This design comes from an exercise in tuning for small area on the open sky130 flow, not from production work.
RTL that was checked went through simulation tests only; none was proved equivalent to the original.
The series may have gaps, and a smaller design here may also do less where the tests do not look.
Only the layout flow was run in runs 18 to 21; the RTL was not checked for function there.
Power is estimated from default activity; no workload was simulated.

==> design/flow/design.v <==
module disp_dec(input logic [2:0] sel, input logic [3:0] hi, input logic [4:0] lo, output logic [7:0] seg);
  wire new_n21, new_n22, new_n23, new_n24, new_n25, new_n26, new_n27, new_n28, new_n29, new_n30, new_n31, new_n32, new_n33, new_n34, new_n35, new_n36, new_n37, new_n38, new_n39, new_n40, new_n41, new_n42, new_n43, new_n44, new_n45, new_n46, new_n47, new_n48, new_n49, new_n50, new_n51, new_n52, new_n53, new_n54, new_n55, new_n56, new_n57, new_n58, new_n59, new_n60, new_n61, new_n62, new_n63, new_n64, new_n65, new_n66, new_n67, new_n68, new_n69, new_n70, new_n71, new_n72, new_n73, new_n74, new_n75, new_n76, new_n77, new_n78, new_n79, new_n80, new_n81, new_n82, new_n83, new_n84, new_n85, new_n86, new_n87, new_n88, new_n89, new_n90, new_n91, new_n92, new_n93, new_n94, new_n95, new_n96, new_n97, new_n98, new_n100, new_n101, new_n102, new_n103, new_n104, new_n105, new_n106, new_n107, new_n108, new_n109, new_n110, new_n111, new_n112, new_n113, new_n114, new_n115, new_n116, new_n117, new_n118, new_n119, new_n120, new_n121, new_n122, new_n123, new_n124, new_n125, new_n126, new_n127, new_n128, new_n129, new_n130, new_n131, new_n132, new_n133, new_n134, new_n135, new_n136, new_n137, new_n138, new_n139, new_n140, new_n141, new_n142, new_n143, new_n144, new_n145, new_n146, new_n147, new_n148, new_n149, new_n150, new_n151, new_n153, new_n154, new_n155, new_n156, new_n157, new_n158, new_n159, new_n160, new_n161, new_n162, new_n163, new_n164, new_n165, new_n166, new_n167, new_n168, new_n169, new_n170, new_n171, new_n172, new_n173, new_n174, new_n175, new_n176, new_n177, new_n178, new_n179, new_n180, new_n181, new_n182, new_n183, new_n184, new_n185, new_n187, new_n188, new_n189, new_n190, new_n191, new_n192, new_n193, new_n194, new_n195, new_n196, new_n197, new_n198, new_n199, new_n200, new_n201, new_n202, new_n203, new_n204, new_n205, new_n206, new_n207, new_n208, new_n210, new_n211, new_n212, new_n213, new_n214, new_n215, new_n216, new_n217, new_n218, new_n219, new_n220, new_n221, new_n222, new_n223, new_n224, new_n225, new_n226, new_n227, new_n228, new_n229, new_n230, new_n231, new_n232, new_n233, new_n234, new_n235, new_n236, new_n237, new_n238, new_n239, new_n240, new_n241, new_n242, new_n244, new_n245, new_n246, new_n247, new_n248, new_n249, new_n250, new_n251, new_n252, new_n253, new_n254, new_n255, new_n256, new_n257, new_n258, new_n259, new_n260, new_n261, new_n262, new_n263, new_n264, new_n266, new_n267, new_n268, new_n269, new_n270, new_n271, new_n272, new_n273, new_n274, new_n275, new_n276, new_n277, new_n278, new_n279, new_n280, new_n281, new_n282, new_n283, new_n284, new_n285, new_n286, new_n287, new_n288, new_n289, new_n290, new_n291, new_n292, new_n293, new_n294, new_n295, new_n296, new_n298, new_n299, new_n300, new_n301, new_n302, new_n303;
  assign new_n21 = ~sel[2] & ~lo[4];
  assign new_n22 = ~lo[2] & new_n21;
  assign new_n23 = ~lo[1] & new_n22;
  assign new_n24 = lo[3] & new_n21;
  assign new_n25 = lo[0] & new_n24;
  assign new_n26 = ~new_n23 & ~new_n25;
  assign new_n27 = ~sel[0] & ~new_n26;
  assign new_n28 = ~sel[2] & ~lo[2];
  assign new_n29 = ~sel[0] & new_n21;
  assign new_n30 = ~new_n28 & ~new_n29;
  assign new_n31 = ~lo[0] & ~lo[1];
  assign new_n32 = ~lo[3] & new_n31;
  assign new_n33 = ~new_n30 & new_n32;
  assign new_n34 = ~sel[2] & lo[4];
  assign new_n35 = ~lo[0] & lo[1];
  assign new_n36 = lo[3] & new_n35;
  assign new_n37 = ~lo[2] & ~new_n36;
  assign new_n38 = ~lo[1] & lo[3];
  assign new_n39 = lo[0] & new_n38;
  assign new_n40 = lo[2] & ~new_n39;
  assign new_n41 = new_n34 & ~new_n37;
  assign new_n42 = ~new_n40 & new_n41;
  assign new_n43 = ~new_n27 & ~new_n33;
  assign new_n44 = ~new_n42 & new_n43;
  assign new_n45 = sel[2] & hi[1];
  assign new_n46 = hi[0] & new_n45;
  assign new_n47 = ~sel[0] & sel[1];
  assign new_n48 = hi[2] & new_n47;
  assign new_n49 = new_n46 & new_n48;
  assign new_n50 = lo[3] & ~new_n31;
  assign new_n51 = sel[0] & ~sel[1];
  assign new_n52 = ~sel[2] & new_n51;
  assign new_n53 = ~new_n50 & new_n52;
  assign new_n54 = ~hi[0] & new_n45;
  assign new_n55 = ~new_n47 & ~new_n51;
  assign new_n56 = new_n54 & new_n55;
  assign new_n57 = ~sel[2] & lo[2];
  assign new_n58 = lo[1] & ~lo[3];
  assign new_n59 = sel[0] & new_n57;
  assign new_n60 = new_n58 & new_n59;
  assign new_n61 = lo[2] & new_n21;
  assign new_n62 = lo[1] & lo[3];
  assign new_n63 = lo[0] & new_n62;
  assign new_n64 = new_n61 & new_n63;
  assign new_n65 = ~sel[0] & ~sel[1];
  assign new_n66 = ~sel[2] & new_n65;
  assign new_n67 = sel[2] & hi[3];
  assign new_n68 = ~new_n21 & ~new_n67;
  assign new_n69 = ~new_n66 & new_n68;
  assign new_n70 = ~new_n64 & ~new_n69;
  assign new_n71 = new_n57 & new_n65;
  assign new_n72 = ~lo[4] & new_n62;
  assign new_n73 = new_n71 & new_n72;
  assign new_n74 = new_n70 & ~new_n73;
  assign new_n75 = lo[0] & new_n58;
  assign new_n76 = ~new_n51 & ~new_n75;
  assign new_n77 = new_n28 & ~new_n76;
  assign new_n78 = ~lo[3] & new_n35;
  assign new_n79 = new_n61 & new_n78;
  assign new_n80 = ~sel[1] & ~hi[2];
  assign new_n81 = new_n45 & new_n80;
  assign new_n82 = sel[2] & ~hi[1];
  assign new_n83 = sel[0] & sel[1];
  assign new_n84 = ~sel[0] & ~hi[2];
  assign new_n85 = sel[1] & ~hi[0];
  assign new_n86 = sel[0] & hi[2];
  assign new_n87 = ~new_n84 & ~new_n85;
  assign new_n88 = ~new_n86 & new_n87;
  assign new_n89 = new_n82 & ~new_n83;
  assign new_n90 = ~new_n88 & new_n89;
  assign new_n91 = ~new_n49 & ~new_n81;
  assign new_n92 = ~new_n53 & ~new_n56;
  assign new_n93 = ~new_n60 & ~new_n79;
  assign new_n94 = new_n92 & new_n93;
  assign new_n95 = ~new_n77 & new_n91;
  assign new_n96 = ~new_n90 & new_n95;
  assign new_n97 = new_n74 & new_n94;
  assign new_n98 = new_n96 & new_n97;
  assign seg[0] = new_n44 & new_n98;
  assign new_n100 = ~hi[2] & new_n67;
  assign new_n101 = hi[1] & new_n100;
  assign new_n102 = hi[2] & new_n67;
  assign new_n103 = ~hi[0] & new_n102;
  assign new_n104 = ~new_n101 & ~new_n103;
  assign new_n105 = new_n83 & ~new_n104;
  assign new_n106 = new_n38 & new_n51;
  assign new_n107 = ~lo[0] & new_n38;
  assign new_n108 = ~sel[1] & new_n107;
  assign new_n109 = ~new_n106 & ~new_n108;
  assign new_n110 = new_n57 & ~new_n109;
  assign new_n111 = lo[0] & new_n23;
  assign new_n112 = ~lo[3] & new_n83;
  assign new_n113 = new_n111 & new_n112;
  assign new_n114 = new_n22 & new_n35;
  assign new_n115 = lo[0] & ~lo[3];
  assign new_n116 = new_n61 & new_n115;
  assign new_n117 = ~new_n114 & ~new_n116;
  assign new_n118 = ~sel[1] & ~new_n117;
  assign new_n119 = new_n85 & new_n101;
  assign new_n120 = ~sel[0] & lo[1];
  assign new_n121 = ~new_n50 & ~new_n120;
  assign new_n122 = ~sel[0] & new_n62;
  assign new_n123 = ~sel[1] & new_n34;
  assign new_n124 = ~new_n122 & new_n123;
  assign new_n125 = ~new_n121 & new_n124;
  assign new_n126 = ~new_n119 & ~new_n125;
  assign new_n127 = new_n36 & new_n52;
  assign new_n128 = new_n34 & new_n65;
  assign new_n129 = ~lo[2] & new_n128;
  assign new_n130 = hi[1] & new_n65;
  assign new_n131 = new_n102 & new_n130;
  assign new_n132 = hi[0] & new_n67;
  assign new_n133 = sel[1] & ~hi[1];
  assign new_n134 = sel[0] & ~hi[2];
  assign new_n135 = new_n133 & ~new_n134;
  assign new_n136 = new_n132 & new_n135;
  assign new_n137 = new_n22 & new_n78;
  assign new_n138 = sel[0] & new_n137;
  assign new_n139 = new_n36 & new_n47;
  assign new_n140 = lo[1] & new_n112;
  assign new_n141 = ~new_n139 & ~new_n140;
  assign new_n142 = new_n61 & ~new_n141;
  assign new_n143 = ~new_n127 & ~new_n129;
  assign new_n144 = ~new_n131 & ~new_n136;
  assign new_n145 = new_n143 & new_n144;
  assign new_n146 = ~new_n138 & new_n145;
  assign new_n147 = ~new_n105 & ~new_n110;
  assign new_n148 = ~new_n113 & ~new_n118;
  assign new_n149 = new_n126 & ~new_n142;
  assign new_n150 = new_n148 & new_n149;
  assign new_n151 = new_n146 & new_n147;
  assign seg[1] = ~new_n150 | ~new_n151;
  assign new_n153 = lo[0] & ~lo[2];
  assign new_n154 = new_n34 & ~new_n153;
  assign new_n155 = ~new_n103 & ~new_n154;
  assign new_n156 = new_n65 & ~new_n155;
  assign new_n157 = new_n21 & ~new_n141;
  assign new_n158 = sel[1] & ~lo[0];
  assign new_n159 = new_n61 & new_n158;
  assign new_n160 = lo[2] & new_n34;
  assign new_n161 = ~sel[1] & new_n160;
  assign new_n162 = ~new_n159 & ~new_n161;
  assign new_n163 = lo[3] & ~new_n162;
  assign new_n164 = ~hi[1] & new_n100;
  assign new_n165 = new_n38 & new_n61;
  assign new_n166 = ~new_n164 & ~new_n165;
  assign new_n167 = sel[0] & ~new_n166;
  assign new_n168 = ~new_n65 & new_n137;
  assign new_n169 = lo[0] & ~new_n38;
  assign new_n170 = new_n21 & new_n83;
  assign new_n171 = new_n169 & new_n170;
  assign new_n172 = ~new_n127 & ~new_n171;
  assign new_n173 = ~lo[2] & ~new_n172;
  assign new_n174 = ~new_n55 & new_n116;
  assign new_n175 = hi[0] & new_n133;
  assign new_n176 = hi[2] & new_n83;
  assign new_n177 = ~new_n175 & ~new_n176;
  assign new_n178 = new_n67 & ~new_n177;
  assign new_n179 = ~new_n168 & ~new_n174;
  assign new_n180 = ~new_n178 & new_n179;
  assign new_n181 = new_n126 & ~new_n156;
  assign new_n182 = ~new_n157 & ~new_n163;
  assign new_n183 = ~new_n167 & ~new_n173;
  assign new_n184 = new_n182 & new_n183;
  assign new_n185 = new_n180 & new_n181;
  assign seg[2] = ~new_n184 | ~new_n185;
  assign new_n187 = ~new_n65 & ~new_n84;
  assign new_n188 = ~hi[0] & ~new_n187;
  assign new_n189 = ~new_n176 & ~new_n188;
  assign new_n190 = new_n82 & ~new_n189;
  assign new_n191 = ~sel[0] & new_n57;
  assign new_n192 = new_n78 & new_n191;
  assign new_n193 = ~sel[1] & new_n21;
  assign new_n194 = sel[2] & ~hi[2];
  assign new_n195 = new_n65 & new_n194;
  assign new_n196 = ~sel[0] & ~new_n75;
  assign new_n197 = sel[0] & ~new_n35;
  assign new_n198 = new_n28 & ~new_n197;
  assign new_n199 = ~new_n196 & new_n198;
  assign new_n200 = new_n46 & ~new_n86;
  assign new_n201 = new_n55 & new_n200;
  assign new_n202 = ~new_n193 & ~new_n195;
  assign new_n203 = ~new_n192 & new_n202;
  assign new_n204 = new_n70 & new_n203;
  assign new_n205 = ~new_n111 & ~new_n199;
  assign new_n206 = ~new_n201 & new_n205;
  assign new_n207 = ~new_n190 & new_n204;
  assign new_n208 = new_n206 & new_n207;
  assign seg[3] = new_n44 & new_n208;
  assign new_n210 = ~new_n47 & new_n114;
  assign new_n211 = ~hi[1] & new_n102;
  assign new_n212 = ~sel[1] & ~hi[0];
  assign new_n213 = sel[0] & ~new_n212;
  assign new_n214 = ~new_n65 & new_n67;
  assign new_n215 = ~new_n213 & new_n214;
  assign new_n216 = ~lo[4] & new_n127;
  assign new_n217 = lo[2] & new_n38;
  assign new_n218 = lo[0] & ~new_n58;
  assign new_n219 = new_n128 & new_n218;
  assign new_n220 = ~new_n217 & new_n219;
  assign new_n221 = hi[0] & new_n102;
  assign new_n222 = ~sel[1] & new_n221;
  assign new_n223 = new_n22 & new_n83;
  assign new_n224 = lo[3] & new_n223;
  assign new_n225 = ~new_n71 & ~new_n170;
  assign new_n226 = new_n115 & ~new_n225;
  assign new_n227 = new_n104 & ~new_n116;
  assign new_n228 = sel[0] & ~new_n227;
  assign new_n229 = new_n39 & new_n47;
  assign new_n230 = ~new_n47 & new_n107;
  assign new_n231 = ~new_n106 & ~new_n112;
  assign new_n232 = ~new_n229 & new_n231;
  assign new_n233 = ~new_n230 & new_n232;
  assign new_n234 = new_n61 & ~new_n233;
  assign new_n235 = ~new_n211 & ~new_n215;
  assign new_n236 = ~new_n210 & new_n235;
  assign new_n237 = ~new_n216 & ~new_n220;
  assign new_n238 = ~new_n222 & ~new_n224;
  assign new_n239 = ~new_n226 & new_n238;
  assign new_n240 = new_n236 & new_n237;
  assign new_n241 = new_n239 & new_n240;
  assign new_n242 = ~new_n228 & ~new_n234;
  assign seg[4] = ~new_n241 | ~new_n242;
  assign new_n244 = ~new_n25 & ~new_n194;
  assign new_n245 = new_n65 & ~new_n244;
  assign new_n246 = new_n21 & ~new_n83;
  assign new_n247 = ~new_n35 & new_n246;
  assign new_n248 = new_n34 & ~new_n38;
  assign new_n249 = ~new_n58 & new_n248;
  assign new_n250 = ~new_n247 & ~new_n249;
  assign new_n251 = ~lo[2] & ~new_n250;
  assign new_n252 = new_n54 & new_n176;
  assign new_n253 = ~new_n28 & ~new_n246;
  assign new_n254 = new_n32 & ~new_n253;
  assign new_n255 = new_n57 & new_n140;
  assign new_n256 = new_n107 & new_n160;
  assign new_n257 = ~new_n34 & ~new_n57;
  assign new_n258 = new_n78 & ~new_n257;
  assign new_n259 = ~new_n252 & ~new_n256;
  assign new_n260 = ~new_n258 & new_n259;
  assign new_n261 = ~new_n254 & ~new_n255;
  assign new_n262 = new_n260 & new_n261;
  assign new_n263 = new_n74 & ~new_n245;
  assign new_n264 = ~new_n251 & new_n263;
  assign seg[5] = new_n262 & new_n264;
  assign new_n266 = hi[1] & new_n51;
  assign new_n267 = new_n103 & ~new_n266;
  assign new_n268 = lo[2] & ~new_n58;
  assign new_n269 = ~new_n169 & ~new_n268;
  assign new_n270 = new_n128 & ~new_n269;
  assign new_n271 = ~new_n39 & ~new_n58;
  assign new_n272 = new_n170 & ~new_n271;
  assign new_n273 = ~new_n83 & new_n116;
  assign new_n274 = new_n61 & ~new_n83;
  assign new_n275 = ~new_n128 & ~new_n274;
  assign new_n276 = new_n107 & ~new_n275;
  assign new_n277 = new_n28 & new_n65;
  assign new_n278 = new_n78 & new_n277;
  assign new_n279 = sel[1] & new_n35;
  assign new_n280 = new_n24 & new_n279;
  assign new_n281 = hi[1] & new_n47;
  assign new_n282 = new_n132 & new_n281;
  assign new_n283 = new_n164 & new_n213;
  assign new_n284 = ~new_n133 & new_n221;
  assign new_n285 = ~new_n38 & ~new_n115;
  assign new_n286 = new_n223 & ~new_n285;
  assign new_n287 = ~new_n114 & ~new_n278;
  assign new_n288 = ~new_n280 & ~new_n282;
  assign new_n289 = new_n287 & new_n288;
  assign new_n290 = ~new_n267 & ~new_n270;
  assign new_n291 = ~new_n272 & ~new_n273;
  assign new_n292 = ~new_n283 & ~new_n284;
  assign new_n293 = ~new_n286 & new_n292;
  assign new_n294 = new_n290 & new_n291;
  assign new_n295 = ~new_n276 & new_n289;
  assign new_n296 = new_n294 & new_n295;
  assign seg[6] = ~new_n293 | ~new_n296;
  assign new_n298 = ~lo[2] & new_n31;
  assign new_n299 = lo[3] & ~new_n298;
  assign new_n300 = sel[0] & ~new_n299;
  assign new_n301 = ~sel[1] & ~new_n300;
  assign new_n302 = new_n34 & ~new_n301;
  assign new_n303 = new_n65 & new_n100;
  assign seg[7] = new_n302 | new_n303;
endmodule
module sequencer(
    input  logic CLK100MHZ,
    input  logic rst,
    input  logic BTNU, BTND, BTNL, BTNR, BTNC, CPU_RESETN,
    input  logic SW15,SW14,SW13,SW12,SW11,SW10,SW9,SW8,SW7,SW6,SW5,SW4,SW3,SW2,SW1,SW0,
    output logic [15:0] LED,
    output logic LED16_R,
    output logic LED17_R, LED17_G, LED17_B,
    output logic [7:0] AN,
    output logic DP,CG,CF,CE,CD,CC,CB,CA,
    output logic AUD_PWM,
    output logic AUD_SD
);
localparam logic PLAY = 1'b0, STOP = 1'b1;
localparam logic [1:0] STEP = 2'd0, SETTING_NAME = 2'd1, SETTING_VALUE = 2'd2;
localparam logic [2:0] SIGNAL = 3'd0, NOTE = 3'd5;
localparam logic[7:0] A_SSEG = 8'h77, B_SSEG = 8'h7C, C_SSEG = 8'h39, D_SSEG = 8'h5E,
                      E_SSEG = 8'h79, F_SSEG = 8'h71, G_SSEG = 8'h3D, H_SSEG = 8'h76,
                      I_SSEG = 8'h30, K_SSEG = 8'h75, N_SSEG = 8'h37, L_SSEG = 8'h38,
                      O_SSEG = 8'h3F, P_SSEG = 8'h73, Q_SSEG = 8'h6F, R_SSEG = 8'h33,
                      S_SSEG = 8'h6D, T_SSEG = 8'h78, U_SSEG = 8'h3E, V_SSEG = 8'h3E,
                      Y_SSEG = 8'h6E, DP_SSEG = 8'h80;
localparam logic[7:0] ZERO_SSEG = 8'h3F, ONE_SSEG = 8'h06, TWO_SSEG = 8'h5B, THREE_SSEG = 8'h4F,
                      FOUR_SSEG = 8'h66, FIVE_SSEG = 8'h6D, SIX_SSEG = 8'h7D, SEVEN_SSEG = 8'h07,
                      EIGHT_SSEG = 8'h7F, NINE_SSEG = 8'h6F;
logic meta, reset;
always_ff @(posedge CLK100MHZ) begin
  meta  <= rst;
  reset <= rst | meta;
end
logic [7:0] refresh;
wire [7:0] refreshInc;
ha_chain #(8) u_refresh(.a(refresh), .ci(1'b1), .s(refreshInc), .co());
always_ff @(posedge CLK100MHZ)
  if (rst) refresh <= 8'd0;
  else     refresh <= refreshInc;
wire tick0 = (refresh[3:0] == 4'd0);    
wire tick9 = (refresh[3:0] == 4'd9);    
wire [5:0] btn_in = {CPU_RESETN, BTNC, BTNR, BTNL, BTND, BTNU};
logic [5:0] db;
logic [1:0] wcnt [0:5];
logic [5:0] dn;
logic [5:0] pulse;
genvar gb;
generate
  for (gb = 0; gb < 6; gb = gb + 1) begin : g_btn
    wire d  = (btn_in[gb] ^ db[gb]) & ~rst;
    wire c1 = wcnt[gb][1];
    wire c0 = wcnt[gb][0];
    always_ff @(posedge CLK100MHZ) begin
      wcnt[gb][1] <= d & (c1 ^ (tick0 & c0));
      wcnt[gb][0] <= d & (~(c1 | c0) | (c0 ^ tick0));
      db[gb]      <= ~rst & (db[gb] ^ (d & tick0 & c1 & c0));
    end
    always_ff @(posedge CLK100MHZ)
      if (tick0) dn[gb] <= ~db[gb];
    assign pulse[gb] = db[gb] & dn[gb] & tick9;
  end
endgenerate
wire UP = pulse[0], DOWN = pulse[1], LEFT = pulse[2], RIGHT = pulse[3];
wire CENTER = pulse[4], RESET = pulse[5];
logic playState, playStateNext;
always_ff @(posedge CLK100MHZ) begin
  if (rst) begin
    playState     <= STOP;
    playStateNext <= STOP;
    LED16_R       <= 1'b1;
  end
  else begin
    playState <= RESET ? STOP : playStateNext;
    if (CENTER) playStateNext <= ~playState;
    LED16_R <= playState;
  end
end
wire playing = (playState == PLAY);
localparam logic [11:0] TEMPO_LAST = 12'd105;     
localparam logic [11:0] TEMPO_2    = 12'd2;       
localparam logic [12:0] BLINK_LAST = 13'd5664;    
logic [11:0] tempoCnt;
logic [12:0] blinkCnt;
wire tempoTick  = (tempoCnt == TEMPO_LAST);
wire tempoTick3 = (tempoCnt == TEMPO_2);    
wire blinkTick  = (blinkCnt == BLINK_LAST);
always_ff @(posedge CLK100MHZ) begin
  if (reset || tempoTick) tempoCnt <= 12'd0;
  else tempoCnt <= {tempoCnt[10:0], ~(tempoCnt[11] ^ tempoCnt[5] ^ tempoCnt[3] ^ tempoCnt[0])};
  if (reset || blinkTick) blinkCnt <= 13'd0;
  else blinkCnt <= {blinkCnt[11:0], ~(blinkCnt[12] ^ blinkCnt[2])};
end
logic [3:0] audioStepState;
wire [3:0] audioStepInc;
ha_chain #(4) u_astep(.a(audioStepState), .ci(tempoTick & playing), .s(audioStepInc), .co());
always_ff @(posedge CLK100MHZ)
  if (rst) audioStepState <= 4'd0;
  else     audioStepState <= audioStepInc;
logic [3:0] menuStepState;
logic [2:0] menuHorizontalState;
logic [1:0] menuVerticalState;
logic [15:0] sigArr;      
wire inValue = (menuVerticalState == SETTING_VALUE);
logic [4:0] curNote;      
wire noteWr = inValue && (menuHorizontalState == NOTE) && (LEFT ^ RIGHT);
wire [4:0] noteT = curNote ^ {5{~RIGHT}};
wire [4:0] noteU;
ha_chain #(5) u_note(.a(noteT), .ci(1'b1), .s(noteU), .co());
wire [4:0] noteNew = noteU ^ {5{~RIGHT}};
wire inStep = (menuVerticalState == STEP);
wire stepDec = inStep & LEFT;
wire [3:0] stepT = menuStepState ^ {4{stepDec}};
wire [3:0] stepU;
ha_chain #(4) u_step(.a(stepT), .ci(inStep & (LEFT | RIGHT)), .s(stepU), .co());
wire [3:0] stepNext = stepU ^ {4{stepDec}};
wire sigTgl = inValue && (menuHorizontalState == SIGNAL) && (UP ^ DOWN);
function automatic logic [2:0] hNext(input logic [2:0] h);
  if (h == 3'd2)      hNext = 3'd4;
  else if (h == 3'd4) hNext = 3'd6;
  else if (h == 3'd6) hNext = 3'd1;
  else if (h == 3'd1) hNext = 3'd3;
  else if (h == 3'd3) hNext = 3'd0;
  else if (h == 3'd0) hNext = 3'd5;
  else                hNext = 3'd2;
endfunction
function automatic logic [2:0] hPrev(input logic [2:0] h);
  if (h == 3'd4)      hPrev = 3'd2;
  else if (h == 3'd6) hPrev = 3'd4;
  else if (h == 3'd1) hPrev = 3'd6;
  else if (h == 3'd3) hPrev = 3'd1;
  else if (h == 3'd0) hPrev = 3'd3;
  else if (h == 3'd5) hPrev = 3'd0;
  else                hPrev = 3'd5;
endfunction
always_ff @(posedge CLK100MHZ) begin
  if (rst) begin
    menuStepState       <= 4'd0;
    menuHorizontalState <= NOTE;
    menuVerticalState   <= STEP;
  end
  else begin
    menuStepState <= stepNext;
    case (menuVerticalState)
      STEP: begin
        if (DOWN) menuVerticalState <= SETTING_NAME;
      end
      SETTING_NAME: begin
        if (DOWN)    menuVerticalState <= SETTING_VALUE;
        else if (UP) menuVerticalState <= STEP;
        if (RIGHT)     menuHorizontalState <= hNext(menuHorizontalState);
        else if (LEFT) menuHorizontalState <= hPrev(menuHorizontalState);
      end
      default: begin
        if (UP) menuVerticalState <= SETTING_NAME;
      end
    endcase
  end
end
genvar gs;
generate
  for (gs = 0; gs < 16; gs = gs + 1) begin : g_step
    always_ff @(posedge CLK100MHZ)
      if (rst) sigArr[gs] <= gs[0];
      else if (sigTgl && (4'd15 - menuStepState) == gs) sigArr[gs] <= ~sigArr[gs];
  end
endgenerate
logic [4:0] ring [0:15];
logic curNoteValid;
logic ringClr;
logic [4:0] audNote;
wire [3:0] ringStep = refresh[3:0];
wire hitM = (ringStep == menuStepState);
wire hitA = (ringStep == audioStepState);
wire [4:0] ringOut = ringClr ? 5'd3 : ring[0];
wire ownM = hitM & curNoteValid;
wire [4:0] ringIn = ownM ? (noteWr ? noteNew : curNote) : ringOut;
wire stepMove = inStep & (LEFT | RIGHT);
always_ff @(posedge CLK100MHZ) begin
  for (int k = 0; k < 15; k = k + 1) ring[k] <= ring[k+1];
  ring[15] <= ringIn;
end
always_ff @(posedge CLK100MHZ) begin
  if (rst) begin
    ringClr      <= 1'b1;
    curNote      <= 5'd3;
    curNoteValid <= 1'b1;
    audNote      <= 5'd3;
  end
  else begin
    if (ringStep == 4'd15) ringClr <= 1'b0;
    if (noteWr) curNote <= noteNew;
    else if (hitM & ~curNoteValid) curNote <= ringOut;
    if (stepMove) curNoteValid <= 1'b0;
    else if (hitM) curNoteValid <= 1'b1;
    if (hitA) audNote <= ringIn;
    else if (noteWr && menuStepState == audioStepState) audNote <= noteNew;
  end
end
logic [3:0] dispHi;
logic [4:0] dispLo;
always_ff @(posedge CLK100MHZ) begin
  if (rst) begin
    dispHi <= 4'd0;
    dispLo <= 5'd0;
  end
  else begin
    case (menuVerticalState)
      STEP: begin
        dispHi <= 4'd15;
        dispLo <= {1'b1, menuStepState};
      end
      SETTING_NAME: begin
        dispHi <= {1'b1, menuHorizontalState};
        dispLo <= 5'd0;
      end
      default: begin
        if (menuHorizontalState == NOTE) begin
          if (curNote < 5'd12) dispLo <= curNote + 5'd1;
        end
        else if (menuHorizontalState == SIGNAL)
          dispLo <= sigArr[menuStepState] ? 5'd14 : 5'd13;
      end
    endcase
  end
end
logic [2:0] sel;
logic [7:0] seg;
assign sel = refresh[7:5];
disp_dec u_dec(.sel(sel), .hi(dispHi), .lo(dispLo), .seg(seg));
assign AN = ~(8'd1 << sel);
assign {DP,CG,CF,CE,CD,CC,CB,CA} = ~seg;
always_ff @(posedge CLK100MHZ)
  LED <= {SW15,SW14,SW13,SW12,SW11,SW10,SW9,SW8,SW7,SW6,SW5,SW4,SW3,SW2,SW1,SW0};
always_ff @(posedge CLK100MHZ) begin
  if (rst) begin
    LED17_R <= 1'b0;
    LED17_G <= 1'b0;
    LED17_B <= 1'b0;
  end
  else if (blinkTick) begin
    if (playing) begin
      LED17_R <= ~LED17_G;
      LED17_G <= ~LED17_B;
      LED17_B <= LED17_G;
    end
    else begin
      LED17_R <= 1'b0;
      LED17_G <= 1'b0;
      LED17_B <= 1'b0;
    end
  end
end
function automatic logic [18:0] fccwOf(input logic [3:0] c);
  fccwOf = 19'd0;
  if (c == 4'd0) fccwOf = 19'd4724;
  else if (c == 4'd1) fccwOf = 19'd5005;
  else if (c == 4'd2) fccwOf = 19'd5303;
  else if (c == 4'd3) fccwOf = 19'd5618;
  else if (c == 4'd4) fccwOf = 19'd5952;
  else if (c == 4'd5) fccwOf = 19'd6306;
  else if (c == 4'd6) fccwOf = 19'd6681;
  else if (c == 4'd7) fccwOf = 19'd7079;
  else if (c == 4'd8) fccwOf = 19'd7500;
  else if (c == 4'd9) fccwOf = 19'd7946;
  else if (c == 4'd10) fccwOf = 19'd8418;
  else if (c == 4'd11) fccwOf = 19'd8919;
  else if (c == 4'd15) fccwOf = 19'd514724;
endfunction
logic [3:0] fcode;       
logic [3:0] fcodeLag;    
always_ff @(posedge CLK100MHZ) begin
  if (rst) begin
    fcode    <= 4'd14;
    fcodeLag <= 4'd14;
  end
  else begin
    if (tempoTick)
      fcode <= LED[4'd15 - audioStepState] ? ((audNote < 5'd12) ? audNote[3:0] : 4'd12) : 4'd15;
    if (tempoTick3)
      fcodeLag <= fcode;
  end
end
wire soundOn = ~(fcode[3] & fcode[2] & fcode[1]);
logic [18:0] phaseLo;
logic [10:0] phaseHi;
logic phaseCy;
wire [18:0] phaseLoSum;
wire [10:0] phaseHiSum;
wire phaseLoCo;
fa_chain #(19) u_phlo(.a(phaseLo), .b(fccwOf(fcodeLag)), .ci(1'b0), .s(phaseLoSum), .co(phaseLoCo));
ha_chain #(11) u_phhi(.a(phaseHi), .ci(phaseCy), .s(phaseHiSum), .co());
always_ff @(posedge CLK100MHZ) begin
  phaseCy <= phaseLoCo;
  if (reset) begin
    phaseLo <= 19'd0;
    phaseHi <= 11'd0;
  end
  else begin
    phaseLo <= phaseLoSum;
    phaseHi <= phaseHiSum;
  end
end
logic [2:0] sigDly, enDly;
always_ff @(posedge CLK100MHZ) begin
  sigDly <= {sigDly[1:0], sigArr[audioStepState]};
  enDly  <= {enDly[1] , enDly[0] & ~reset, soundOn & playing};
end
function automatic logic [14:0] qsin(input logic [6:0] j);
  case (j)
    7'd0: qsin = 15'd0;
    7'd1: qsin = 15'd706;
    7'd2: qsin = 15'd1413;
    7'd3: qsin = 15'd2119;
    7'd4: qsin = 15'd2823;
    7'd5: qsin = 15'd3525;
    7'd6: qsin = 15'd4225;
    7'd7: qsin = 15'd4923;
    7'd8: qsin = 15'd5618;
    7'd9: qsin = 15'd6310;
    7'd10: qsin = 15'd6997;
    7'd11: qsin = 15'd7681;
    7'd12: qsin = 15'd8360;
    7'd13: qsin = 15'd9034;
    7'd14: qsin = 15'd9702;
    7'd15: qsin = 15'd10364;
    7'd16: qsin = 15'd11021;
    7'd17: qsin = 15'd11670;
    7'd18: qsin = 15'd12313;
    7'd19: qsin = 15'd12948;
    7'd20: qsin = 15'd13576;
    7'd21: qsin = 15'd14195;
    7'd22: qsin = 15'd14806;
    7'd23: qsin = 15'd15408;
    7'd24: qsin = 15'd16000;
    7'd25: qsin = 15'd16583;
    7'd26: qsin = 15'd17156;
    7'd27: qsin = 15'd17718;
    7'd28: qsin = 15'd18270;
    7'd29: qsin = 15'd18811;
    7'd30: qsin = 15'd19341;
    7'd31: qsin = 15'd19858;
    7'd32: qsin = 15'd20364;
    7'd33: qsin = 15'd20858;
    7'd34: qsin = 15'd21338;
    7'd35: qsin = 15'd21807;
    7'd36: qsin = 15'd22262;
    7'd37: qsin = 15'd22704;
    7'd38: qsin = 15'd23132;
    7'd39: qsin = 15'd23546;
    7'd40: qsin = 15'd23946;
    7'd41: qsin = 15'd24331;
    7'd42: qsin = 15'd24702;
    7'd43: qsin = 15'd25058;
    7'd44: qsin = 15'd25399;
    7'd45: qsin = 15'd25724;
    7'd46: qsin = 15'd26034;
    7'd47: qsin = 15'd26329;
    7'd48: qsin = 15'd26608;
    7'd49: qsin = 15'd26869;
    7'd50: qsin = 15'd27116;
    7'd51: qsin = 15'd27346;
    7'd52: qsin = 15'd27559;
    7'd53: qsin = 15'd27756;
    7'd54: qsin = 15'd27936;
    7'd55: qsin = 15'd28100;
    7'd56: qsin = 15'd28246;
    7'd57: qsin = 15'd28376;
    7'd58: qsin = 15'd28487;
    7'd59: qsin = 15'd28583;
    7'd60: qsin = 15'd28661;
    7'd61: qsin = 15'd28721;
    7'd62: qsin = 15'd28765;
    7'd63: qsin = 15'd28791;
    7'd64: qsin = 15'd28799;
    default: qsin = 15'd0;
  endcase
endfunction
wire [7:0] addr = phaseHi[10:3];
wire [6:0] qidx = addr[6] ? (7'd64 - {1'b0, addr[5:0]}) : {1'b0, addr[5:0]};
wire [14:0] mag = sigDly[2] ? 15'd4394 : qsin(qidx);
wire zeroPt = ~sigDly[2] & (addr == 8'd128);
wire en = enDly[2] & ~zeroPt;
wire [15:0] dacIn = {~(en & addr[7]), en ? (mag ^ {15{addr[7]}}) : 15'd0};
logic [16:0] acc;
wire [15:0] accSum;
wire accCo;
fa_chain #(16) u_acc(.a(acc[15:0]), .b(dacIn), .ci(1'b0), .s(accSum), .co(accCo));
always_ff @(posedge CLK100MHZ)
  if (reset) acc <= 17'd0;
  else       acc <= {accCo, accSum};
assign AUD_PWM = acc[16];
assign AUD_SD  = 1'b1;
endmodule
module ha_chain #(parameter W = 8) (
  input  logic [W-1:0] a,
  input  logic ci,
  output logic [W-1:0] s,
  output logic co
);
  logic [W:0] c;
  assign c[0] = ci;
  genvar i;
  generate
    for (i = 0; i < W; i = i + 1) begin : g
      assign s[i]   = a[i] ^ c[i];
      assign c[i+1] = a[i] & c[i];
    end
  endgenerate
  assign co = c[W];
endmodule
module fa_chain #(parameter W = 8) (
  input  logic [W-1:0] a,
  input  logic [W-1:0] b,
  input  logic ci,
  output logic [W-1:0] s,
  output logic co
);
  logic [W:0] c;
  assign c[0] = ci;
  genvar i;
  generate
    for (i = 0; i < W; i = i + 1) begin : g
      assign s[i]   = a[i] ^ b[i] ^ c[i];
      assign c[i+1] = (a[i] & b[i]) | (c[i] & (a[i] ^ b[i]));
    end
  endgenerate
  assign co = c[W];
endmodule
==> design/flow/run.sh <==
#!/bin/bash
# synth_recipe.tcl (not shown) runs the flow's synth.tcl, then flattens the netlist and writes it again
# the make line also repeats each setting of config.mk as NAME=value (left out here)
make -C /OpenROAD-flow-scripts/flow DESIGN_CONFIG=/design/flow/config.mk WORK_HOME=/design/flow/orfs CLKGATE_MAP_FILE= SYNTH_SCRIPT=/design/flow/synth_recipe.tcl finish
==> design/flow/config.mk <==
export PLATFORM = sky130hd
export DESIGN_NAME = sequencer
export DESIGN_NICKNAME = sequencer
export VERILOG_FILES = /design/flow/design.v
export SDC_FILE = /design/flow/constraint.sdc
export NUM_CORES = 4
export LEC_CHECK = 0
export ABC_AREA = 1
export CAP_MARGIN = 20
export CORE_AREA = 10 10 190 190
export CTS_BUF_LIST = sky130_fd_sc_hd__clkbuf_8
export CTS_CLUSTER_DIAMETER = 60
export CTS_CLUSTER_SIZE = 15
export DIE_AREA = 0 0 200 200
export SLEW_MARGIN = 20
==> design/flow/constraint.sdc <==
create_clock -name core_clock -period 10.0 [get_ports {CLK100MHZ}]
set_input_delay 2.0000 -clock core_clock [delete_from_list [all_inputs] [get_ports {CLK100MHZ}]]
set_output_delay 2.0000 -clock core_clock [all_outputs]
set_load 0.01 [all_outputs]
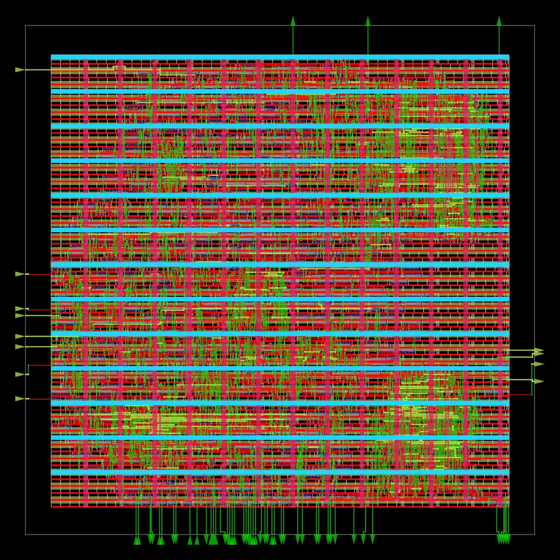
run_1/top_view.png
io pins: 62
WL final: 33000 um
fin cells: 2211
FP Rows: 65
die width: 200 um

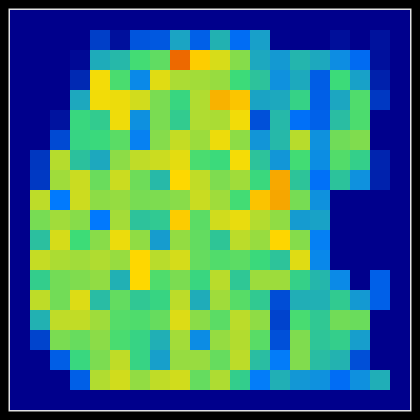
run_1/util_map.png
(2 px per um) The die is cut into 20 by 20 equal tiles; dark blue is low, red is high, 0 to 100% covered.
tiles over 75% full: 3.0%
nearly empty tiles: 28%
densest ninth of the die: centre

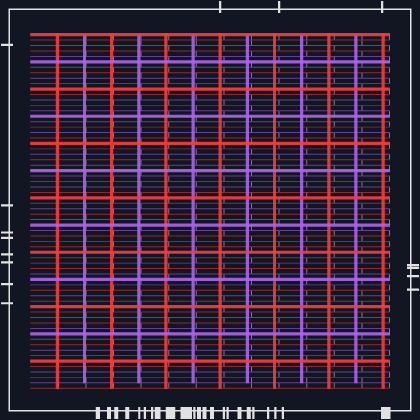
run_1/floorplan.png
(2 px per um) Pins as bars on the die edge. Tap cells in grey.
legend:
  red:
    net: VSS
  purple:
    net: VDD
tap cells: 435
rows: 65
met4 straps: 13
met5 straps: 13

-- run 1: metal layers --
| layer | vias to the layer above | global-route usage |
|---|---|---|
| li1 | 5653 | - |
| met1 | 5179 | 0.225 |
| met2 | 365 | 0.262 |
| met3 | 72 | 0.0260 |
| met4 | 0 | 0.0595 |
| met5 | - | 0 |
-- run 1: report_power, final --
group          internal, uW  leakage, uW  switching [uW]
sequential             1120      0.00221            15.7
combinational          38.0      0.00366            58.6
clock                   269     0.000236             358
total                  1420      0.00610             432
-- run 1: worst max-delay path: cells and delay by family, from the launching register on --
family,cells,cell delay [ns]
buffers and inverters,6,0.67
and+or+nand+nor,12,1.14
DFF,1,0.42
AOI/OAI and AO/OA,1,0.20
adders and majority gates,18,6.76
-- run 1: cell usage after synthesis, types with 13 or more instances --
| library cell | n | area share |
|---|---|---|
| nand2_1 | 288 | 0.082 |
| dfxtp_1 | 267 | 0.40 |
| inv_1 | 257 | 0.073 |
| nor2_1 | 204 | 0.058 |
| nand3_1 | 136 | 0.051 |
| o21ai_0 | 103 | 0.039 |
| a21oi_1 | 99 | 0.037 |
| ha_1 | 54 | 0.051 |
| fa_1 | 33 | 0.050 |
| clkbuf_1 | 30 | 0.0085 |
| nor3_1 | 26 | 0.0098 |
| nand4_1 | 17 | 0.0080 |
| o21ai_1 | 17 | 0.0064 |
| o211ai_1 | 16 | 0.0091 |
| xnor2_1 | 16 | 0.011 |
| o22ai_1 | 15 | 0.0071 |
| buf_2 | 14 | 0.0053 |
| xor2_1 | 13 | 0.0086 |
-- run 1: cell families (layout without fill, tap and decap cells) --
kind of cell | Yosys count | count (layout) | synth area share
AOI/OAI and AO/OA | 296 | 296 | 0.127
and+or+nand+nor | 712 | 712 | 0.233
other | 1 | 1 | 0.000283
xor gates and xnor gates | 29 | 29 | 0.0192
adders and majority gates | 87 | 87 | 0.101
DFF | 273 | 273 | 0.417
buffers and inverters | 330 | 375 | 0.100
muxes | 3 | 3 | 0.00227
-- run 1: stage by stage --
| stage | hold WS [ns] | power [uW] | instances | worst slack [ns] |
|---|---|---|---|---|
| after CTS | 0.327 | 1880 | 2211 | 0.489 |
| after global routing | 0.332 | 1940 | 2211 | 0.00948 |
| after floorplan | 0.310 | 1210 | 1731 | 1.28 |
| after global placement | 0.311 | 1250 | 2175 | 0.647 |
| final | 0.325 | 1860 | 2211 | 0.653 |
| after detailed placement | 0.312 | 1250 | 2175 | 0.479 |
==> reports/qor.csv, run 1 <==
stage,metric,value,unit
timing,timing.final.crit_share,0.935,
final_layout,final_common_cell,nand2_1,
clock_tree,clock_sink_count,273,
place,placed_area,14200,um2
floorplan,die-area,40000,um2
clock_tree,cts_resized,0,
power_and_ir_drop,ir_drop,0.0000920,V
clock_tree,clk_path_buf_depth,3,
critical_path,critPathKind,reg -> reg,
outcome,status,timing/DRC/antenna clean,
detailed_routing,met1_length,15600,um
final_layout,multiInputGateArea,6400,um2
global_routing,grt_max_degree,49,
final_layout,fin_area,14600,um2
final_layout,reg_top3,"ring x80, phaseLo x19, acc x17",
clock_tree,numCtsBuffers,24,
final_layout,final-clk-cell-share,0.0307,
detailed_routing,dr.pass1.iters,5,
final_layout,seq_cell_count,273,
logic_synthesis,ys_warn_count,3,
logic_synthesis,async_flop_share,0,
global_routing,track_usage,0.166,
critical_path,end_kind,flop,
final_layout,largest_cell_class,multi-input combinational cells,
hold_path,hold_path_depth,0,
final_layout,max_flop_register,ring,
final_layout,multi_input_area_share,0.439,
global_routing,overflow,0,
final_layout,seq_share,0.379,
detailed_routing,met3_length,1960,um
timing,slew_headroom,0.430,
final_layout,drive_above_1_share,0.0484,
logic_synthesis,synth_ff_type,dfxtp_1,
hold_path,hold_path.class,reg -> reg,
critical_path,worstPathRequired,10.41,ns
critical_path,crit_arrival,9.76,ns
timing,worst_pin_slew,0.855,ns
detailed_routing,top_layer,met4,
detailed_routing,drc_errors,0,
critical_path,worst_path_largest_cell_delay,0.44,ns
timing,rsz0062_at_grt,no,
clock_tree,insertion_delay,0.55,ns
clock_tree,holdBufCountCts,0,
hold_path,hold_start,ring[6][2]$_DFF_P_,
logic_synthesis,syn_area,13300,um2
critical_path,r2r-end,acc[15]$_SDFF_PP0_,
final_layout,fin_util,0.459,
logic_synthesis,synth_edf_count,6,
detailed_routing,met2_length,14500,um
clock_tree,clk_pin_slew,0.09,ns
detailed_routing,ant_nets,0,
final_layout,antennaDiodeCount,0,
detailed_routing,vias,11300,
final_layout,clock_buffer_count,26,
power_and_ir_drop,leakage,0.00610,uW
global_routing,antenna_found_initial,0,
final_layout,seq_area,5530,um2
power_and_ir_drop,power.density,127,nW/um2
final_layout,fill_cells,3181,
detailed_routing,drtIter0Drc,1061,
clock_tree,root_buffer,clkbuf_8,
logic_synthesis,syn_avg_cell_area,7.66,um2
critical_path,start_kind,flop,
logic_synthesis,ys_ff_latch,273,
final_layout,nMultiInputCombCells,1128,
place,dp_hpwl,24300,um
critical_path,cp_max_fo,12,
critical_path,reg2reg_from,phaseHi[3]$_SDFF_PP0_,
floorplan,tap_cells,435,
logic_synthesis,ys_seq_area_frac,0.417,
global_routing,grt_pass1_wl,54900,um
timing,hold_viol_final,0,
timing,setup_tns,0,ns
global_routing,grt_pass1_vias,10800,
timing,max_freq,0.107,GHz
timing,finClkSkew,0.0244,ns
final_layout,area_delta_synth_final,10.2,%
timing,slew_violations,0,
detailed_routing,vias_per_cell,5.10,
clock_tree,cts_setup_buffers,0,
hold_path,hold_end,ring[5][2]$_DFF_P_,
floorplan,start_util,0.417,
timing,period_minus_slack,9.35,ns
critical_path,crit_start,phaseHi[3]$_SDFF_PP0_,
place,gp_congestion,0.971,
timing,finalSetupViolCount,0,
place,io_buffers,60,
final_layout,fin_nets,1877,
critical_path,cp_slowest_cell,fa_1,
critical_path,crit_top_cell,fa_1,
clock_tree,cts_tree,built,
clock_tree,htree_levels,1,
floorplan,core_area,31800,um2
critical_path,reg2reg_depth,37,
critical_path,rrSetupSlack,0.65,ns
final_layout,largest_reg_flops,80,
final_layout,buffers_excl_clock,68,
detailed_routing,post_drt_wl_per_cell,14.9,um
final_layout,nonClkBufAreaFrac,0.0449,
logic_synthesis,netlist_instances,1731,
job,max_cap_violations,0,
logic_synthesis,synth_fp_nets,1842,
final_layout,final_cell_mix,"nand2_1 (288), dfxtp_1 (265), inv_1 (260)",
final_layout,inverters,271,
==> run 2, diff against run 1 <==
==> design/flow/flow/run.sh (new file) <==
#!/bin/bash
# Own layout flow: the standard flow (standard.sh, which runs the standard synthesis and
# ORFS's make targets) with two changes:
# - the port buffers are sky130_fd_sc_hd__buf_1 (buffer_ports would pick a larger cell);
# - clock tree synthesis uses the standard arguments, clkbuf_8 buffers, clusters of at most
#   15 sinks, and no dummy loads.
# Everything else (floorplan, power grid, placement, routing) is the standard flow.
set -euo pipefail
bash standard.sh \
  "BUFFER_PORTS_ARGS=-buffer_cell sky130_fd_sc_hd__buf_1" \
  "CTS_ARGS=-sink_clustering_enable -repair_clock_nets -dont_use_dummy_load -sink_clustering_size 15 -sink_clustering_max_diameter 60 -buf_list sky130_fd_sc_hd__clkbuf_8" \
  finish > make_finish.log 2>&1
==> design/flow/standard.sh (new file) <==
#!/bin/bash
# synth_recipe.tcl (not shown) runs the flow's synth.tcl, then flattens the netlist and writes it again
# the make line also repeats each setting of config.mk as NAME=value (left out here)
make -C /OpenROAD-flow-scripts/flow DESIGN_CONFIG=/design/flow/config.mk WORK_HOME=/design/flow/orfs CLKGATE_MAP_FILE= SYNTH_SCRIPT=/design/flow/synth_recipe.tcl "${@:-finish}"
removed: design/flow/run.sh
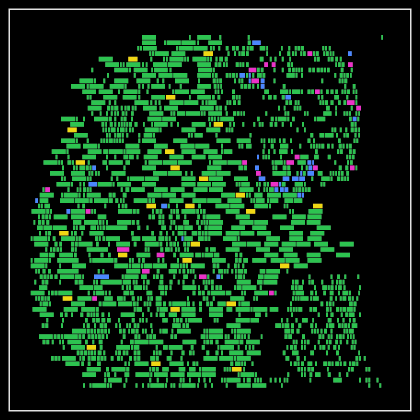
run_2/sizing.png
(2 px per um)
legend:
  blue:
    size: x2
    cells: 34
    share: 1.9%
  magenta:
    size: x3 and x4
    cells: 24
    share: 1.4%
  green:
    size: x1 and smaller
    cells: 1687
    share: 95%
  yellow:
    size: x6 and larger
    cells: 25
    share: 1.4%

==> reports/qor.csv, run 2 <==
stage,metric,value,unit,change
critical_path,reg2reg_from,phaseHi[3]$_SDFF_PP0_,,unchanged
timing,slew_headroom,0.366,,was 0.430
clock_tree,clk_pin_slew,0.09,ns,about the same
final_layout,area_delta_synth_final,6.91,%,was 10.2%
final_layout,fin_area,14200,um2,was 14600 um2
timing,finClkSkew,0.0946,ns,was 0.0244 ns
timing,slew_violations,0,,unchanged
logic_synthesis,syn_avg_cell_area,7.66,um2,unchanged
global_routing,grt_max_degree,49,,unchanged
critical_path,worstPathRequired,10.40,ns,was 10.41 ns
power_and_ir_drop,leakage,0.00591,uW,was 0.00610 uW
logic_synthesis,synth_fp_nets,1842,,unchanged
logic_synthesis,ys_seq_area_frac,0.417,,unchanged
hold_path,hold_path.class,reg -> reg,,unchanged
timing,timing.final.crit_share,0.927,,was 0.935
final_layout,fill_cells,3260,,was 3181
place,dp_hpwl,24200,um,was 24300 um
critical_path,start_kind,flop,,unchanged
global_routing,grt_pass1_wl,54600,um,was 54900 um
critical_path,reg2reg_depth,37,,unchanged
detailed_routing,post_drt_wl_per_cell,14.9,um,about the same
logic_synthesis,syn_area,13300,um2,unchanged
floorplan,fp-row-count,65,,unchanged
clock_tree,insertion_delay,0.57,ns,was 0.55 ns
clock_tree,htree_levels,1,,unchanged
floorplan,start_util,0.417,,unchanged
critical_path,end_kind,flop,,unchanged
clock_tree,clock_sink_count,273,,unchanged
hold_path,hold_path_depth,0,,unchanged
floorplan,core_area,31800,um2,unchanged
place,dpl.cell_count,2180,,was 2175
timing,setup_tns,0,ns,unchanged
final_layout,final_cell_mix,"nand2_1 (288), dfxtp_1 (266), inv_1 (257)",,"was nand2_1 (288), dfxtp_1 (265), inv_1 (260)"
timing,worst_hold_slack,0.294,ns,was 0.325 ns
detailed_routing,vias_per_cell,5.09,,was 5.10
job,max_cap_violations,0,,unchanged
logic_synthesis,synth_most_common_cell,nand2_1,,unchanged
outcome,status,timing/DRC/antenna clean,,unchanged
final_layout,fin_util,0.446,,was 0.459
critical_path,cp_slowest_cell,dfxtp_1,,was fa_1
clock_tree,numCtsBuffers,25,,was 24
timing,fin_ws,0.728,ns,was 0.653 ns
timing,max_freq,0.108,GHz,was 0.107 GHz
final_layout,antennaDiodeCount,0,,unchanged
clock_tree,cts_setup_buffers,0,,unchanged
final_layout,max_flop_register,ring,,unchanged
final_layout,final_cells,2205,,was 2211
logic_synthesis,synth_ff_type,dfxtp_1,,unchanged
place,io_buffers,60,,unchanged
timing,finalSetupViolCount,0,,unchanged
clock_tree,cts_tree,built,,unchanged
final_layout,reg_top3,"ring x80, phaseLo x19, acc x17",,unchanged
final_layout,drive_above_1_share,0.0469,,was 0.0484
logic_synthesis,ys_ff_latch,273,,unchanged
detailed_routing,drtIter0Drc,915,,was 1061
logic_synthesis,yosys-top-cells-count,"nand2_1 (288), dfxtp_1 (267), inv_1 (257), nor2_1 (204), nand3_1 (136)",,unchanged
critical_path,r2r-end,acc[15]$_SDFF_PP0_,,unchanged
critical_path,crit_arrival,9.67,ns,was 9.76 ns
global_routing,overflow,0,,unchanged
logic_synthesis,ys_top_cells_by_area,"dfxtp_1 (40%), nand2_1 (8.2%), inv_1 (7.3%)",,unchanged
logic_synthesis,async_flop_share,0,,unchanged
floorplan,die-area,40000,um2,unchanged
final_layout,largest_reg_flops,80,,unchanged
global_routing,grt_pass1_vias,10600,,was 10800
floorplan,die_w,200,um,unchanged
logic_synthesis,ys_warn_count,3,,unchanged
floorplan,io_pins,62,,unchanged
place,dpl_worst_slack,0.622,ns,was 0.479 ns
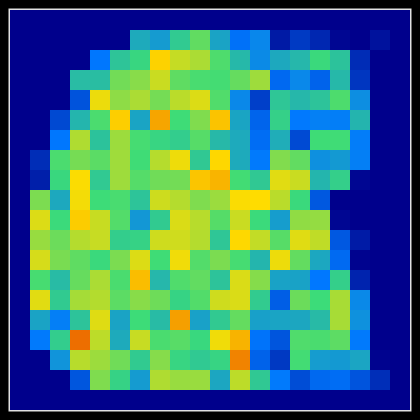
run_2/util_map.png
(2 px per um) The die is cut into 20 by 20 equal tiles; dark blue is low, red is high, 0 to 100% covered.
fullest tile: 88%
nearly empty tiles: 29%
mean over tiles: 34%
tiles over 75% full: 3.5%

[run 2: changes by cell type in the layout (fill, tap and decap cells not counted), sizes merged]
cell / previous run / this run
buf: 9 / 72
bufinv: 1 / 0
clkdlybuf4s50: 59 / 0
clkinv: 6 / 4
clkinvlp: 2 / 0
inv: 272 / 267
[run 2: power by group]
part	total, uW	leakage [uW]	switching [uW]	internal (uW)
logic	86.2	0.00352	58.8	27.4
clock network	556	0.000180	334	222
registers	1130	0.00221	15.4	1120
total	1770	0.00591	408	1370
[run 2: layout make-up]
type / instances / area [um2] / area share
Multi-Input combinational cell: 1128 / 6410 / 0.452
Sequential cell: 273 / 5530 / 0.390
Timing Repair Buffer: 73 / 324 / 0.0229
Inverter: 271 / 1020 / 0.0721
Clock buffer: 25 / 344 / 0.0243
Tap cell: 435 / 544 / 0.0384
[run 2: repair_timing]
item,in CTS,in global routing
gates resized for setup,0,1
hold buffers,0,0
setup endpoints to repair,0,1
[run 2: routing by layer]
metal | vias to the layer above | wire (um) | track usage
li1 | 5660 | - | -
met1 | 5165 | 16000 | 0.234
met2 | 340 | 14500 | 0.261
met3 | 67 | 1690 | 0.0184
met4 | 0 | 748 | 0.0488
met5 | - | 0 | 0
[run 2: worst min-delay path by stage]
| stage | from | slack, ns | endpoint |
|---|---|---|---|
| after global placement | ring[14][1]$_DFF_P_ | 0.31 | ring[13][1]$_DFF_P_ |
| after CTS | ring[10][2]$_DFF_P_ | 0.28 | ring[9][2]$_DFF_P_ |
| after global routing | ring[10][2]$_DFF_P_ | 0.29 | ring[9][2]$_DFF_P_ |
| after floorplan | enDly[1]$_DFF_P_ | 0.31 | enDly[2]$_DFF_P_ |
| after detailed placement | ring[13][1]$_DFF_P_ | 0.31 | ring[12][1]$_DFF_P_ |
| final | ring[15][1]$_DFF_P_ | 0.29 | ring[14][1]$_DFF_P_ |
[run 2: cells by family after synthesis]
kind of cell / synth area share
flops: 0.417
other cells: 0.000283
fa+ha+maj: 0.101
compound gates: 0.127
buf+inv: 0.100
xor+xnor: 0.0192
simple gates: 0.233
mux: 0.00227
[run 2: worst max-delay path, delay by kind of cell, from the launching register on]
family / cells / cell delay, ns
compound gates: 1 / 0.20
buf+inv: 6 / 0.60
fa+ha+maj: 18 / 6.76
simple gates: 12 / 1.12
flops: 1 / 0.47
==> run 3, diff against run 2 <==
--- a/design/flow/design.v
+++ b/design/flow/design.v
@@ -361,12 +361,10 @@
 end
 wire playing = (playState == PLAY);
 localparam logic [11:0] TEMPO_LAST = 12'd105;     
-localparam logic [11:0] TEMPO_2    = 12'd2;       
 localparam logic [12:0] BLINK_LAST = 13'd5664;    
 logic [11:0] tempoCnt;
 logic [12:0] blinkCnt;
 wire tempoTick  = (tempoCnt == TEMPO_LAST);
-wire tempoTick3 = (tempoCnt == TEMPO_2);    
 wire blinkTick  = (blinkCnt == BLINK_LAST);
 always_ff @(posedge CLK100MHZ) begin
   if (reset || tempoTick) tempoCnt <= 12'd0;
@@ -551,36 +549,28 @@
   else if (c == 4'd15) fccwOf = 19'd514724;
 endfunction
 logic [3:0] fcode;       
-logic [3:0] fcodeLag;    
-always_ff @(posedge CLK100MHZ) begin
-  if (rst) begin
-    fcode    <= 4'd14;
-    fcodeLag <= 4'd14;
-  end
-  else begin
-    if (tempoTick)
-      fcode <= LED[4'd15 - audioStepState] ? ((audNote < 5'd12) ? audNote[3:0] : 4'd12) : 4'd15;
-    if (tempoTick3)
-      fcodeLag <= fcode;
-  end
-end
+always_ff @(posedge CLK100MHZ)
+  if (rst) fcode <= 4'd14;
+  else if (tempoTick)
+    fcode <= LED[4'd15 - audioStepState] ? ((audNote < 5'd12) ? audNote[3:0] : 4'd12) : 4'd15;
 wire soundOn = ~(fcode[3] & fcode[2] & fcode[1]);
 logic [18:0] phaseLo;
 logic [10:0] phaseHi;
-logic phaseCy;
+logic [3:0] phaseCy;
 wire [18:0] phaseLoSum;
 wire [10:0] phaseHiSum;
 wire phaseLoCo;
-fa_chain #(19) u_phlo(.a(phaseLo), .b(fccwOf(fcodeLag)), .ci(1'b0), .s(phaseLoSum), .co(phaseLoCo));
-ha_chain #(11) u_phhi(.a(phaseHi), .ci(phaseCy), .s(phaseHiSum), .co());
+fa_chain #(19) u_phlo(.a(phaseLo), .b(fccwOf(fcode)), .ci(1'b0), .s(phaseLoSum), .co(phaseLoCo));
+ha_chain #(11) u_phhi(.a(phaseHi), .ci(phaseCy[3]), .s(phaseHiSum), .co());
 always_ff @(posedge CLK100MHZ) begin
-  phaseCy <= phaseLoCo;
   if (reset) begin
     phaseLo <= 19'd0;
+    phaseCy <= 4'd0;
     phaseHi <= 11'd0;
   end
   else begin
     phaseLo <= phaseLoSum;
+    phaseCy <= {phaseCy[2:0], phaseLoCo};
     phaseHi <= phaseHiSum;
   end
 end
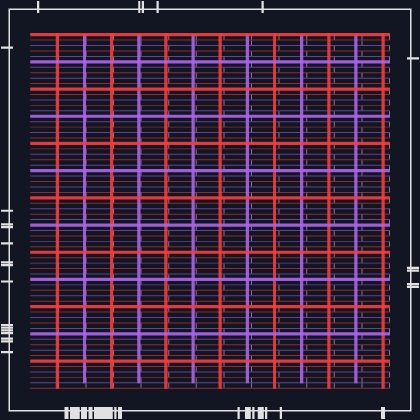
run_3/floorplan.png
(2 px per um) Pins as bars on the die edge. Tap cells in grey.
legend:
  red:
    net: VSS
  purple:
    net: VDD
met1 rails: 66
met5 straps: 13
met4 straps: 13

==> reports/qor.csv, run 3 <==
stage,metric,value,unit,change
global_routing,grt_pass1_vias,10500,,was 10600
critical_path,reg2reg_from,phaseHi[3]$_SDFF_PP0_,,unchanged
hold_path,hold_start,ring[2][2]$_DFF_P_,,was ring[15][1]$_DFF_P_
final_layout,largest_reg_flops,80,,unchanged
place,io_buffers,60,,unchanged
critical_path,reg2reg_depth,37,,unchanged
floorplan,io_pins,62,,unchanged
hold_path,hold_path.class,reg -> reg,,unchanged
clock_tree,holdBufCountCts,0,,unchanged
final_layout,fin_nets,1842,,was 1883
final_layout,final_common_cell,dfxtp_1,,was nand2_1
detailed_routing,dr.pass1.iters,6,,was 5
final_layout,max_flop_register,ring,,unchanged
hold_path,hold_end,ring[1][2]$_DFF_P_,,was ring[14][1]$_DFF_P_
logic_synthesis,yosys-top-cells-count,"dfxtp_1 (266), nand2_1 (254), inv_1 (241), nor2_1 (209), nand3_1 (139)",,"was nand2_1 (288), dfxtp_1 (267), inv_1 (257), nor2_1 (204), nand3_1 (136)"
clock_tree,clk_pin_slew,0.08,ns,was 0.09 ns
critical_path,cp_slowest_cell,fa_1,,was dfxtp_1
critical_path,worstPathRequired,10.38,ns,was 10.40 ns
timing,finClkSkew,0.0776,ns,was 0.0946 ns
final_layout,area_delta_synth_final,6.26,%,was 6.91%
job,max_cap_violations,0,,unchanged
final_layout,reg_top3,"ring x80, phaseLo x19, acc x17",,unchanged
critical_path,start_kind,flop,,unchanged
floorplan,fp-row-count,65,,unchanged
timing,slew_violations,0,,unchanged
final_layout,final_cells,2164,,was 2205
floorplan,die_w,200,um,unchanged
critical_path,rrSetupSlack,0.65,ns,was 0.73 ns
clock_tree,clk_path_buf_depth,3,,unchanged
final_layout,fin_util,0.439,,was 0.446
power_and_ir_drop,power.density,125,nW/um2,about the same
detailed_routing,drt_wl_total,31600,um,was 33000 um
logic_synthesis,netlist_instances,1700,,was 1731
global_routing,overflow,0,,unchanged
timing,finalSetupViolCount,0,,unchanged
timing,timing.final.crit_share,0.935,,was 0.927
global_routing,grt_max_degree,53,,was 49
power_and_ir_drop,leakage,0.00564,uW,was 0.00591 uW
logic_synthesis,ys_warn_count,3,,unchanged
logic_synthesis,ys_ff_latch,272,,was 273
place,gp_congestion,0.908,,was 0.941
place,dp_hpwl,23300,um,was 24200 um
timing,hold_viol_final,0,,unchanged
critical_path,worst_path_largest_cell_delay,0.43,ns,was 0.47 ns
detailed_routing,drtIter0Drc,1005,,was 915
detailed_routing,vias_per_cell,5.08,,was 5.09
timing,worst_pin_slew,0.953,ns,was 0.951 ns
global_routing,grt_pass1_wl,52700,um,was 54600 um
logic_synthesis,synth_most_common_cell,dfxtp_1,,was nand2_1
final_layout,final_cell_mix,"dfxtp_1 (264), nand2_1 (254), inv_1 (241)",,"was nand2_1 (288), dfxtp_1 (266), inv_1 (257)"
critical_path,r2r-end,acc[15]$_SDFF_PP0_,,unchanged
place,placed_area,13600,um2,was 13800 um2
detailed_routing,vias,11000,,was 11200
timing,rsz0062_at_grt,no,,unchanged
logic_synthesis,async_flop_share,0,,unchanged
logic_synthesis,ys_seq_area_frac,0.419,,was 0.417
critical_path,crit_arrival,9.73,ns,was 9.67 ns
timing,worst_hold_slack,0.265,ns,was 0.294 ns
final_layout,drive_above_1_share,0.0440,,was 0.0469
logic_synthesis,synth_edf_count,6,,unchanged
clock_tree,htree_levels,1,,unchanged
final_layout,fin_area,14000,um2,was 14200 um2
outcome,status,timing/DRC/antenna clean,,unchanged
logic_synthesis,syn_avg_cell_area,7.73,um2,was 7.66 um2
critical_path,critPathKind,reg -> reg,,unchanged
logic_synthesis,synth_fp_nets,1811,,was 1842
logic_synthesis,synth_cell_types,60,,was 57
timing,setup_tns,0,ns,unchanged
logic_synthesis,ys_top_cells_by_area,"dfxtp_1 (41%), nand2_1 (7.3%), inv_1 (6.9%)",,"was dfxtp_1 (40%), nand2_1 (8.2%), inv_1 (7.3%)"
clock_tree,root_buffer,clkbuf_8,,unchanged
detailed_routing,drc_errors,0,,unchanged
floorplan,core_area,31800,um2,unchanged
clock_tree,cts_tree,built,,unchanged
logic_synthesis,synth_ff_type,dfxtp_1,,unchanged
floorplan,die_h,200,um,unchanged
detailed_routing,ant_nets,0,,unchanged
clock_tree,numCtsBuffers,24,,was 25
place,dpl_worst_slack,0.486,ns,was 0.622 ns
timing,slew_headroom,0.365,,was 0.366
power_and_ir_drop,finalPower,1740,uW,was 1770 uW
critical_path,crit_top_cell,fa_1,,unchanged
clock_tree,clock_sink_count,272,,was 273
global_routing,antenna_found_initial,0,,unchanged
logic_synthesis,synth_top_area_cell,dfxtp_1,,unchanged
floorplan,die-area,40000,um2,unchanged
clock_tree,cts_setup_buffers,0,,unchanged
place,dpl.cell_count,2140,,was 2180
final_layout,antennaDiodeCount,0,,unchanged
global_routing,track_usage,0.159,,was 0.166
power_and_ir_drop,ir_drop,0.000123,V,was 0.0000868 V
timing,fin_ws,0.650,ns,was 0.728 ns
floorplan,start_util,0.413,,was 0.417
timing,period_minus_slack,9.35,ns,was 9.27 ns
critical_path,end_kind,flop,,unchanged
logic_synthesis,syn_area,13100,um2,was 13300 um2
hold_path,hold_path_depth,0,,unchanged
detailed_routing,post_drt_wl_per_cell,14.6,um,was 14.9 um
timing,max_freq,0.107,GHz,was 0.108 GHz
clock_tree,insertion_delay,0.59,ns,was 0.57 ns
critical_path,cp_max_fo,10,,was 12
logic_synthesis,synth_top_area_share,0.405,,was 0.403
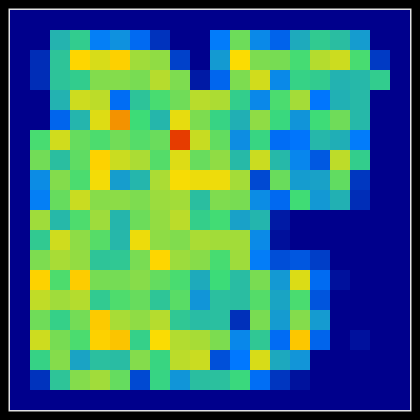
run_3/util_map.png
(2 px per um) The die is cut into 20 by 20 equal tiles; dark blue is low, red is high, 0 to 100% covered.
densest ninth of the die: centre
emptiest ninth of the die: south-east
nearly empty tiles: 30%
fullest tile: 93%
mean over tiles: 34%

-- run 3: cell types whose count changed after synthesis, sizes merged, moves of 3 or more --
| cell | previous run | this run |
|---|---|---|
| o211ai | 17 | 11 |
| nor2 | 213 | 216 |
| a21oi | 100 | 107 |
| mux2i | 3 | 0 |
| nand3 | 139 | 143 |
| inv | 267 | 248 |
| buf | 29 | 36 |
| nor3 | 27 | 31 |
| o21ai | 123 | 133 |
| nand2 | 299 | 260 |
| o22ai | 15 | 19 |
-- run 3: cell families after synthesis --
logic type / synth area share
other: 0.000285
XOR/XNOR: 0.0193
buffers and inverters: 0.0983
flip-flops: 0.419
AND/OR/NAND/NOR: 0.227
adder cells (fa/ha/maj): 0.102
AO/OA/AOI/OAI: 0.134
-- run 3: repair_timing --
| item | CTS | global route |
|---|---|---|
| endpoints found under the hold margin | 0 | 0 |
| resized for setup | 0 | 1 |
| endpoints found under the setup margin | 0 | 1 |
-- run 3: how the worst max path moves through the flow --
stage / startpoint / to / cells after the start
2_1_floorplan: phaseHi[3]$_SDFF_PP0_ / acc[15]$_SDFF_PP0_ / 34
3_3_place_gp: phaseHi[3]$_SDFF_PP0_ / acc[15]$_SDFF_PP0_ / 37
3_5_place_dp: phaseHi[3]$_SDFF_PP0_ / acc[15]$_SDFF_PP0_ / 37
4_1_cts: phaseHi[3]$_SDFF_PP0_ / acc[15]$_SDFF_PP0_ / 37
5_1_grt: phaseHi[3]$_SDFF_PP0_ / acc[15]$_SDFF_PP0_ / 37
6_report: phaseHi[3]$_SDFF_PP0_ / acc[15]$_SDFF_PP0_ / 37
-- run 3: area by class of cell --
type,count,area (um2)
timing repair buffer,69,294
clock buffer,24,330
fill,3283,17800
inverter,251,943
multi-input combinational,1113,6340
sequential,272,5510
tap,435,544
-- run 3: metal layers --
layer / track usage / wire length (um) / vias to the layer above
met5: 0 / 0 / -
met4: 0.0449 / 694 / 0
met3: 0.0224 / 1600 / 60
met2: 0.259 / 14300 / 314
met1: 0.215 / 15000 / 5067
li1: - / - / 5559
-- run 3: power by group --
part	switching (uW)	internal, uW	total, uW
Combinational	52.0	22.4	74.4
Sequential	13.2	1110	1120
Clock	332	214	546
Total	398	1350	1740
-- run 3: worst max-delay path: cells and delay by family (launching register included) --
family          cells  cell delay (ns)
compound gates      1             0.17
buf+inv             6             0.65
flops               1             0.41
simple gates       12             1.17
fa+ha+maj          18             6.79
==> run 4, diff against run 3 <==
==> design/flow/flow/run.sh (replaced) <==
#!/bin/bash
# Own layout flow: the standard flow (standard.sh: the standard synthesis script and ORFS's
# make targets) with three changes:
# - ABC maps the combinational logic for area (dch -f; map -a) instead of ORFS's area script
#   (dch; map -B 0.9; buffer).  It runs after the flip-flops are mapped, so the registers,
#   their names and cells are the standard synthesis's.
# - the port buffers are sky130_fd_sc_hd__buf_1 (buffer_ports would pick a larger cell);
# - clock tree synthesis uses the standard arguments, clkbuf_8 buffers, clusters of at most
#   15 sinks, and no dummy loads.
# Every tool's output goes to the ORFS logs under orfs/logs and to make_finish.log here.
set -euo pipefail
work=$(pwd)
rm -rf "$work/scripts_local"
cp -r "$FLOW_HOME/scripts" "$work/scripts_local"
printf 'strash\ndch -f\nmap -a\ntopo\nstime -c\nupsize -c\ndnsize -c\n' > "$work/scripts_local/abc_area.script"
bash standard.sh \
  "SCRIPTS_DIR=$work/scripts_local" \
  "BUFFER_PORTS_ARGS=-buffer_cell sky130_fd_sc_hd__buf_1" \
  "CTS_ARGS=-sink_clustering_enable -repair_clock_nets -dont_use_dummy_load -sink_clustering_size 15 -sink_clustering_max_diameter 60 -buf_list sky130_fd_sc_hd__clkbuf_8" \
  finish > make_finish.log 2>&1
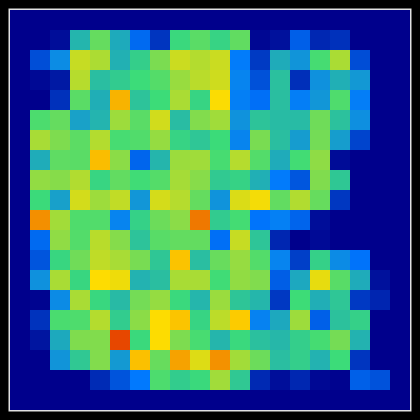
run_4/util_map.png
(2 px per um) The die is cut into 20 by 20 equal tiles; dark blue is low, red is high, 0 to 100% covered.
densest ninth of the die: centre
mean over tiles: 33%
tiles over 75% full: 2.8%
nearly empty tiles: 28%
fullest tile: 92%

==> reports/qor.csv, run 4 <==
stage,metric,value,unit,change
clock_tree,root_buffer,clkbuf_8,,unchanged
critical_path,worstPathRequired,10.38,ns,about the same
logic_synthesis,synth_top_area_share,0.422,,was 0.405
critical_path,cp_slowest_cell,fa_1,,unchanged
timing,period_minus_slack,9.43,ns,was 9.35 ns
timing,slew_headroom,0.340,,was 0.365
critical_path,r2r-end,acc[15]$_SDFF_PP0_,,unchanged
final_layout,seq_area,5510,um2,about the same
clock_tree,clk_pin_slew,0.09,ns,was 0.08 ns
final_layout,max_flop_register,ring,,unchanged
floorplan,core_area,31800,um2,unchanged
critical_path,cp_max_fo,5,,was 10
floorplan,die_w,200,um,unchanged
power_and_ir_drop,pwr-share-seq,0.640,,was 0.644
final_layout,final_cells,2103,,was 2164
power_and_ir_drop,leakage,0.00494,uW,was 0.00564 uW
logic_synthesis,syn_area,12600,um2,was 13100 um2
detailed_routing,drt_wl_total,32000,um,was 31600 um
final_layout,fin_nets,1781,,was 1842
final_layout,multiInputGateArea,6150,um2,was 6340 um2
power_and_ir_drop,pwr-share-clk,0.315,,was 0.313
global_routing,grt_pass1_vias,10400,,was 10500
detailed_routing,vias_per_cell,5.21,,was 5.08
critical_path,start_kind,flop,,unchanged
timing,finalSetupViolCount,0,,unchanged
logic_synthesis,yosys-top-cells-count,"dfxtp_1 (266), nor2_1 (266), clkinv_1 (231), nand2_1 (147), o21ai_0 (133)",,"was dfxtp_1 (266), nand2_1 (254), inv_1 (241), nor2_1 (209), nand3_1 (139)"
place,dpl.cell_count,2077,,was 2140
timing,max_freq,0.106,GHz,was 0.107 GHz
power_and_ir_drop,combinationalPowerShare,0.045,,was 0.043
final_layout,drive_above_1_share,0.0528,,was 0.0440
floorplan,fp-row-count,65,,unchanged
clock_tree,htree_levels,1,,unchanged
logic_synthesis,async_flop_share,0,,unchanged
final_layout,multi_input_area_share,0.445,,was 0.454
global_routing,grt_max_degree,56,,was 53
power_and_ir_drop,p_sw,414,uW,was 398 uW
logic_synthesis,ys_top_cells_by_area,"dfxtp_1 (42%), nor2_1 (7.9%), clkinv_1 (6.9%)",,"was dfxtp_1 (41%), nand2_1 (7.3%), inv_1 (6.9%)"
logic_synthesis,synth_cell_types,55,,was 60
clock_tree,clk_path_buf_depth,3,,unchanged
final_layout,seq_cell_count,272,,unchanged
detailed_routing,post_drt_wl_per_cell,15.2,um,was 14.6 um
critical_path,crit_top_cell,fa_1,,unchanged
global_routing,grt_pass1_wl,53000,um,was 52700 um
timing,timing.final.crit_share,0.943,,was 0.935
place,gp_congestion,0.930,,was 0.908
timing,slew_violations,0,,unchanged
clock_tree,insertion_delay,0.56,ns,was 0.59 ns
global_routing,track_usage,0.160,,was 0.159
critical_path,crit_arrival,9.82,ns,was 9.73 ns
final_layout,fin_area,13800,um2,was 14000 um2
logic_synthesis,ys_seq_area_frac,0.436,,was 0.419
timing,worst_pin_slew,0.990,ns,was 0.953 ns
floorplan,die_h,200,um,unchanged
final_layout,final-clk-cell-share,0.0259,,was 0.0237
critical_path,critPathKind,reg -> reg,,unchanged
clock_tree,cts_tree,built,,unchanged
final_layout,buffers_excl_clock,68,,was 69
clock_tree,numCtsBuffers,26,,was 24
hold_path,hold_path.class,reg -> reg,,unchanged
clock_tree,cts_setup_buffers,0,,unchanged
power_and_ir_drop,power.density,131,nW/um2,was 125 nW/um2
critical_path,crit_start,phaseHi[4]$_SDFF_PP0_,,was phaseHi[3]$_SDFF_PP0_
final_layout,largest_cell_class,multi-input combinational cells,,unchanged
logic_synthesis,synth_fp_nets,1686,,was 1811
timing,rsz0062_at_grt,no,,unchanged
hold_path,hold_path_depth,0,,unchanged
final_layout,antennaDiodeCount,0,,unchanged
global_routing,overflow,0,,unchanged
timing,setup_tns,0,ns,unchanged
logic_synthesis,synth_edf_count,6,,unchanged
hold_path,hold_start,ring[10][0]$_DFF_P_,,was ring[2][2]$_DFF_P_
critical_path,crit_buf_inv,4,,was 6
critical_path,end_kind,flop,,unchanged
final_layout,largest_reg_flops,80,,unchanged
place,io_buffers,60,,unchanged
power_and_ir_drop,switching_share,0.230,,was 0.228
critical_path,worst_path_largest_cell_delay,0.43,ns,about the same
logic_synthesis,syn_avg_cell_area,8.01,um2,was 7.73 um2
place,dp_hpwl,23700,um,was 23300 um
power_and_ir_drop,internal_power,1390,uW,was 1350 uW
detailed_routing,ant_nets,0,,unchanged
final_layout,fin_util,0.434,,was 0.439
final_layout,area_delta_synth_final,9.42,%,was 6.26%
global_routing,antenna_found_initial,0,,unchanged
timing,finClkSkew,0.0365,ns,was 0.0776 ns
hold_path,hold_end,ring[9][0]$_DFF_P_,,was ring[1][2]$_DFF_P_
final_layout,nonClkBufAreaFrac,0.0208,,was 0.0211
critical_path,reg2reg_from,phaseHi[4]$_SDFF_PP0_,,was phaseHi[3]$_SDFF_PP0_
logic_synthesis,ys_warn_count,3,,unchanged
critical_path,reg2reg_depth,32,,was 37
timing,hold_viol_final,0,,unchanged
detailed_routing,drtIter0Drc,876,,was 1005
final_layout,nMultiInputCombCells,1050,,was 1113
detailed_routing,drc_errors,0,,unchanged
logic_synthesis,synth_ff_type,dfxtp_1,,unchanged
floorplan,tap_cells,435,,unchanged
outcome,status,timing/DRC/antenna clean,,unchanged
clock_tree,clock_sink_count,272,,unchanged
logic_synthesis,ys_ff_latch,272,,unchanged
place,placed_area,13400,um2,was 13600 um2
power_and_ir_drop,finalPower,1800,uW,was 1740 uW
floorplan,start_util,0.397,,was 0.413
floorplan,die-area,40000,um2,unchanged
final_layout,reg_top3,"ring x80, phaseLo x19, acc x17",,unchanged
final_layout,clock_buffer_count,26,,was 24
critical_path,rrSetupSlack,0.57,ns,was 0.65 ns
floorplan,io_pins,62,,unchanged
critical_path,cp_top_family,adder cells,,unchanged
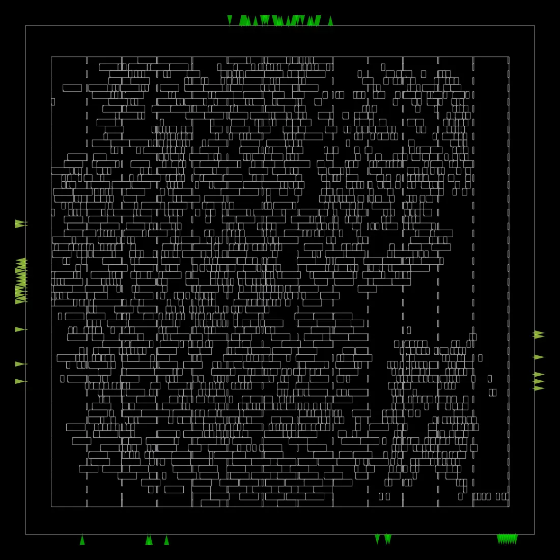
run_4/placed.png
FILL cells: 3255
Seq area share: 0.399

-- run 4: changes by cell type in the layout (fill, tap and decap cells not counted), moves of 8 or more --
cell	change
nand3_1	-73
nor2_1	+56
o22ai_1	-10
o21ai_0	+14
nand2_1	-107
a21oi_1	+29
or2_2	+9
inv_2	+8
clkinv_1	+229
inv_1	-239
a22oi_1	+8
-- run 4: logic make-up after synthesis --
group	synth area share
and+or+nand+nor	0.192
AOI/OAI and AO/OA	0.171
DFF	0.436
buffers and inverters	0.0771
adders and majority gates	0.106
xor gates and xnor gates	0.0168
other	0.000297
muxes	0.000793
-- run 4: power groups by stage --
| stage | registers (uW) | logic [uW] | clock network (uW) |
|---|---|---|---|
| floorplan | 1170 | 51.7 | 0 |
| CTS | 1160 | 81.5 | 600 |
| global placement | 1180 | 79.9 | 0 |
| finish | 1160 | 80.4 | 568 |
| detailed placement | 1180 | 81.1 | 0 |
| global route | 1160 | 93.1 | 639 |
-- run 4: worst register-to-register path, delay by kind of cell (launching register included) --
family,cells,cell delay [ns]
compound gates,6,1.03
fa+ha+maj,18,6.89
simple gates,4,0.63
flops,1,0.42
buf+inv,4,0.30
-- run 4: metal layers --
metal | GRT usage | vias up | routed length (um)
li1 | - | 5452 | -
met1 | 0.218 | 5031 | 15000
met2 | 0.256 | 387 | 14200
met3 | 0.0199 | 79 | 1830
met4 | 0.0513 | 0 | 921
met5 | 0 | - | 0
-- run 4: worst max path at each step --
stage                         end  cells after the start
2_1_floorplan  acc[15]$_SDFF_PP0_                     35
6_report       acc[15]$_SDFF_PP0_                     32
4_1_cts        acc[15]$_SDFF_PP0_                     32
5_1_grt        acc[15]$_SDFF_PP0_                     32
3_5_place_dp   acc[15]$_SDFF_PP0_                     32
3_3_place_gp   acc[15]$_SDFF_PP0_                     32
-- run 4: timing repair --
action | in CTS | in global routing
gates resized for setup | 0 | 3
setup endpoints to repair | 0 | 1
hold buffers | 0 | 0
-- run 4: metrics by stage --
step | setup WS, ns | hold slack [ns]
6_report | 0.565 | 0.315
5_1_grt | 0.0334 | 0.316
4_1_cts | 0.240 | 0.318
3_5_place_dp | 0.268 | 0.312
3_3_place_gp | 0.465 | 0.310
2_1_floorplan | 0.503 | 0.310
==> run 5, diff against run 4 <==
==> design/flow/flow/run.sh (replaced) <==
#!/bin/bash
# Own layout flow: the standard flow (standard.sh: the standard synthesis script and ORFS's
# make targets) with three changes:
# - ABC maps the combinational logic for area (resyn2 twice, &dch -f, &nf) instead of ORFS's
#   area script (dch; map -B 0.9; buffer).  It runs after the flip-flops are mapped, so the registers,
#   their names and cells are the standard synthesis's.
# - the port buffers are sky130_fd_sc_hd__buf_1 (buffer_ports would pick a larger cell);
# - clock tree synthesis uses the standard arguments, clkbuf_8 buffers, clusters of at most
#   15 sinks, and no dummy loads.
# Every tool's output goes to the ORFS logs under orfs/logs and to make_finish.log here.
set -euo pipefail
work=$(pwd)
rm -rf "$work/scripts_local"
cp -r "$FLOW_HOME/scripts" "$work/scripts_local"
cat > "$work/scripts_local/abc_area.script" <<'ABC'
strash
balance; rewrite; refactor; balance; rewrite; rewrite -z; balance; refactor -z; rewrite -z; balance
balance; rewrite; refactor; balance; rewrite; rewrite -z; balance; refactor -z; rewrite -z; balance
&get -n
&dch -f
&nf -R 1000
&put
topo
ABC
bash standard.sh \
  "SCRIPTS_DIR=$work/scripts_local" \
  "BUFFER_PORTS_ARGS=-buffer_cell sky130_fd_sc_hd__buf_1" \
  "CTS_ARGS=-sink_clustering_enable -repair_clock_nets -dont_use_dummy_load -sink_clustering_size 15 -sink_clustering_max_diameter 60 -buf_list sky130_fd_sc_hd__clkbuf_8" \
  finish > make_finish.log 2>&1
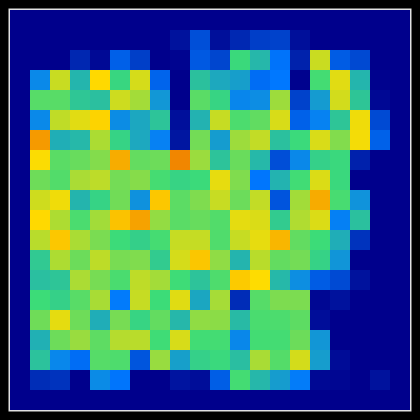
run_5/util_map.png
(2 px per um) The die is cut into 20 by 20 equal tiles; dark blue is low, red is high, 0 to 100% covered.
fullest tile: 85%
mean over tiles: 33%
nearly empty tiles: 31%
tiles over 75% full: 3.5%

==> reports/qor.csv, run 5 <==
stage,metric,value,unit,change
detailed_routing,drtIter0Drc,742,,was 876
critical_path,r2r-end,acc[15]$_SDFF_PP0_,,unchanged
timing,finClkSkew,0.0801,ns,was 0.0365 ns
final_layout,fin_nets,1544,,was 1781
critical_path,endpoint,acc[15]$_SDFF_PP0_,,unchanged
clock_tree,numCtsBuffers,25,,was 26
logic_synthesis,yosys-top-cells-count,"dfxtp_1 (266), nor2_1 (148), o21ai_0 (103), nand2_1 (99), a21oi_1 (94)",,"was dfxtp_1 (266), nor2_1 (266), clkinv_1 (231), nand2_1 (147), o21ai_0 (133)"
power_and_ir_drop,ir_drop,0.000101,V,was 0.000103 V
clock_tree,root_buffer,clkbuf_8,,unchanged
global_routing,track_usage,0.147,,was 0.160
logic_synthesis,ys_ff_latch,272,,unchanged
floorplan,start_util,0.385,,was 0.397
job,max_cap_violations,0,,unchanged
detailed_routing,post_drt_wl_per_cell,15.6,um,was 15.2 um
logic_synthesis,synth_cell_types,56,,was 55
logic_synthesis,syn_area,12300,um2,was 12600 um2
timing,finalSetupViolCount,0,,unchanged
timing,slew_headroom,0.416,,was 0.340
final_layout,reg_top3,"ring x80, phaseLo x19, acc x17",,unchanged
logic_synthesis,netlist_instances,1321,,was 1575
floorplan,die_w,200,um,unchanged
clock_tree,insertion_delay,0.57,ns,was 0.56 ns
power_and_ir_drop,comb-power,65.6,uW,was 80.4 uW
final_layout,final_cell_mix,"dfxtp_1 (265), nor2_1 (148), o21ai_0 (101)",,"was dfxtp_1 (265), nor2_1 (265), clkinv_1 (231)"
detailed_routing,vias_per_cell,5.30,,was 5.21
logic_synthesis,syn_avg_cell_area,9.28,um2,was 8.01 um2
critical_path,critPathKind,reg -> reg,,unchanged
timing,max_freq,0.106,GHz,about the same
global_routing,grt_max_degree,65,,was 56
power_and_ir_drop,p_seq,1150,uW,was 1160 uW
final_layout,final_common_cell,dfxtp_1,,
floorplan,die-area,40000,um2,unchanged
logic_synthesis,async_flop_share,0,,unchanged
power_and_ir_drop,power.density,130,nW/um2,was 131 nW/um2
floorplan,io_pins,62,,unchanged
timing,worst_pin_slew,0.870,ns,was 0.990 ns
power_and_ir_drop,clock_net_power,549,uW,was 568 uW
critical_path,cp_top_family,adder cells,,unchanged
clock_tree,cts_tree,built,,unchanged
power_and_ir_drop,leakage,0.00489,uW,was 0.00494 uW
place,dp_hpwl,21000,um,was 23700 um
place,gp_congestion,0.935,,was 0.930
critical_path,cp_num_cells,33,,was 32
floorplan,core_area,31800,um2,unchanged
power_and_ir_drop,combinationalPowerShare,0.037,,was 0.045
clock_tree,clk_path_buf_depth,3,,unchanged
critical_path,worstPathRequired,10.38,ns,about the same
critical_path,worst_path_largest_cell_delay,0.44,ns,was 0.43 ns
logic_synthesis,ys_warn_count,3,,unchanged
critical_path,crit_buf_inv,4,,unchanged
final_layout,largest_reg_flops,80,,unchanged
clock_tree,clk_pin_slew,0.07,ns,was 0.09 ns
timing,rsz0062_at_grt,no,,unchanged
power_and_ir_drop,switching_share,0.219,,was 0.230
logic_synthesis,synth_fp_nets,1432,,was 1686
detailed_routing,ant_nets,0,,unchanged
hold_path,hold_path.class,reg -> reg,,unchanged
floorplan,fp-row-count,65,,unchanged
critical_path,reg2reg_depth,33,,was 32
logic_synthesis,synth_most_common_cell,dfxtp_1,,
logic_synthesis,ys_top_cells_by_area,"dfxtp_1 (43%), ha_1 (5.5%), fa_1 (5.4%)",,"was dfxtp_1 (42%), nor2_1 (7.9%), clkinv_1 (6.9%)"
detailed_routing,drt_wl_total,29000,um,was 32000 um
global_routing,overflow,0,,unchanged
logic_synthesis,synth_edf_count,6,,unchanged
timing,period_minus_slack,9.44,ns,was 9.43 ns
critical_path,rrSetupSlack,0.56,ns,was 0.57 ns
global_routing,grt_pass1_vias,9549,,was 10400
clock_tree,htree_levels,1,,unchanged
power_and_ir_drop,pwr-share-seq,0.652,,was 0.640
logic_synthesis,synth_ff_type,dfxtp_1,,unchanged
critical_path,cp_slowest_cell,fa_1,,unchanged
detailed_routing,dr.pass1.iters,7,,was 6
final_layout,max_flop_register,ring,,unchanged
outcome,status,timing/DRC/antenna clean,,unchanged
power_and_ir_drop,internal_power,1380,uW,was 1390 uW
logic_synthesis,synth_top_area_cell,dfxtp_1,,unchanged
power_and_ir_drop,power.group.top,sequential cells,,unchanged
floorplan,die_h,200,um,unchanged
critical_path,crit_top_cell,fa_1,,unchanged
critical_path,cp_max_fo,7,,was 5
final_layout,fin_util,0.428,,was 0.434
clock_tree,clock_sink_count,272,,unchanged
detailed_routing,drc_errors,0,,unchanged
timing,slew_violations,0,,unchanged
power_and_ir_drop,finalPower,1770,uW,was 1800 uW
critical_path,start_kind,flop,,unchanged
critical_path,crit_arrival,9.82,ns,about the same
power_and_ir_drop,pwr-share-clk,0.310,,was 0.315
global_routing,antenna_found_initial,0,,unchanged
global_routing,grt_pass1_wl,49100,um,was 53000 um
final_layout,drive_above_1_share,0.0482,,was 0.0528
timing,setup_tns,0,ns,unchanged
timing,hold_viol_final,0,,unchanged
final_layout,area_delta_synth_final,11.0,%,was 9.42%
critical_path,reg2reg_from,phaseHi[3]$_SDFF_PP0_,,was phaseHi[4]$_SDFF_PP0_
detailed_routing,vias,9904,,was 10900
logic_synthesis,ys_seq_area_frac,0.449,,was 0.436
power_and_ir_drop,p_sw,387,uW,was 414 uW
critical_path,crit_start,phaseHi[3]$_SDFF_PP0_,,was phaseHi[4]$_SDFF_PP0_
critical_path,end_kind,flop,,unchanged
place,io_buffers,60,,unchanged
clock_tree,cts_setup_buffers,0,,unchanged
timing,timing.final.crit_share,0.944,,was 0.943
logic_synthesis,synth_top_area_share,0.435,,was 0.422
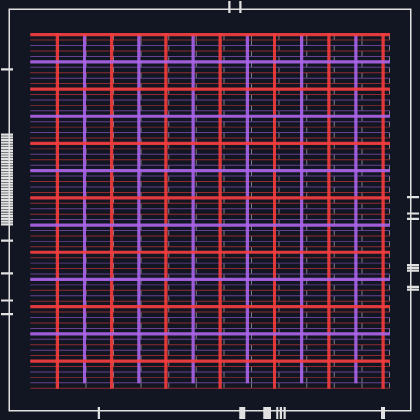
run_5/floorplan.png
(2 px per um) Pins as bars on the die edge. Tap cells in grey.
legend:
  purple:
    net: VDD
  red:
    net: VSS
signal pins: 62
tap cells: 435

==> run 5: cell count changes after synthesis, sizes merged, moves of 15 or more <==
cell    delta
nand2     -52
clkinv   -172
o21ai     -39
nor2     -125
a21oi     -39
nor2b     +59
and3      +15
nand3     -22
nand2b    +23
xor2      +16
inv       -21
and2      +19
xnor2     +26
==> run 5: timing repair <==
action | 4_1_cts | 5_1_grt
endpoints found under the setup margin | 0 | 1
hold buffers | 0 | 0
gates resized for setup | 0 | 4
hold endpoints to repair | 0 | 0
==> run 5: layer usage <==
layer | GRT usage | wire length, um
met4 | 0.0423 | 795
met3 | 0.0278 | 1870
met2 | 0.225 | 12500
met1 | 0.206 | 13900
met5 | 0 | 0
==> run 5: layout make-up <==
| type | instances | area, um2 |
|---|---|---|
| diodes | 1 | 2.50 |
| clock buffers | 25 | 344 |
| fillers | 3155 | 18200 |
| inverters | 59 | 224 |
| multi-input cells | 989 | 6560 |
| flip-flops and latches | 272 | 5510 |
| well taps | 435 | 544 |
| repair buffers | 86 | 422 |
==> run 5: kinds of logic after synthesis <==
group,Yosys count,share of synthesized area
adder cells (fa/ha/maj),87,0.109
other,1,0.000306
XOR/XNOR,64,0.0457
flip-flops,272,0.449
AND/OR/NAND/NOR,506,0.199
AO/OA/AOI/OAI,317,0.157
buffers and inverters,60,0.0187
multiplexers,14,0.0207
==> run 5: through the flow <==
stage	cells	setup WS [ns]	hold WS (ns)	area, um2
global placement	1841	0.530	0.310	13200
finish	1867	0.556	0.326	13600
global route	1866	0.00789	0.335	13600
floorplan	1321	0.0878	0.310	12300
detailed placement	1841	0.512	0.312	13200
CTS	1866	0.410	0.330	13600
==> run 5: worst min path at each step <==
stage | from | endpoint | cells after the start
2_1_floorplan | enDly[1]$_DFF_P_ | enDly[2]$_DFF_P_ | 0
3_3_place_gp | ring[11][1]$_DFF_P_ | ring[10][1]$_DFF_P_ | 0
3_5_place_dp | ring[13][3]$_DFF_P_ | ring[12][3]$_DFF_P_ | 0
4_1_cts | ring[6][0]$_DFF_P_ | ring[5][0]$_DFF_P_ | 0
5_1_grt | ring[14][3]$_DFF_P_ | ring[13][3]$_DFF_P_ | 0
6_report | ring[3][3]$_DFF_P_ | ring[2][3]$_DFF_P_ | 0
==> run 6, diff against run 5 <==
--- a/design/flow/design.v
+++ b/design/flow/design.v
@@ -579,79 +579,80 @@
   sigDly <= {sigDly[1:0], sigArr[audioStepState]};
   enDly  <= {enDly[1] , enDly[0] & ~reset, soundOn & playing};
 end
-function automatic logic [14:0] qsin(input logic [6:0] j);
+function automatic logic [14:0] qsin(input logic [5:0] j);
   case (j)
-    7'd0: qsin = 15'd0;
-    7'd1: qsin = 15'd706;
-    7'd2: qsin = 15'd1413;
-    7'd3: qsin = 15'd2119;
-    7'd4: qsin = 15'd2823;
-    7'd5: qsin = 15'd3525;
-    7'd6: qsin = 15'd4225;
-    7'd7: qsin = 15'd4923;
-    7'd8: qsin = 15'd5618;
-    7'd9: qsin = 15'd6310;
-    7'd10: qsin = 15'd6997;
-    7'd11: qsin = 15'd7681;
-    7'd12: qsin = 15'd8360;
-    7'd13: qsin = 15'd9034;
-    7'd14: qsin = 15'd9702;
-    7'd15: qsin = 15'd10364;
-    7'd16: qsin = 15'd11021;
-    7'd17: qsin = 15'd11670;
-    7'd18: qsin = 15'd12313;
-    7'd19: qsin = 15'd12948;
-    7'd20: qsin = 15'd13576;
-    7'd21: qsin = 15'd14195;
-    7'd22: qsin = 15'd14806;
-    7'd23: qsin = 15'd15408;
-    7'd24: qsin = 15'd16000;
-    7'd25: qsin = 15'd16583;
-    7'd26: qsin = 15'd17156;
-    7'd27: qsin = 15'd17718;
-    7'd28: qsin = 15'd18270;
-    7'd29: qsin = 15'd18811;
-    7'd30: qsin = 15'd19341;
-    7'd31: qsin = 15'd19858;
-    7'd32: qsin = 15'd20364;
-    7'd33: qsin = 15'd20858;
-    7'd34: qsin = 15'd21338;
-    7'd35: qsin = 15'd21807;
-    7'd36: qsin = 15'd22262;
-    7'd37: qsin = 15'd22704;
-    7'd38: qsin = 15'd23132;
-    7'd39: qsin = 15'd23546;
-    7'd40: qsin = 15'd23946;
-    7'd41: qsin = 15'd24331;
-    7'd42: qsin = 15'd24702;
-    7'd43: qsin = 15'd25058;
-    7'd44: qsin = 15'd25399;
-    7'd45: qsin = 15'd25724;
-    7'd46: qsin = 15'd26034;
-    7'd47: qsin = 15'd26329;
-    7'd48: qsin = 15'd26608;
-    7'd49: qsin = 15'd26869;
-    7'd50: qsin = 15'd27116;
-    7'd51: qsin = 15'd27346;
-    7'd52: qsin = 15'd27559;
-    7'd53: qsin = 15'd27756;
-    7'd54: qsin = 15'd27936;
-    7'd55: qsin = 15'd28100;
-    7'd56: qsin = 15'd28246;
-    7'd57: qsin = 15'd28376;
-    7'd58: qsin = 15'd28487;
-    7'd59: qsin = 15'd28583;
-    7'd60: qsin = 15'd28661;
-    7'd61: qsin = 15'd28721;
-    7'd62: qsin = 15'd28765;
-    7'd63: qsin = 15'd28791;
-    7'd64: qsin = 15'd28799;
+    6'd0: qsin = 15'd0;
+    6'd1: qsin = 15'd706;
+    6'd2: qsin = 15'd1413;
+    6'd3: qsin = 15'd2119;
+    6'd4: qsin = 15'd2823;
+    6'd5: qsin = 15'd3525;
+    6'd6: qsin = 15'd4225;
+    6'd7: qsin = 15'd4923;
+    6'd8: qsin = 15'd5618;
+    6'd9: qsin = 15'd6310;
+    6'd10: qsin = 15'd6997;
+    6'd11: qsin = 15'd7681;
+    6'd12: qsin = 15'd8360;
+    6'd13: qsin = 15'd9034;
+    6'd14: qsin = 15'd9702;
+    6'd15: qsin = 15'd10364;
+    6'd16: qsin = 15'd11021;
+    6'd17: qsin = 15'd11670;
+    6'd18: qsin = 15'd12313;
+    6'd19: qsin = 15'd12948;
+    6'd20: qsin = 15'd13576;
+    6'd21: qsin = 15'd14195;
+    6'd22: qsin = 15'd14806;
+    6'd23: qsin = 15'd15408;
+    6'd24: qsin = 15'd16000;
+    6'd25: qsin = 15'd16583;
+    6'd26: qsin = 15'd17156;
+    6'd27: qsin = 15'd17718;
+    6'd28: qsin = 15'd18270;
+    6'd29: qsin = 15'd18811;
+    6'd30: qsin = 15'd19341;
+    6'd31: qsin = 15'd19858;
+    6'd32: qsin = 15'd20364;
+    6'd33: qsin = 15'd20858;
+    6'd34: qsin = 15'd21338;
+    6'd35: qsin = 15'd21807;
+    6'd36: qsin = 15'd22262;
+    6'd37: qsin = 15'd22704;
+    6'd38: qsin = 15'd23132;
+    6'd39: qsin = 15'd23546;
+    6'd40: qsin = 15'd23946;
+    6'd41: qsin = 15'd24331;
+    6'd42: qsin = 15'd24702;
+    6'd43: qsin = 15'd25058;
+    6'd44: qsin = 15'd25399;
+    6'd45: qsin = 15'd25724;
+    6'd46: qsin = 15'd26034;
+    6'd47: qsin = 15'd26329;
+    6'd48: qsin = 15'd26608;
+    6'd49: qsin = 15'd26869;
+    6'd50: qsin = 15'd27116;
+    6'd51: qsin = 15'd27346;
+    6'd52: qsin = 15'd27559;
+    6'd53: qsin = 15'd27756;
+    6'd54: qsin = 15'd27936;
+    6'd55: qsin = 15'd28100;
+    6'd56: qsin = 15'd28246;
+    6'd57: qsin = 15'd28376;
+    6'd58: qsin = 15'd28487;
+    6'd59: qsin = 15'd28583;
+    6'd60: qsin = 15'd28661;
+    6'd61: qsin = 15'd28721;
+    6'd62: qsin = 15'd28765;
+    6'd63: qsin = 15'd28791;
     default: qsin = 15'd0;
   endcase
 endfunction
+localparam logic [14:0] QPEAK = 15'd28799;
 wire [7:0] addr = phaseHi[10:3];
-wire [6:0] qidx = addr[6] ? (7'd64 - {1'b0, addr[5:0]}) : {1'b0, addr[5:0]};
-wire [14:0] mag = sigDly[2] ? 15'd4394 : qsin(qidx);
+wire [5:0] qidx = addr[6] ? (6'd0 - addr[5:0]) : addr[5:0];
+wire qpeak = addr[6] & (addr[5:0] == 6'd0);
+wire [14:0] mag = sigDly[2] ? 15'd4394 : (qpeak ? QPEAK : qsin(qidx));
 wire zeroPt = ~sigDly[2] & (addr == 8'd128);
 wire en = enDly[2] & ~zeroPt;
 wire [15:0] dacIn = {~(en & addr[7]), en ? (mag ^ {15{addr[7]}}) : 15'd0};
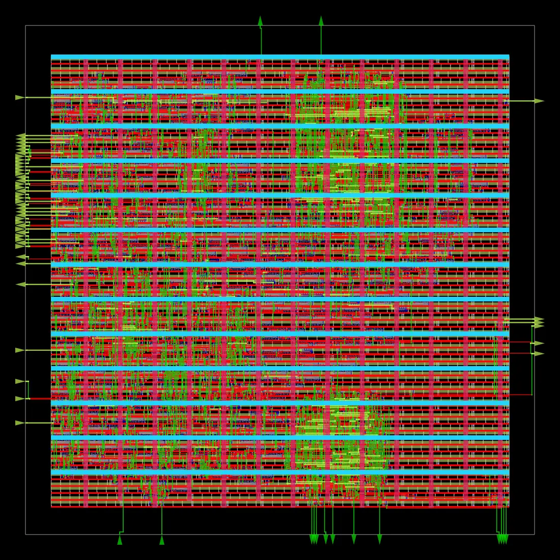
run_6/top_view.png
fin cells: 1861
die height: 200 um
die area: 40000 um2
Layout Utilization: 0.428

==> reports/qor.csv, run 6 <==
stage,metric,value,unit,change
global_routing,use_met2,0.231,,was 0.225
place,dpl.cell_count,1836,,was 1841
detailed_routing,ant_nets,0,,unchanged
critical_path,end_kind,flop,,unchanged
timing,timing.final.crit_share,0.946,,was 0.944
global_routing,track_usage,0.145,,was 0.147
final_layout,max_flop_register,ring,,unchanged
power_and_ir_drop,pwr-share-seq,0.656,,was 0.652
floorplan,fp-row-count,65,,unchanged
critical_path,cp_slowest_cell,fa_1,,unchanged
final_layout,fin_area,13600,um2,about the same
power_and_ir_drop,combinationalPowerShare,0.038,,was 0.037
clock_tree,clock_sink_count,272,,unchanged
timing,slew_violations,0,,unchanged
clock_tree,cts_setup_buffers,0,,unchanged
power_and_ir_drop,leakage,0.00484,uW,was 0.00489 uW
floorplan,start_util,0.383,,was 0.385
logic_synthesis,synth_top_area_share,0.437,,was 0.435
global_routing,use_met1,0.200,,was 0.206
logic_synthesis,synth_top_area_cell,dfxtp_1,,unchanged
final_layout,area_delta_synth_final,11.7,%,was 11.0%
floorplan,die_w,200,um,unchanged
clock_tree,cts_tree,built,,unchanged
outcome,status,timing/DRC/antenna clean,,unchanged
timing,period_minus_slack,9.46,ns,was 9.44 ns
job,max_cap_violations,0,,unchanged
place,io_buffers,60,,unchanged
critical_path,crit_buf_inv,4,,unchanged
global_routing,antenna_found_initial,0,,unchanged
logic_synthesis,synth_most_common_cell,dfxtp_1,,unchanged
global_routing,globalRouteMet3Util,0.0253,,was 0.0278
logic_synthesis,ys_top_cells_by_area,"dfxtp_1 (44%), fa_1 (5.4%), ha_1 (5.0%)",,"was dfxtp_1 (43%), ha_1 (5.5%), fa_1 (5.4%)"
logic_synthesis,syn_area,12200,um2,was 12300 um2
timing,finalSetupViolCount,0,,unchanged
global_routing,overflow,0,,unchanged
clock_tree,cts_resized,0,,unchanged
final_layout,final_cell_mix,"dfxtp_1 (264), nor2_1 (152), nand2_1 (106)",,"was dfxtp_1 (265), nor2_1 (148), o21ai_0 (101)"
final_layout,antennaDiodeCount,0,,was 1
detailed_routing,drtIter0Drc,592,,was 742
critical_path,reg2reg_from,phaseHi[3]$_SDFF_PP0_,,unchanged
critical_path,crit_arrival,9.80,ns,was 9.82 ns
critical_path,start_kind,flop,,unchanged
timing,hold_viol_final,0,,unchanged
floorplan,io_pins,62,,unchanged
timing,max_freq,0.106,GHz,about the same
power_and_ir_drop,p_sw,393,uW,was 387 uW
logic_synthesis,yosys-top-cells-count,"dfxtp_1 (266), nor2_1 (154), nand2_1 (106), a21oi_1 (85), o21ai_0 (77)",,"was dfxtp_1 (266), nor2_1 (148), o21ai_0 (103), nand2_1 (99), a21oi_1 (94)"
logic_synthesis,synth_ff_type,dfxtp_1,,unchanged
power_and_ir_drop,switching_share,0.219,,about the same
clock_tree,numCtsBuffers,25,,unchanged
hold_path,hold_end,ring[6][0]$_DFF_P_,,was ring[2][3]$_DFF_P_
final_layout,largest_reg_flops,80,,unchanged
critical_path,worst_path_largest_cell_delay,0.43,ns,was 0.44 ns
timing,finClkSkew,0.120,ns,was 0.0801 ns
place,gp_congestion,0.937,,was 0.935
global_routing,grt.busiest_layer,met2,,unchanged
critical_path,r2r-end,acc[15]$_SDFF_PP0_,,unchanged
final_layout,drive_above_1_share,0.0540,,was 0.0482
hold_path,hold_path.class,reg -> reg,,unchanged
power_and_ir_drop,ir_drop,0.000101,V,about the same
clock_tree,holdBufCountCts,0,,unchanged
detailed_routing,vias_per_cell,5.24,,was 5.30
detailed_routing,dr.pass1.iters,5,,was 7
timing,fin_ws,0.544,ns,was 0.556 ns
critical_path,cp_max_fo,14,,was 7
critical_path,rrSetupSlack,0.54,ns,was 0.56 ns
global_routing,grt_max_degree,89,,was 65
power_and_ir_drop,pwr-share-clk,0.306,,was 0.310
logic_synthesis,synth_cell_types,60,,was 56
place,dpl_worst_slack,0.318,ns,was 0.512 ns
clock_tree,insertion_delay,0.58,ns,was 0.57 ns
hold_path,hold_path_depth,0,,unchanged
timing,worst_pin_slew,0.906,ns,was 0.870 ns
logic_synthesis,async_flop_share,0,,unchanged
clock_tree,clk_pin_slew,0.09,ns,was 0.07 ns
clock_tree,root_buffer,clkbuf_8,,unchanged
detailed_routing,drt_wl_total,28800,um,was 29000 um
final_layout,fin_nets,1534,,was 1544
final_layout,final_common_cell,dfxtp_1,,unchanged
place,placed_area,13200,um2,about the same
critical_path,reg2reg_depth,33,,unchanged
detailed_routing,drc_errors,0,,unchanged
timing,slew_headroom,0.396,,was 0.416
logic_synthesis,synth_fp_nets,1422,,was 1432
critical_path,worstPathRequired,10.34,ns,was 10.38 ns
final_layout,reg_top3,"ring x80, phaseLo x19, acc x17",,unchanged
logic_synthesis,synth_edf_count,6,,unchanged
global_routing,grt_pass1_wl,48700,um,was 49100 um
logic_synthesis,netlist_instances,1316,,was 1321
logic_synthesis,ys_warn_count,3,,unchanged
clock_tree,clk_path_buf_depth,3,,unchanged
critical_path,cp_top_family,adder cells,,unchanged
power_and_ir_drop,power.density,132,nW/um2,was 130 nW/um2
power_and_ir_drop,internal_power,1400,uW,was 1380 uW
detailed_routing,post_drt_wl_per_cell,15.5,um,was 15.6 um
place,dp_hpwl,20600,um,was 21000 um
detailed_routing,vias,9759,,was 9904
critical_path,critPathKind,reg -> reg,,unchanged
global_routing,grt_pass1_vias,9536,,was 9549
clock_tree,htree_levels,1,,unchanged
logic_synthesis,ys_ff_latch,272,,unchanged
logic_synthesis,syn_avg_cell_area,9.27,um2,was 9.28 um2
hold_path,hold_start,ring[7][0]$_DFF_P_,,was ring[3][3]$_DFF_P_
critical_path,crit_top_cell,fa_1,,unchanged
logic_synthesis,ys_seq_area_frac,0.452,,was 0.449
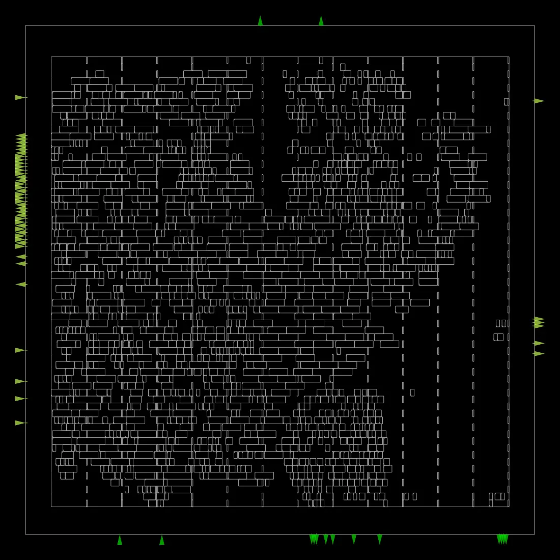
run_6/placed.png
Seq area share: 0.404
FILL cells: 3133
core area: 31800 um2
number of tapcells: 435

-- run 6: worst max-delay path by stage --
stage	start	end	slack, ns	cells after the start
after global placement	phaseHi[4]$_SDFF_PP0_	acc[15]$_SDFF_PP0_	0.42	32
after floorplan	phaseHi[3]$_SDFF_PP0_	acc[15]$_SDFF_PP0_	0.03	32
after global routing	phaseHi[3]$_SDFF_PP0_	acc[15]$_SDFF_PP0_	-0.02	33
final	phaseHi[3]$_SDFF_PP0_	acc[15]$_SDFF_PP0_	0.54	33
after CTS	phaseHi[4]$_SDFF_PP0_	acc[15]$_SDFF_PP0_	0.31	33
after detailed placement	phaseHi[4]$_SDFF_PP0_	acc[15]$_SDFF_PP0_	0.32	33
-- run 6: metal layers --
metal / wire, um / part of all wire / vias to the layer above
met5: 0 / 0 / -
met1: 13700 / 0.48 / 4541
met2: 12800 / 0.44 / 312
met3: 1790 / 0.062 / 45
met4: 541 / 0.019 / 0
li1: - / - / 4861
-- run 6: cell families after synthesis --
family,Yosys count,synth area share
multiplexers,11,0.0193
other,1,0.000308
AO/OA/AOI/OAI,299,0.154
buffers and inverters,63,0.0197
AND/OR/NAND/NOR,527,0.207
flip-flops,272,0.452
XOR/XNOR,61,0.0438
adder cells (fa/ha/maj),82,0.104
-- run 6: through the flow --
step / setup TNS (ns) / hold WS [ns] / power [uW]
2_1_floorplan: 0 / 0.310 / 1240
3_3_place_gp: 0 / 0.310 / 1270
6_report: 0 / 0.225 / 1790
3_5_place_dp: 0 / 0.312 / 1270
5_1_grt: -0.0167 / 0.236 / 1880
4_1_cts: 0 / 0.223 / 1830
-- run 6: area by class of cell --
type                    instances  area (um2)  area share
well taps                     435         544      0.0399
flip-flops and latches        272        5510       0.404
repair buffers                 86         422      0.0309
multi-input cells             981        6570       0.482
inverters                      62         238      0.0174
clock buffers                  25         344      0.0253
-- run 6: power groups by stage --
stage,clock network [uW],logic (uW),registers [uW]
2_1_floorplan,0,40.5,1200
3_3_place_gp,0,68.1,1200
3_5_place_dp,0,69.6,1200
4_1_cts,578,70.0,1180
5_1_grt,615,78.9,1190
6_report,548,68.8,1180
==> run 7, diff against run 6 <==
--- a/design/flow/flow/run.sh
+++ b/design/flow/flow/run.sh
@@ -1,7 +1,7 @@
 #!/bin/bash
 # Own layout flow: the standard flow (standard.sh: the standard synthesis script and ORFS's
 # make targets) with three changes:
-# - ABC maps the combinational logic for area (resyn2 twice, &dch -f, &nf) instead of ORFS's
+# - ABC maps the combinational logic for area (resyn2 twice, &deepsyn, &dch -f, &nf) instead of ORFS's
 #   area script (dch; map -B 0.9; buffer).  It runs after the flip-flops are mapped, so the registers,
 #   their names and cells are the standard synthesis's.
 # - the port buffers are sky130_fd_sc_hd__buf_1 (buffer_ports would pick a larger cell);
@@ -17,6 +17,7 @@
 balance; rewrite; refactor; balance; rewrite; rewrite -z; balance; refactor -z; rewrite -z; balance
 balance; rewrite; refactor; balance; rewrite; rewrite -z; balance; refactor -z; rewrite -z; balance
 &get -n
+&deepsyn -T 30
 &dch -f
 &nf -R 1000
 &put
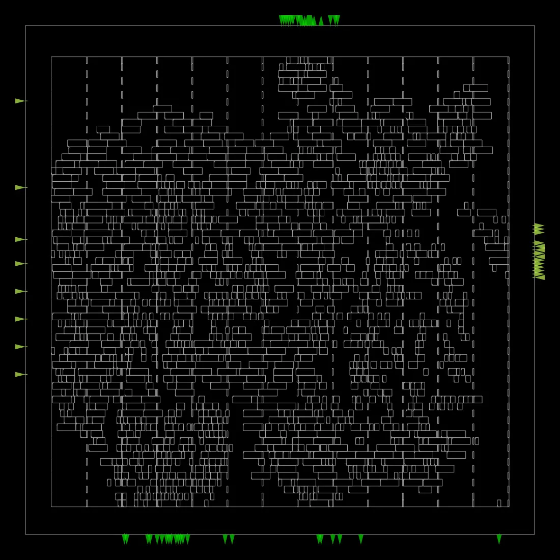
run_7/placed.png
FILL cells: 3220
fin cells: 1840

==> reports/qor.csv, run 7 <==
stage,metric,value,unit,change
outcome,status,timing/DRC/antenna clean,,unchanged
place,dp_hpwl,22000,um,was 20600 um
critical_path,crit_arrival,9.78,ns,was 9.80 ns
critical_path,start_kind,flop,,unchanged
critical_path,cp_slowest_cell,nor2_1,,was fa_1
detailed_routing,vias,9632,,was 9759
final_layout,final_cell_mix,"dfxtp_1 (265), nor2_1 (169), nand2_1 (108)",,"was dfxtp_1 (264), nor2_1 (152), nand2_1 (106)"
timing,period_minus_slack,9.40,ns,was 9.46 ns
timing,setup_tns,0,ns,unchanged
clock_tree,root_buffer,clkbuf_8,,unchanged
timing,fin_ws,0.596,ns,was 0.544 ns
timing,finClkSkew,0.0525,ns,was 0.120 ns
power_and_ir_drop,power.density,133,nW/um2,was 132 nW/um2
place,gp_congestion,0.912,,was 0.937
global_routing,antenna_found_initial,0,,unchanged
logic_synthesis,synth_most_common_cell,dfxtp_1,,unchanged
place,io_buffers,60,,unchanged
final_layout,drive_above_1_share,0.0420,,was 0.0540
timing,slew_headroom,0.306,,was 0.396
critical_path,worst_path_largest_cell_delay,0.59,ns,was 0.43 ns
global_routing,grt.busiest_layer,met2,,unchanged
detailed_routing,drc_errors,0,,unchanged
critical_path,end_kind,flop,,unchanged
global_routing,grt_pass1_wl,48200,um,was 48700 um
final_layout,area_delta_synth_final,11.3,%,was 11.7%
clock_tree,clk_pin_slew,0.09,ns,about the same
timing,rsz0062_at_grt,no,,
global_routing,use_met1,0.191,,was 0.200
power_and_ir_drop,ir_drop,0.000103,V,was 0.000101 V
logic_synthesis,yosys-top-cells-count,"dfxtp_1 (266), nor2_1 (169), nand2_1 (108), a21oi_1 (89), clkinv_1 (71)",,"was dfxtp_1 (266), nor2_1 (154), nand2_1 (106), a21oi_1 (85), o21ai_0 (77)"
floorplan,core_area,31800,um2,unchanged
detailed_routing,dr.pass1.iters,5,,unchanged
timing,hold_viol_final,0,,unchanged
floorplan,io_pins,62,,unchanged
job,max_cap_violations,0,,unchanged
global_routing,grt_max_degree,68,,was 89
critical_path,cp_max_fo,10,,was 14
critical_path,critPathKind,reg -> reg,,unchanged
critical_path,cp_top_family,adder cells,,unchanged
detailed_routing,post_drt_wl_per_cell,16.1,um,was 15.5 um
timing,max_freq,0.106,GHz,about the same
timing,worst_pin_slew,1.03,ns,was 0.906 ns
logic_synthesis,synth_top_area_cell,dfxtp_1,,unchanged
timing,slew_violations,0,,unchanged
floorplan,start_util,0.373,,was 0.383
logic_synthesis,ys_warn_count,3,,unchanged
clock_tree,cts_tree,built,,unchanged
clock_tree,htree_levels,1,,unchanged
logic_synthesis,syn_area,11900,um2,was 12200 um2
logic_synthesis,ys_seq_area_frac,0.464,,was 0.452
global_routing,overflow,0,,unchanged
final_layout,reg_top3,"ring x80, phaseLo x19, acc x17",,unchanged
power_and_ir_drop,leakage,0.00472,uW,was 0.00484 uW
detailed_routing,drtIter0Drc,595,,was 592
final_layout,antennaDiodeCount,0,,unchanged
final_layout,max_flop_register,ring,,unchanged
final_layout,final_common_cell,dfxtp_1,,unchanged
detailed_routing,ant_nets,0,,unchanged
floorplan,die_h,200,um,unchanged
power_and_ir_drop,finalPower,1760,uW,was 1790 uW
logic_synthesis,async_flop_share,0,,unchanged
detailed_routing,drt_wl_total,29700,um,was 28800 um
critical_path,crit_top_cell,fa_1,,unchanged
floorplan,fp-row-count,65,,unchanged
logic_synthesis,netlist_instances,1292,,was 1316
floorplan,die_w,200,um,unchanged
clock_tree,numCtsBuffers,25,,unchanged
clock_tree,insertion_delay,0.56,ns,was 0.58 ns
logic_synthesis,syn_avg_cell_area,9.19,um2,was 9.27 um2
hold_path,hold_path.class,reg -> reg,,unchanged
logic_synthesis,ys_top_cells_by_area,"dfxtp_1 (45%), fa_1 (5.6%), nor2_1 (5.3%)",,"was dfxtp_1 (44%), fa_1 (5.4%), ha_1 (5.0%)"
global_routing,use_met2,0.250,,was 0.231
logic_synthesis,synth_cell_types,61,,was 60
clock_tree,holdBufCountCts,0,,unchanged
floorplan,die-area,40000,um2,unchanged
logic_synthesis,synth_fp_nets,1398,,was 1422
logic_synthesis,ys_ff_latch,272,,unchanged
critical_path,worstPathRequired,10.38,ns,was 10.34 ns
logic_synthesis,synth_top_area_share,0.448,,was 0.437
timing,timing.final.crit_share,0.940,,was 0.946
place,dpl_worst_slack,0.549,ns,was 0.318 ns
clock_tree,clk_path_buf_depth,3,,unchanged
global_routing,globalRouteMet3Util,0.0189,,was 0.0253
logic_synthesis,synth_ff_type,dfxtp_1,,unchanged
final_layout,largest_reg_flops,80,,unchanged
timing,finalSetupViolCount,0,,unchanged
detailed_routing,vias_per_cell,5.23,,was 5.24
critical_path,crit_buf_inv,5,,was 4
global_routing,track_usage,0.147,,was 0.145
logic_synthesis,synth_edf_count,6,,unchanged
final_layout,fin_nets,1513,,was 1534
clock_tree,clock_sink_count,272,,unchanged
global_routing,grt_pass1_vias,9208,,was 9536
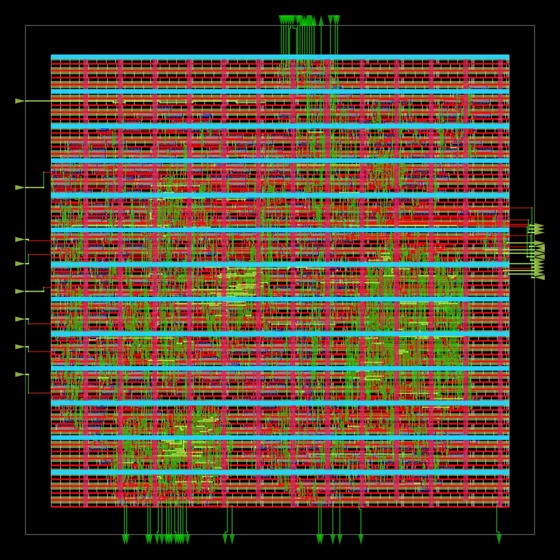
run_7/top_view.png
Layout Utilization: 0.416
Final Cell Area: 13200 um2

==> run 7: cell types whose count changed after synthesis, sizes merged, moves of 9 or more <==
| cell | change |
|---|---|
| o22ai | +10 |
| o21ai | -14 |
| mux4 | -10 |
| clkinv | +9 |
| xor2 | -14 |
| nor2 | +15 |
| a311oi | -10 |
| nor3 | -15 |
==> run 7: worst paths after layout <==
| check | from | endpoint | slack (ns) | cells after the start |
|---|---|---|---|---|
| max reg2reg | phaseHi[3]$_SDFF_PP0_ | acc[15]$_SDFF_PP0_ | 0.60 | 30 |
| min reg2reg | ring[6][0]$_DFF_P_ | ring[5][0]$_DFF_P_ | 0.30 | 0 |
| max | phaseHi[3]$_SDFF_PP0_ | acc[15]$_SDFF_PP0_ | 0.60 | 30 |
| min | ring[6][0]$_DFF_P_ | ring[5][0]$_DFF_P_ | 0.30 | 0 |
==> run 7: metal layers <==
metal / wire (um) / part of all wire
met2: 14000 / 0.47
met1: 13600 / 0.46
met4: 772 / 0.026
met5: 0 / 0
met3: 1220 / 0.041
==> run 7: kinds of logic after synthesis <==
group / after synthesis / synth area share
XOR/XNOR: 50 / 0.0369
flip-flops: 272 / 0.464
AO/OA/AOI/OAI: 294 / 0.159
AND/OR/NAND/NOR: 514 / 0.204
adder cells (fa/ha/maj): 82 / 0.107
other: 1 / 0.000316
buffers and inverters: 72 / 0.0231
multiplexers: 7 / 0.00590
==> run 7: cell type report <==
class / count / area, um2 / area share
Multi-Input combinational cell: 948 / 6110 / 0.462
Sequential cell: 272 / 5510 / 0.417
Tap cell: 435 / 544 / 0.0412
Timing Repair Buffer: 89 / 444 / 0.0336
Clock buffer: 25 / 344 / 0.0260
Inverter: 71 / 270 / 0.0204
==> run 7: through the flow <==
step,cell area [um2],cells,hold WS [ns]
floorplan,11900,1292,0.310
global placement,12900,1813,0.310
detailed placement,12900,1813,0.312
CTS,13200,1838,0.307
global route,13200,1840,0.312
finish,13200,1840,0.305
==> run 7: where the power goes <==
part           internal, uW  total (uW)  switching, uW
combinational          34.4        88.6           54.1
clock                   222         551            329
sequential             1100        1120           21.2
==> run 7: timing repair <==
item,CTS,global route
endpoints found under the setup margin,0,1
setup buffers,0,2
resized for setup,0,1
==> run 8, diff against run 7 <==
==> design/flow/config.mk (replaced) <==
export PLATFORM = sky130hd
export DESIGN_NAME = sequencer
export DESIGN_NICKNAME = sequencer
export VERILOG_FILES = /design/flow/design.v
export SDC_FILE = /design/flow/constraint.sdc
export NUM_CORES = 4
export LEC_CHECK = 0
export ABC_AREA = 1
export CAP_MARGIN = 20
export CORE_AREA = 8 8 157 157
export DIE_AREA = 0 0 165 165
export SLEW_MARGIN = 20
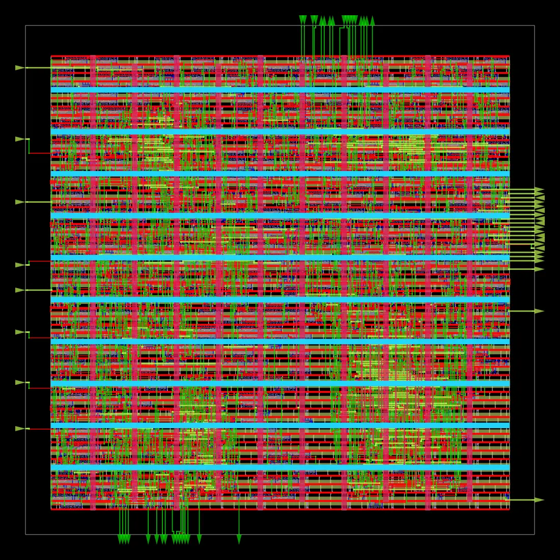
run_8/top_view.png
Layout Utilization: 0.594
die area: 27200 um2
fin cells: 1677
FP Rows: 54
die height: 165 um

==> reports/qor.csv, run 8 <==
stage,metric,value,unit,change
logic_synthesis,ys_warn_count,3,,unchanged
place,gp_congestion,0.988,,was 0.912
timing,timing.final.crit_share,0.936,,was 0.940
detailed_routing,post_drt_wl_per_cell,16.6,um,was 16.1 um
logic_synthesis,netlist_instances,1292,,unchanged
timing,setup_tns,0,ns,unchanged
power_and_ir_drop,power.density,134,nW/um2,was 133 nW/um2
global_routing,antenna_found_initial,0,,unchanged
logic_synthesis,synth_top_area_share,0.448,,unchanged
detailed_routing,drt_wl_total,27900,um,was 29700 um
logic_synthesis,ys_top_cells_by_area,"dfxtp_1 (45%), fa_1 (5.6%), nor2_1 (5.3%)",,unchanged
critical_path,worstPathRequired,10.36,ns,was 10.38 ns
final_layout,fin_nets,1505,,was 1513
clock_tree,cts_tree,built,,unchanged
detailed_routing,drc_errors,0,,unchanged
timing,slew_violations,0,,unchanged
floorplan,core_area,21800,um2,was 31800 um2
final_layout,antennaDiodeCount,0,,unchanged
logic_synthesis,syn_area,11900,um2,unchanged
final_layout,final_cell_mix,"dfxtp_1 (265), nor2_1 (169), nand2_1 (108)",,unchanged
timing,hold_viol_final,0,,unchanged
place,dp_hpwl,20400,um,was 22000 um
clock_tree,clock_sink_count,272,,unchanged
floorplan,io_pins,62,,unchanged
timing,period_minus_slack,9.36,ns,was 9.40 ns
logic_synthesis,syn_avg_cell_area,9.19,um2,unchanged
clock_tree,clk_pin_slew,0.08,ns,was 0.09 ns
detailed_routing,vias,9741,,was 9632
final_layout,final_common_cell,dfxtp_1,,unchanged
logic_synthesis,synth_edf_count,6,,unchanged
timing,slew_headroom,0.453,,was 0.306
logic_synthesis,ys_ff_latch,272,,unchanged
global_routing,use_met1,0.263,,was 0.191
logic_synthesis,synth_ff_type,dfxtp_1,,unchanged
power_and_ir_drop,leakage,0.00468,uW,was 0.00472 uW
logic_synthesis,ys_seq_area_frac,0.464,,unchanged
timing,worst_pin_slew,0.814,ns,was 1.03 ns
clock_tree,root_buffer,clkbuf_8,,unchanged
hold_path,hold_path.class,reg -> reg,,unchanged
logic_synthesis,yosys-top-cells-count,"dfxtp_1 (266), nor2_1 (169), nand2_1 (108), a21oi_1 (89), clkinv_1 (71)",,unchanged
clock_tree,clk_path_buf_depth,3,,unchanged
clock_tree,cts_setup_buffers,0,,unchanged
critical_path,crit_arrival,9.72,ns,was 9.78 ns
job,max_cap_violations,0,,unchanged
logic_synthesis,synth_most_common_cell,dfxtp_1,,unchanged
floorplan,start_util,0.544,,was 0.373
logic_synthesis,synth_cell_types,61,,unchanged
logic_synthesis,synth_top_area_cell,dfxtp_1,,unchanged
critical_path,cp_slowest_cell,xnor2_1,,was nor2_1
critical_path,crit_top_cell,fa_1,,unchanged
critical_path,cp_top_family,adder cells,,unchanged
final_layout,drive_above_1_share,0.0365,,was 0.0420
global_routing,use_met2,0.341,,was 0.250
outcome,status,timing/DRC/antenna clean,,unchanged
detailed_routing,ant_nets,0,,unchanged
global_routing,grt_max_degree,71,,was 68
final_layout,area_delta_synth_final,9.19,%,was 11.3%
global_routing,globalRouteMet3Util,0.0322,,was 0.0189
critical_path,end_kind,flop,,unchanged
critical_path,crit_buf_inv,2,,was 5
logic_synthesis,async_flop_share,0,,unchanged
critical_path,start_kind,flop,,unchanged
critical_path,worst_path_largest_cell_delay,0.69,ns,was 0.59 ns
critical_path,critPathKind,reg -> reg,,unchanged
power_and_ir_drop,ir_drop,0.000158,V,was 0.000103 V
timing,max_freq,0.107,GHz,was 0.106 GHz
clock_tree,numCtsBuffers,24,,was 25
detailed_routing,dr.pass1.iters,8,,was 5
floorplan,die_w,165,um,was 200 um
critical_path,cp_max_fo,9,,was 10
clock_tree,htree_levels,1,,unchanged
detailed_routing,vias_per_cell,5.81,,was 5.23
power_and_ir_drop,finalPower,1740,uW,was 1760 uW
place,io_buffers,60,,unchanged
detailed_routing,drtIter0Drc,770,,was 595
clock_tree,insertion_delay,0.56,ns,about the same
timing,rsz0062_at_grt,no,,unchanged
timing,finClkSkew,0.0791,ns,was 0.0525 ns
final_layout,max_flop_register,ring,,unchanged
global_routing,grt_pass1_wl,46200,um,was 48200 um
final_layout,largest_reg_flops,80,,unchanged
timing,finalSetupViolCount,0,,unchanged
final_layout,reg_top3,"ring x80, phaseLo x19, acc x17",,unchanged
global_routing,grt.busiest_layer,met2,,unchanged
global_routing,track_usage,0.205,,was 0.147
global_routing,overflow,0,,unchanged
global_routing,grt_pass1_vias,9346,,was 9208
logic_synthesis,synth_fp_nets,1398,,unchanged
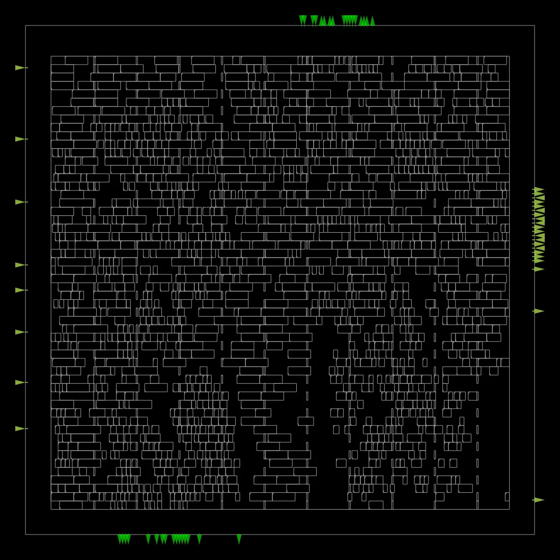
run_8/placed.png
flip-flop and latch count: 272
Seq area share: 0.425
FILL cells: 1928

run 8: cell counts after synthesis:
No cell type changed its count.
run 8: cell type report:
cell class              instances  area [um2]
clock buffers                  24         330
fillers                      1928        8860
inverters                      71         267
multi-input cells             948        6110
flip-flops and latches        272        5510
well taps                     280         350
repair buffers                 82         404
run 8: repair_timing:
action                     4_1_cts  5_1_grt
hold buffers                     0        0
setup endpoints to repair        0        1
gates resized for setup          0        1
run 8: cells by family (layout without fill, tap and decap cells):
kind of cell             after synthesis  count (layout)  synth area share
XOR/XNOR                              50              50            0.0369
buffers and inverters                 72             177            0.0231
other                                  1               1          0.000316
adder cells (fa/ha/maj)               82              82             0.107
AND/OR/NAND/NOR                      514             514             0.204
flip-flops                           272             272             0.464
AO/OA/AOI/OAI                        294             294             0.159
multiplexers                           7               7           0.00590
run 8: final timing paths:
path / start / end / slack (ns) / cells past startpoint
setup / recovery: phaseHi[9]$_SDFF_PP0_ / acc[15]$_SDFF_PP0_ / 0.64 / 27
hold / removal: ring[8][3]$_DFF_P_ / ring[7][3]$_DFF_P_ / 0.28 / 0
setup reg to reg: phaseHi[9]$_SDFF_PP0_ / acc[15]$_SDFF_PP0_ / 0.64 / 27
hold reg to reg: ring[8][3]$_DFF_P_ / ring[7][3]$_DFF_P_ / 0.28 / 0
run 8: power breakdown:
group / switching [uW] / leakage, uW / internal [uW] / total, uW
registers: 18.5 / 0.00220 / 1100 / 1120
clock network: 320 / 0.000173 / 214 / 534
logic: 53.7 / 0.00231 / 34.2 / 87.9
run 8: through the flow:
| step | setup slack [ns] | hold WS [ns] | cell area, um2 | utilization | instances |
|---|---|---|---|---|---|
| after floorplan | 0.0784 | 0.310 | 11900 | - | 1292 |
| after global placement | 0.644 | 0.310 | 12600 | 0.579 | 1653 |
| after detailed placement | 0.557 | 0.312 | 12600 | 0.579 | 1653 |
| after CTS | 0.514 | 0.280 | 13000 | 0.594 | 1677 |
| after global routing | 0.0536 | 0.287 | 13000 | 0.594 | 1677 |
| final | 0.642 | 0.280 | 13000 | 0.594 | 1677 |
run 8: layer usage:
metal	vias up	wire, um
met2	361	13100
met4	0	947
met5	-	0
li1	4769	-
met1	4522	11900
met3	89	1980
==> run 9, diff against run 8 <==
--- a/design/flow/config.mk
+++ b/design/flow/config.mk
@@ -7,6 +7,7 @@
 export LEC_CHECK = 0
 export ABC_AREA = 1
 export CAP_MARGIN = 20
-export CORE_AREA = 8 8 157 157
-export DIE_AREA = 0 0 165 165
+export CORE_AREA = 6 6 144 144
+export DIE_AREA = 0 0 150 150
+export PLACE_DENSITY = 0.8
 export SLEW_MARGIN = 20
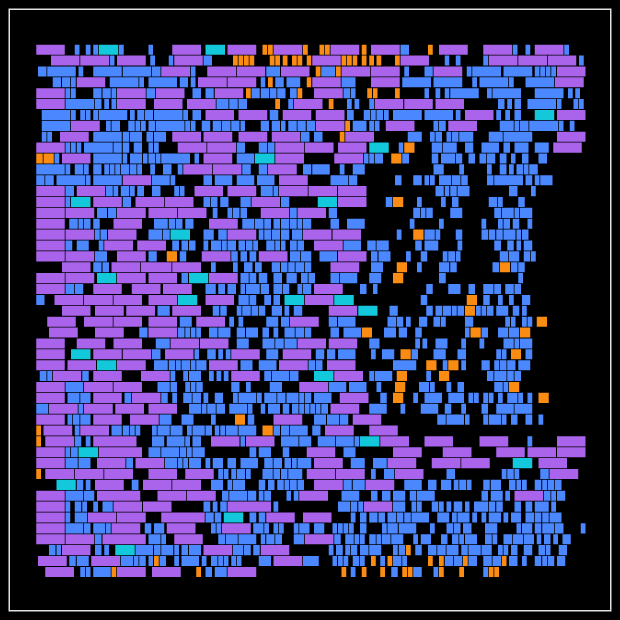
run_9/class_map.png
(4 px per um)
legend:
  cyan:
    class: clock-net drivers
    cells: 23
  purple:
    class: registers
    cells: 272
  blue:
    class: remaining logic cells
    cells: 1019
  orange:
    class: remaining buffers and delay cells
    cells: 87

==> reports/qor.csv, run 9 <==
stage,metric,value,unit,change
power_and_ir_drop,ir_drop,0.000156,V,was 0.000158 V
critical_path,cp_num_cells,31,,was 27
final_layout,final_cell_mix,"dfxtp_1 (265), nor2_1 (168), nand2_1 (108)",,"was dfxtp_1 (265), nor2_1 (169), nand2_1 (108)"
logic_synthesis,synth_edf_count,6,,unchanged
detailed_routing,dr.pass1.iters,6,,was 8
global_routing,grt_pass1_vias,9440,,was 9346
critical_path,cp_slowest_cell,fa_1,,was xnor2_1
clock_tree,numCtsBuffers,23,,was 24
floorplan,die_w,150,um,was 165 um
detailed_routing,vias_per_cell,6.06,,was 5.81
timing,hold_viol_final,0,,unchanged
global_routing,grt_pass1_wl,46700,um,was 46200 um
place,dpl_worst_slack,0.358,ns,was 0.557 ns
critical_path,crit_arrival,9.80,ns,was 9.72 ns
timing,max_freq,0.106,GHz,was 0.107 GHz
final_layout,max_flop_register,ring,,unchanged
logic_synthesis,netlist_instances,1292,,unchanged
logic_synthesis,synth_top_area_cell,dfxtp_1,,unchanged
detailed_routing,drt_wl_total,28500,um,was 27900 um
logic_synthesis,synth_top_area_share,0.448,,unchanged
timing,timing.final.crit_share,0.943,,was 0.936
global_routing,track_usage,0.250,,was 0.205
critical_path,worstPathRequired,10.37,ns,was 10.36 ns
critical_path,start_kind,flop,,unchanged
global_routing,antenna_found_initial,0,,unchanged
floorplan,die_h,150,um,was 165 um
final_layout,area_delta_synth_final,8.80,%,was 9.19%
clock_tree,insertion_delay,0.57,ns,was 0.56 ns
detailed_routing,ant_nets,0,,unchanged
final_layout,reg_top3,"ring x80, phaseLo x19, acc x17",,unchanged
place,gp_congestion,1.01,,was 0.988
global_routing,overflow,0,,unchanged
final_layout,fill_cells,1351,,was 1928
logic_synthesis,muxShareOfSynthArea,0.00590,,unchanged
power_and_ir_drop,leakage,0.00469,uW,was 0.00468 uW
final_layout,antennaDiodeCount,0,,unchanged
detailed_routing,vias,9871,,was 9741
critical_path,critPathKind,reg -> reg,,unchanged
logic_synthesis,synth_cell_types,61,,unchanged
detailed_routing,post_drt_wl_per_cell,17.5,um,was 16.6 um
timing,slew_violations,0,,unchanged
logic_synthesis,synth_fp_nets,1398,,unchanged
logic_synthesis,yosys.area_share.xor_xnor,0.0369,,unchanged
final_layout,final_common_cell,dfxtp_1,,unchanged
critical_path,cp_max_fo,12,,was 9
clock_tree,clock_sink_count,272,,unchanged
clock_tree,cts_tree,built,,unchanged
place,io_buffers,60,,unchanged
critical_path,crit_top_cell,fa_1,,unchanged
clock_tree,htree_levels,1,,unchanged
clock_tree,clk_path_buf_depth,3,,unchanged
timing,fin_ws,0.572,ns,was 0.642 ns
timing,finalSetupViolCount,0,,unchanged
final_layout,drive_above_1_share,0.0400,,was 0.0365
detailed_routing,drc_errors,0,,unchanged
hold_path,hold_path_depth,0,,unchanged
logic_synthesis,synth_most_common_cell,dfxtp_1,,unchanged
critical_path,crit_buf_inv,4,,was 2
critical_path,cp_top_family,adder cells,,unchanged
critical_path,reg2reg_depth,31,,was 27
logic_synthesis,synth_ff_type,dfxtp_1,,unchanged
floorplan,start_util,0.648,,was 0.544
logic_synthesis,synth-simple-area-share,0.204,,unchanged
outcome,status,timing/DRC/antenna clean,,unchanged
place,dpl.cell_count,1604,,was 1653
place,dp_hpwl,20600,um,was 20400 um
logic_synthesis,yosys-top-cells-count,"dfxtp_1 (266), nor2_1 (169), nand2_1 (108), a21oi_1 (89), clkinv_1 (71)",,unchanged
floorplan,die-area,22500,um2,was 27200 um2
detailed_routing,drtIter0Drc,850,,was 770
timing,rsz0062_at_grt,no,,unchanged
floorplan,core_area,18300,um2,was 21800 um2
floorplan,fp-row-count,49,,was 54
final_layout,fin_util,0.705,,was 0.594
logic_synthesis,syn_avg_cell_area,9.19,um2,unchanged
global_routing,grt_max_degree,70,,was 71
timing,slew_headroom,0.474,,was 0.453
final_layout,largest_reg_flops,80,,unchanged
logic_synthesis,ys_seq_area_frac,0.464,,unchanged
logic_synthesis,ys_ff_latch,272,,unchanged
logic_synthesis,ys_top_cells_by_area,"dfxtp_1 (45%), fa_1 (5.6%), nor2_1 (5.3%)",,unchanged
floorplan,io_pins,62,,unchanged
timing,finClkSkew,0.118,ns,was 0.0791 ns
final_layout,seq_area,5510,um2,unchanged
clock_tree,root_buffer,clkbuf_8,,unchanged
timing,period_minus_slack,9.43,ns,was 9.36 ns
clock_tree,holdBufCountCts,0,,unchanged
logic_synthesis,syn_area,11900,um2,unchanged
timing,worst_pin_slew,0.783,ns,was 0.814 ns
logic_synthesis,synth-compound-area-share,0.159,,unchanged
logic_synthesis,async_flop_share,0,,unchanged
critical_path,end_kind,flop,,unchanged
final_layout,multiInputGateArea,6110,um2,about the same
critical_path,worst_path_largest_cell_delay,0.45,ns,was 0.69 ns
power_and_ir_drop,power.density,134,nW/um2,about the same
final_layout,fin_nets,1509,,was 1505
clock_tree,clk_pin_slew,0.09,ns,was 0.08 ns
logic_synthesis,ys_warn_count,3,,unchanged
logic_synthesis,synth_top_family_by_area,simple AND/OR/NAND/NOR gates,,unchanged
logic_synthesis,synthAdderAreaFrac,0.107,,unchanged
job,max_cap_violations,0,,unchanged
hold_path,hold_path.class,reg -> reg,,unchanged
timing,setup_tns,0,ns,unchanged
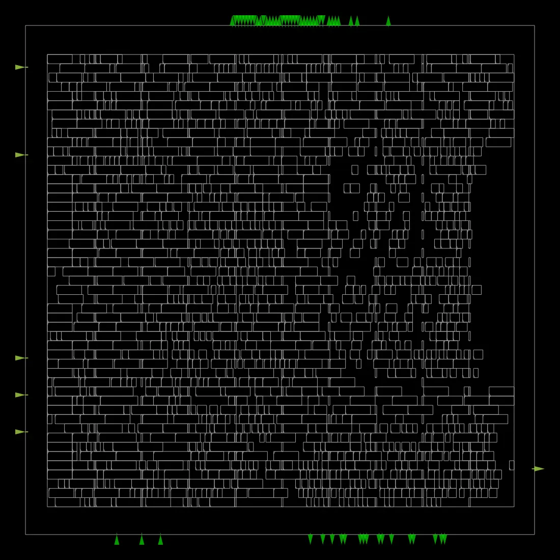
run_9/placed.png
number of tapcells: 229
fin cells: 1630
Seq area share: 0.426

## run 9: worst reg2reg max path, delay by kind of cell (launching register included)
kind | cells | cell delay, ns
DFF | 1 | 0.37
adders and majority gates | 17 | 6.58
AOI/OAI and AO/OA | 4 | 0.70
and+or+nand+nor | 5 | 0.96
xor gates and xnor gates | 1 | 0.17
buffers and inverters | 4 | 0.52
## run 9: final timing paths
check / startpoint / end / slack, ns
min reg2reg: ring[6][1]$_DFF_P_ / ring[5][1]$_DFF_P_ / 0.27
max: phaseHi[3]$_SDFF_PP0_ / acc[15]$_SDFF_PP0_ / 0.57
max reg2reg: phaseHi[3]$_SDFF_PP0_ / acc[15]$_SDFF_PP0_ / 0.57
min: ring[6][1]$_DFF_P_ / ring[5][1]$_DFF_P_ / 0.27
## run 9: through the flow
step | power [uW] | hold WS, ns | area [um2]
after floorplan | 1200 | 0.310 | 11900
after global placement | 1230 | 0.310 | 12600
after detailed placement | 1230 | 0.312 | 12600
after CTS | 1740 | 0.274 | 12900
after global routing | 1810 | 0.286 | 12900
final | 1730 | 0.275 | 12900
## run 9: layout make-up
cell class              instances  share of cell area
clock buffers                  23              0.0245
inverters                      71              0.0209
multi-input cells             948               0.473
flip-flops and latches        272               0.426
well taps                     229              0.0222
repair buffers                 87              0.0332
## run 9: cells by family (layout without fill, tap and decap cells)
| logic type | count (synthesis) | after routing |
|---|---|---|
| and+or+nand+nor | 514 | 514 |
| AOI/OAI and AO/OA | 294 | 294 |
| DFF | 272 | 272 |
| adders and majority gates | 82 | 82 |
| buffers and inverters | 72 | 181 |
| xor gates and xnor gates | 50 | 50 |
| muxes | 7 | 7 |
| other | 1 | 1 |
## run 9: power breakdown
| part | internal (uW) | switching, uW |
|---|---|---|
| combinational | 34.4 | 57.2 |
| sequential | 1100 | 17.9 |
| clock | 205 | 317 |
## run 9: routing by layer
layer  track usage  routed length, um  up-vias
met1         0.333              11900     4597
met3        0.0311               1750       82
met4        0.0948               1100        0
li1              -                  -     4772
met2         0.418              13800      420
met5             0                  0        -
## run 9: timing repair
| item | CTS | global route |
|---|---|---|
| resized for setup | 0 | 2 |
| buffers inserted | 0 | 3 |
| endpoints found under the setup margin | 0 | 1 |
==> run 10, diff against run 9 <==
--- a/design/flow/flow/run.sh
+++ b/design/flow/flow/run.sh
@@ -26,5 +26,5 @@
 bash standard.sh \
   "SCRIPTS_DIR=$work/scripts_local" \
   "BUFFER_PORTS_ARGS=-buffer_cell sky130_fd_sc_hd__buf_1" \
-  "CTS_ARGS=-sink_clustering_enable -repair_clock_nets -dont_use_dummy_load -sink_clustering_size 15 -sink_clustering_max_diameter 60 -buf_list sky130_fd_sc_hd__clkbuf_8" \
+  "CTS_ARGS=-sink_clustering_enable -repair_clock_nets -dont_use_dummy_load -sink_clustering_size 8 -sink_clustering_max_diameter 40 -buf_list sky130_fd_sc_hd__clkbuf_4" \
   finish > make_finish.log 2>&1
--- a/design/flow/config.mk
+++ b/design/flow/config.mk
@@ -7,7 +7,6 @@
 export LEC_CHECK = 0
 export ABC_AREA = 1
 export CAP_MARGIN = 20
-export CORE_AREA = 6 6 144 144
-export DIE_AREA = 0 0 150 150
-export PLACE_DENSITY = 0.8
+export CORE_AREA = 8 8 157 157
+export DIE_AREA = 0 0 165 165
 export SLEW_MARGIN = 20
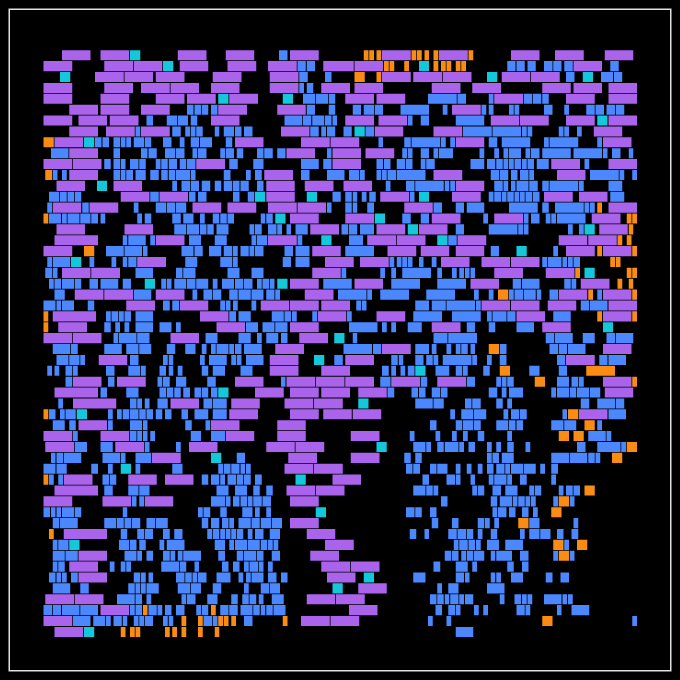
run_10/class_map.png
(4 px per um)
legend:
  purple:
    class: registers
    cells: 272
  orange:
    class: remaining buffers and delay cells
    cells: 82
  cyan:
    class: clock-net drivers
    cells: 42
  blue:
    class: remaining logic cells
    cells: 1019

==> reports/qor.csv, run 10 <==
stage,metric,value,unit,change
detailed_routing,vias,9825,,was 9871
floorplan,start_util,0.544,,was 0.648
logic_synthesis,synth_edf_count,6,,unchanged
logic_synthesis,synth_most_common_cell,dfxtp_1,,unchanged
clock_tree,root_buffer,clkbuf_4,,was clkbuf_8
critical_path,worst_path_largest_cell_delay,0.51,ns,was 0.45 ns
critical_path,critPathKind,reg -> reg,,unchanged
final_layout,largest_reg_flops,80,,unchanged
critical_path,cp_max_fo,10,,was 12
final_layout,fin_nets,1523,,was 1509
outcome,status,timing/DRC/antenna clean,,unchanged
logic_synthesis,ys_ff_latch,272,,unchanged
critical_path,start_kind,flop,,unchanged
timing,worst_pin_slew,0.809,ns,was 0.783 ns
final_layout,area_delta_synth_final,9.08,%,was 8.80%
power_and_ir_drop,combinationalPowerShare,0.051,,was 0.053
logic_synthesis,synth_cell_types,61,,unchanged
global_routing,overflow,0,,unchanged
global_routing,grt_max_degree,71,,was 70
final_layout,drive_above_1_share,0.0481,,was 0.0400
clock_tree,clock_sink_count,272,,unchanged
final_layout,final_cell_mix,"dfxtp_1 (265), nor2_1 (169), nand2_1 (108)",,"was dfxtp_1 (265), nor2_1 (168), nand2_1 (108)"
logic_synthesis,yosys-top-cells-count,"dfxtp_1 (266), nor2_1 (169), nand2_1 (108), a21oi_1 (89), clkinv_1 (71)",,unchanged
place,dpl_worst_slack,0.557,ns,was 0.358 ns
detailed_routing,dr.pass1.iters,5,,was 6
logic_synthesis,netlist_instances,1292,,unchanged
floorplan,die_w,165,um,was 150 um
power_and_ir_drop,pwr-share-seq,0.646,,was 0.645
clock_tree,clk_path_buf_depth,3,,unchanged
logic_synthesis,synth_fp_nets,1398,,unchanged
place,dp_hpwl,20400,um,was 20600 um
critical_path,worstPathRequired,10.50,ns,was 10.37 ns
logic_synthesis,ys_seq_area_frac,0.464,,unchanged
detailed_routing,post_drt_wl_per_cell,16.6,um,was 17.5 um
critical_path,end_kind,flop,,unchanged
timing,slew_violations,0,,unchanged
logic_synthesis,synth_top_area_share,0.448,,unchanged
job,max_cap_violations,0,,unchanged
clock_tree,numCtsBuffers,42,,was 23
timing,finClkSkew,0.106,ns,was 0.118 ns
detailed_routing,ant_nets,0,,unchanged
critical_path,cp_slowest_cell,nor2_1,,was fa_1
timing,rsz0062_at_grt,no,,unchanged
clock_tree,holdBufCountCts,0,,unchanged
logic_synthesis,syn_area,11900,um2,unchanged
critical_path,crit_arrival,9.93,ns,was 9.80 ns
clock_tree,htree_levels,2,,was 1
clock_tree,cts_tree,built,,unchanged
timing,setup_tns,0,ns,unchanged
power_and_ir_drop,leakage,0.00470,uW,was 0.00469 uW
clock_tree,insertion_delay,0.64,ns,was 0.57 ns
place,io_buffers,60,,unchanged
logic_synthesis,ys_top_cells_by_area,"dfxtp_1 (45%), fa_1 (5.6%), nor2_1 (5.3%)",,unchanged
floorplan,die_h,165,um,was 150 um
detailed_routing,drt_wl_total,28200,um,was 28500 um
timing,max_freq,0.106,GHz,about the same
global_routing,grt_pass1_wl,46600,um,was 46700 um
timing,period_minus_slack,9.44,ns,was 9.43 ns
final_layout,max_flop_register,ring,,unchanged
final_layout,final_common_cell,dfxtp_1,,unchanged
critical_path,crit_top_cell,fa_1,,unchanged
timing,timing.final.crit_share,0.944,,was 0.943
timing,slew_headroom,0.457,,was 0.474
hold_path,hold_path.class,reg -> reg,,unchanged
detailed_routing,drc_errors,0,,unchanged
power_and_ir_drop,p_sw,404,uW,was 392 uW
floorplan,fp-row-count,54,,was 49
final_layout,reg_top3,"ring x80, phaseLo x19, acc x17",,unchanged
clock_tree,clk_pin_slew,0.09,ns,about the same
timing,hold_viol_final,0,,unchanged
logic_synthesis,ys_warn_count,3,,unchanged
place,gp_congestion,0.988,,was 1.01
detailed_routing,drtIter0Drc,837,,was 850
logic_synthesis,synth_top_area_cell,dfxtp_1,,unchanged
power_and_ir_drop,switching_share,0.233,,was 0.226
logic_synthesis,async_flop_share,0,,unchanged
global_routing,track_usage,0.208,,was 0.250
floorplan,die-area,27200,um2,was 22500 um2
power_and_ir_drop,internal_power,1330,uW,was 1340 uW
timing,fin_ws,0.563,ns,was 0.572 ns
power_and_ir_drop,pwr-share-clk,0.303,,was 0.302
power_and_ir_drop,power.density,134,nW/um2,about the same
timing,finalSetupViolCount,0,,unchanged
clock_tree,cts_resized,0,,unchanged
power_and_ir_drop,ir_drop,0.000106,V,was 0.000156 V
logic_synthesis,synth_ff_type,dfxtp_1,,unchanged
global_routing,grt_pass1_vias,9484,,was 9440
detailed_routing,vias_per_cell,5.79,,was 6.06
global_routing,antenna_found_initial,2,,was 0
logic_synthesis,syn_avg_cell_area,9.19,um2,unchanged
floorplan,io_pins,62,,unchanged
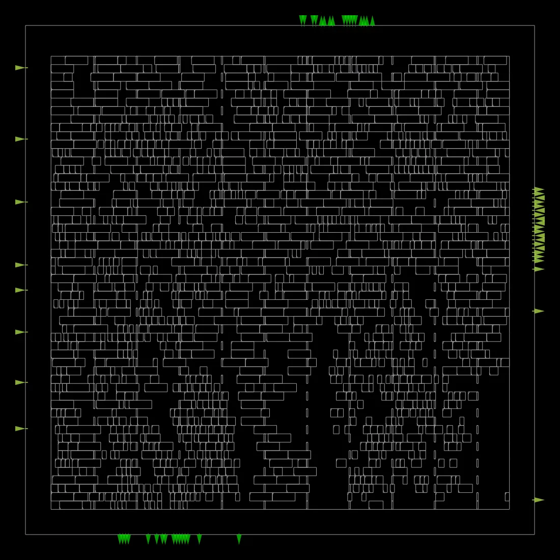
run_10/placed.png
Layout Utilization: 0.594
core area: 21800 um2

-- run 10: cell counts after synthesis --
No cell type changed its count.
-- run 10: worst paths after layout --
| check | start | to | slack (ns) | cells past startpoint |
|---|---|---|---|---|
| hold reg to reg | ring[7][3]$_DFF_P_ | ring[6][3]$_DFF_P_ | 0.29 | 0 |
| hold / removal | ring[7][3]$_DFF_P_ | ring[6][3]$_DFF_P_ | 0.29 | 0 |
| setup reg to reg | phaseHi[3]$_SDFF_PP0_ | acc[15]$_SDFF_PP0_ | 0.56 | 30 |
| setup / recovery | phaseHi[3]$_SDFF_PP0_ | acc[15]$_SDFF_PP0_ | 0.56 | 30 |
-- run 10: routing by layer --
layer  global-route usage  share of wire
met1                0.261           0.43
met2                0.343           0.47
met3               0.0406          0.071
met4               0.0893          0.033
met5                    0        0.00039
-- run 10: repair_timing --
action,CTS,global route
hold endpoints to repair,0,0
endpoints found under the setup margin,0,1
setup buffers,0,0
-- run 10: cells by family after synthesis --
group,share of synthesized area
adder cells (fa/ha/maj),0.107
flip-flops,0.464
other,0.000316
AO/OA/AOI/OAI,0.159
buffers and inverters,0.0231
XOR/XNOR,0.0369
AND/OR/NAND/NOR,0.204
multiplexers,0.00590
-- run 10: area by class of cell --
cell class	instances	area, um2
diodes	1	2.50
clock buffers	42	315
fillers	1943	8870
inverters	71	267
multi-input cells	948	6110
flip-flops and latches	272	5510
well taps	280	350
repair buffers	82	404
-- run 10: power by group through the flow --
stage	Combinational (uW)	Clock, uW	Sequential [uW]
6_report	88.2	524	1120
5_1_grt	98.8	590	1120
4_1_cts	88.4	549	1120
3_5_place_dp	88.1	0	1140
3_3_place_gp	86.5	0	1140
2_1_floorplan	56.2	0	1140
-- run 10: metrics by stage --
stage / hold slack, ns / total power (uW) / utilization / area (um2) / cells
floorplan: 0.310 / 1200 / - / 11900 / 1292
global placement: 0.310 / 1230 / 0.579 / 12600 / 1653
detailed placement: 0.312 / 1230 / 0.579 / 12600 / 1653
CTS: 0.288 / 1750 / 0.593 / 13000 / 1695
global route: 0.289 / 1810 / 0.594 / 13000 / 1696
finish: 0.287 / 1730 / 0.594 / 13000 / 1696
-- run 10: critical path: cells and delay by family (launching register included) --
| kind | cells | cell delay [ns] |
|---|---|---|
| compound gates | 4 | 0.62 |
| fa+ha+maj | 17 | 6.61 |
| flops | 1 | 0.39 |
| buf+inv | 5 | 0.83 |
| simple gates | 4 | 0.85 |
==> run 11, diff against run 10 <==
--- a/design/flow/config.mk
+++ b/design/flow/config.mk
@@ -7,6 +7,9 @@
 export LEC_CHECK = 0
 export ABC_AREA = 1
 export CAP_MARGIN = 20
-export CORE_AREA = 8 8 157 157
-export DIE_AREA = 0 0 165 165
+export CORE_AREA = 10 10 190 190
+export CTS_BUF_LIST = sky130_fd_sc_hd__clkbuf_8
+export CTS_CLUSTER_DIAMETER = 60
+export CTS_CLUSTER_SIZE = 15
+export DIE_AREA = 0 0 200 200
 export SLEW_MARGIN = 20
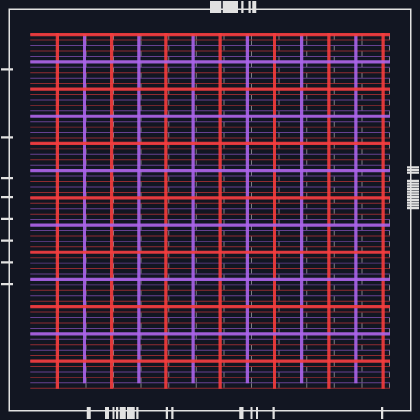
run_11/floorplan.png
(2 px per um) Pins as bars on the die edge. Tap cells in grey.
legend:
  purple:
    net: VDD
  red:
    net: VSS
met1 rails: 66
tap cells: 435
met4 straps: 13
signal pins: 62
met5 straps: 13

==> reports/qor.csv, run 11 <==
stage,metric,value,unit,change
global_routing,track_usage,0.150,,was 0.208
logic_synthesis,synth_fp_nets,1398,,unchanged
floorplan,core_area,31800,um2,was 21800 um2
clock_tree,clk_path_buf_depth,3,,unchanged
critical_path,reg2reg_depth,31,,was 30
logic_synthesis,synth_top_area_cell,dfxtp_1,,unchanged
final_layout,final_cell_mix,"dfxtp_1 (265), nor2_1 (169), nand2_1 (108)",,unchanged
global_routing,antenna_found_initial,1,,was 2
logic_synthesis,syn_area,11900,um2,unchanged
job,max_cap_violations,0,,unchanged
final_layout,seq_area,5510,um2,unchanged
final_layout,drive_above_1_share,0.0541,,was 0.0481
timing,slew_headroom,0.308,,was 0.457
place,placed_area,12900,um2,was 12600 um2
detailed_routing,ant_nets,0,,unchanged
timing,finClkSkew,0.0743,ns,was 0.106 ns
timing,fin_ws,0.596,ns,was 0.563 ns
final_layout,final_cells,1859,,was 1696
final_layout,fin_area,13200,um2,was 13000 um2
floorplan,fp-row-count,65,,was 54
timing,setup_tns,0,ns,unchanged
critical_path,rrSetupSlack,0.60,ns,was 0.56 ns
global_routing,grt_max_degree,68,,was 71
clock_tree,holdBufCountCts,0,,unchanged
place,gp_congestion,0.912,,was 0.988
critical_path,crit_top_cell,fa_1,,unchanged
critical_path,reg2reg_from,phaseHi[3]$_SDFF_PP0_,,unchanged
final_layout,final_common_cell,dfxtp_1,,unchanged
logic_synthesis,synth_cell_types,61,,unchanged
clock_tree,root_buffer,clkbuf_4,,unchanged
floorplan,io_pins,62,,unchanged
clock_tree,cts_setup_buffers,0,,unchanged
hold_path,hold_path_depth,0,,unchanged
power_and_ir_drop,power.density,134,nW/um2,about the same
final_layout,multiInputGateArea,6110,um2,unchanged
detailed_routing,dr.pass1.iters,5,,unchanged
logic_synthesis,synth_ff_type,dfxtp_1,,unchanged
power_and_ir_drop,finalPower,1760,uW,was 1730 uW
logic_synthesis,netlist_instances,1292,,unchanged
critical_path,end_kind,flop,,unchanged
hold_path,hold_start,ring[8][1]$_DFF_P_,,was ring[7][3]$_DFF_P_
clock_tree,cts_resized,0,,unchanged
global_routing,overflow,0,,unchanged
timing,rsz0062_at_grt,no,,unchanged
timing,hold_viol_final,0,,unchanged
logic_synthesis,synth_most_common_cell,dfxtp_1,,unchanged
critical_path,start_kind,flop,,unchanged
clock_tree,cts_tree,built,,unchanged
hold_path,hold_path.class,reg -> reg,,unchanged
power_and_ir_drop,ir_drop,0.000118,V,was 0.000106 V
place,dpl_worst_slack,0.549,ns,was 0.557 ns
global_routing,grt_pass1_vias,9423,,was 9484
logic_synthesis,ys_seq_area_frac,0.464,,unchanged
clock_tree,insertion_delay,0.70,ns,was 0.64 ns
timing,slew_violations,0,,unchanged
logic_synthesis,yosys-top-cells-count,"dfxtp_1 (266), nor2_1 (169), nand2_1 (108), a21oi_1 (89), clkinv_1 (71)",,unchanged
place,dp_hpwl,22000,um,was 20400 um
critical_path,worstPathRequired,10.49,ns,was 10.50 ns
detailed_routing,drc_errors,0,,unchanged
detailed_routing,vias,9746,,was 9825
critical_path,cp_slowest_cell,fa_1,,was nor2_1
floorplan,start_util,0.373,,was 0.544
logic_synthesis,ys_warn_count,3,,unchanged
clock_tree,htree_levels,2,,unchanged
final_layout,max_flop_register,ring,,unchanged
power_and_ir_drop,leakage,0.00474,uW,was 0.00470 uW
final_layout,largest_reg_flops,80,,unchanged
logic_synthesis,async_flop_share,0,,unchanged
critical_path,worst_path_largest_cell_delay,0.43,ns,was 0.51 ns
final_layout,area_delta_synth_final,11.1,%,was 9.08%
timing,finalSetupViolCount,0,,unchanged
global_routing,grt_pass1_wl,48700,um,was 46600 um
timing,timing.final.crit_share,0.940,,was 0.944
final_layout,reg_top3,"ring x80, phaseLo x19, acc x17",,unchanged
timing,period_minus_slack,9.40,ns,was 9.44 ns
critical_path,r2r-end,acc[15]$_SDFF_PP0_,,unchanged
hold_path,hold_end,ring[7][1]$_DFF_P_,,was ring[6][3]$_DFF_P_
critical_path,critPathKind,reg -> reg,,unchanged
floorplan,die_h,200,um,was 165 um
logic_synthesis,synth_top_area_share,0.448,,unchanged
logic_synthesis,ys_ff_latch,272,,unchanged
logic_synthesis,synth_edf_count,6,,unchanged
detailed_routing,drt_wl_total,30100,um,was 28200 um
detailed_routing,vias_per_cell,5.24,,was 5.79
clock_tree,clock_sink_count,272,,unchanged
logic_synthesis,ys_top_cells_by_area,"dfxtp_1 (45%), fa_1 (5.6%), nor2_1 (5.3%)",,unchanged
clock_tree,clk_pin_slew,0.08,ns,was 0.09 ns
logic_synthesis,syn_avg_cell_area,9.19,um2,unchanged
outcome,status,timing/DRC/antenna clean,,unchanged
final_layout,fill_cells,3224,,was 1943
place,dpl.cell_count,1813,,was 1653
floorplan,die_w,200,um,was 165 um
timing,worst_pin_slew,1.03,ns,was 0.809 ns
final_layout,fin_nets,1531,,was 1523
clock_tree,numCtsBuffers,45,,was 42
timing,max_freq,0.106,GHz,about the same
floorplan,die-area,40000,um2,was 27200 um2
critical_path,cp_max_fo,10,,unchanged
detailed_routing,drtIter0Drc,553,,was 837
detailed_routing,post_drt_wl_per_cell,16.2,um,was 16.6 um
critical_path,crit_arrival,9.90,ns,was 9.93 ns
place,io_buffers,60,,unchanged
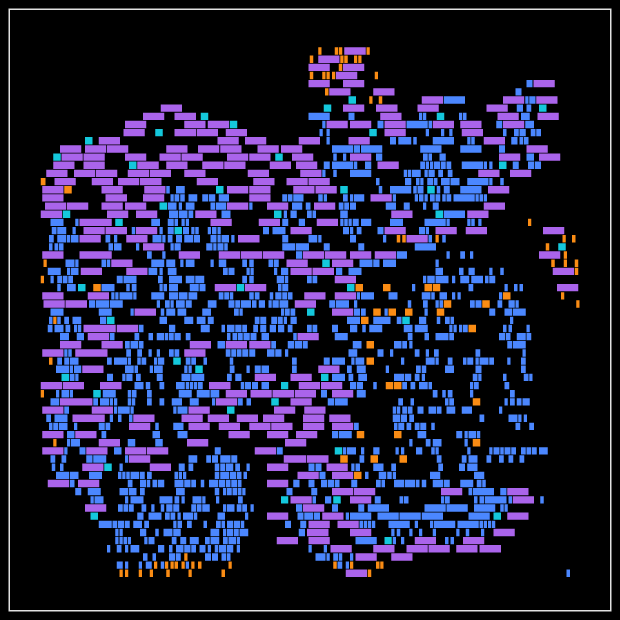
run_11/class_map.png
(3 px per um)
legend:
  cyan:
    class: clock-net drivers
    cells: 45
  blue:
    class: remaining logic cells
    cells: 1019
  orange:
    class: remaining buffers and delay cells
    cells: 87
  purple:
    class: registers
    cells: 272

==> run 11: cell type report <==
| class | count | share of cell area |
|---|---|---|
| diodes | 1 | 0.000190 |
| flip-flops and latches | 272 | 0.417 |
| clock buffers | 45 | 0.0256 |
| repair buffers | 87 | 0.0325 |
| inverters | 71 | 0.0205 |
| multi-input cells | 948 | 0.463 |
| well taps | 435 | 0.0412 |
==> run 11: report_power, final <==
part	switching (uW)	leakage [uW]	internal, uW	total, uW
clock network	350	0.000207	206	556
registers	20.9	0.00220	1100	1120
logic	54.6	0.00233	34.4	89.0
==> run 11: worst max-delay path by stage <==
stage	slack (ns)	startpoint	to	cells past startpoint
after floorplan	0.08	phaseHi[3]$_SDFF_PP0_	acc[15]$_SDFF_PP0_	31
after global placement	0.71	phaseHi[3]$_SDFF_PP0_	acc[15]$_SDFF_PP0_	31
after detailed placement	0.55	phaseHi[3]$_SDFF_PP0_	acc[15]$_SDFF_PP0_	31
after CTS	0.51	phaseHi[3]$_SDFF_PP0_	acc[15]$_SDFF_PP0_	31
after global routing	0.004	phaseHi[3]$_SDFF_PP0_	acc[15]$_SDFF_PP0_	31
final	0.60	phaseHi[3]$_SDFF_PP0_	acc[15]$_SDFF_PP0_	31
==> run 11: cells by family after synthesis <==
group / synth area share
other: 0.000316
DFF: 0.464
AOI/OAI and AO/OA: 0.159
xor gates and xnor gates: 0.0369
adders and majority gates: 0.107
buffers and inverters: 0.0231
and+or+nand+nor: 0.204
muxes: 0.00590
==> run 11: per-stage QoR <==
| stage | utilization | hold slack [ns] |
|---|---|---|
| 2_1_floorplan | - | 0.310 |
| 3_3_place_gp | 0.404 | 0.310 |
| 3_5_place_dp | 0.404 | 0.312 |
| 4_1_cts | 0.415 | 0.287 |
| 5_1_grt | 0.415 | 0.295 |
| 6_report | 0.415 | 0.282 |
==> run 11: critical path, delay by kind of cell, from the launching register on <==
family / cells / cell delay (ns)
flip-flops: 1 / 0.34
XOR/XNOR: 1 / 0.24
AO/OA/AOI/OAI: 5 / 0.93
AND/OR/NAND/NOR: 4 / 0.70
buffers and inverters: 4 / 0.58
adder cells (fa/ha/maj): 17 / 6.48
==> run 11: routing by layer <==
layer / vias to the layer above / track usage / wire length (um)
li1: 4832 / - / -
met1: 4563 / 0.190 / 13600
met2: 286 / 0.254 / 14200
met3: 65 / 0.0241 / 1400
met4: 0 / 0.0494 / 811
met5: - / 0 / 0
==> run 12, diff against run 11 <==
--- a/design/flow/flow/run.sh
+++ b/design/flow/flow/run.sh
@@ -26,5 +26,5 @@
 bash standard.sh \
   "SCRIPTS_DIR=$work/scripts_local" \
   "BUFFER_PORTS_ARGS=-buffer_cell sky130_fd_sc_hd__buf_1" \
-  "CTS_ARGS=-sink_clustering_enable -repair_clock_nets -dont_use_dummy_load -sink_clustering_size 8 -sink_clustering_max_diameter 40 -buf_list sky130_fd_sc_hd__clkbuf_4" \
+  "CTS_ARGS=-sink_clustering_enable -repair_clock_nets -dont_use_dummy_load -sink_clustering_size 30 -sink_clustering_max_diameter 80 -buf_list sky130_fd_sc_hd__clkbuf_16" \
   finish > make_finish.log 2>&1
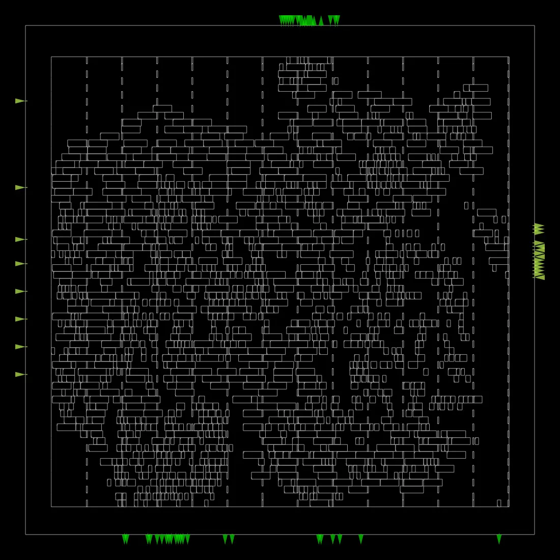
run_12/placed.png
number of tapcells: 435
FILL cells: 3210
FP Rows: 65
Layout Utilization: 0.417
core area: 31800 um2

==> reports/qor.csv, run 12 <==
stage,metric,value,unit,change
critical_path,crit_top_cell,fa_1,,unchanged
detailed_routing,vias,9605,,was 9746
critical_path,critPathKind,reg -> reg,,unchanged
floorplan,start_util,0.373,,unchanged
clock_tree,clk_pin_slew,0.10,ns,was 0.08 ns
logic_synthesis,syn_avg_cell_area,9.19,um2,unchanged
timing,worst_pin_slew,1.03,ns,about the same
timing,max_freq,0.107,GHz,was 0.106 GHz
logic_synthesis,netlist_instances,1292,,unchanged
logic_synthesis,synth_cell_types,61,,unchanged
place,dp_hpwl,22000,um,unchanged
logic_synthesis,ys_ff_latch,272,,unchanged
floorplan,io_pins,62,,unchanged
timing,worst_hold_slack,0.323,ns,was 0.282 ns
critical_path,cp_slowest_cell,nor2_1,,was fa_1
floorplan,die-area,40000,um2,unchanged
timing,rsz0062_at_grt,no,,unchanged
clock_tree,numCtsBuffers,16,,was 45
clock_tree,cts_tree,built,,unchanged
timing,finalSetupViolCount,0,,unchanged
logic_synthesis,synth_edf_count,6,,unchanged
global_routing,overflow,0,,unchanged
detailed_routing,dr.pass1.iters,5,,unchanged
critical_path,end_kind,flop,,unchanged
hold_path,hold_path.class,reg -> reg,,unchanged
critical_path,crit_arrival,9.69,ns,was 9.90 ns
clock_tree,insertion_delay,0.51,ns,was 0.70 ns
detailed_routing,post_drt_wl_per_cell,16.2,um,about the same
critical_path,rrSetupSlack,0.67,ns,was 0.60 ns
logic_synthesis,synth_ff_type,dfxtp_1,,unchanged
timing,finClkSkew,0.0632,ns,was 0.0743 ns
critical_path,crit_buf_inv,5,,was 4
logic_synthesis,ys_warn_count,3,,unchanged
logic_synthesis,yosys-top-cells-count,"dfxtp_1 (266), nor2_1 (169), nand2_1 (108), a21oi_1 (89), clkinv_1 (71)",,unchanged
timing,slew_violations,0,,unchanged
logic_synthesis,ys_seq_area_frac,0.464,,unchanged
global_routing,grt_pass1_wl,48100,um,was 48700 um
timing,timing.final.crit_share,0.933,,was 0.940
timing,slew_headroom,0.306,,was 0.308
global_routing,track_usage,0.147,,was 0.150
logic_synthesis,ys_top_cells_by_area,"dfxtp_1 (45%), fa_1 (5.6%), nor2_1 (5.3%)",,unchanged
final_layout,multiInputGateArea,6110,um2,unchanged
place,io_buffers,60,,unchanged
logic_synthesis,syn_area,11900,um2,unchanged
logic_synthesis,synth_fp_nets,1398,,unchanged
critical_path,reg2reg_depth,30,,was 31
global_routing,antenna_found_initial,0,,was 1
timing,setup_tns,0,ns,unchanged
critical_path,worstPathRequired,10.36,ns,was 10.49 ns
power_and_ir_drop,leakage,0.00474,uW,about the same
floorplan,die_h,200,um,unchanged
timing,hold_viol_final,0,,unchanged
global_routing,grt_pass1_vias,9117,,was 9423
critical_path,worst_path_largest_cell_delay,0.54,ns,was 0.43 ns
clock_tree,clk_path_buf_depth,3,,unchanged
job,max_cap_violations,0,,unchanged
logic_synthesis,synth_top_area_cell,dfxtp_1,,unchanged
outcome,status,timing/DRC/antenna clean,,unchanged
power_and_ir_drop,power.density,138,nW/um2,was 134 nW/um2
clock_tree,root_buffer,clkbuf_16,,was clkbuf_4
critical_path,cp_max_fo,10,,unchanged
timing,period_minus_slack,9.33,ns,was 9.40 ns
final_layout,largest_reg_flops,80,,unchanged
critical_path,start_kind,flop,,unchanged
detailed_routing,vias_per_cell,5.25,,was 5.24
final_layout,reg_top3,"ring x80, phaseLo x19, acc x17",,unchanged
logic_synthesis,synth_most_common_cell,dfxtp_1,,unchanged
final_layout,seq_area,5510,um2,unchanged
final_layout,fin_nets,1504,,was 1531
critical_path,cp_top_family,adder cells,,unchanged
clock_tree,clock_sink_count,272,,unchanged
final_layout,drive_above_1_share,0.0358,,was 0.0541
detailed_routing,ant_nets,0,,unchanged
place,gp_congestion,0.912,,unchanged
detailed_routing,drtIter0Drc,650,,was 553
logic_synthesis,async_flop_share,0,,unchanged
clock_tree,htree_levels,1,,was 2
final_layout,antennaDiodeCount,0,,was 1
critical_path,cp_num_cells,30,,was 31
final_layout,final_cell_mix,"dfxtp_1 (265), nor2_1 (169), nand2_1 (108)",,unchanged
detailed_routing,drt_wl_total,29600,um,was 30100 um
detailed_routing,drc_errors,0,,unchanged
hold_path,hold_path_depth,0,,unchanged
final_layout,final_common_cell,dfxtp_1,,unchanged
floorplan,die_w,200,um,unchanged
power_and_ir_drop,ir_drop,0.000135,V,was 0.000118 V
logic_synthesis,synth_top_area_share,0.448,,unchanged
final_layout,max_flop_register,ring,,unchanged
global_routing,grt_max_degree,68,,unchanged
final_layout,area_delta_synth_final,11.8,%,was 11.1%
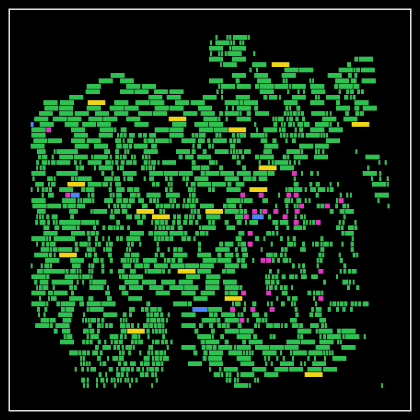
run_12/sizing.png
(2 px per um)
legend:
  green:
    size: x1 and smaller
    cells: 1346
    share: 96%
  magenta:
    size: x3 and x4
    cells: 30
    share: 2.1%
  blue:
    size: x2
    cells: 4
    share: 0.29%
  yellow:
    size: x6 and larger
    cells: 16
    share: 1.1%

run 12: cell counts after synthesis:
Identical to the previous run, type by type.
run 12: final cells by class:
class,instances,share of cell area
timing repair buffer,89,0.0335
tap,435,0.0410
inverter,71,0.0204
sequential,272,0.415
multi-input combinational,948,0.460
clock buffer,16,0.0302
run 12: kinds of logic after synthesis:
family	count (synthesis)	share of synthesized area
multiplexers	7	0.00590
other	1	0.000316
XOR/XNOR	50	0.0369
AND/OR/NAND/NOR	514	0.204
flip-flops	272	0.464
adder cells (fa/ha/maj)	82	0.107
AO/OA/AOI/OAI	294	0.159
buffers and inverters	72	0.0231
run 12: stage by stage:
| step | area, um2 | instances | setup slack, ns | util | total power, uW |
|---|---|---|---|---|---|
| final | 13300 | 1831 | 0.671 | 0.417 | 1830 |
| after global routing | 13300 | 1831 | 0.0782 | 0.417 | 1910 |
| after CTS | 13300 | 1829 | 0.504 | 0.417 | 1860 |
| after detailed placement | 12900 | 1813 | 0.549 | 0.404 | 1230 |
| after global placement | 12900 | 1813 | 0.706 | 0.404 | 1230 |
| after floorplan | 11900 | 1292 | 0.0784 | - | 1200 |
run 12: report_power, final:
part           internal (uW)  leakage, uW  switching (uW)  total, uW
Combinational           34.4      0.00234            54.2       88.7
Clock                    286     0.000197             334        620
Sequential              1100      0.00220            21.0       1120
Total                   1420      0.00474             409       1830
run 12: repair_timing:
item                       CTS  global route
buffers inserted             0             2
gates resized for setup      0             1
hold buffers                 0             0
hold endpoints to repair     0             0
setup endpoints to repair    0             1
run 12: metal layers:
layer / global-route usage / vias up / wire (um)
met5: 0 / - / 0
met4: 0.0370 / 0 / 755
met3: 0.0177 / 48 / 1220
met2: 0.250 / 246 / 14100
met1: 0.193 / 4553 / 13600
li1: - / 4758 / -
run 12: final timing paths:
path / start / end
max: phaseHi[3]$_SDFF_PP0_ / acc[15]$_SDFF_PP0_
min: ring[6][0]$_DFF_P_ / ring[5][0]$_DFF_P_
max reg2reg: phaseHi[3]$_SDFF_PP0_ / acc[15]$_SDFF_PP0_
min reg2reg: ring[6][0]$_DFF_P_ / ring[5][0]$_DFF_P_
run 12: worst reg2reg max path, delay by kind of cell, from the launching register on:
kind                     cells  cell delay (ns)
AO/OA/AOI/OAI                3             0.48
adder cells (fa/ha/maj)     17             6.55
AND/OR/NAND/NOR              5             1.03
buffers and inverters        5             0.77
flip-flops                   1             0.34
==> run 13, diff against run 12 <==
==> design/flow/flow/run.sh (replaced) <==
#!/bin/bash
# Own layout flow: the standard flow (standard.sh: the standard synthesis script and ORFS's
# make targets) with three changes:
# - ABC maps the combinational logic for area (resyn2 twice, &dch -f, &nf) instead of ORFS's
#   area script (dch; map -B 0.9; buffer).  It runs after the flip-flops are mapped, so the registers,
#   their names and cells are the standard synthesis's.
# - the port buffers are sky130_fd_sc_hd__buf_1 (buffer_ports would pick a larger cell);
# - clock tree synthesis uses the standard arguments, clkbuf_8 buffers, clusters of at most
#   15 sinks, and no dummy loads.
# Every tool's output goes to the ORFS logs under orfs/logs and to make_finish.log here.
set -euo pipefail
work=$(pwd)
rm -rf "$work/scripts_local"
cp -r "$FLOW_HOME/scripts" "$work/scripts_local"
cat > "$work/scripts_local/abc_area.script" <<'ABC'
strash
balance; rewrite; refactor; balance; rewrite; rewrite -z; balance; refactor -z; rewrite -z; balance
balance; rewrite; refactor; balance; rewrite; rewrite -z; balance; refactor -z; rewrite -z; balance
&get -n
&dch -f
&nf -R 1000
&put
topo
ABC
bash standard.sh \
  "SCRIPTS_DIR=$work/scripts_local" \
  "BUFFER_PORTS_ARGS=-buffer_cell sky130_fd_sc_hd__buf_1" \
  "CTS_ARGS=-sink_clustering_enable -repair_clock_nets -dont_use_dummy_load -sink_clustering_size 18 -sink_clustering_max_diameter 60 -buf_list sky130_fd_sc_hd__clkbuf_8" \
  finish > make_finish.log 2>&1
--- a/design/flow/config.mk
+++ b/design/flow/config.mk
@@ -8,8 +8,6 @@
 export ABC_AREA = 1
 export CAP_MARGIN = 20
 export CORE_AREA = 10 10 190 190
-export CTS_BUF_LIST = sky130_fd_sc_hd__clkbuf_8
-export CTS_CLUSTER_DIAMETER = 60
-export CTS_CLUSTER_SIZE = 15
 export DIE_AREA = 0 0 200 200
+export GPL_TIMING_DRIVEN = 0
 export SLEW_MARGIN = 20
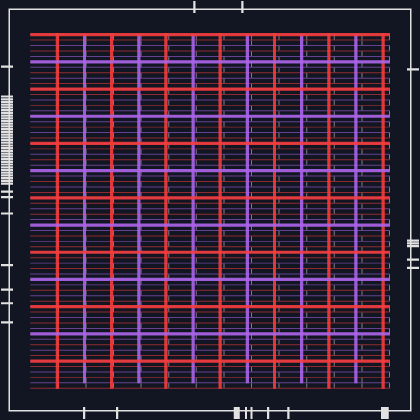
run_13/floorplan.png
(2 px per um) Pins as bars on the die edge. Tap cells in grey.
legend:
  purple:
    net: VDD
  red:
    net: VSS
signal pins: 62
met5 straps: 13
met1 rails: 66

==> reports/qor.csv, run 13 <==
stage,metric,value,unit,change
logic_synthesis,synth_fp_nets,1422,,was 1398
place,dp_hpwl,19500,um,was 22000 um
detailed_routing,drc_errors,0,,unchanged
final_layout,fill_cells,3131,,was 3210
clock_tree,root_buffer,clkbuf_8,,was clkbuf_16
critical_path,cp_max_fo,7,,was 10
timing,finClkSkew,0.114,ns,was 0.0632 ns
job,max_cap_violations,0,,unchanged
final_layout,max_flop_register,ring,,unchanged
power_and_ir_drop,finalPower,1790,uW,was 1830 uW
place,dpl_worst_slack,-1.34,ns,was 0.549 ns
detailed_routing,ant_nets,0,,unchanged
clock_tree,clk_path_buf_depth,3,,unchanged
power_and_ir_drop,ir_drop,0.0000988,V,was 0.000135 V
logic_synthesis,ys_top_cells_by_area,"dfxtp_1 (44%), fa_1 (5.4%), ha_1 (5.0%)",,"was dfxtp_1 (45%), fa_1 (5.6%), nor2_1 (5.3%)"
logic_synthesis,ys_seq_area_frac,0.452,,was 0.464
detailed_routing,drt_wl_total,28100,um,was 29600 um
critical_path,crit_buf_inv,5,,unchanged
global_routing,grt_max_degree,65,,was 68
clock_tree,cts_tree,built,,unchanged
logic_synthesis,synth_cell_types,60,,was 61
critical_path,crit_top_cell,fa_1,,unchanged
timing,fin_ws,0.462,ns,was 0.671 ns
hold_path,hold_end,ring[1][1]$_DFF_P_,,was ring[5][0]$_DFF_P_
floorplan,fp-row-count,65,,unchanged
logic_synthesis,synth_most_common_cell,dfxtp_1,,unchanged
detailed_routing,drtIter0Drc,648,,was 650
final_layout,final_cells,1865,,was 1831
critical_path,critPathKind,reg -> reg,,unchanged
final_layout,reg_top3,"ring x80, phaseLo x19, acc x17",,unchanged
final_layout,antennaDiodeCount,0,,unchanged
clock_tree,holdBufCountCts,0,,unchanged
final_layout,final_cell_mix,"dfxtp_1 (263), nor2_1 (152), nand2_1 (105)",,"was dfxtp_1 (265), nor2_1 (169), nand2_1 (108)"
timing,period_minus_slack,9.54,ns,was 9.33 ns
global_routing,track_usage,0.143,,was 0.147
global_routing,antenna_found_initial,0,,unchanged
hold_path,hold_path.class,reg -> reg,,unchanged
global_routing,grt_pass1_vias,9545,,was 9117
place,dpl.cell_count,1819,,was 1813
logic_synthesis,netlist_instances,1316,,was 1292
critical_path,rrSetupSlack,0.46,ns,was 0.67 ns
critical_path,cp_slowest_cell,fa_1,,was nor2_1
floorplan,die_h,200,um,unchanged
final_layout,fin_nets,1538,,was 1504
detailed_routing,dr.pass1.iters,5,,unchanged
clock_tree,insertion_delay,0.57,ns,was 0.51 ns
global_routing,overflow,0,,unchanged
global_routing,grt_pass1_wl,48200,um,was 48100 um
critical_path,end_kind,flop,,unchanged
hold_path,hold_start,ring[2][1]$_DFF_P_,,was ring[6][0]$_DFF_P_
critical_path,start_kind,flop,,unchanged
final_layout,drive_above_1_share,0.0657,,was 0.0358
timing,timing.final.crit_share,0.954,,was 0.933
final_layout,fin_util,0.434,,was 0.417
timing,worst_pin_slew,0.941,ns,was 1.03 ns
outcome,status,timing/DRC/antenna clean,,unchanged
logic_synthesis,synth_edf_count,6,,unchanged
critical_path,reg2reg_depth,34,,was 30
power_and_ir_drop,power.density,129,nW/um2,was 138 nW/um2
floorplan,die_w,200,um,unchanged
floorplan,start_util,0.383,,was 0.373
logic_synthesis,ys_warn_count,3,,unchanged
hold_path,hold_path_depth,0,,unchanged
timing,hold_viol_final,0,,unchanged
logic_synthesis,synth_ff_type,dfxtp_1,,unchanged
power_and_ir_drop,leakage,0.00490,uW,was 0.00474 uW
final_layout,largest_reg_flops,80,,unchanged
logic_synthesis,yosys-top-cells-count,"dfxtp_1 (266), nor2_1 (154), nand2_1 (106), a21oi_1 (85), o21ai_0 (77)",,"was dfxtp_1 (266), nor2_1 (169), nand2_1 (108), a21oi_1 (89), clkinv_1 (71)"
logic_synthesis,async_flop_share,0,,unchanged
floorplan,io_pins,62,,unchanged
timing,setup_tns,0,ns,unchanged
critical_path,worst_path_largest_cell_delay,0.44,ns,was 0.54 ns
critical_path,cp_top_family,adder cells,,unchanged
timing,slew_violations,0,,unchanged
detailed_routing,vias,9855,,was 9605
final_layout,fin_area,13800,um2,was 13300 um2
logic_synthesis,syn_avg_cell_area,9.27,um2,was 9.19 um2
timing,max_freq,0.105,GHz,was 0.107 GHz
place,io_buffers,60,,unchanged
clock_tree,numCtsBuffers,24,,was 16
logic_synthesis,synth_top_area_share,0.437,,was 0.448
logic_synthesis,syn_area,12200,um2,was 11900 um2
timing,slew_headroom,0.372,,was 0.306
logic_synthesis,synth_top_area_cell,dfxtp_1,,unchanged
clock_tree,clk_pin_slew,0.10,ns,about the same
critical_path,r2r-end,acc[15]$_SDFF_PP0_,,unchanged
timing,rsz0062_at_grt,no,,unchanged
detailed_routing,post_drt_wl_per_cell,15.1,um,was 16.2 um
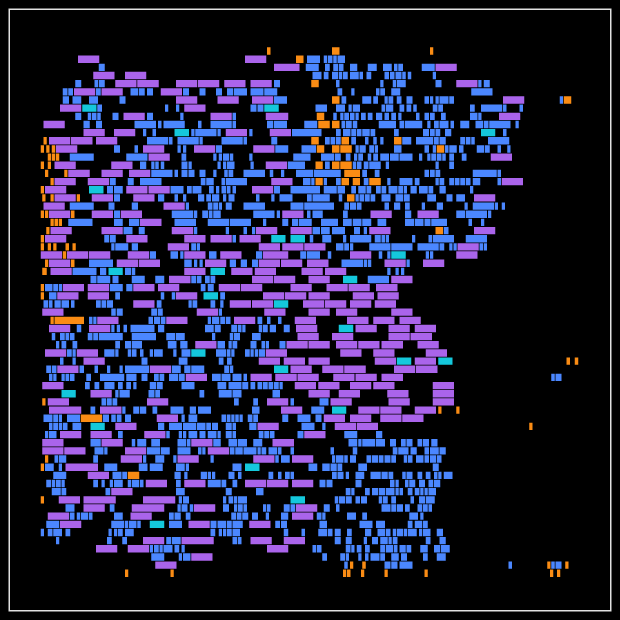
run_13/class_map.png
(3 px per um)
legend:
  blue:
    class: remaining logic cells
    cells: 1046
  cyan:
    class: clock-net drivers
    cells: 24
  purple:
    class: registers
    cells: 272
  orange:
    class: remaining buffers and delay cells
    cells: 88

==> run 13: cell type report <==
class,instances,area (um2),share of cell area
Buffer,1,7.51,0.000544
Sequential cell,272,5510,0.400
Inverter,62,241,0.0175
Tap cell,435,544,0.0394
Multi-Input combinational cell,984,6670,0.484
Timing Repair Buffer,87,488,0.0354
Clock buffer,24,330,0.0239
==> run 13: timing repair <==
action / CTS / global route
setup buffers: 9 / 10
gates resized for setup: 14 / 11
cloned: 3 / 0
pin swaps: 4 / 4
hold endpoints to repair: 0 / 0
endpoints found under the setup margin: 5 / 2
==> run 13: routing by layer <==
| metal | vias to the layer above | share of wire | wire length [um] | GRT usage |
|---|---|---|---|---|
| met1 | 4548 | 0.47 | 13100 | 0.198 |
| met4 | 0 | 0.025 | 695 | 0.0432 |
| met3 | 60 | 0.071 | 2000 | 0.0270 |
| li1 | 4897 | - | - | - |
| met5 | - | 0 | 0 | 0 |
| met2 | 350 | 0.44 | 12300 | 0.220 |
==> run 13: worst max path at each step <==
stage                                startpoint                 end  slack [ns]  depth (start not counted)
after CTS                 phaseHi[4]$_SDFF_PP0_  acc[15]$_SDFF_PP0_        0.04                         34
after floorplan           phaseHi[3]$_SDFF_PP0_  acc[15]$_SDFF_PP0_        0.03                         32
after global routing      phaseHi[4]$_SDFF_PP0_  acc[15]$_SDFF_PP0_       0.003                         34
after detailed placement  phaseHi[3]$_SDFF_PP0_  acc[15]$_SDFF_PP0_       -1.34                         32
after global placement    phaseHi[3]$_SDFF_PP0_  acc[15]$_SDFF_PP0_       -1.57                         32
final                     phaseHi[3]$_SDFF_PP0_  acc[15]$_SDFF_PP0_        0.46                         34
==> run 13: logic make-up (layout without fill, tap and decap cells) <==
logic type / after synthesis / in the layout / share of synthesized area
DFF: 272 / 272 / 0.452
and+or+nand+nor: 527 / 527 / 0.207
adders and majority gates: 82 / 82 / 0.104
xor gates and xnor gates: 61 / 64 / 0.0438
buffers and inverters: 63 / 174 / 0.0197
AOI/OAI and AO/OA: 299 / 299 / 0.154
other: 1 / 1 / 0.000308
muxes: 11 / 11 / 0.0193
==> run 13: where the power goes <==
part / internal (uW) / switching (uW)
registers: 1150 / 28.0
logic: 28.5 / 38.9
clock network: 213 / 325
total: 1390 / 392
==> run 14, diff against run 13 <==
--- a/design/flow/config.mk
+++ b/design/flow/config.mk
@@ -6,8 +6,7 @@
 export NUM_CORES = 4
 export LEC_CHECK = 0
 export ABC_AREA = 1
-export CAP_MARGIN = 20
+export CAP_MARGIN = 5
 export CORE_AREA = 10 10 190 190
 export DIE_AREA = 0 0 200 200
-export GPL_TIMING_DRIVEN = 0
-export SLEW_MARGIN = 20
+export SLEW_MARGIN = 5
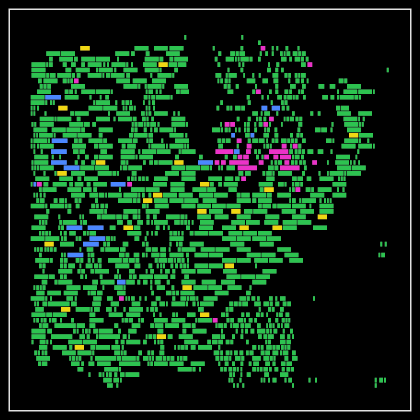
run_14/sizing.png
(2 px per um)
legend:
  yellow:
    size: x6 and larger
    cells: 24
    share: 1.7%
  green:
    size: x1 and smaller
    cells: 1348
    share: 95%
  blue:
    size: x2
    cells: 19
    share: 1.3%
  magenta:
    size: x3 and x4
    cells: 34
    share: 2.4%

==> reports/qor.csv, run 14 <==
stage,metric,value,unit,change
global_routing,globalRouteMet3Util,0.0266,,was 0.0270
global_routing,track_usage,0.145,,was 0.143
critical_path,crit_arrival,9.79,ns,was 9.89 ns
timing,slew_headroom,0.192,,was 0.372
final_layout,largest_reg_flops,80,,unchanged
global_routing,grt.busiest_layer,met2,,unchanged
final_layout,max_flop_register,ring,,unchanged
timing,fin_ws,0.520,ns,was 0.462 ns
global_routing,use_met2,0.230,,was 0.220
detailed_routing,dr.pass1.iters,5,,unchanged
logic_synthesis,synth_most_common_cell,dfxtp_1,,unchanged
detailed_routing,drtIter0Drc,637,,was 648
critical_path,cp_max_fo,14,,was 7
global_routing,grt_pass1_wl,48600,um,was 48200 um
global_routing,grt_pass1_vias,9551,,was 9545
global_routing,grt_max_degree,89,,was 65
detailed_routing,drc_errors,0,,unchanged
floorplan,die-area,40000,um2,unchanged
global_routing,overflow,0,,unchanged
logic_synthesis,synth_cell_types,60,,unchanged
global_routing,use_met1,0.199,,was 0.198
clock_tree,clk_path_buf_depth,3,,unchanged
clock_tree,numCtsBuffers,24,,unchanged
job,max_cap_violations,0,,unchanged
final_layout,area_delta_synth_final,11.7,%,was 13.2%
logic_synthesis,synth_top_area_cell,dfxtp_1,,unchanged
detailed_routing,drt_wl_total,28800,um,was 28100 um
logic_synthesis,yosys-top-cells-count,"dfxtp_1 (266), nor2_1 (154), nand2_1 (106), a21oi_1 (85), o21ai_0 (77)",,unchanged
hold_path,hold_path.class,reg -> reg,,unchanged
clock_tree,holdBufCountCts,0,,unchanged
floorplan,core_area,31800,um2,unchanged
clock_tree,clock_sink_count,272,,unchanged
clock_tree,root_buffer,clkbuf_8,,unchanged
power_and_ir_drop,ir_drop,0.000109,V,was 0.0000988 V
timing,worst_hold_slack,0.200,ns,was 0.283 ns
logic_synthesis,synth_top_area_share,0.437,,unchanged
floorplan,start_util,0.383,,unchanged
logic_synthesis,ys_seq_area_frac,0.452,,unchanged
final_layout,antennaDiodeCount,0,,unchanged
outcome,status,timing/DRC/antenna clean,,unchanged
clock_tree,insertion_delay,0.60,ns,was 0.57 ns
final_layout,fin_nets,1533,,was 1538
logic_synthesis,ys_warn_count,3,,unchanged
critical_path,end_kind,flop,,unchanged
detailed_routing,vias,9802,,was 9855
place,dp_hpwl,20600,um,was 19500 um
detailed_routing,post_drt_wl_per_cell,15.5,um,was 15.1 um
final_layout,drive_above_1_share,0.0540,,was 0.0657
timing,hold_viol_final,0,,unchanged
clock_tree,cts_tree,built,,unchanged
floorplan,die_w,200,um,unchanged
timing,period_minus_slack,9.48,ns,was 9.54 ns
logic_synthesis,synth_edf_count,6,,unchanged
timing,slew_violations,0,,unchanged
logic_synthesis,synth_fp_nets,1422,,unchanged
timing,finClkSkew,0.147,ns,was 0.114 ns
timing,timing.final.crit_share,0.948,,was 0.954
critical_path,worstPathRequired,10.31,ns,was 10.36 ns
critical_path,start_kind,flop,,unchanged
detailed_routing,ant_nets,0,,unchanged
logic_synthesis,syn_area,12200,um2,unchanged
floorplan,io_pins,62,,unchanged
detailed_routing,vias_per_cell,5.27,,was 5.28
final_layout,final_common_cell,dfxtp_1,,unchanged
place,io_buffers,60,,unchanged
power_and_ir_drop,power.density,131,nW/um2,was 129 nW/um2
final_layout,final_cell_mix,"dfxtp_1 (264), nor2_1 (152), nand2_1 (106)",,"was dfxtp_1 (263), nor2_1 (152), nand2_1 (105)"
logic_synthesis,ys_ff_latch,272,,unchanged
critical_path,worst_path_largest_cell_delay,0.43,ns,was 0.44 ns
logic_synthesis,synth_ff_type,dfxtp_1,,unchanged
place,dpl_worst_slack,0.318,ns,was -1.34 ns
logic_synthesis,syn_avg_cell_area,9.27,um2,unchanged
clock_tree,clk_pin_slew,0.08,ns,was 0.10 ns
final_layout,reg_top3,"ring x80, phaseLo x19, acc x17",,unchanged
logic_synthesis,netlist_instances,1316,,unchanged
critical_path,crit_top_cell,fa_1,,unchanged
logic_synthesis,async_flop_share,0,,unchanged
floorplan,fp-row-count,65,,unchanged
critical_path,critPathKind,reg -> reg,,unchanged
timing,finalSetupViolCount,0,,unchanged
logic_synthesis,ys_top_cells_by_area,"dfxtp_1 (44%), fa_1 (5.4%), ha_1 (5.0%)",,unchanged
power_and_ir_drop,leakage,0.00484,uW,was 0.00490 uW
timing,max_freq,0.105,GHz,about the same
timing,worst_pin_slew,1.20,ns,was 0.941 ns
floorplan,die_h,200,um,unchanged
global_routing,antenna_found_initial,0,,unchanged
critical_path,cp_slowest_cell,fa_1,,unchanged
place,gp_congestion,0.937,,was 0.914
clock_tree,htree_levels,1,,unchanged
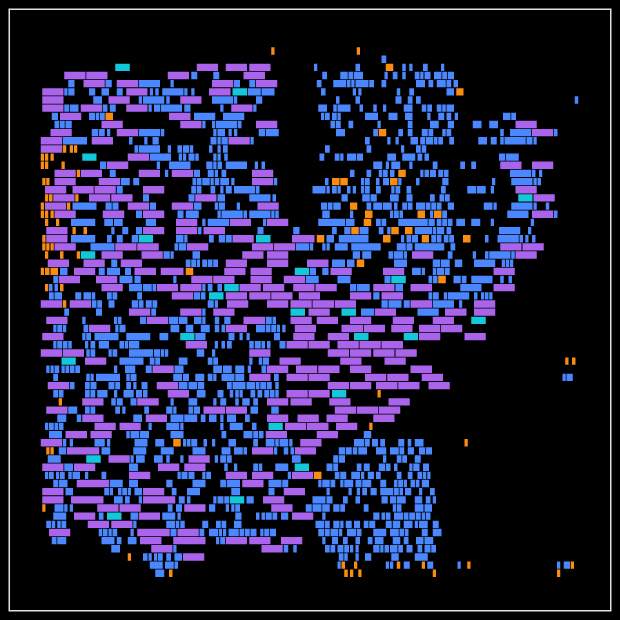
run_14/class_map.png
(3 px per um)
legend:
  orange:
    class: remaining buffers and delay cells
    cells: 86
  blue:
    class: remaining logic cells
    cells: 1043
  purple:
    class: registers
    cells: 272
  cyan:
    class: clock-net drivers
    cells: 24

run 14: cell counts after synthesis:
Identical to the previous run, type by type.
run 14: final cells by class:
type | instances | area [um2]
Fill cell | 3143 | 18200
Timing Repair Buffer | 86 | 422
Multi-Input combinational cell | 981 | 6570
Clock buffer | 24 | 330
Sequential cell | 272 | 5510
Inverter | 62 | 241
Tap cell | 435 | 544
run 14: path summary, 6_finish.rpt:
path / from / to / slack (ns) / depth (start not counted)
max: phaseHi[4]$_SDFF_PP0_ / acc[15]$_SDFF_PP0_ / 0.52 / 31
max reg2reg: phaseHi[4]$_SDFF_PP0_ / acc[15]$_SDFF_PP0_ / 0.52 / 31
min: ring[13][2]$_DFF_P_ / ring[12][2]$_DFF_P_ / 0.20 / 0
min reg2reg: ring[13][2]$_DFF_P_ / ring[12][2]$_DFF_P_ / 0.20 / 0
run 14: logic make-up after synthesis:
family / count (synthesis) / share of synthesized area
simple gates: 527 / 0.207
flops: 272 / 0.452
other cells: 1 / 0.000308
mux: 11 / 0.0193
buf+inv: 63 / 0.0197
fa+ha+maj: 82 / 0.104
compound gates: 299 / 0.154
xor+xnor: 61 / 0.0438
run 14: worst max-delay path, delay by kind of cell (launching register included):
kind | cells | cell delay, ns
fa+ha+maj | 17 | 6.47
xor+xnor | 2 | 0.42
simple gates | 3 | 0.51
compound gates | 4 | 0.87
buf+inv | 5 | 0.65
flops | 1 | 0.40
run 14: stage by stage:
step	total power, uW	cells	cell area [um2]	util	setup TNS (ns)
floorplan	1240	1316	12200	-	0
detailed placement	1270	1836	13200	0.416	0
finish	1790	1860	13600	0.428	0
global route	1870	1860	13600	0.428	-0.00774
global placement	1270	1836	13200	0.416	0
CTS	1820	1860	13600	0.427	0
run 14: per-layer routing:
| layer | vias up | wire, um |
|---|---|---|
| met5 | - | 0 |
| met4 | 0 | 496 |
| met3 | 48 | 1970 |
| met2 | 347 | 12700 |
| met1 | 4548 | 13600 |
| li1 | 4859 | - |
run 14: repair_timing:
item,4_1_cts,5_1_grt
setup endpoints to repair,0,1
gates resized for setup,0,9
buffers inserted,0,0
run 14: power breakdown:
part           switching [uW]  total [uW]  internal [uW]
combinational            42.4        68.8           26.4
clock                     326         539            213
sequential               24.6        1180           1150
total                     393        1790           1390
==> run 15, diff against run 14 <==
==> design/flow/flow/run.sh (replaced) <==
#!/bin/bash
# Own layout flow: the standard flow (standard.sh: the standard synthesis script and ORFS's
# make targets) with three changes:
# - ABC maps the combinational logic for area (resyn2 twice, &deepsyn, &dch -f, &nf) instead of ORFS's
#   area script (dch; map -B 0.9; buffer).  It runs after the flip-flops are mapped, so the registers,
#   their names and cells are the standard synthesis's.
# - the port buffers are sky130_fd_sc_hd__buf_1 (buffer_ports would pick a larger cell);
# - clock tree synthesis uses the standard arguments, clkbuf_4 buffers, clusters of at most
#   8 sinks, and no dummy loads.
# Every tool's output goes to the ORFS logs under orfs/logs and to make_finish.log here.
set -euo pipefail
work=$(pwd)
rm -rf "$work/scripts_local"
cp -r "$FLOW_HOME/scripts" "$work/scripts_local"
cat > "$work/scripts_local/abc_area.script" <<'ABC'
strash
balance; rewrite; refactor; balance; rewrite; rewrite -z; balance; refactor -z; rewrite -z; balance
balance; rewrite; refactor; balance; rewrite; rewrite -z; balance; refactor -z; rewrite -z; balance
&get -n
&deepsyn -T 30
&dch -f
&nf -R 1000
&put
topo
ABC
bash standard.sh \
  "SCRIPTS_DIR=$work/scripts_local" \
  "BUFFER_PORTS_ARGS=-buffer_cell sky130_fd_sc_hd__buf_1" \
  "CTS_ARGS=-sink_clustering_enable -repair_clock_nets -dont_use_dummy_load -sink_clustering_size 8 -sink_clustering_max_diameter 40 -buf_list sky130_fd_sc_hd__clkbuf_4" \
  finish > make_finish.log 2>&1
==> design/flow/config.mk (replaced) <==
export PLATFORM = sky130hd
export DESIGN_NAME = sequencer
export DESIGN_NICKNAME = sequencer
export VERILOG_FILES = /design/flow/design.v
export SDC_FILE = /design/flow/constraint.sdc
export NUM_CORES = 4
export LEC_CHECK = 0
export ABC_AREA = 1
export CAP_MARGIN = 0
export CORE_AREA = 8 8 157 157
export DIE_AREA = 0 0 165 165
export SLEW_MARGIN = 0
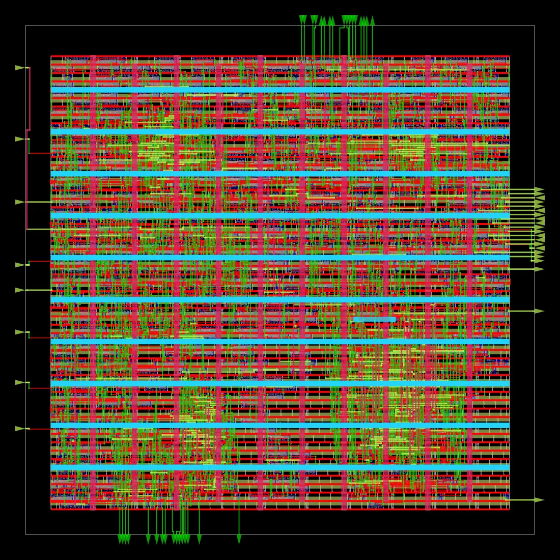
run_15/top_view.png
fin cells: 1696
WL final: 28200 um
Layout Utilization: 0.594

==> reports/qor.csv, run 15 <==
stage,metric,value,unit,change
logic_synthesis,synth_most_common_cell,dfxtp_1,,unchanged
clock_tree,cts_resized,0,,unchanged
clock_tree,htree_levels,2,,was 1
timing,worst_pin_slew,0.809,ns,was 1.20 ns
final_layout,fill_cells,1943,,was 3143
critical_path,worst_path_largest_cell_delay,0.51,ns,was 0.43 ns
floorplan,io_pins,62,,unchanged
critical_path,r2r-end,acc[15]$_SDFF_PP0_,,unchanged
floorplan,die_w,165,um,was 200 um
detailed_routing,vias_per_cell,5.79,,was 5.27
timing,slew_headroom,0.457,,was 0.192
hold_path,hold_path.class,reg -> reg,,unchanged
hold_path,hold_path_depth,0,,unchanged
logic_synthesis,synth_top_area_share,0.448,,was 0.437
place,dp_hpwl,20400,um,was 20600 um
timing,period_minus_slack,9.44,ns,was 9.48 ns
global_routing,antenna_found_initial,2,,was 0
final_layout,fin_area,13000,um2,was 13600 um2
logic_synthesis,syn_avg_cell_area,9.19,um2,was 9.27 um2
outcome,status,timing/DRC/antenna clean,,unchanged
global_routing,track_usage,0.208,,was 0.145
timing,setup_tns,0,ns,unchanged
critical_path,rrSetupSlack,0.56,ns,was 0.52 ns
timing,slew_violations,0,,unchanged
logic_synthesis,yosys-top-cells-count,"dfxtp_1 (266), nor2_1 (169), nand2_1 (108), a21oi_1 (89), clkinv_1 (71)",,"was dfxtp_1 (266), nor2_1 (154), nand2_1 (106), a21oi_1 (85), o21ai_0 (77)"
critical_path,reg2reg_from,phaseHi[3]$_SDFF_PP0_,,was phaseHi[4]$_SDFF_PP0_
timing,hold_viol_final,0,,unchanged
hold_path,hold_end,ring[6][3]$_DFF_P_,,was ring[12][2]$_DFF_P_
logic_synthesis,ys_ff_latch,272,,unchanged
logic_synthesis,ys_top_cells_by_area,"dfxtp_1 (45%), fa_1 (5.6%), nor2_1 (5.3%)",,"was dfxtp_1 (44%), fa_1 (5.4%), ha_1 (5.0%)"
critical_path,crit_top_cell,fa_1,,unchanged
clock_tree,root_buffer,clkbuf_4,,was clkbuf_8
final_layout,area_delta_synth_final,9.08,%,was 11.7%
logic_synthesis,ys_seq_area_frac,0.464,,was 0.452
clock_tree,clk_pin_slew,0.09,ns,was 0.08 ns
detailed_routing,dr.pass1.iters,5,,unchanged
timing,max_freq,0.106,GHz,was 0.105 GHz
final_layout,reg_top3,"ring x80, phaseLo x19, acc x17",,unchanged
logic_synthesis,synth_fp_nets,1398,,was 1422
global_routing,grt_pass1_wl,46600,um,was 48600 um
clock_tree,cts_setup_buffers,0,,unchanged
floorplan,start_util,0.544,,was 0.383
critical_path,worstPathRequired,10.50,ns,was 10.31 ns
critical_path,reg2reg_depth,30,,was 31
detailed_routing,drc_errors,0,,unchanged
hold_path,hold_start,ring[7][3]$_DFF_P_,,was ring[13][2]$_DFF_P_
global_routing,grt_pass1_vias,9484,,was 9551
final_layout,drive_above_1_share,0.0481,,was 0.0540
critical_path,start_kind,flop,,unchanged
global_routing,overflow,0,,unchanged
final_layout,largest_reg_flops,80,,unchanged
clock_tree,numCtsBuffers,42,,was 24
power_and_ir_drop,leakage,0.00470,uW,was 0.00484 uW
clock_tree,holdBufCountCts,0,,unchanged
logic_synthesis,synth_cell_types,61,,was 60
place,placed_area,12600,um2,was 13200 um2
logic_synthesis,netlist_instances,1292,,was 1316
floorplan,fp-row-count,54,,was 65
place,gp_congestion,0.988,,was 0.937
logic_synthesis,synth_ff_type,dfxtp_1,,unchanged
final_layout,final_common_cell,dfxtp_1,,unchanged
floorplan,die-area,27200,um2,was 40000 um2
detailed_routing,ant_nets,0,,unchanged
job,max_cap_violations,0,,unchanged
final_layout,max_flop_register,ring,,unchanged
timing,timing.final.crit_share,0.944,,was 0.948
timing,finClkSkew,0.106,ns,was 0.147 ns
logic_synthesis,synth_top_area_cell,dfxtp_1,,unchanged
logic_synthesis,synth_edf_count,6,,unchanged
power_and_ir_drop,ir_drop,0.000106,V,was 0.000109 V
place,io_buffers,60,,unchanged
critical_path,cp_slowest_cell,nor2_1,,was fa_1
clock_tree,clk_path_buf_depth,3,,unchanged
floorplan,die_h,165,um,was 200 um
global_routing,grt_max_degree,71,,was 89
final_layout,final_cell_mix,"dfxtp_1 (265), nor2_1 (169), nand2_1 (108)",,"was dfxtp_1 (264), nor2_1 (152), nand2_1 (106)"
logic_synthesis,async_flop_share,0,,unchanged
timing,rsz0062_at_grt,no,,
critical_path,cp_max_fo,10,,was 14
logic_synthesis,ys_warn_count,3,,unchanged
clock_tree,insertion_delay,0.64,ns,was 0.60 ns
critical_path,end_kind,flop,,unchanged
detailed_routing,post_drt_wl_per_cell,16.6,um,was 15.5 um
critical_path,crit_arrival,9.93,ns,was 9.79 ns
floorplan,core_area,21800,um2,was 31800 um2
final_layout,fin_nets,1523,,was 1533
logic_synthesis,syn_area,11900,um2,was 12200 um2
clock_tree,clock_sink_count,272,,unchanged
power_and_ir_drop,power.density,134,nW/um2,was 131 nW/um2
critical_path,critPathKind,reg -> reg,,unchanged
detailed_routing,vias,9825,,was 9802
clock_tree,cts_tree,built,,unchanged
detailed_routing,drtIter0Drc,837,,was 637
timing,finalSetupViolCount,0,,unchanged
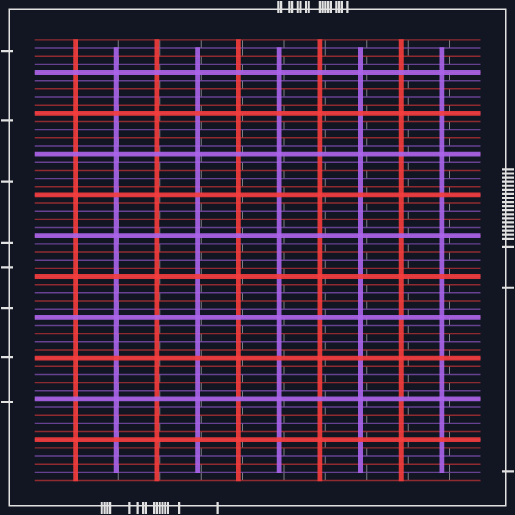
run_15/floorplan.png
(3 px per um) Pins as bars on the die edge. Tap cells in grey.
legend:
  red:
    net: VSS
  purple:
    net: VDD
met1 rails: 55
tap cells: 280
met4 straps: 10
signal pins: 62

[run 15: cell families after synthesis]
| family | Yosys count | synth area share |
|---|---|---|
| compound gates | 294 | 0.159 |
| fa+ha+maj | 82 | 0.107 |
| simple gates | 514 | 0.204 |
| other cells | 1 | 0.000316 |
| mux | 7 | 0.00590 |
| flops | 272 | 0.464 |
| xor+xnor | 50 | 0.0369 |
| buf+inv | 72 | 0.0231 |
[run 15: how the worst max path moves through the flow]
stage	from	to	slack, ns
after detailed placement	phaseHi[3]$_SDFF_PP0_	acc[15]$_SDFF_PP0_	0.56
after global routing	phaseHi[3]$_SDFF_PP0_	acc[15]$_SDFF_PP0_	0.01
after CTS	phaseHi[3]$_SDFF_PP0_	acc[15]$_SDFF_PP0_	0.55
final	phaseHi[3]$_SDFF_PP0_	acc[15]$_SDFF_PP0_	0.56
after global placement	phaseHi[3]$_SDFF_PP0_	acc[15]$_SDFF_PP0_	0.64
after floorplan	phaseHi[3]$_SDFF_PP0_	acc[15]$_SDFF_PP0_	0.08
[run 15: per-layer routing]
metal | wire length [um] | GRT usage | part of all wire
met5 | 11 | 0 | 0.00039
met4 | 916 | 0.0893 | 0.033
met1 | 12100 | 0.261 | 0.43
met3 | 2010 | 0.0406 | 0.071
met2 | 13200 | 0.343 | 0.47
[run 15: cell type report]
cell class | count | area, um2 | share of cell area
Timing Repair Buffer | 82 | 404 | 0.0312
Sequential cell | 272 | 5510 | 0.425
Tap cell | 280 | 350 | 0.0270
Multi-Input combinational cell | 948 | 6110 | 0.472
Clock buffer | 42 | 315 | 0.0243
Antenna cell | 1 | 2.50 | 0.000193
Inverter | 71 | 267 | 0.0206
[run 15: worst max-delay path: cells and delay by family (launching register included)]
kind,cells,cell delay [ns]
flip-flops,1,0.39
AO/OA/AOI/OAI,4,0.62
adder cells (fa/ha/maj),17,6.61
AND/OR/NAND/NOR,4,0.85
buffers and inverters,5,0.83
[run 15: metrics by stage]
step	utilization	worst slack [ns]	hold WS [ns]	cells	power [uW]
floorplan	-	0.0784	0.310	1292	1200
global placement	0.579	0.644	0.310	1653	1230
detailed placement	0.579	0.557	0.312	1653	1230
CTS	0.593	0.552	0.288	1695	1750
global route	0.594	0.0134	0.289	1696	1810
finish	0.594	0.563	0.287	1696	1730
[run 15: report_power, final]
part           switching (uW)  total (uW)  internal, uW
combinational            53.9        88.2          34.3
sequential               18.7        1120          1100
clock                     331         524           193
total                     404        1730          1330
==> run 16, diff against run 15 <==
--- a/design/flow/config.mk
+++ b/design/flow/config.mk
@@ -6,7 +6,7 @@
 export NUM_CORES = 4
 export LEC_CHECK = 0
 export ABC_AREA = 1
-export CAP_MARGIN = 0
+export CAP_MARGIN = 20
 export CORE_AREA = 8 8 157 157
 export DIE_AREA = 0 0 165 165
-export SLEW_MARGIN = 0
+export SLEW_MARGIN = 20
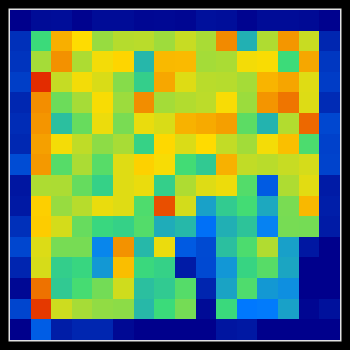
run_16/util_map.png
(2 px per um) The die is cut into 16 by 16 equal tiles; dark blue is low, red is high, 0 to 100% covered.
mean over tiles: 46%
tiles over 75% full: 14%
densest ninth of the die: centre
fullest tile: 95%
emptiest ninth of the die: south-east

==> reports/qor.csv, run 16 <==
stage,metric,value,unit,change
final_layout,reg_top3,"ring x80, phaseLo x19, acc x17",,unchanged
timing,max_freq,0.106,GHz,unchanged
floorplan,core_area,21800,um2,unchanged
logic_synthesis,ys_warn_count,3,,unchanged
logic_synthesis,async_flop_share,0,,unchanged
logic_synthesis,synth_ff_type,dfxtp_1,,unchanged
logic_synthesis,muxShareOfSynthArea,0.00590,,unchanged
logic_synthesis,ys_ff_latch,272,,unchanged
timing,hold_viol_final,0,,unchanged
power_and_ir_drop,ir_drop,0.000106,V,unchanged
detailed_routing,post_drt_wl_per_cell,16.6,um,unchanged
logic_synthesis,synth-simple-area-share,0.204,,unchanged
power_and_ir_drop,p_sw,404,uW,unchanged
final_layout,fin_nets,1523,,unchanged
logic_synthesis,synth_most_common_cell,dfxtp_1,,unchanged
timing,rsz0062_at_grt,no,,unchanged
clock_tree,cts_resized,0,,unchanged
critical_path,endpoint,acc[15]$_SDFF_PP0_,,unchanged
timing,finClkSkew,0.106,ns,unchanged
outcome,status,timing/DRC/antenna clean,,unchanged
critical_path,reg2reg_depth,30,,unchanged
timing,setup_tns,0,ns,unchanged
power_and_ir_drop,combinationalPowerShare,0.051,,about the same
final_layout,largest_reg_flops,80,,unchanged
detailed_routing,drt_wl_total,28200,um,unchanged
critical_path,crit_buf_inv,5,,unchanged
logic_synthesis,syn_avg_cell_area,9.19,um2,unchanged
global_routing,grt.busiest_layer,met2,,unchanged
power_and_ir_drop,internal_power,1330,uW,unchanged
detailed_routing,vias,9825,,unchanged
logic_synthesis,syn_area,11900,um2,unchanged
detailed_routing,ant_nets,0,,unchanged
clock_tree,holdBufCountCts,0,,unchanged
final_layout,drive_above_1_share,0.0481,,unchanged
global_routing,antenna_found_initial,2,,unchanged
timing,period_minus_slack,9.44,ns,unchanged
power_and_ir_drop,pwr-share-seq,0.646,,about the same
logic_synthesis,netlist_instances,1292,,unchanged
critical_path,end_kind,flop,,unchanged
power_and_ir_drop,pwr-share-clk,0.303,,about the same
detailed_routing,drtIter0Drc,837,,unchanged
global_routing,grt_pass1_vias,9484,,unchanged
clock_tree,cts_setup_buffers,0,,unchanged
critical_path,rrSetupSlack,0.56,ns,about the same
floorplan,start_util,0.544,,unchanged
critical_path,r2r-end,acc[15]$_SDFF_PP0_,,unchanged
clock_tree,root_buffer,clkbuf_4,,unchanged
clock_tree,clk_pin_slew,0.09,ns,about the same
critical_path,reg2reg_from,phaseHi[3]$_SDFF_PP0_,,unchanged
logic_synthesis,synth_top_area_cell,dfxtp_1,,unchanged
clock_tree,clock_sink_count,272,,unchanged
timing,fin_ws,0.563,ns,unchanged
power_and_ir_drop,power.density,134,nW/um2,unchanged
floorplan,die-area,27200,um2,unchanged
critical_path,worst_path_largest_cell_delay,0.51,ns,about the same
timing,worst_pin_slew,0.809,ns,unchanged
power_and_ir_drop,leakage,0.00470,uW,unchanged
clock_tree,htree_levels,2,,unchanged
timing,slew_headroom,0.457,,unchanged
power_and_ir_drop,switching_share,0.233,,unchanged
global_routing,use_met1,0.261,,unchanged
global_routing,use_met2,0.343,,unchanged
critical_path,crit_start,phaseHi[3]$_SDFF_PP0_,,unchanged
global_routing,grt_max_degree,71,,unchanged
logic_synthesis,ys_seq_area_frac,0.464,,unchanged
floorplan,die_h,165,um,unchanged
place,dp_hpwl,20400,um,unchanged
clock_tree,clk_path_buf_depth,3,,unchanged
place,dpl_worst_slack,0.557,ns,unchanged
critical_path,cp_num_cells,30,,unchanged
clock_tree,cts_tree,built,,unchanged
critical_path,crit_arrival,9.93,ns,about the same
final_layout,final_common_cell,dfxtp_1,,unchanged
critical_path,start_kind,flop,,unchanged
logic_synthesis,yosys.area_share.xor_xnor,0.0369,,unchanged
final_layout,max_flop_register,ring,,unchanged
global_routing,globalRouteMet3Util,0.0406,,unchanged
place,gp_congestion,0.988,,unchanged
logic_synthesis,synth_edf_count,6,,unchanged
logic_synthesis,synth_top_area_share,0.448,,unchanged
logic_synthesis,yosys-top-cells-count,"dfxtp_1 (266), nor2_1 (169), nand2_1 (108), a21oi_1 (89), clkinv_1 (71)",,unchanged
floorplan,die_w,165,um,unchanged
global_routing,track_usage,0.208,,unchanged
clock_tree,numCtsBuffers,42,,unchanged
timing,finalSetupViolCount,0,,unchanged
floorplan,io_pins,62,,unchanged
logic_synthesis,synth-compound-area-share,0.159,,unchanged
logic_synthesis,synth_cell_types,61,,unchanged
critical_path,cp_max_fo,10,,unchanged
logic_synthesis,ys_top_cells_by_area,"dfxtp_1 (45%), fa_1 (5.6%), nor2_1 (5.3%)",,unchanged
clock_tree,insertion_delay,0.64,ns,about the same
hold_path,hold_path.class,reg -> reg,,unchanged
timing,slew_violations,0,,unchanged
job,max_cap_violations,0,,unchanged
logic_synthesis,synthAdderAreaFrac,0.107,,unchanged
critical_path,worstPathRequired,10.50,ns,about the same
floorplan,fp-row-count,54,,unchanged
place,io_buffers,60,,unchanged
critical_path,crit_top_cell,fa_1,,unchanged
critical_path,critPathKind,reg -> reg,,unchanged
global_routing,grt_pass1_wl,46600,um,unchanged
final_layout,final_cell_mix,"dfxtp_1 (265), nor2_1 (169), nand2_1 (108)",,unchanged
critical_path,cp_slowest_cell,nor2_1,,unchanged
detailed_routing,vias_per_cell,5.79,,unchanged
logic_synthesis,synth_fp_nets,1398,,unchanged
detailed_routing,dr.pass1.iters,5,,unchanged
critical_path,cp_top_family,adder cells,,unchanged
detailed_routing,drc_errors,0,,unchanged
logic_synthesis,synth_top_family_by_area,simple AND/OR/NAND/NOR gates,,unchanged
final_layout,area_delta_synth_final,9.08,%,unchanged
timing,timing.final.crit_share,0.944,,unchanged
global_routing,overflow,0,,unchanged
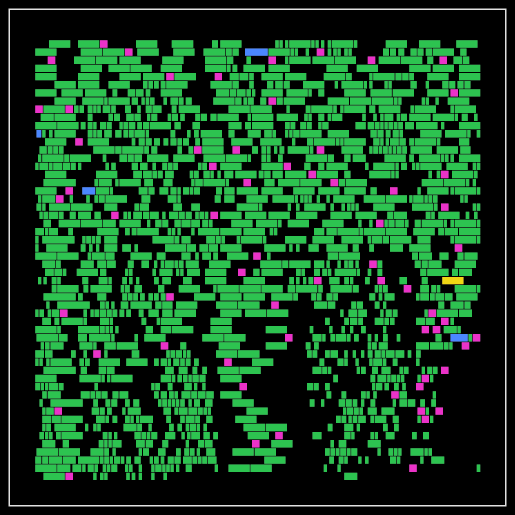
run_16/sizing.png
(3 px per um)
legend:
  magenta:
    size: x3 and x4
    cells: 63
    share: 4.5%
  yellow:
    size: x6 and larger
    cells: 1
    share: 0.071%
  green:
    size: x1 and smaller
    cells: 1347
    share: 95%
  blue:
    size: x2
    cells: 4
    share: 0.28%

-- run 16: metrics by stage --
stage / util / total power (uW) / hold WS (ns) / instance area (um2) / std cells
3_3_place_gp: 0.579 / 1230 / 0.310 / 12600 / 1653
3_5_place_dp: 0.579 / 1230 / 0.312 / 12600 / 1653
5_1_grt: 0.594 / 1810 / 0.289 / 13000 / 1696
2_1_floorplan: - / 1200 / 0.310 / 11900 / 1292
6_report: 0.594 / 1730 / 0.287 / 13000 / 1696
4_1_cts: 0.593 / 1750 / 0.288 / 13000 / 1695
-- run 16: area by class of cell --
class | instances | area, um2
Clock buffer | 42 | 315
Fill cell | 1943 | 8870
Sequential cell | 272 | 5510
Inverter | 71 | 267
Tap cell | 280 | 350
Antenna cell | 1 | 2.50
Multi-Input combinational cell | 948 | 6110
Timing Repair Buffer | 82 | 404
-- run 16: cell families after synthesis --
kind of cell	count (synthesis)
and+or+nand+nor	514
AOI/OAI and AO/OA	294
DFF	272
adders and majority gates	82
buffers and inverters	72
xor gates and xnor gates	50
muxes	7
other	1
-- run 16: power by group through the flow --
stage,Clock [uW],Sequential (uW),Combinational [uW]
3_5_place_dp,0,1140,88.1
5_1_grt,590,1120,98.8
6_report,524,1120,88.2
4_1_cts,549,1120,88.4
3_3_place_gp,0,1140,86.5
2_1_floorplan,0,1140,56.2
-- run 16: worst min path at each step --
stage                       startpoint                  to  cells after the start
global route        ring[7][3]$_DFF_P_  ring[6][3]$_DFF_P_                      0
CTS                 ring[7][3]$_DFF_P_  ring[6][3]$_DFF_P_                      0
global placement    ring[4][1]$_DFF_P_  ring[3][1]$_DFF_P_                      0
detailed placement  ring[8][3]$_DFF_P_  ring[7][3]$_DFF_P_                      0
finish              ring[7][3]$_DFF_P_  ring[6][3]$_DFF_P_                      0
floorplan             enDly[1]$_DFF_P_    enDly[2]$_DFF_P_                      0
-- run 16: routing by layer --
| layer | part of all wire | up-vias | wire length, um |
|---|---|---|---|
| li1 | - | 4824 | - |
| met1 | 0.43 | 4533 | 12100 |
| met2 | 0.47 | 379 | 13200 |
| met3 | 0.071 | 87 | 2010 |
| met4 | 0.033 | 2 | 916 |
| met5 | 0.00039 | - | 11 |
==> run 17, diff against run 16 <==
--- a/design/flow/flow/run.sh
+++ b/design/flow/flow/run.sh
@@ -22,6 +22,9 @@
 &nf -R 1000
 &put
 topo
+stime -c
+upsize -c
+dnsize -c
 ABC
 bash standard.sh \
   "SCRIPTS_DIR=$work/scripts_local" \
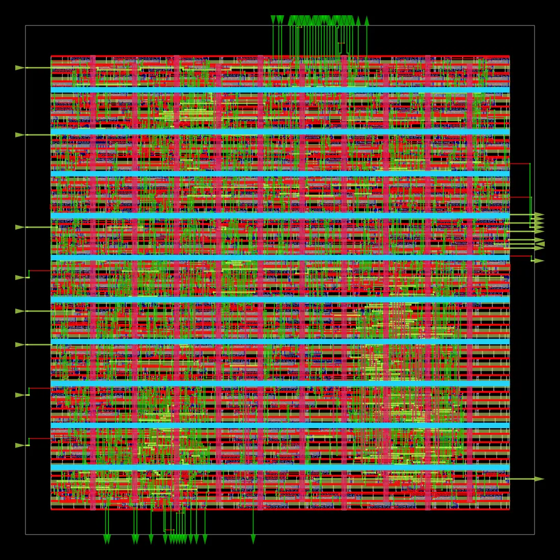
run_17/top_view.png
WL final: 28200 um
Final Cell Area: 13100 um2

==> reports/qor.csv, run 17 <==
stage,metric,value,unit,change
power_and_ir_drop,finalPower,1740,uW,was 1730 uW
timing,timing.final.crit_share,0.941,,was 0.944
hold_path,hold_path.class,reg -> reg,,unchanged
critical_path,cp_max_fo,8,,was 10
timing,finClkSkew,0.0619,ns,was 0.106 ns
power_and_ir_drop,p_seq,1120,uW,about the same
detailed_routing,drtIter0Drc,687,,was 837
critical_path,rrSetupSlack,0.59,ns,was 0.56 ns
power_and_ir_drop,power.density,133,nW/um2,was 134 nW/um2
detailed_routing,drc_errors,0,,unchanged
place,gp_congestion,0.923,,was 0.988
floorplan,start_util,0.549,,was 0.544
clock_tree,clk_pin_slew,0.08,ns,was 0.09 ns
clock_tree,clock_sink_count,272,,unchanged
power_and_ir_drop,p_sw,411,uW,was 404 uW
final_layout,max_flop_register,ring,,unchanged
logic_synthesis,async_flop_share,0,,unchanged
detailed_routing,post_drt_wl_per_cell,16.6,um,about the same
place,dp_hpwl,20400,um,about the same
power_and_ir_drop,leakage,0.00474,uW,was 0.00470 uW
final_layout,final_common_cell,dfxtp_1,,unchanged
timing,hold_viol_final,0,,unchanged
critical_path,crit_top_cell,fa_1,,unchanged
logic_synthesis,yosys-top-cells-count,"dfxtp_1 (266), nor2_1 (168), nand2_1 (108), a21oi_1 (89), clkinv_1 (69)",,"was dfxtp_1 (266), nor2_1 (169), nand2_1 (108), a21oi_1 (89), clkinv_1 (71)"
timing,max_freq,0.106,GHz,about the same
critical_path,critPathKind,reg -> reg,,unchanged
final_layout,fin_util,0.599,,was 0.594
clock_tree,insertion_delay,0.65,ns,was 0.64 ns
floorplan,fp-row-count,54,,unchanged
floorplan,io_pins,62,,unchanged
clock_tree,root_buffer,clkbuf_4,,unchanged
job,max_cap_violations,0,,unchanged
timing,slew_violations,0,,unchanged
power_and_ir_drop,combinationalPowerShare,0.052,,was 0.051
hold_path,hold_path_depth,0,,unchanged
logic_synthesis,ys_seq_area_frac,0.460,,was 0.464
clock_tree,htree_levels,2,,unchanged
floorplan,die_h,165,um,unchanged
place,placed_area,12700,um2,was 12600 um2
global_routing,overflow,0,,unchanged
global_routing,antenna_found_initial,1,,was 2
logic_synthesis,synth_edf_count,6,,unchanged
clock_tree,cts_setup_buffers,0,,unchanged
power_and_ir_drop,internal_power,1330,uW,about the same
final_layout,fin_nets,1527,,was 1523
global_routing,grt_pass1_wl,47200,um,was 46600 um
place,dpl.cell_count,1652,,was 1653
outcome,status,timing/DRC/antenna clean,,unchanged
floorplan,die_w,165,um,unchanged
critical_path,cp_top_family,adder cells,,unchanged
critical_path,reg2reg_depth,31,,was 30
power_and_ir_drop,comb-power,90.5,uW,was 88.2 uW
power_and_ir_drop,ir_drop,0.000114,V,was 0.000106 V
global_routing,grt_pass1_vias,9473,,was 9484
critical_path,r2r-end,acc[15]$_SDFF_PP0_,,unchanged
logic_synthesis,synth_top_area_share,0.445,,was 0.448
critical_path,crit_buf_inv,4,,was 5
logic_synthesis,syn_avg_cell_area,9.27,um2,was 9.19 um2
logic_synthesis,ys_warn_count,3,,unchanged
clock_tree,cts_tree,built,,unchanged
global_routing,track_usage,0.212,,was 0.208
logic_synthesis,synth_top_area_cell,dfxtp_1,,unchanged
power_and_ir_drop,pwr-share-seq,0.642,,was 0.646
critical_path,worst_path_largest_cell_delay,0.44,ns,was 0.51 ns
floorplan,core_area,21800,um2,unchanged
timing,worst_pin_slew,0.996,ns,was 0.809 ns
critical_path,reg2reg_from,phaseHi[4]$_SDFF_PP0_,,was phaseHi[3]$_SDFF_PP0_
critical_path,start_kind,flop,,unchanged
clock_tree,cts_resized,0,,unchanged
power_and_ir_drop,clock_net_power,532,uW,was 524 uW
timing,finalSetupViolCount,0,,unchanged
logic_synthesis,synth_most_common_cell,dfxtp_1,,unchanged
clock_tree,clk_path_buf_depth,3,,unchanged
logic_synthesis,synth_ff_type,dfxtp_1,,unchanged
critical_path,crit_arrival,9.89,ns,was 9.93 ns
clock_tree,holdBufCountCts,0,,unchanged
logic_synthesis,ys_ff_latch,272,,unchanged
timing,setup_tns,0,ns,unchanged
logic_synthesis,synth_fp_nets,1398,,unchanged
final_layout,largest_reg_flops,80,,unchanged
timing,rsz0062_at_grt,no,,unchanged
logic_synthesis,synth_cell_types,72,,was 61
critical_path,worstPathRequired,10.48,ns,was 10.50 ns
place,io_buffers,60,,unchanged
power_and_ir_drop,power.group.top,sequential cells,,unchanged
detailed_routing,dr.pass1.iters,6,,was 5
detailed_routing,vias,9886,,was 9825
critical_path,cp_slowest_cell,dfxtp_1,,was nor2_1
timing,period_minus_slack,9.41,ns,was 9.44 ns
timing,slew_headroom,0.331,,was 0.457
logic_synthesis,syn_area,12000,um2,was 11900 um2
detailed_routing,ant_nets,0,,unchanged
global_routing,grt_max_degree,70,,was 71
final_layout,final_cell_mix,"dfxtp_1 (265), nor2_1 (167), nand2_1 (108)",,"was dfxtp_1 (265), nor2_1 (169), nand2_1 (108)"
logic_synthesis,netlist_instances,1292,,unchanged
detailed_routing,vias_per_cell,5.82,,was 5.79
critical_path,end_kind,flop,,unchanged
hold_path,hold_start,ring[14][4]$_DFF_P_,,was ring[7][3]$_DFF_P_
power_and_ir_drop,pwr-share-clk,0.306,,was 0.303
final_layout,area_delta_synth_final,9.19,%,was 9.08%
final_layout,final_cells,1700,,was 1696
hold_path,hold_end,ring[13][4]$_DFF_P_,,was ring[6][3]$_DFF_P_
clock_tree,numCtsBuffers,42,,unchanged
logic_synthesis,ys_top_cells_by_area,"dfxtp_1 (44%), fa_1 (5.5%), nor2_1 (5.3%)",,"was dfxtp_1 (45%), fa_1 (5.6%), nor2_1 (5.3%)"
final_layout,reg_top3,"ring x80, phaseLo x19, acc x17",,unchanged
final_layout,drive_above_1_share,0.0592,,was 0.0481
power_and_ir_drop,switching_share,0.236,,was 0.233
floorplan,die-area,27200,um2,unchanged
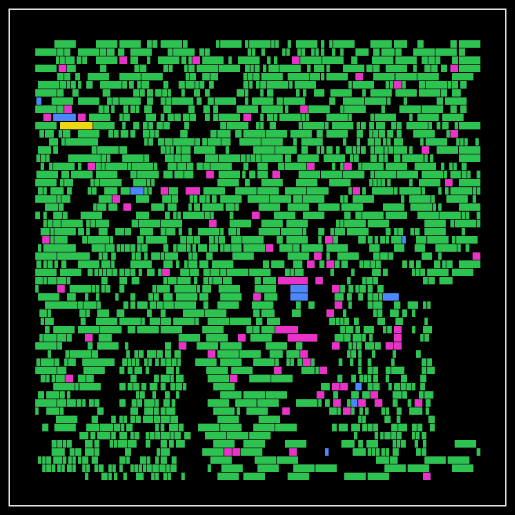
run_17/sizing.png
(3 px per um)
legend:
  green:
    size: x1 and smaller
    cells: 1335
    share: 94%
  magenta:
    size: x3 and x4
    cells: 73
    share: 5.1%
  yellow:
    size: x6 and larger
    cells: 1
    share: 0.070%
  blue:
    size: x2
    cells: 10
    share: 0.70%

[run 17: cell count changes in the layout (fill, tap and decap cells not counted), sizes merged]
cell | previous run | this run
clkinv | 71 | 67
inv | 0 | 2
buf | 81 | 85
clkinvlp | 0 | 1
bufinv | 0 | 1
[run 17: metrics by stage]
stage	hold slack, ns	setup slack, ns
after floorplan	0.310	0.241
after global placement	0.310	0.508
after detailed placement	0.312	0.390
after CTS	0.286	0.387
after global routing	0.284	0.0438
final	0.295	0.590
[run 17: worst max-delay path by stage]
stage | start | end | depth (start not counted)
after global routing | phaseHi[4]$_SDFF_PP0_ | acc[15]$_SDFF_PP0_ | 31
after detailed placement | phaseHi[4]$_SDFF_PP0_ | acc[15]$_SDFF_PP0_ | 31
final | phaseHi[4]$_SDFF_PP0_ | acc[15]$_SDFF_PP0_ | 31
after floorplan | phaseHi[3]$_SDFF_PP0_ | acc[15]$_SDFF_PP0_ | 31
after global placement | phaseHi[4]$_SDFF_PP0_ | acc[15]$_SDFF_PP0_ | 31
after CTS | phaseHi[4]$_SDFF_PP0_ | acc[15]$_SDFF_PP0_ | 31
[run 17: per-layer routing]
layer,part of all wire,track usage,wire length [um],vias up
li1,-,-,-,4819
met4,0.039,0.108,1120,0
met5,0,0,0,-
met1,0.43,0.269,12000,4622
met3,0.063,0.0371,1770,85
met2,0.47,0.342,13300,360
[run 17: layout make-up]
type / instances / area (um2)
clock buffer: 42 / 315
fill: 1956 / 8740
tap: 280 / 350
inverter: 71 / 297
sequential: 272 / 5510
timing repair buffer: 86 / 422
multi-input combinational: 948 / 6190
antenna: 1 / 2.50
[run 17: worst reg2reg max path: cells and delay by family (launching register included)]
kind / cells / cell delay [ns]
and+or+nand+nor: 4 / 0.69
DFF: 1 / 0.44
AOI/OAI and AO/OA: 5 / 0.82
adders and majority gates: 17 / 6.48
buffers and inverters: 4 / 0.54
xor gates and xnor gates: 1 / 0.28
[run 17: cell families after synthesis]
logic type / after synthesis / synth area share
adders and majority gates: 82 / 0.106
other: 1 / 0.000313
xor gates and xnor gates: 50 / 0.0409
muxes: 7 / 0.00585
AOI/OAI and AO/OA: 294 / 0.158
DFF: 272 / 0.460
buffers and inverters: 72 / 0.0251
and+or+nand+nor: 514 / 0.203
==> run 18, diff against run 17 <==
--- a/design/flow/design.v
+++ b/design/flow/design.v
@@ -381,7 +381,6 @@
 logic [3:0] menuStepState;
 logic [2:0] menuHorizontalState;
 logic [1:0] menuVerticalState;
-logic [15:0] sigArr;      
 wire inValue = (menuVerticalState == SETTING_VALUE);
 logic [4:0] curNote;      
 wire noteWr = inValue && (menuHorizontalState == NOTE) && (LEFT ^ RIGHT);
@@ -438,15 +437,8 @@
     endcase
   end
 end
-genvar gs;
-generate
-  for (gs = 0; gs < 16; gs = gs + 1) begin : g_step
-    always_ff @(posedge CLK100MHZ)
-      if (rst) sigArr[gs] <= gs[0];
-      else if (sigTgl && (4'd15 - menuStepState) == gs) sigArr[gs] <= ~sigArr[gs];
-  end
-endgenerate
 logic [4:0] ring [0:15];
+logic [15:0] sring;       
 logic curNoteValid;
 logic ringClr;
 logic [4:0] audNote;
@@ -460,6 +452,40 @@
 always_ff @(posedge CLK100MHZ) begin
   for (int k = 0; k < 15; k = k + 1) ring[k] <= ring[k+1];
   ring[15] <= ringIn;
+  sring <= {sIn, sring[15:1]};
+end
+logic sigW, sigWValid, sigM, sigA, sigN, hitAq;
+wire [3:0] stepW = ~menuStepState;                  
+wire hitW = (ringStep == stepW);
+wire sOut = ringClr ? ringStep[0] : sring[0];       
+wire ownW = hitW & sigWValid;
+wire sigWNext = sigW ^ sigTgl;
+wire sIn = ownW ? sigWNext : sOut;
+wire [3:0] audioStepP1;
+ha_chain #(4) u_astep1(.a(audioStepState), .ci(1'b1), .s(audioStepP1), .co());
+wire tglA = sigTgl & (stepW == audioStepState);
+wire tglN = sigTgl & (stepW == audioStepP1);
+wire stepAdvance = tempoTick & playing;
+always_ff @(posedge CLK100MHZ) begin
+  hitAq <= hitA;           
+  if (rst) begin
+    sigW      <= 1'b1;     
+    sigWValid <= 1'b1;
+    sigM      <= 1'b0;     
+    sigA      <= 1'b0;     
+    sigN      <= 1'b1;     
+  end
+  else begin
+    if (sigTgl) sigW <= sigWNext;
+    else if (hitW & ~sigWValid) sigW <= sOut;
+    if (stepMove) sigWValid <= 1'b0;
+    else if (hitW) sigWValid <= 1'b1;
+    if (hitM) sigM <= sOut;
+    if (stepAdvance) sigA <= sigN ^ tglN;
+    else sigA <= sigA ^ tglA;
+    if (hitAq) sigN <= sIn;
+    else sigN <= sigN ^ tglN;
+  end
 end
 always_ff @(posedge CLK100MHZ) begin
   if (rst) begin
@@ -500,7 +526,7 @@
           if (curNote < 5'd12) dispLo <= curNote + 5'd1;
         end
         else if (menuHorizontalState == SIGNAL)
-          dispLo <= sigArr[menuStepState] ? 5'd14 : 5'd13;
+          dispLo <= sigM ? 5'd14 : 5'd13;
       end
     endcase
   end
@@ -576,7 +602,7 @@
 end
 logic [2:0] sigDly, enDly;
 always_ff @(posedge CLK100MHZ) begin
-  sigDly <= {sigDly[1:0], sigArr[audioStepState]};
+  sigDly <= {sigDly[1:0], sigA};
   enDly  <= {enDly[1] , enDly[0] & ~reset, soundOn & playing};
 end
 function automatic logic [14:0] qsin(input logic [5:0] j);
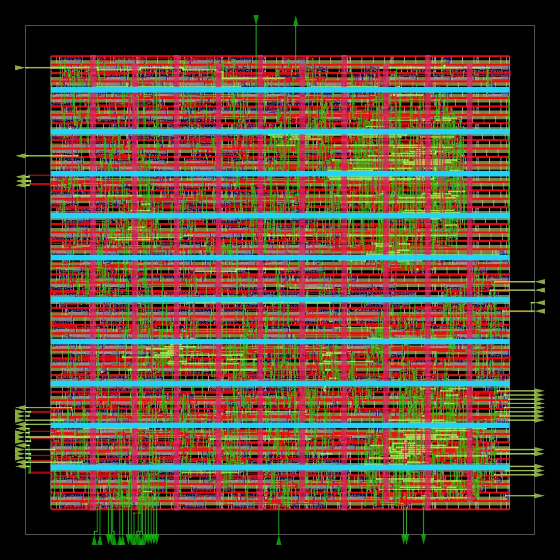
run_18/top_view.png
fin cells: 1630
WL final: 26800 um
Layout Utilization: 0.597

==> reports/qor.csv, run 18 <==
stage,metric,value,unit,change
hold_path,hold_path.class,reg -> reg,,unchanged
clock_tree,insertion_delay,0.64,ns,was 0.65 ns
logic_synthesis,ys_seq_area_frac,0.476,,was 0.460
timing,timing.final.crit_share,0.944,,was 0.941
logic_synthesis,synth_ff_type,dfxtp_1,,unchanged
global_routing,grt_pass1_vias,8825,,was 9473
final_layout,reg_top3,"ring x80, phaseLo x19, acc x17",,unchanged
power_and_ir_drop,ir_drop,0.000154,V,was 0.000114 V
floorplan,io_pins,62,,unchanged
place,gp_congestion,0.965,,was 0.923
final_layout,fin_area,13000,um2,was 13100 um2
critical_path,cp_max_fo,9,,was 8
place,placed_area,12700,um2,about the same
floorplan,start_util,0.542,,was 0.549
hold_path,hold_end,ring[3][1]$_DFF_P_,,was ring[13][4]$_DFF_P_
logic_synthesis,netlist_instances,1210,,was 1292
logic_synthesis,synth_fp_nets,1318,,was 1398
timing,period_minus_slack,9.44,ns,was 9.41 ns
critical_path,reg2reg_from,phaseHi[4]$_SDFF_PP0_,,unchanged
final_layout,area_delta_synth_final,10.2,%,was 9.19%
global_routing,grt_max_degree,72,,was 70
clock_tree,htree_levels,2,,unchanged
critical_path,reg2reg_depth,35,,was 31
logic_synthesis,syn_avg_cell_area,9.77,um2,was 9.27 um2
clock_tree,clock_sink_count,278,,was 272
critical_path,critPathKind,reg -> reg,,unchanged
power_and_ir_drop,leakage,0.00480,uW,was 0.00474 uW
logic_synthesis,synth_top_area_share,0.460,,was 0.445
clock_tree,root_buffer,clkbuf_4,,unchanged
critical_path,cp_slowest_cell,fa_1,,was dfxtp_1
timing,finClkSkew,0.0602,ns,was 0.0619 ns
critical_path,end_kind,flop,,unchanged
logic_synthesis,synth_most_common_cell,dfxtp_1,,unchanged
global_routing,grt_pass1_wl,44700,um,was 47200 um
power_and_ir_drop,finalPower,1770,uW,was 1740 uW
detailed_routing,ant_nets,0,,unchanged
hold_path,hold_start,ring[4][1]$_DFF_P_,,was ring[14][4]$_DFF_P_
logic_synthesis,ys_top_cells_by_area,"dfxtp_1 (46%), fa_1 (5.6%), ha_1 (5.4%)",,"was dfxtp_1 (44%), fa_1 (5.5%), nor2_1 (5.3%)"
timing,setup_tns,0,ns,unchanged
job,max_cap_violations,0,,unchanged
detailed_routing,drc_errors,0,,unchanged
place,dpl.cell_count,1586,,was 1652
final_layout,final_common_cell,dfxtp_1,,unchanged
timing,worst_pin_slew,0.862,ns,was 0.996 ns
final_layout,max_flop_register,ring,,unchanged
timing,worst_hold_slack,0.284,ns,was 0.295 ns
detailed_routing,drtIter0Drc,604,,was 687
logic_synthesis,ys_warn_count,3,,unchanged
global_routing,overflow,0,,unchanged
critical_path,rrSetupSlack,0.56,ns,was 0.59 ns
detailed_routing,vias_per_cell,5.62,,was 5.82
timing,slew_violations,0,,unchanged
clock_tree,cts_setup_buffers,0,,unchanged
timing,rsz0062_at_grt,no,,unchanged
final_layout,drive_above_1_share,0.0830,,was 0.0592
floorplan,fp-row-count,54,,unchanged
critical_path,crit_arrival,9.92,ns,was 9.89 ns
power_and_ir_drop,power.density,136,nW/um2,was 133 nW/um2
logic_synthesis,yosys-top-cells-count,"dfxtp_1 (272), nor2_1 (151), nand2_1 (101), a21oi_1 (69), clkinv_1 (65)",,"was dfxtp_1 (266), nor2_1 (168), nand2_1 (108), a21oi_1 (89), clkinv_1 (69)"
final_layout,final_cell_mix,"dfxtp_1 (271), nor2_1 (150), nand2_1 (101)",,"was dfxtp_1 (265), nor2_1 (167), nand2_1 (108)"
critical_path,crit_top_cell,fa_1,,unchanged
outcome,status,timing/DRC/antenna clean,,unchanged
critical_path,r2r-end,acc[15]$_SDFF_PP0_,,unchanged
logic_synthesis,synth_edf_count,6,,unchanged
detailed_routing,vias,9168,,was 9886
logic_synthesis,async_flop_share,0,,unchanged
place,dpl_worst_slack,0.319,ns,was 0.390 ns
global_routing,track_usage,0.202,,was 0.212
place,dp_hpwl,19500,um,was 20400 um
timing,max_freq,0.106,GHz,about the same
clock_tree,clk_pin_slew,0.08,ns,about the same
detailed_routing,dr.pass1.iters,5,,was 6
floorplan,die_h,165,um,unchanged
timing,hold_viol_final,0,,unchanged
critical_path,start_kind,flop,,unchanged
timing,fin_ws,0.559,ns,was 0.590 ns
logic_synthesis,synth_top_area_cell,dfxtp_1,,unchanged
timing,slew_headroom,0.420,,was 0.331
global_routing,antenna_found_initial,1,,unchanged
final_layout,largest_reg_flops,80,,unchanged
logic_synthesis,ys_ff_latch,278,,was 272
floorplan,die_w,165,um,unchanged
floorplan,core_area,21800,um2,unchanged
timing,finalSetupViolCount,0,,unchanged
final_layout,fin_nets,1459,,was 1527
logic_synthesis,synth_cell_types,79,,was 72
logic_synthesis,syn_area,11800,um2,was 12000 um2
critical_path,worstPathRequired,10.48,ns,about the same
critical_path,crit_buf_inv,5,,was 4
hold_path,hold_path_depth,0,,unchanged
clock_tree,clk_path_buf_depth,3,,unchanged
place,io_buffers,60,,unchanged
floorplan,die-area,27200,um2,unchanged
detailed_routing,post_drt_wl_per_cell,16.4,um,was 16.6 um
critical_path,worst_path_largest_cell_delay,0.43,ns,was 0.44 ns
clock_tree,cts_tree,built,,unchanged
clock_tree,numCtsBuffers,43,,was 42
critical_path,cp_top_family,adder cells,,unchanged
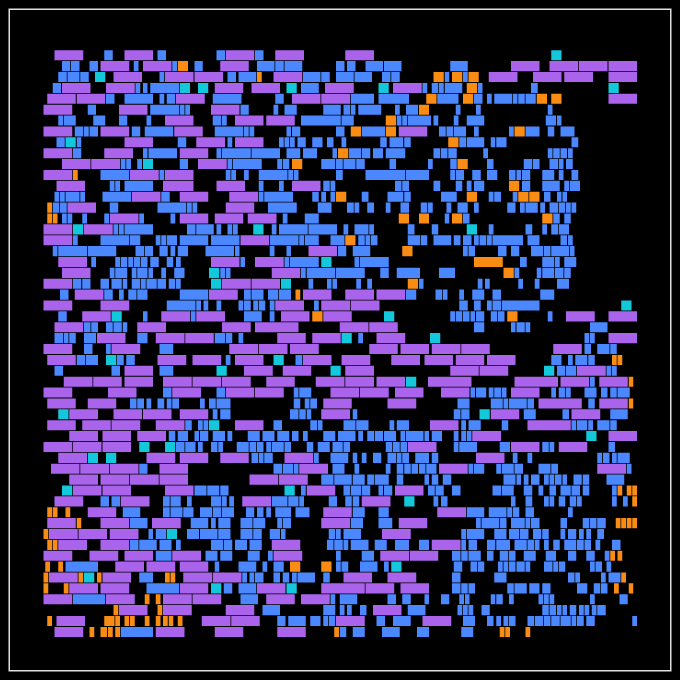
run_18/class_map.png
(4 px per um)
legend:
  orange:
    class: remaining buffers and delay cells
    cells: 97
  blue:
    class: remaining logic cells
    cells: 931
  purple:
    class: registers
    cells: 278
  cyan:
    class: clock-net drivers
    cells: 43

## run 18: changes by cell type after synthesis, sizes merged, moves of 5 or more
cell and change:
nand4 -6, a32oi -6, dfxtp +6, nor2b -14, nor3 -5, nand3 -16, a21oi -18, a222oi -7
mux2i +5, nor2 -17, o22ai -8, xor2 +6, o21ai -11, nand2 -5
## run 18: worst max path at each step
stage | cells past startpoint | slack (ns) | end | start
3_3_place_gp | 33 | 0.46 | acc[15]$_SDFF_PP0_ | phaseHi[4]$_SDFF_PP0_
5_1_grt | 30 | 0.08 | acc[15]$_SDFF_PP0_ | phaseHi[9]$_SDFF_PP0_
4_1_cts | 33 | 0.37 | acc[15]$_SDFF_PP0_ | phaseHi[3]$_SDFF_PP0_
3_5_place_dp | 33 | 0.32 | acc[15]$_SDFF_PP0_ | phaseHi[3]$_SDFF_PP0_
6_report | 35 | 0.56 | acc[15]$_SDFF_PP0_ | phaseHi[4]$_SDFF_PP0_
2_1_floorplan | 35 | 0.42 | acc[15]$_SDFF_PP0_ | phaseHi[3]$_SDFF_PP0_
## run 18: cells by family after synthesis
group | count (synthesis) | share of synthesized area
muxes | 19 | 0.0206
adders and majority gates | 84 | 0.110
AOI/OAI and AO/OA | 247 | 0.142
and+or+nand+nor | 459 | 0.186
DFF | 278 | 0.476
buffers and inverters | 69 | 0.0222
other | 1 | 0.000317
xor gates and xnor gates | 53 | 0.0437
## run 18: power by group
| group | switching (uW) | leakage, uW | internal (uW) |
|---|---|---|---|
| Clock | 340 | 0.000198 | 197 |
| Sequential | 19.3 | 0.00225 | 1130 |
| Combinational | 49.4 | 0.00235 | 33.2 |
## run 18: layout make-up
class / count / area (um2)
Fill cell: 1915 / 8790
Multi-Input combinational cell: 863 / 5960
Clock buffer: 43 / 323
Tap cell: 280 / 350
Timing Repair Buffer: 97 / 517
Sequential cell: 278 / 5630
Inverter: 68 / 255
Antenna cell: 1 / 2.50
## run 18: metal layers
| metal | up-vias | part of all wire | track usage |
|---|---|---|---|
| met2 | 352 | 0.43 | 0.294 |
| met5 | - | 0 | 0 |
| li1 | 4530 | - | - |
| met4 | 0 | 0.028 | 0.0753 |
| met1 | 4224 | 0.47 | 0.289 |
| met3 | 62 | 0.079 | 0.0414 |
## run 18: timing repair
action / CTS / global route
gates resized for setup: 0 / 3
endpoints found under the setup margin: 0 / 1
hold buffers: 0 / 0
==> run 19, diff against run 18 <==
--- a/design/flow/flow/run.sh
+++ b/design/flow/flow/run.sh
@@ -22,9 +22,6 @@
 &nf -R 1000
 &put
 topo
-stime -c
-upsize -c
-dnsize -c
 ABC
 bash standard.sh \
   "SCRIPTS_DIR=$work/scripts_local" \
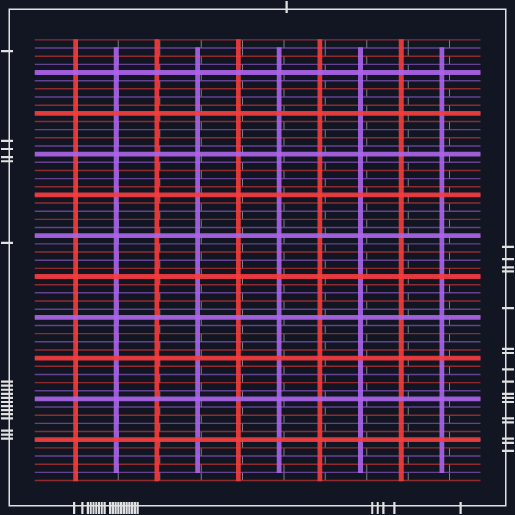
run_19/floorplan.png
(3 px per um) Pins as bars on the die edge. Tap cells in grey.
legend:
  purple:
    net: VDD
  red:
    net: VSS
rows: 54
tap cells: 280
met4 straps: 10
signal pins: 62

==> reports/qor.csv, run 19 <==
stage,metric,value,unit,change
power_and_ir_drop,power.density,136,nW/um2,about the same
timing,setup_tns,0,ns,unchanged
timing,rsz0062_at_grt,no,,unchanged
logic_synthesis,synth_fp_nets,1318,,unchanged
detailed_routing,post_drt_wl_per_cell,16.4,um,about the same
clock_tree,cts_tree,built,,unchanged
timing,finalSetupViolCount,0,,unchanged
final_layout,area_delta_synth_final,11.3,%,was 10.2%
final_layout,seq_area,5630,um2,unchanged
logic_synthesis,ys_top_cells_by_area,"dfxtp_1 (47%), fa_1 (5.7%), ha_1 (5.5%)",,"was dfxtp_1 (46%), fa_1 (5.6%), ha_1 (5.4%)"
detailed_routing,drt_wl_total,26900,um,was 26800 um
global_routing,grt_pass1_wl,45000,um,was 44700 um
floorplan,core_area,21800,um2,unchanged
global_routing,track_usage,0.203,,was 0.202
clock_tree,root_buffer,clkbuf_4,,unchanged
logic_synthesis,ys_warn_count,3,,unchanged
outcome,status,timing/DRC/antenna clean,,unchanged
job,max_cap_violations,0,,unchanged
place,dpl.cell_count,1596,,was 1586
logic_synthesis,ys_ff_latch,278,,unchanged
critical_path,crit_buf_inv,3,,was 5
detailed_routing,drc_errors,0,,unchanged
critical_path,cp_max_fo,5,,was 9
clock_tree,htree_levels,2,,unchanged
global_routing,grt_max_degree,72,,unchanged
logic_synthesis,synth_top_area_cell,dfxtp_1,,unchanged
critical_path,crit_arrival,9.89,ns,was 9.92 ns
place,dp_hpwl,19700,um,was 19500 um
place,io_buffers,60,,unchanged
logic_synthesis,netlist_instances,1210,,unchanged
logic_synthesis,synth_top_family_by_area,simple AND/OR/NAND/NOR gates,,unchanged
logic_synthesis,synthAdderAreaFrac,0.111,,was 0.110
logic_synthesis,yosys.area_share.xor_xnor,0.0398,,was 0.0437
detailed_routing,vias_per_cell,5.59,,was 5.62
final_layout,final_common_cell,dfxtp_1,,unchanged
final_layout,fin_util,0.594,,was 0.597
power_and_ir_drop,ir_drop,0.000136,V,was 0.000154 V
floorplan,die_w,165,um,unchanged
final_layout,drive_above_1_share,0.0794,,was 0.0830
global_routing,overflow,0,,unchanged
logic_synthesis,syn_avg_cell_area,9.63,um2,was 9.77 um2
logic_synthesis,synth_top_area_share,0.467,,was 0.460
timing,max_freq,0.106,GHz,about the same
timing,worst_pin_slew,0.792,ns,was 0.862 ns
timing,period_minus_slack,9.40,ns,was 9.44 ns
place,gp_congestion,0.957,,was 0.965
final_layout,fill_cells,1936,,was 1915
logic_synthesis,synth_most_common_cell,dfxtp_1,,unchanged
floorplan,io_pins,62,,unchanged
clock_tree,clk_path_buf_depth,3,,unchanged
clock_tree,insertion_delay,0.67,ns,was 0.64 ns
final_layout,largest_reg_flops,80,,unchanged
floorplan,die-area,27200,um2,unchanged
logic_synthesis,synth-simple-area-share,0.186,,about the same
power_and_ir_drop,leakage,0.00482,uW,was 0.00480 uW
logic_synthesis,synth-compound-area-share,0.136,,was 0.142
critical_path,cp_slowest_cell,fa_1,,unchanged
final_layout,multiInputGateArea,5810,um2,was 5960 um2
critical_path,critPathKind,reg -> reg,,unchanged
detailed_routing,ant_nets,0,,unchanged
final_layout,reg_top3,"ring x80, phaseLo x19, acc x17",,unchanged
global_routing,grt_pass1_vias,8869,,was 8825
logic_synthesis,synth_ff_type,dfxtp_1,,unchanged
logic_synthesis,yosys-top-cells-count,"dfxtp_1 (272), nor2_1 (152), nand2_1 (103), a21oi_1 (71), clkinv_1 (68)",,"was dfxtp_1 (272), nor2_1 (151), nand2_1 (101), a21oi_1 (69), clkinv_1 (65)"
detailed_routing,top_layer,met4,,unchanged
critical_path,end_kind,flop,,unchanged
logic_synthesis,syn_area,11600,um2,was 11800 um2
critical_path,start_kind,flop,,unchanged
global_routing,antenna_found_initial,1,,unchanged
logic_synthesis,async_flop_share,0,,unchanged
floorplan,start_util,0.534,,was 0.542
detailed_routing,vias,9185,,was 9168
logic_synthesis,synth_edf_count,6,,unchanged
detailed_routing,met1_length,12800,um,was 12500 um
floorplan,fp-row-count,54,,unchanged
timing,timing.final.crit_share,0.940,,was 0.944
timing,slew_violations,0,,unchanged
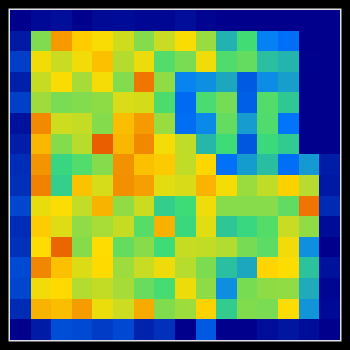
run_19/util_map.png
(2 px per um) The die is cut into 16 by 16 equal tiles; dark blue is low, red is high, 0 to 100% covered.
emptiest ninth of the die: north-east
fullest tile: 89%
mean over tiles: 46%

==> run 19: final timing paths <==
check                           depth (start not counted)             startpoint                   to  slack [ns]
worst max-delay path                                   35  phaseHi[4]$_SDFF_PP0_   acc[15]$_SDFF_PP0_        0.60
worst min-delay path                                    0    ring[11][1]$_DFF_P_  ring[10][1]$_DFF_P_        0.30
worst max register to register                         35  phaseHi[4]$_SDFF_PP0_   acc[15]$_SDFF_PP0_        0.60
worst min register to register                          0    ring[11][1]$_DFF_P_  ring[10][1]$_DFF_P_        0.30
==> run 19: logic make-up (layout without fill, tap and decap cells) <==
| family | count (synthesis) | after routing |
|---|---|---|
| AOI/OAI and AO/OA | 247 | 247 |
| xor gates and xnor gates | 53 | 53 |
| adders and majority gates | 84 | 84 |
| buffers and inverters | 69 | 220 |
| DFF | 278 | 278 |
| muxes | 19 | 19 |
| other | 1 | 3 |
| and+or+nand+nor | 459 | 459 |
==> run 19: layout make-up <==
cell class | instances | area share
Antenna cell | 2 | 0.000386
Clock buffer | 43 | 0.0249
Inverter | 68 | 0.0197
Multi-Input combinational cell | 863 | 0.448
Sequential cell | 278 | 0.434
Tap cell | 280 | 0.0270
Timing Repair Buffer | 109 | 0.0459
==> run 19: timing repair <==
item	in CTS	in global routing
hold endpoints to repair	0	0
endpoints found under the setup margin	0	2
setup buffers	0	2
hold buffers	0	0
resized for setup	0	8
==> run 19: layer usage <==
layer,vias up,global-route usage
met5,-,0
met4,0,0.0823
met3,66,0.0396
met1,4273,0.286
li1,4552,-
met2,294,0.298
==> run 19: report_power, final <==
part | internal, uW | switching (uW) | total (uW)
clock | 197 | 337 | 535
sequential | 1130 | 18.4 | 1150
combinational | 32.9 | 49.7 | 82.6
==> run 19: metrics by stage <==
step           hold slack [ns]  area, um2  power, uW  worst slack [ns]
6_report                 0.298      13000       1770             0.603
5_1_grt                  0.299      13000       1860            0.0136
4_1_cts                  0.304      12900       1800             0.292
3_5_place_dp             0.312      12600       1260             0.218
3_3_place_gp             0.310      12600       1250             0.375
2_1_floorplan            0.310      11700       1220            0.0247
==> run 19: worst register-to-register path: cells and delay by family, from the launching register on <==
family          cells  cell delay [ns]
compound gates     11             1.83
xor+xnor            1             0.26
fa+ha+maj          16             6.23
buf+inv             3             0.23
flops               1             0.34
simple gates        4             0.42
==> run 20, diff against run 19 <==
--- a/design/flow/flow/run.sh
+++ b/design/flow/flow/run.sh
@@ -17,7 +17,6 @@
 balance; rewrite; refactor; balance; rewrite; rewrite -z; balance; refactor -z; rewrite -z; balance
 balance; rewrite; refactor; balance; rewrite; rewrite -z; balance; refactor -z; rewrite -z; balance
 &get -n
-&deepsyn -T 30
 &dch -f
 &nf -R 1000
 &put
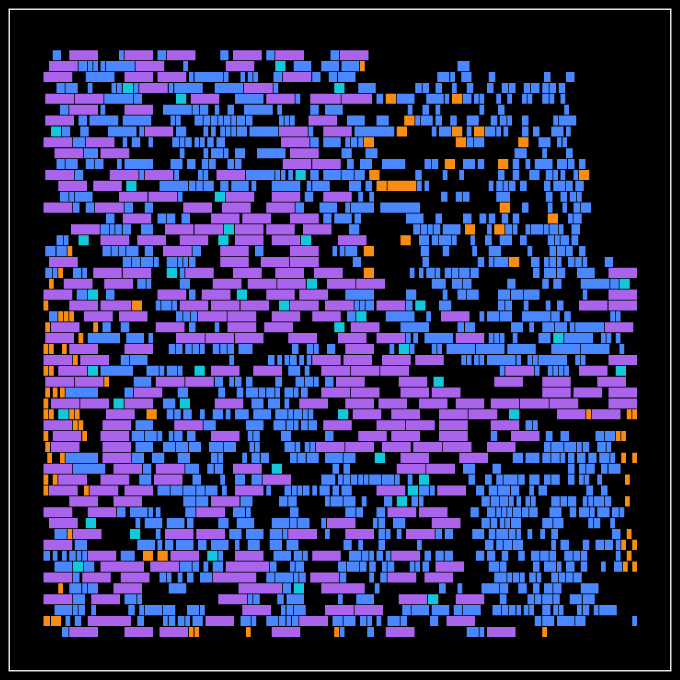
run_20/class_map.png
(4 px per um)
legend:
  purple:
    class: registers
    cells: 278
  cyan:
    class: clock-net drivers
    cells: 43
  orange:
    class: remaining buffers and delay cells
    cells: 88
  blue:
    class: remaining logic cells
    cells: 990

==> reports/qor.csv, run 20 <==
stage,metric,value,unit,change
detailed_routing,drtIter0Drc,741,,was 723
logic_synthesis,ys_warn_count,3,,unchanged
critical_path,cp_max_fo,8,,was 5
critical_path,crit_start,phaseHi[4]$_SDFF_PP0_,,unchanged
global_routing,grt_max_degree,78,,was 72
detailed_routing,dr.pass1.iters,7,,unchanged
final_layout,max_flop_register,ring,,unchanged
critical_path,rrSetupSlack,0.61,ns,was 0.60 ns
clock_tree,clock_sink_count,278,,unchanged
hold_path,hold_path.class,reg -> reg,,unchanged
final_layout,drive_above_1_share,0.0665,,was 0.0794
job,max_cap_violations,0,,unchanged
critical_path,critPathKind,reg -> reg,,unchanged
floorplan,die-area,27200,um2,unchanged
logic_synthesis,synth_ff_type,dfxtp_1,,unchanged
detailed_routing,post_drt_wl_per_cell,15.8,um,was 16.4 um
floorplan,core_area,21800,um2,unchanged
logic_synthesis,async_flop_share,0,,unchanged
clock_tree,root_buffer,clkbuf_4,,unchanged
floorplan,io_pins,62,,unchanged
critical_path,start_kind,flop,,unchanged
power_and_ir_drop,power.density,136,nW/um2,about the same
place,io_buffers,60,,unchanged
detailed_routing,drt_wl_total,26600,um,was 26900 um
detailed_routing,top_layer,met4,,unchanged
logic_synthesis,yosys-top-cells-count,"dfxtp_1 (272), nor2_1 (158), nand2_1 (103), a21oi_1 (76), o21ai_0 (65)",,"was dfxtp_1 (272), nor2_1 (152), nand2_1 (103), a21oi_1 (71), clkinv_1 (68)"
timing,slew_headroom,0.351,,was 0.467
global_routing,track_usage,0.199,,was 0.203
logic_synthesis,ys_ff_latch,278,,unchanged
timing,hold_viol_final,0,,unchanged
logic_synthesis,ys_top_cells_by_area,"dfxtp_1 (45%), fa_1 (5.5%), ha_1 (5.3%)",,"was dfxtp_1 (47%), fa_1 (5.7%), ha_1 (5.5%)"
timing,worst_hold_slack,0.289,ns,was 0.298 ns
detailed_routing,vias,9436,,was 9185
global_routing,grt_pass1_vias,9084,,was 8869
logic_synthesis,ys_seq_area_frac,0.469,,was 0.483
logic_synthesis,synth_top_area_share,0.454,,was 0.467
critical_path,r2r-end,acc[15]$_SDFF_PP0_,,unchanged
place,gp_congestion,0.988,,was 0.957
logic_synthesis,synth_edf_count,6,,unchanged
detailed_routing,drc_errors,0,,unchanged
critical_path,cp_slowest_cell,fa_1,,unchanged
hold_path,hold_end,ring[0][0]$_DFF_P_,,was ring[10][1]$_DFF_P_
floorplan,fp-row-count,54,,unchanged
logic_synthesis,synth_cell_types,59,,was 62
logic_synthesis,synth_fp_nets,1377,,was 1318
timing,finClkSkew,0.102,ns,was 0.103 ns
timing,period_minus_slack,9.39,ns,was 9.40 ns
timing,setup_tns,0,ns,unchanged
critical_path,endpoint,acc[15]$_SDFF_PP0_,,unchanged
clock_tree,cts_setup_buffers,0,,unchanged
detailed_routing,met3_length,1930,um,was 1850 um
place,dp_hpwl,19000,um,was 19700 um
final_layout,final_common_cell,dfxtp_1,,unchanged
timing,max_freq,0.107,GHz,was 0.106 GHz
global_routing,overflow,0,,unchanged
global_routing,grt_pass1_wl,44700,um,was 45000 um
critical_path,reg2reg_depth,34,,was 35
place,placed_area,12800,um2,was 12600 um2
final_layout,final_cells,1680,,was 1643
floorplan,die_h,165,um,unchanged
logic_synthesis,syn_avg_cell_area,9.44,um2,was 9.63 um2
timing,worst_pin_slew,0.969,ns,was 0.792 ns
detailed_routing,vias_per_cell,5.62,,was 5.59
place,dpl.cell_count,1636,,was 1596
critical_path,worstPathRequired,10.44,ns,was 10.49 ns
final_layout,fin_area,13200,um2,was 13000 um2
final_layout,reg_top3,"ring x80, phaseLo x19, acc x17",,unchanged
clock_tree,clk_path_buf_depth,3,,unchanged
detailed_routing,ant_nets,0,,unchanged
outcome,status,timing/DRC/antenna clean,,unchanged
final_layout,area_delta_synth_final,10.0,%,was 11.3%
clock_tree,insertion_delay,0.63,ns,was 0.67 ns
detailed_routing,met1_length,12300,um,was 12800 um
final_layout,fill_cells,1962,,was 1936
final_layout,fin_nets,1509,,was 1471
critical_path,crit_top_cell,fa_1,,unchanged
power_and_ir_drop,leakage,0.00488,uW,was 0.00482 uW
logic_synthesis,syn_area,12000,um2,was 11600 um2
final_layout,final_cell_mix,"dfxtp_1 (269), nor2_1 (157), nand2_1 (103)",,"was dfxtp_1 (271), nor2_1 (152), nand2_1 (103)"
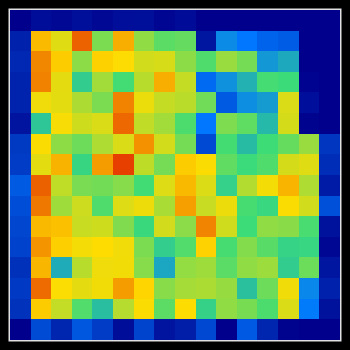
run_20/util_map.png
(2 px per um) The die is cut into 16 by 16 equal tiles; dark blue is low, red is high, 0 to 100% covered.
nearly empty tiles: 10%
densest ninth of the die: centre
emptiest ninth of the die: north-east

run 20: cell types whose count changed in the layout (fill, tap and decap cells not counted), sizes merged, moves of 7 or more:
cell    previous run  this run
a211oi            17        25
a31oi             21        28
buf              108        87
clkinv            67        54
mux2i             12         5
nand2b            17        24
nand3             31        42
nor3              39        55
o21ai             52        65
xor2              18        35
run 20: timing repair:
item                                   4_1_cts  5_1_grt
gates resized for setup                      0        5
endpoints found under the hold margin        0        0
setup endpoints to repair                    0        1
run 20: area by class of cell:
cell class	instances	area [um2]	share of cell area
flip-flops and latches	278	5630	0.427
diodes	1	2.50	0.000190
repair buffers	88	449	0.0341
multi-input cells	935	6220	0.472
well taps	280	350	0.0266
inverters	55	213	0.0161
clock buffers	43	323	0.0245
run 20: logic make-up after synthesis:
family                     after synthesis  share of synthesized area
other                                    1                   0.000313
adders and majority gates               84                      0.108
and+or+nand+nor                        503                      0.200
DFF                                    278                      0.469
AOI/OAI and AO/OA                      265                      0.138
buffers and inverters                   56                     0.0179
muxes                                   10                     0.0136
xor gates and xnor gates                72                     0.0526
run 20: critical path: cells and delay by family, from the launching register on:
| family | cells | cell delay (ns) |
|---|---|---|
| adder cells (fa/ha/maj) | 17 | 6.45 |
| AO/OA/AOI/OAI | 6 | 0.79 |
| buffers and inverters | 6 | 0.74 |
| AND/OR/NAND/NOR | 3 | 0.44 |
| XOR/XNOR | 2 | 0.40 |
| flip-flops | 1 | 0.37 |
run 20: report_power, final:
| part | total [uW] | switching (uW) | leakage, uW | internal, uW |
|---|---|---|---|---|
| combinational | 70.6 | 42.9 | 0.00241 | 27.7 |
| clock | 531 | 333 | 0.000198 | 198 |
| sequential | 1200 | 24.2 | 0.00227 | 1170 |
| total | 1800 | 400 | 0.00488 | 1400 |
run 20: stage by stage:
| stage | total power (uW) | worst slack, ns |
|---|---|---|
| floorplan | 1260 | 0.103 |
| global placement | 1290 | 0.543 |
| detailed placement | 1290 | 0.423 |
| CTS | 1830 | 0.358 |
| global route | 1890 | 0.000909 |
| finish | 1800 | 0.612 |
run 20: layer usage:
layer / up-vias / GRT usage
li1: 4712 / -
met1: 4337 / 0.273
met2: 323 / 0.299
met3: 64 / 0.0456
met4: 0 / 0.0799
met5: - / 0
==> run 21, diff against run 20 <==
--- a/design/flow/flow/run.sh
+++ b/design/flow/flow/run.sh
@@ -17,6 +17,7 @@
 balance; rewrite; refactor; balance; rewrite; rewrite -z; balance; refactor -z; rewrite -z; balance
 balance; rewrite; refactor; balance; rewrite; rewrite -z; balance; refactor -z; rewrite -z; balance
 &get -n
+&deepsyn -T 30
 &dch -f
 &nf -R 1000
 &put
--- a/design/flow/config.mk
+++ b/design/flow/config.mk
@@ -9,4 +9,5 @@
 export CAP_MARGIN = 20
 export CORE_AREA = 8 8 157 157
 export DIE_AREA = 0 0 165 165
+export GPL_TIMING_DRIVEN = 0
 export SLEW_MARGIN = 20
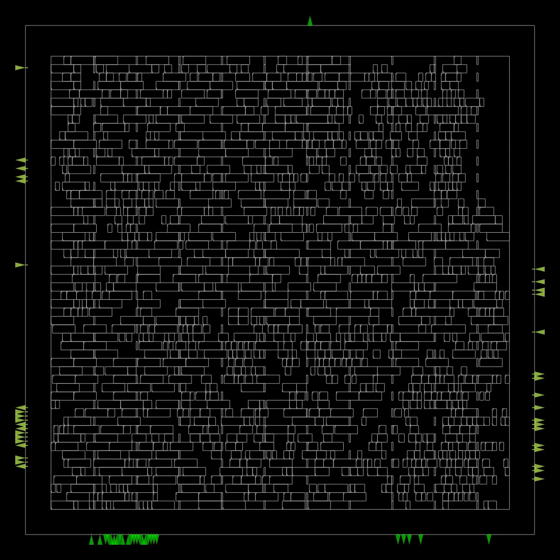
run_21/placed.png
Layout Utilization: 0.597
number of tapcells: 280
fin cells: 1614

==> reports/qor.csv, run 21 <==
stage,metric,value,unit,change
timing,timing.final.crit_share,0.951,,was 0.939
logic_synthesis,ys_warn_count,3,,unchanged
clock_tree,root_buffer,clkbuf_4,,unchanged
critical_path,reg2reg_from,phaseHi[3]$_SDFF_PP0_,,was phaseHi[4]$_SDFF_PP0_
timing,finalSetupViolCount,0,,unchanged
final_layout,fill_cells,1938,,was 1962
clock_tree,insertion_delay,0.62,ns,was 0.63 ns
timing,max_freq,0.105,GHz,was 0.107 GHz
clock_tree,clock_sink_count,278,,unchanged
logic_synthesis,yosys-top-cells-count,"dfxtp_1 (272), nor2_1 (152), nand2_1 (103), a21oi_1 (71), clkinv_1 (68)",,"was dfxtp_1 (272), nor2_1 (158), nand2_1 (103), a21oi_1 (76), o21ai_0 (65)"
logic_synthesis,muxShareOfSynthArea,0.0209,,was 0.0136
global_routing,grt_pass1_vias,8574,,was 9084
floorplan,die_h,165,um,unchanged
logic_synthesis,synthAdderAreaFrac,0.111,,was 0.108
power_and_ir_drop,ir_drop,0.000114,V,was 0.000140 V
critical_path,worst_path_largest_cell_delay,0.44,ns,was 0.43 ns
logic_synthesis,synth_cell_types,62,,was 59
critical_path,r2r-end,acc[15]$_SDFF_PP0_,,unchanged
final_layout,reg_top3,"ring x80, phaseLo x19, acc x17",,unchanged
power_and_ir_drop,finalPower,1770,uW,was 1800 uW
critical_path,cp_max_fo,7,,was 8
critical_path,worstPathRequired,10.49,ns,was 10.44 ns
logic_synthesis,synth_top_area_cell,dfxtp_1,,unchanged
critical_path,end_kind,flop,,unchanged
timing,fin_ws,0.493,ns,was 0.612 ns
floorplan,core_area,21800,um2,unchanged
clock_tree,htree_levels,2,,unchanged
floorplan,fp-row-count,54,,unchanged
logic_synthesis,synth_fp_nets,1318,,was 1377
clock_tree,numCtsBuffers,43,,unchanged
detailed_routing,ant_nets,0,,unchanged
logic_synthesis,ys_top_cells_by_area,"dfxtp_1 (47%), fa_1 (5.7%), ha_1 (5.5%)",,"was dfxtp_1 (45%), fa_1 (5.5%), ha_1 (5.3%)"
power_and_ir_drop,power.density,136,nW/um2,about the same
final_layout,fin_nets,1443,,was 1509
place,dp_hpwl,17900,um,was 19000 um
hold_path,hold_path.class,reg -> reg,,unchanged
hold_path,hold_end,ring[9][1]$_DFF_P_,,was ring[0][0]$_DFF_P_
timing,period_minus_slack,9.51,ns,was 9.39 ns
critical_path,crit_arrival,10.00,ns,was 9.83 ns
detailed_routing,dr.pass1.iters,4,,was 7
global_routing,grt_pass1_wl,42800,um,was 44700 um
logic_synthesis,synth_top_family_by_area,simple AND/OR/NAND/NOR gates,,unchanged
final_layout,multiInputGateArea,6020,um2,was 6220 um2
logic_synthesis,async_flop_share,0,,unchanged
final_layout,final_common_cell,dfxtp_1,,unchanged
power_and_ir_drop,leakage,0.00474,uW,was 0.00488 uW
clock_tree,cts_tree,built,,unchanged
outcome,status,timing/DRC/antenna clean,,unchanged
critical_path,crit_top_cell,fa_1,,unchanged
place,io_buffers,60,,unchanged
critical_path,cp_slowest_cell,fa_1,,unchanged
job,max_cap_violations,0,,unchanged
critical_path,start_kind,flop,,unchanged
detailed_routing,drc_errors,0,,unchanged
place,dpl_worst_slack,-1.61,ns,was 0.423 ns
logic_synthesis,syn_avg_cell_area,9.63,um2,was 9.44 um2
timing,hold_viol_final,0,,unchanged
timing,worst_hold_slack,0.276,ns,was 0.289 ns
final_layout,max_flop_register,ring,,unchanged
critical_path,rrSetupSlack,0.49,ns,was 0.61 ns
timing,setup_tns,0,ns,unchanged
timing,slew_violations,0,,unchanged
detailed_routing,drtIter0Drc,590,,was 741
global_routing,track_usage,0.191,,was 0.199
detailed_routing,vias,9019,,was 9436
global_routing,antenna_found_initial,2,,was 1
detailed_routing,post_drt_wl_per_cell,15.9,um,was 15.8 um
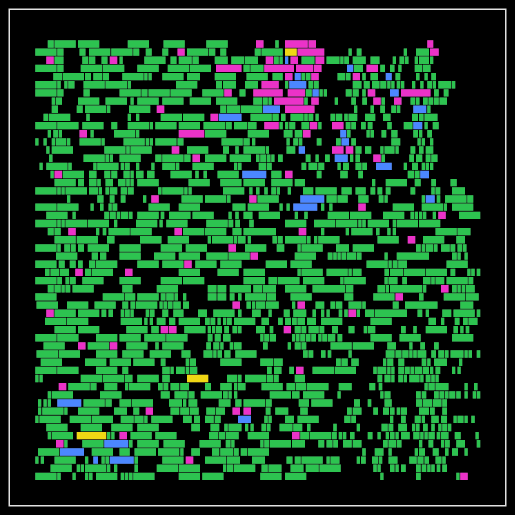
run_21/sizing.png
(3 px per um)
legend:
  blue:
    size: x2
    cells: 27
    share: 2.0%
  green:
    size: x1 and smaller
    cells: 1223
    share: 92%
  yellow:
    size: x6 and larger
    cells: 3
    share: 0.23%
  magenta:
    size: x3 and x4
    cells: 80
    share: 6.0%

[run 21: cell count changes after synthesis, sizes merged, moves of 7 or more]
cell,previous run,this run
clkinv,55,68
o21ai,65,52
a31oi,28,21
xor2,35,18
a211oi,25,17
nand3,42,31
nor3,55,39
mux2i,5,12
nand2b,24,17
[run 21: critical path, delay by kind of cell (launching register included)]
kind	cells	cell delay (ns)
AND/OR/NAND/NOR	4	0.75
buffers and inverters	5	0.53
flip-flops	1	0.40
AO/OA/AOI/OAI	10	1.54
adder cells (fa/ha/maj)	16	6.16
[run 21: worst max-delay path by stage]
stage	startpoint	slack, ns	cells after the start	to
detailed placement	phaseHi[3]$_SDFF_PP0_	-1.61	33	acc[15]$_SDFF_PP0_
finish	phaseHi[3]$_SDFF_PP0_	0.49	35	acc[15]$_SDFF_PP0_
global placement	phaseHi[3]$_SDFF_PP0_	-1.70	31	acc[15]$_SDFF_PP0_
global route	phaseHi[5]$_SDFF_PP0_	-0.004	30	acc[15]$_SDFF_PP0_
floorplan	phaseHi[3]$_SDFF_PP0_	0.02	31	acc[15]$_SDFF_PP0_
CTS	phaseHi[3]$_SDFF_PP0_	0.03	36	acc[15]$_SDFF_PP0_
[run 21: routing by layer]
metal  wire length [um]  GRT usage  up-vias
met5                 13          0        -
met3               1830     0.0409       59
li1                   -          -     4500
met1              12300      0.271     4152
met4                597     0.0639        2
met2              11000      0.282      306
[run 21: power breakdown]
part           internal [uW]  switching, uW
logic                   35.4           47.5
registers               1130           21.3
clock network            198            340
total                   1360            409
[run 21: area by class of cell]
type / count / area share
Inverter: 68 / 0.0206
Sequential cell: 278 / 0.433
Timing Repair Buffer: 80 / 0.0317
Clock buffer: 43 / 0.0248
Buffer: 1 / 0.000577
Multi-Input combinational cell: 863 / 0.462
Antenna cell: 1 / 0.000192
Tap cell: 280 / 0.0269
[run 21: stage by stage]
stage | utilization | instances
global route | 0.597 | 1614
CTS | 0.589 | 1603
floorplan | - | 1210
global placement | 0.561 | 1550
detailed placement | 0.564 | 1554
finish | 0.597 | 1614
[run 21: timing repair]
action | 4_1_cts | 5_1_grt
setup buffers | 6 | 10
hold buffers | 0 | 0
pin swaps | 4 | 8
hold endpoints to repair | 0 | 0
gates cloned | 0 | 0
endpoints found under the setup margin | 5 | 3
gates resized for setup | 37 | 20

==> layout pictures side by side <==
Cells coloured by class.
(a)
(4 px per um)
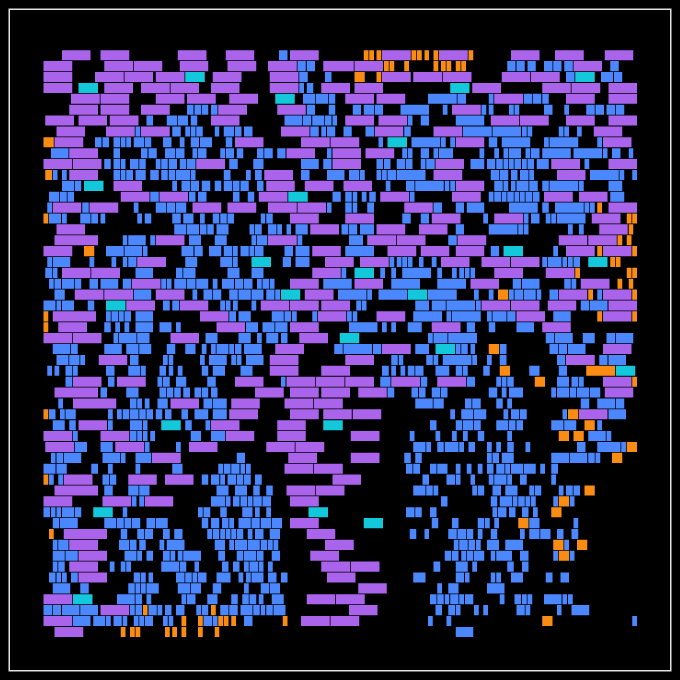
(b)
(3 px per um)
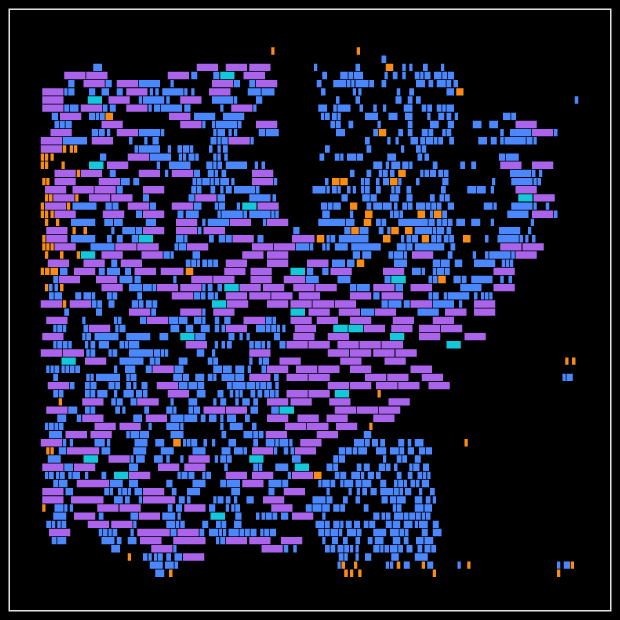
(c)
(3 px per um)
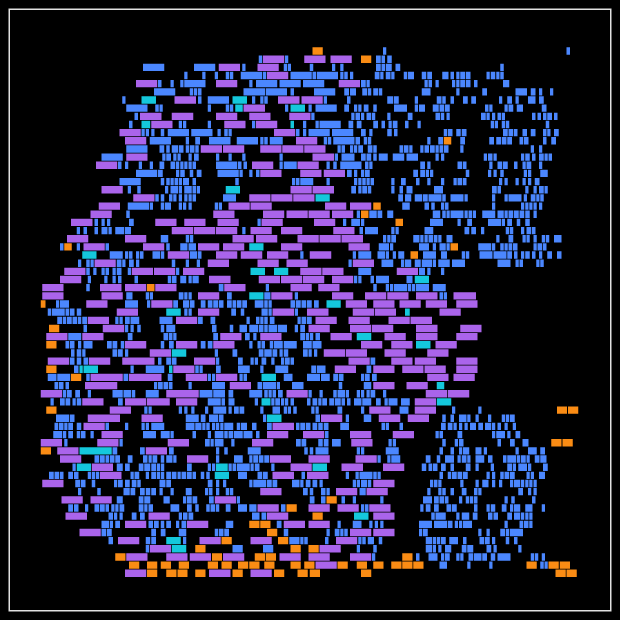
(d)
(3 px per um)
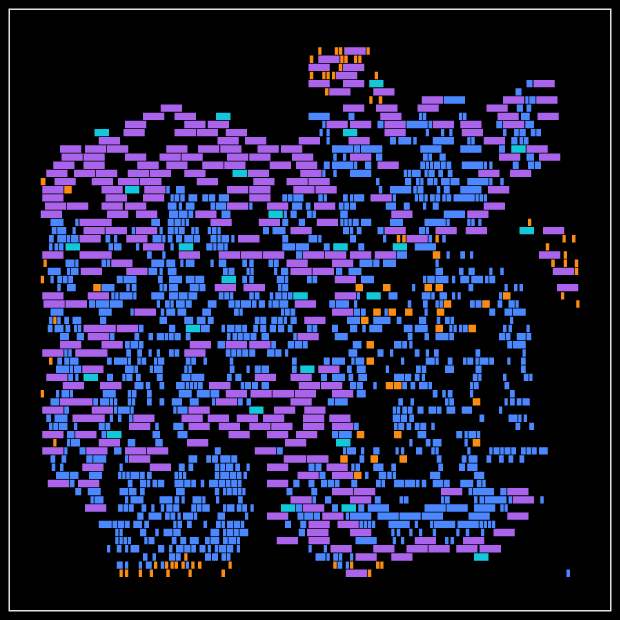
(e)
(4 px per um)
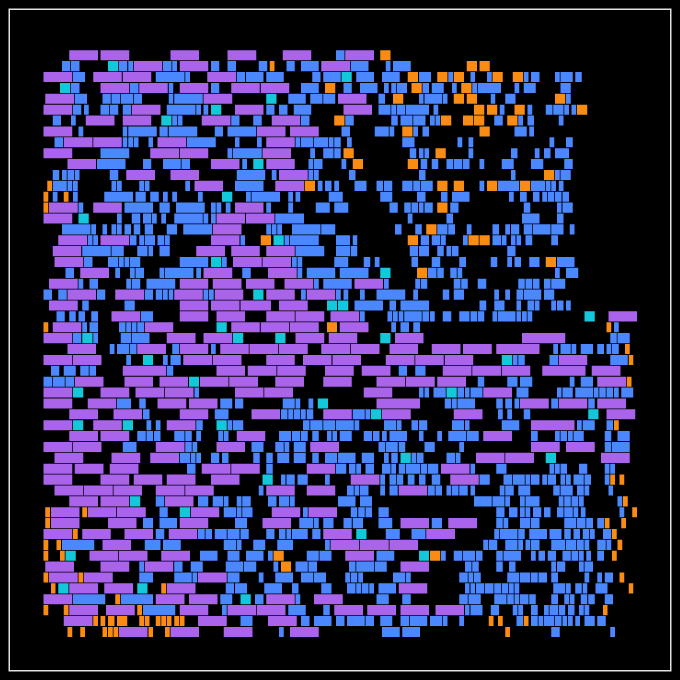
(f)
(3 px per um)
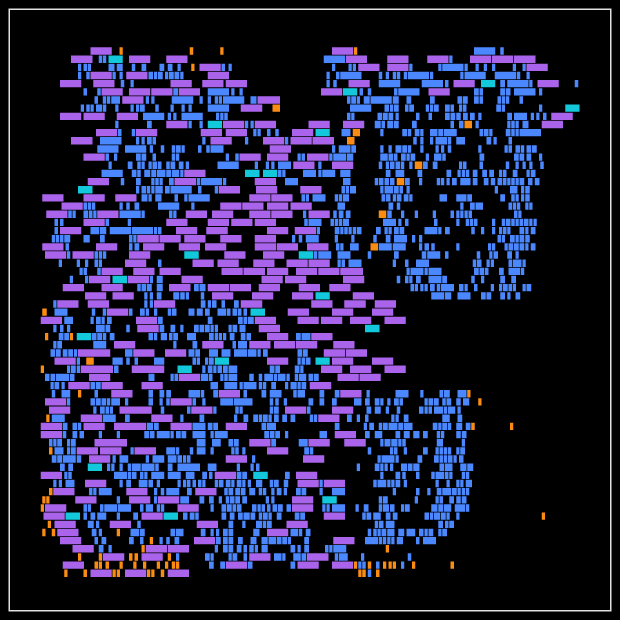
| from | picture |
|---|---|
| run 19 | (e) |
| run 1 | (c) |
| run 6 | (b) |
| run 7 | (d) |
| run 8 | (a) |
| run 3 | (f) |

Key to (c):
legend:
  purple:
    class: registers
    cells: 273
  orange:
    class: remaining buffers and delay cells
    cells: 68
  blue:
    class: remaining logic cells
    cells: 1399
  cyan:
    class: clock drivers and dummy loads
    cells: 36


==> layout pictures side by side <==
Placed standard cells.
panel A
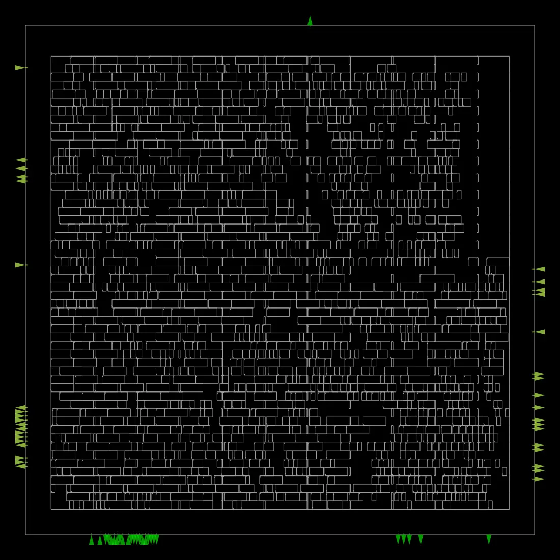
panel B
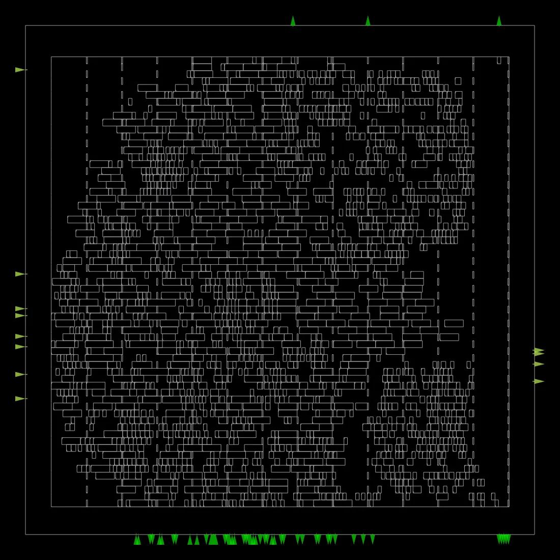
panel C
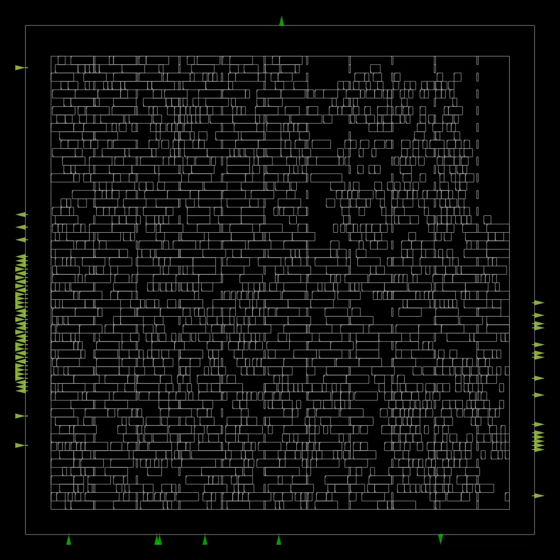
panel D
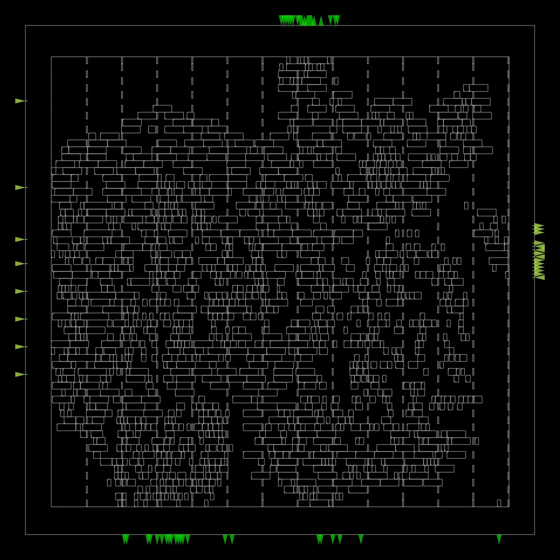
panel E
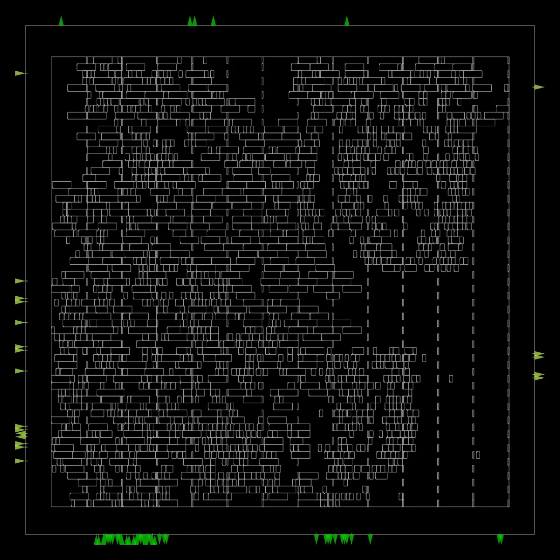
panel B: run 2
panel E: run 3
panel D: run 11
panel A: run 19
panel C: run 20

Setup slack of run 21, layout unchanged: 0.493 ns with ideal ports, 0.493 ns with driving cells assumed (clock clkbuf_16, inputs buf_2), 0.493 ns with port delays also shifted by the 0.627 ns mid clock arrival.
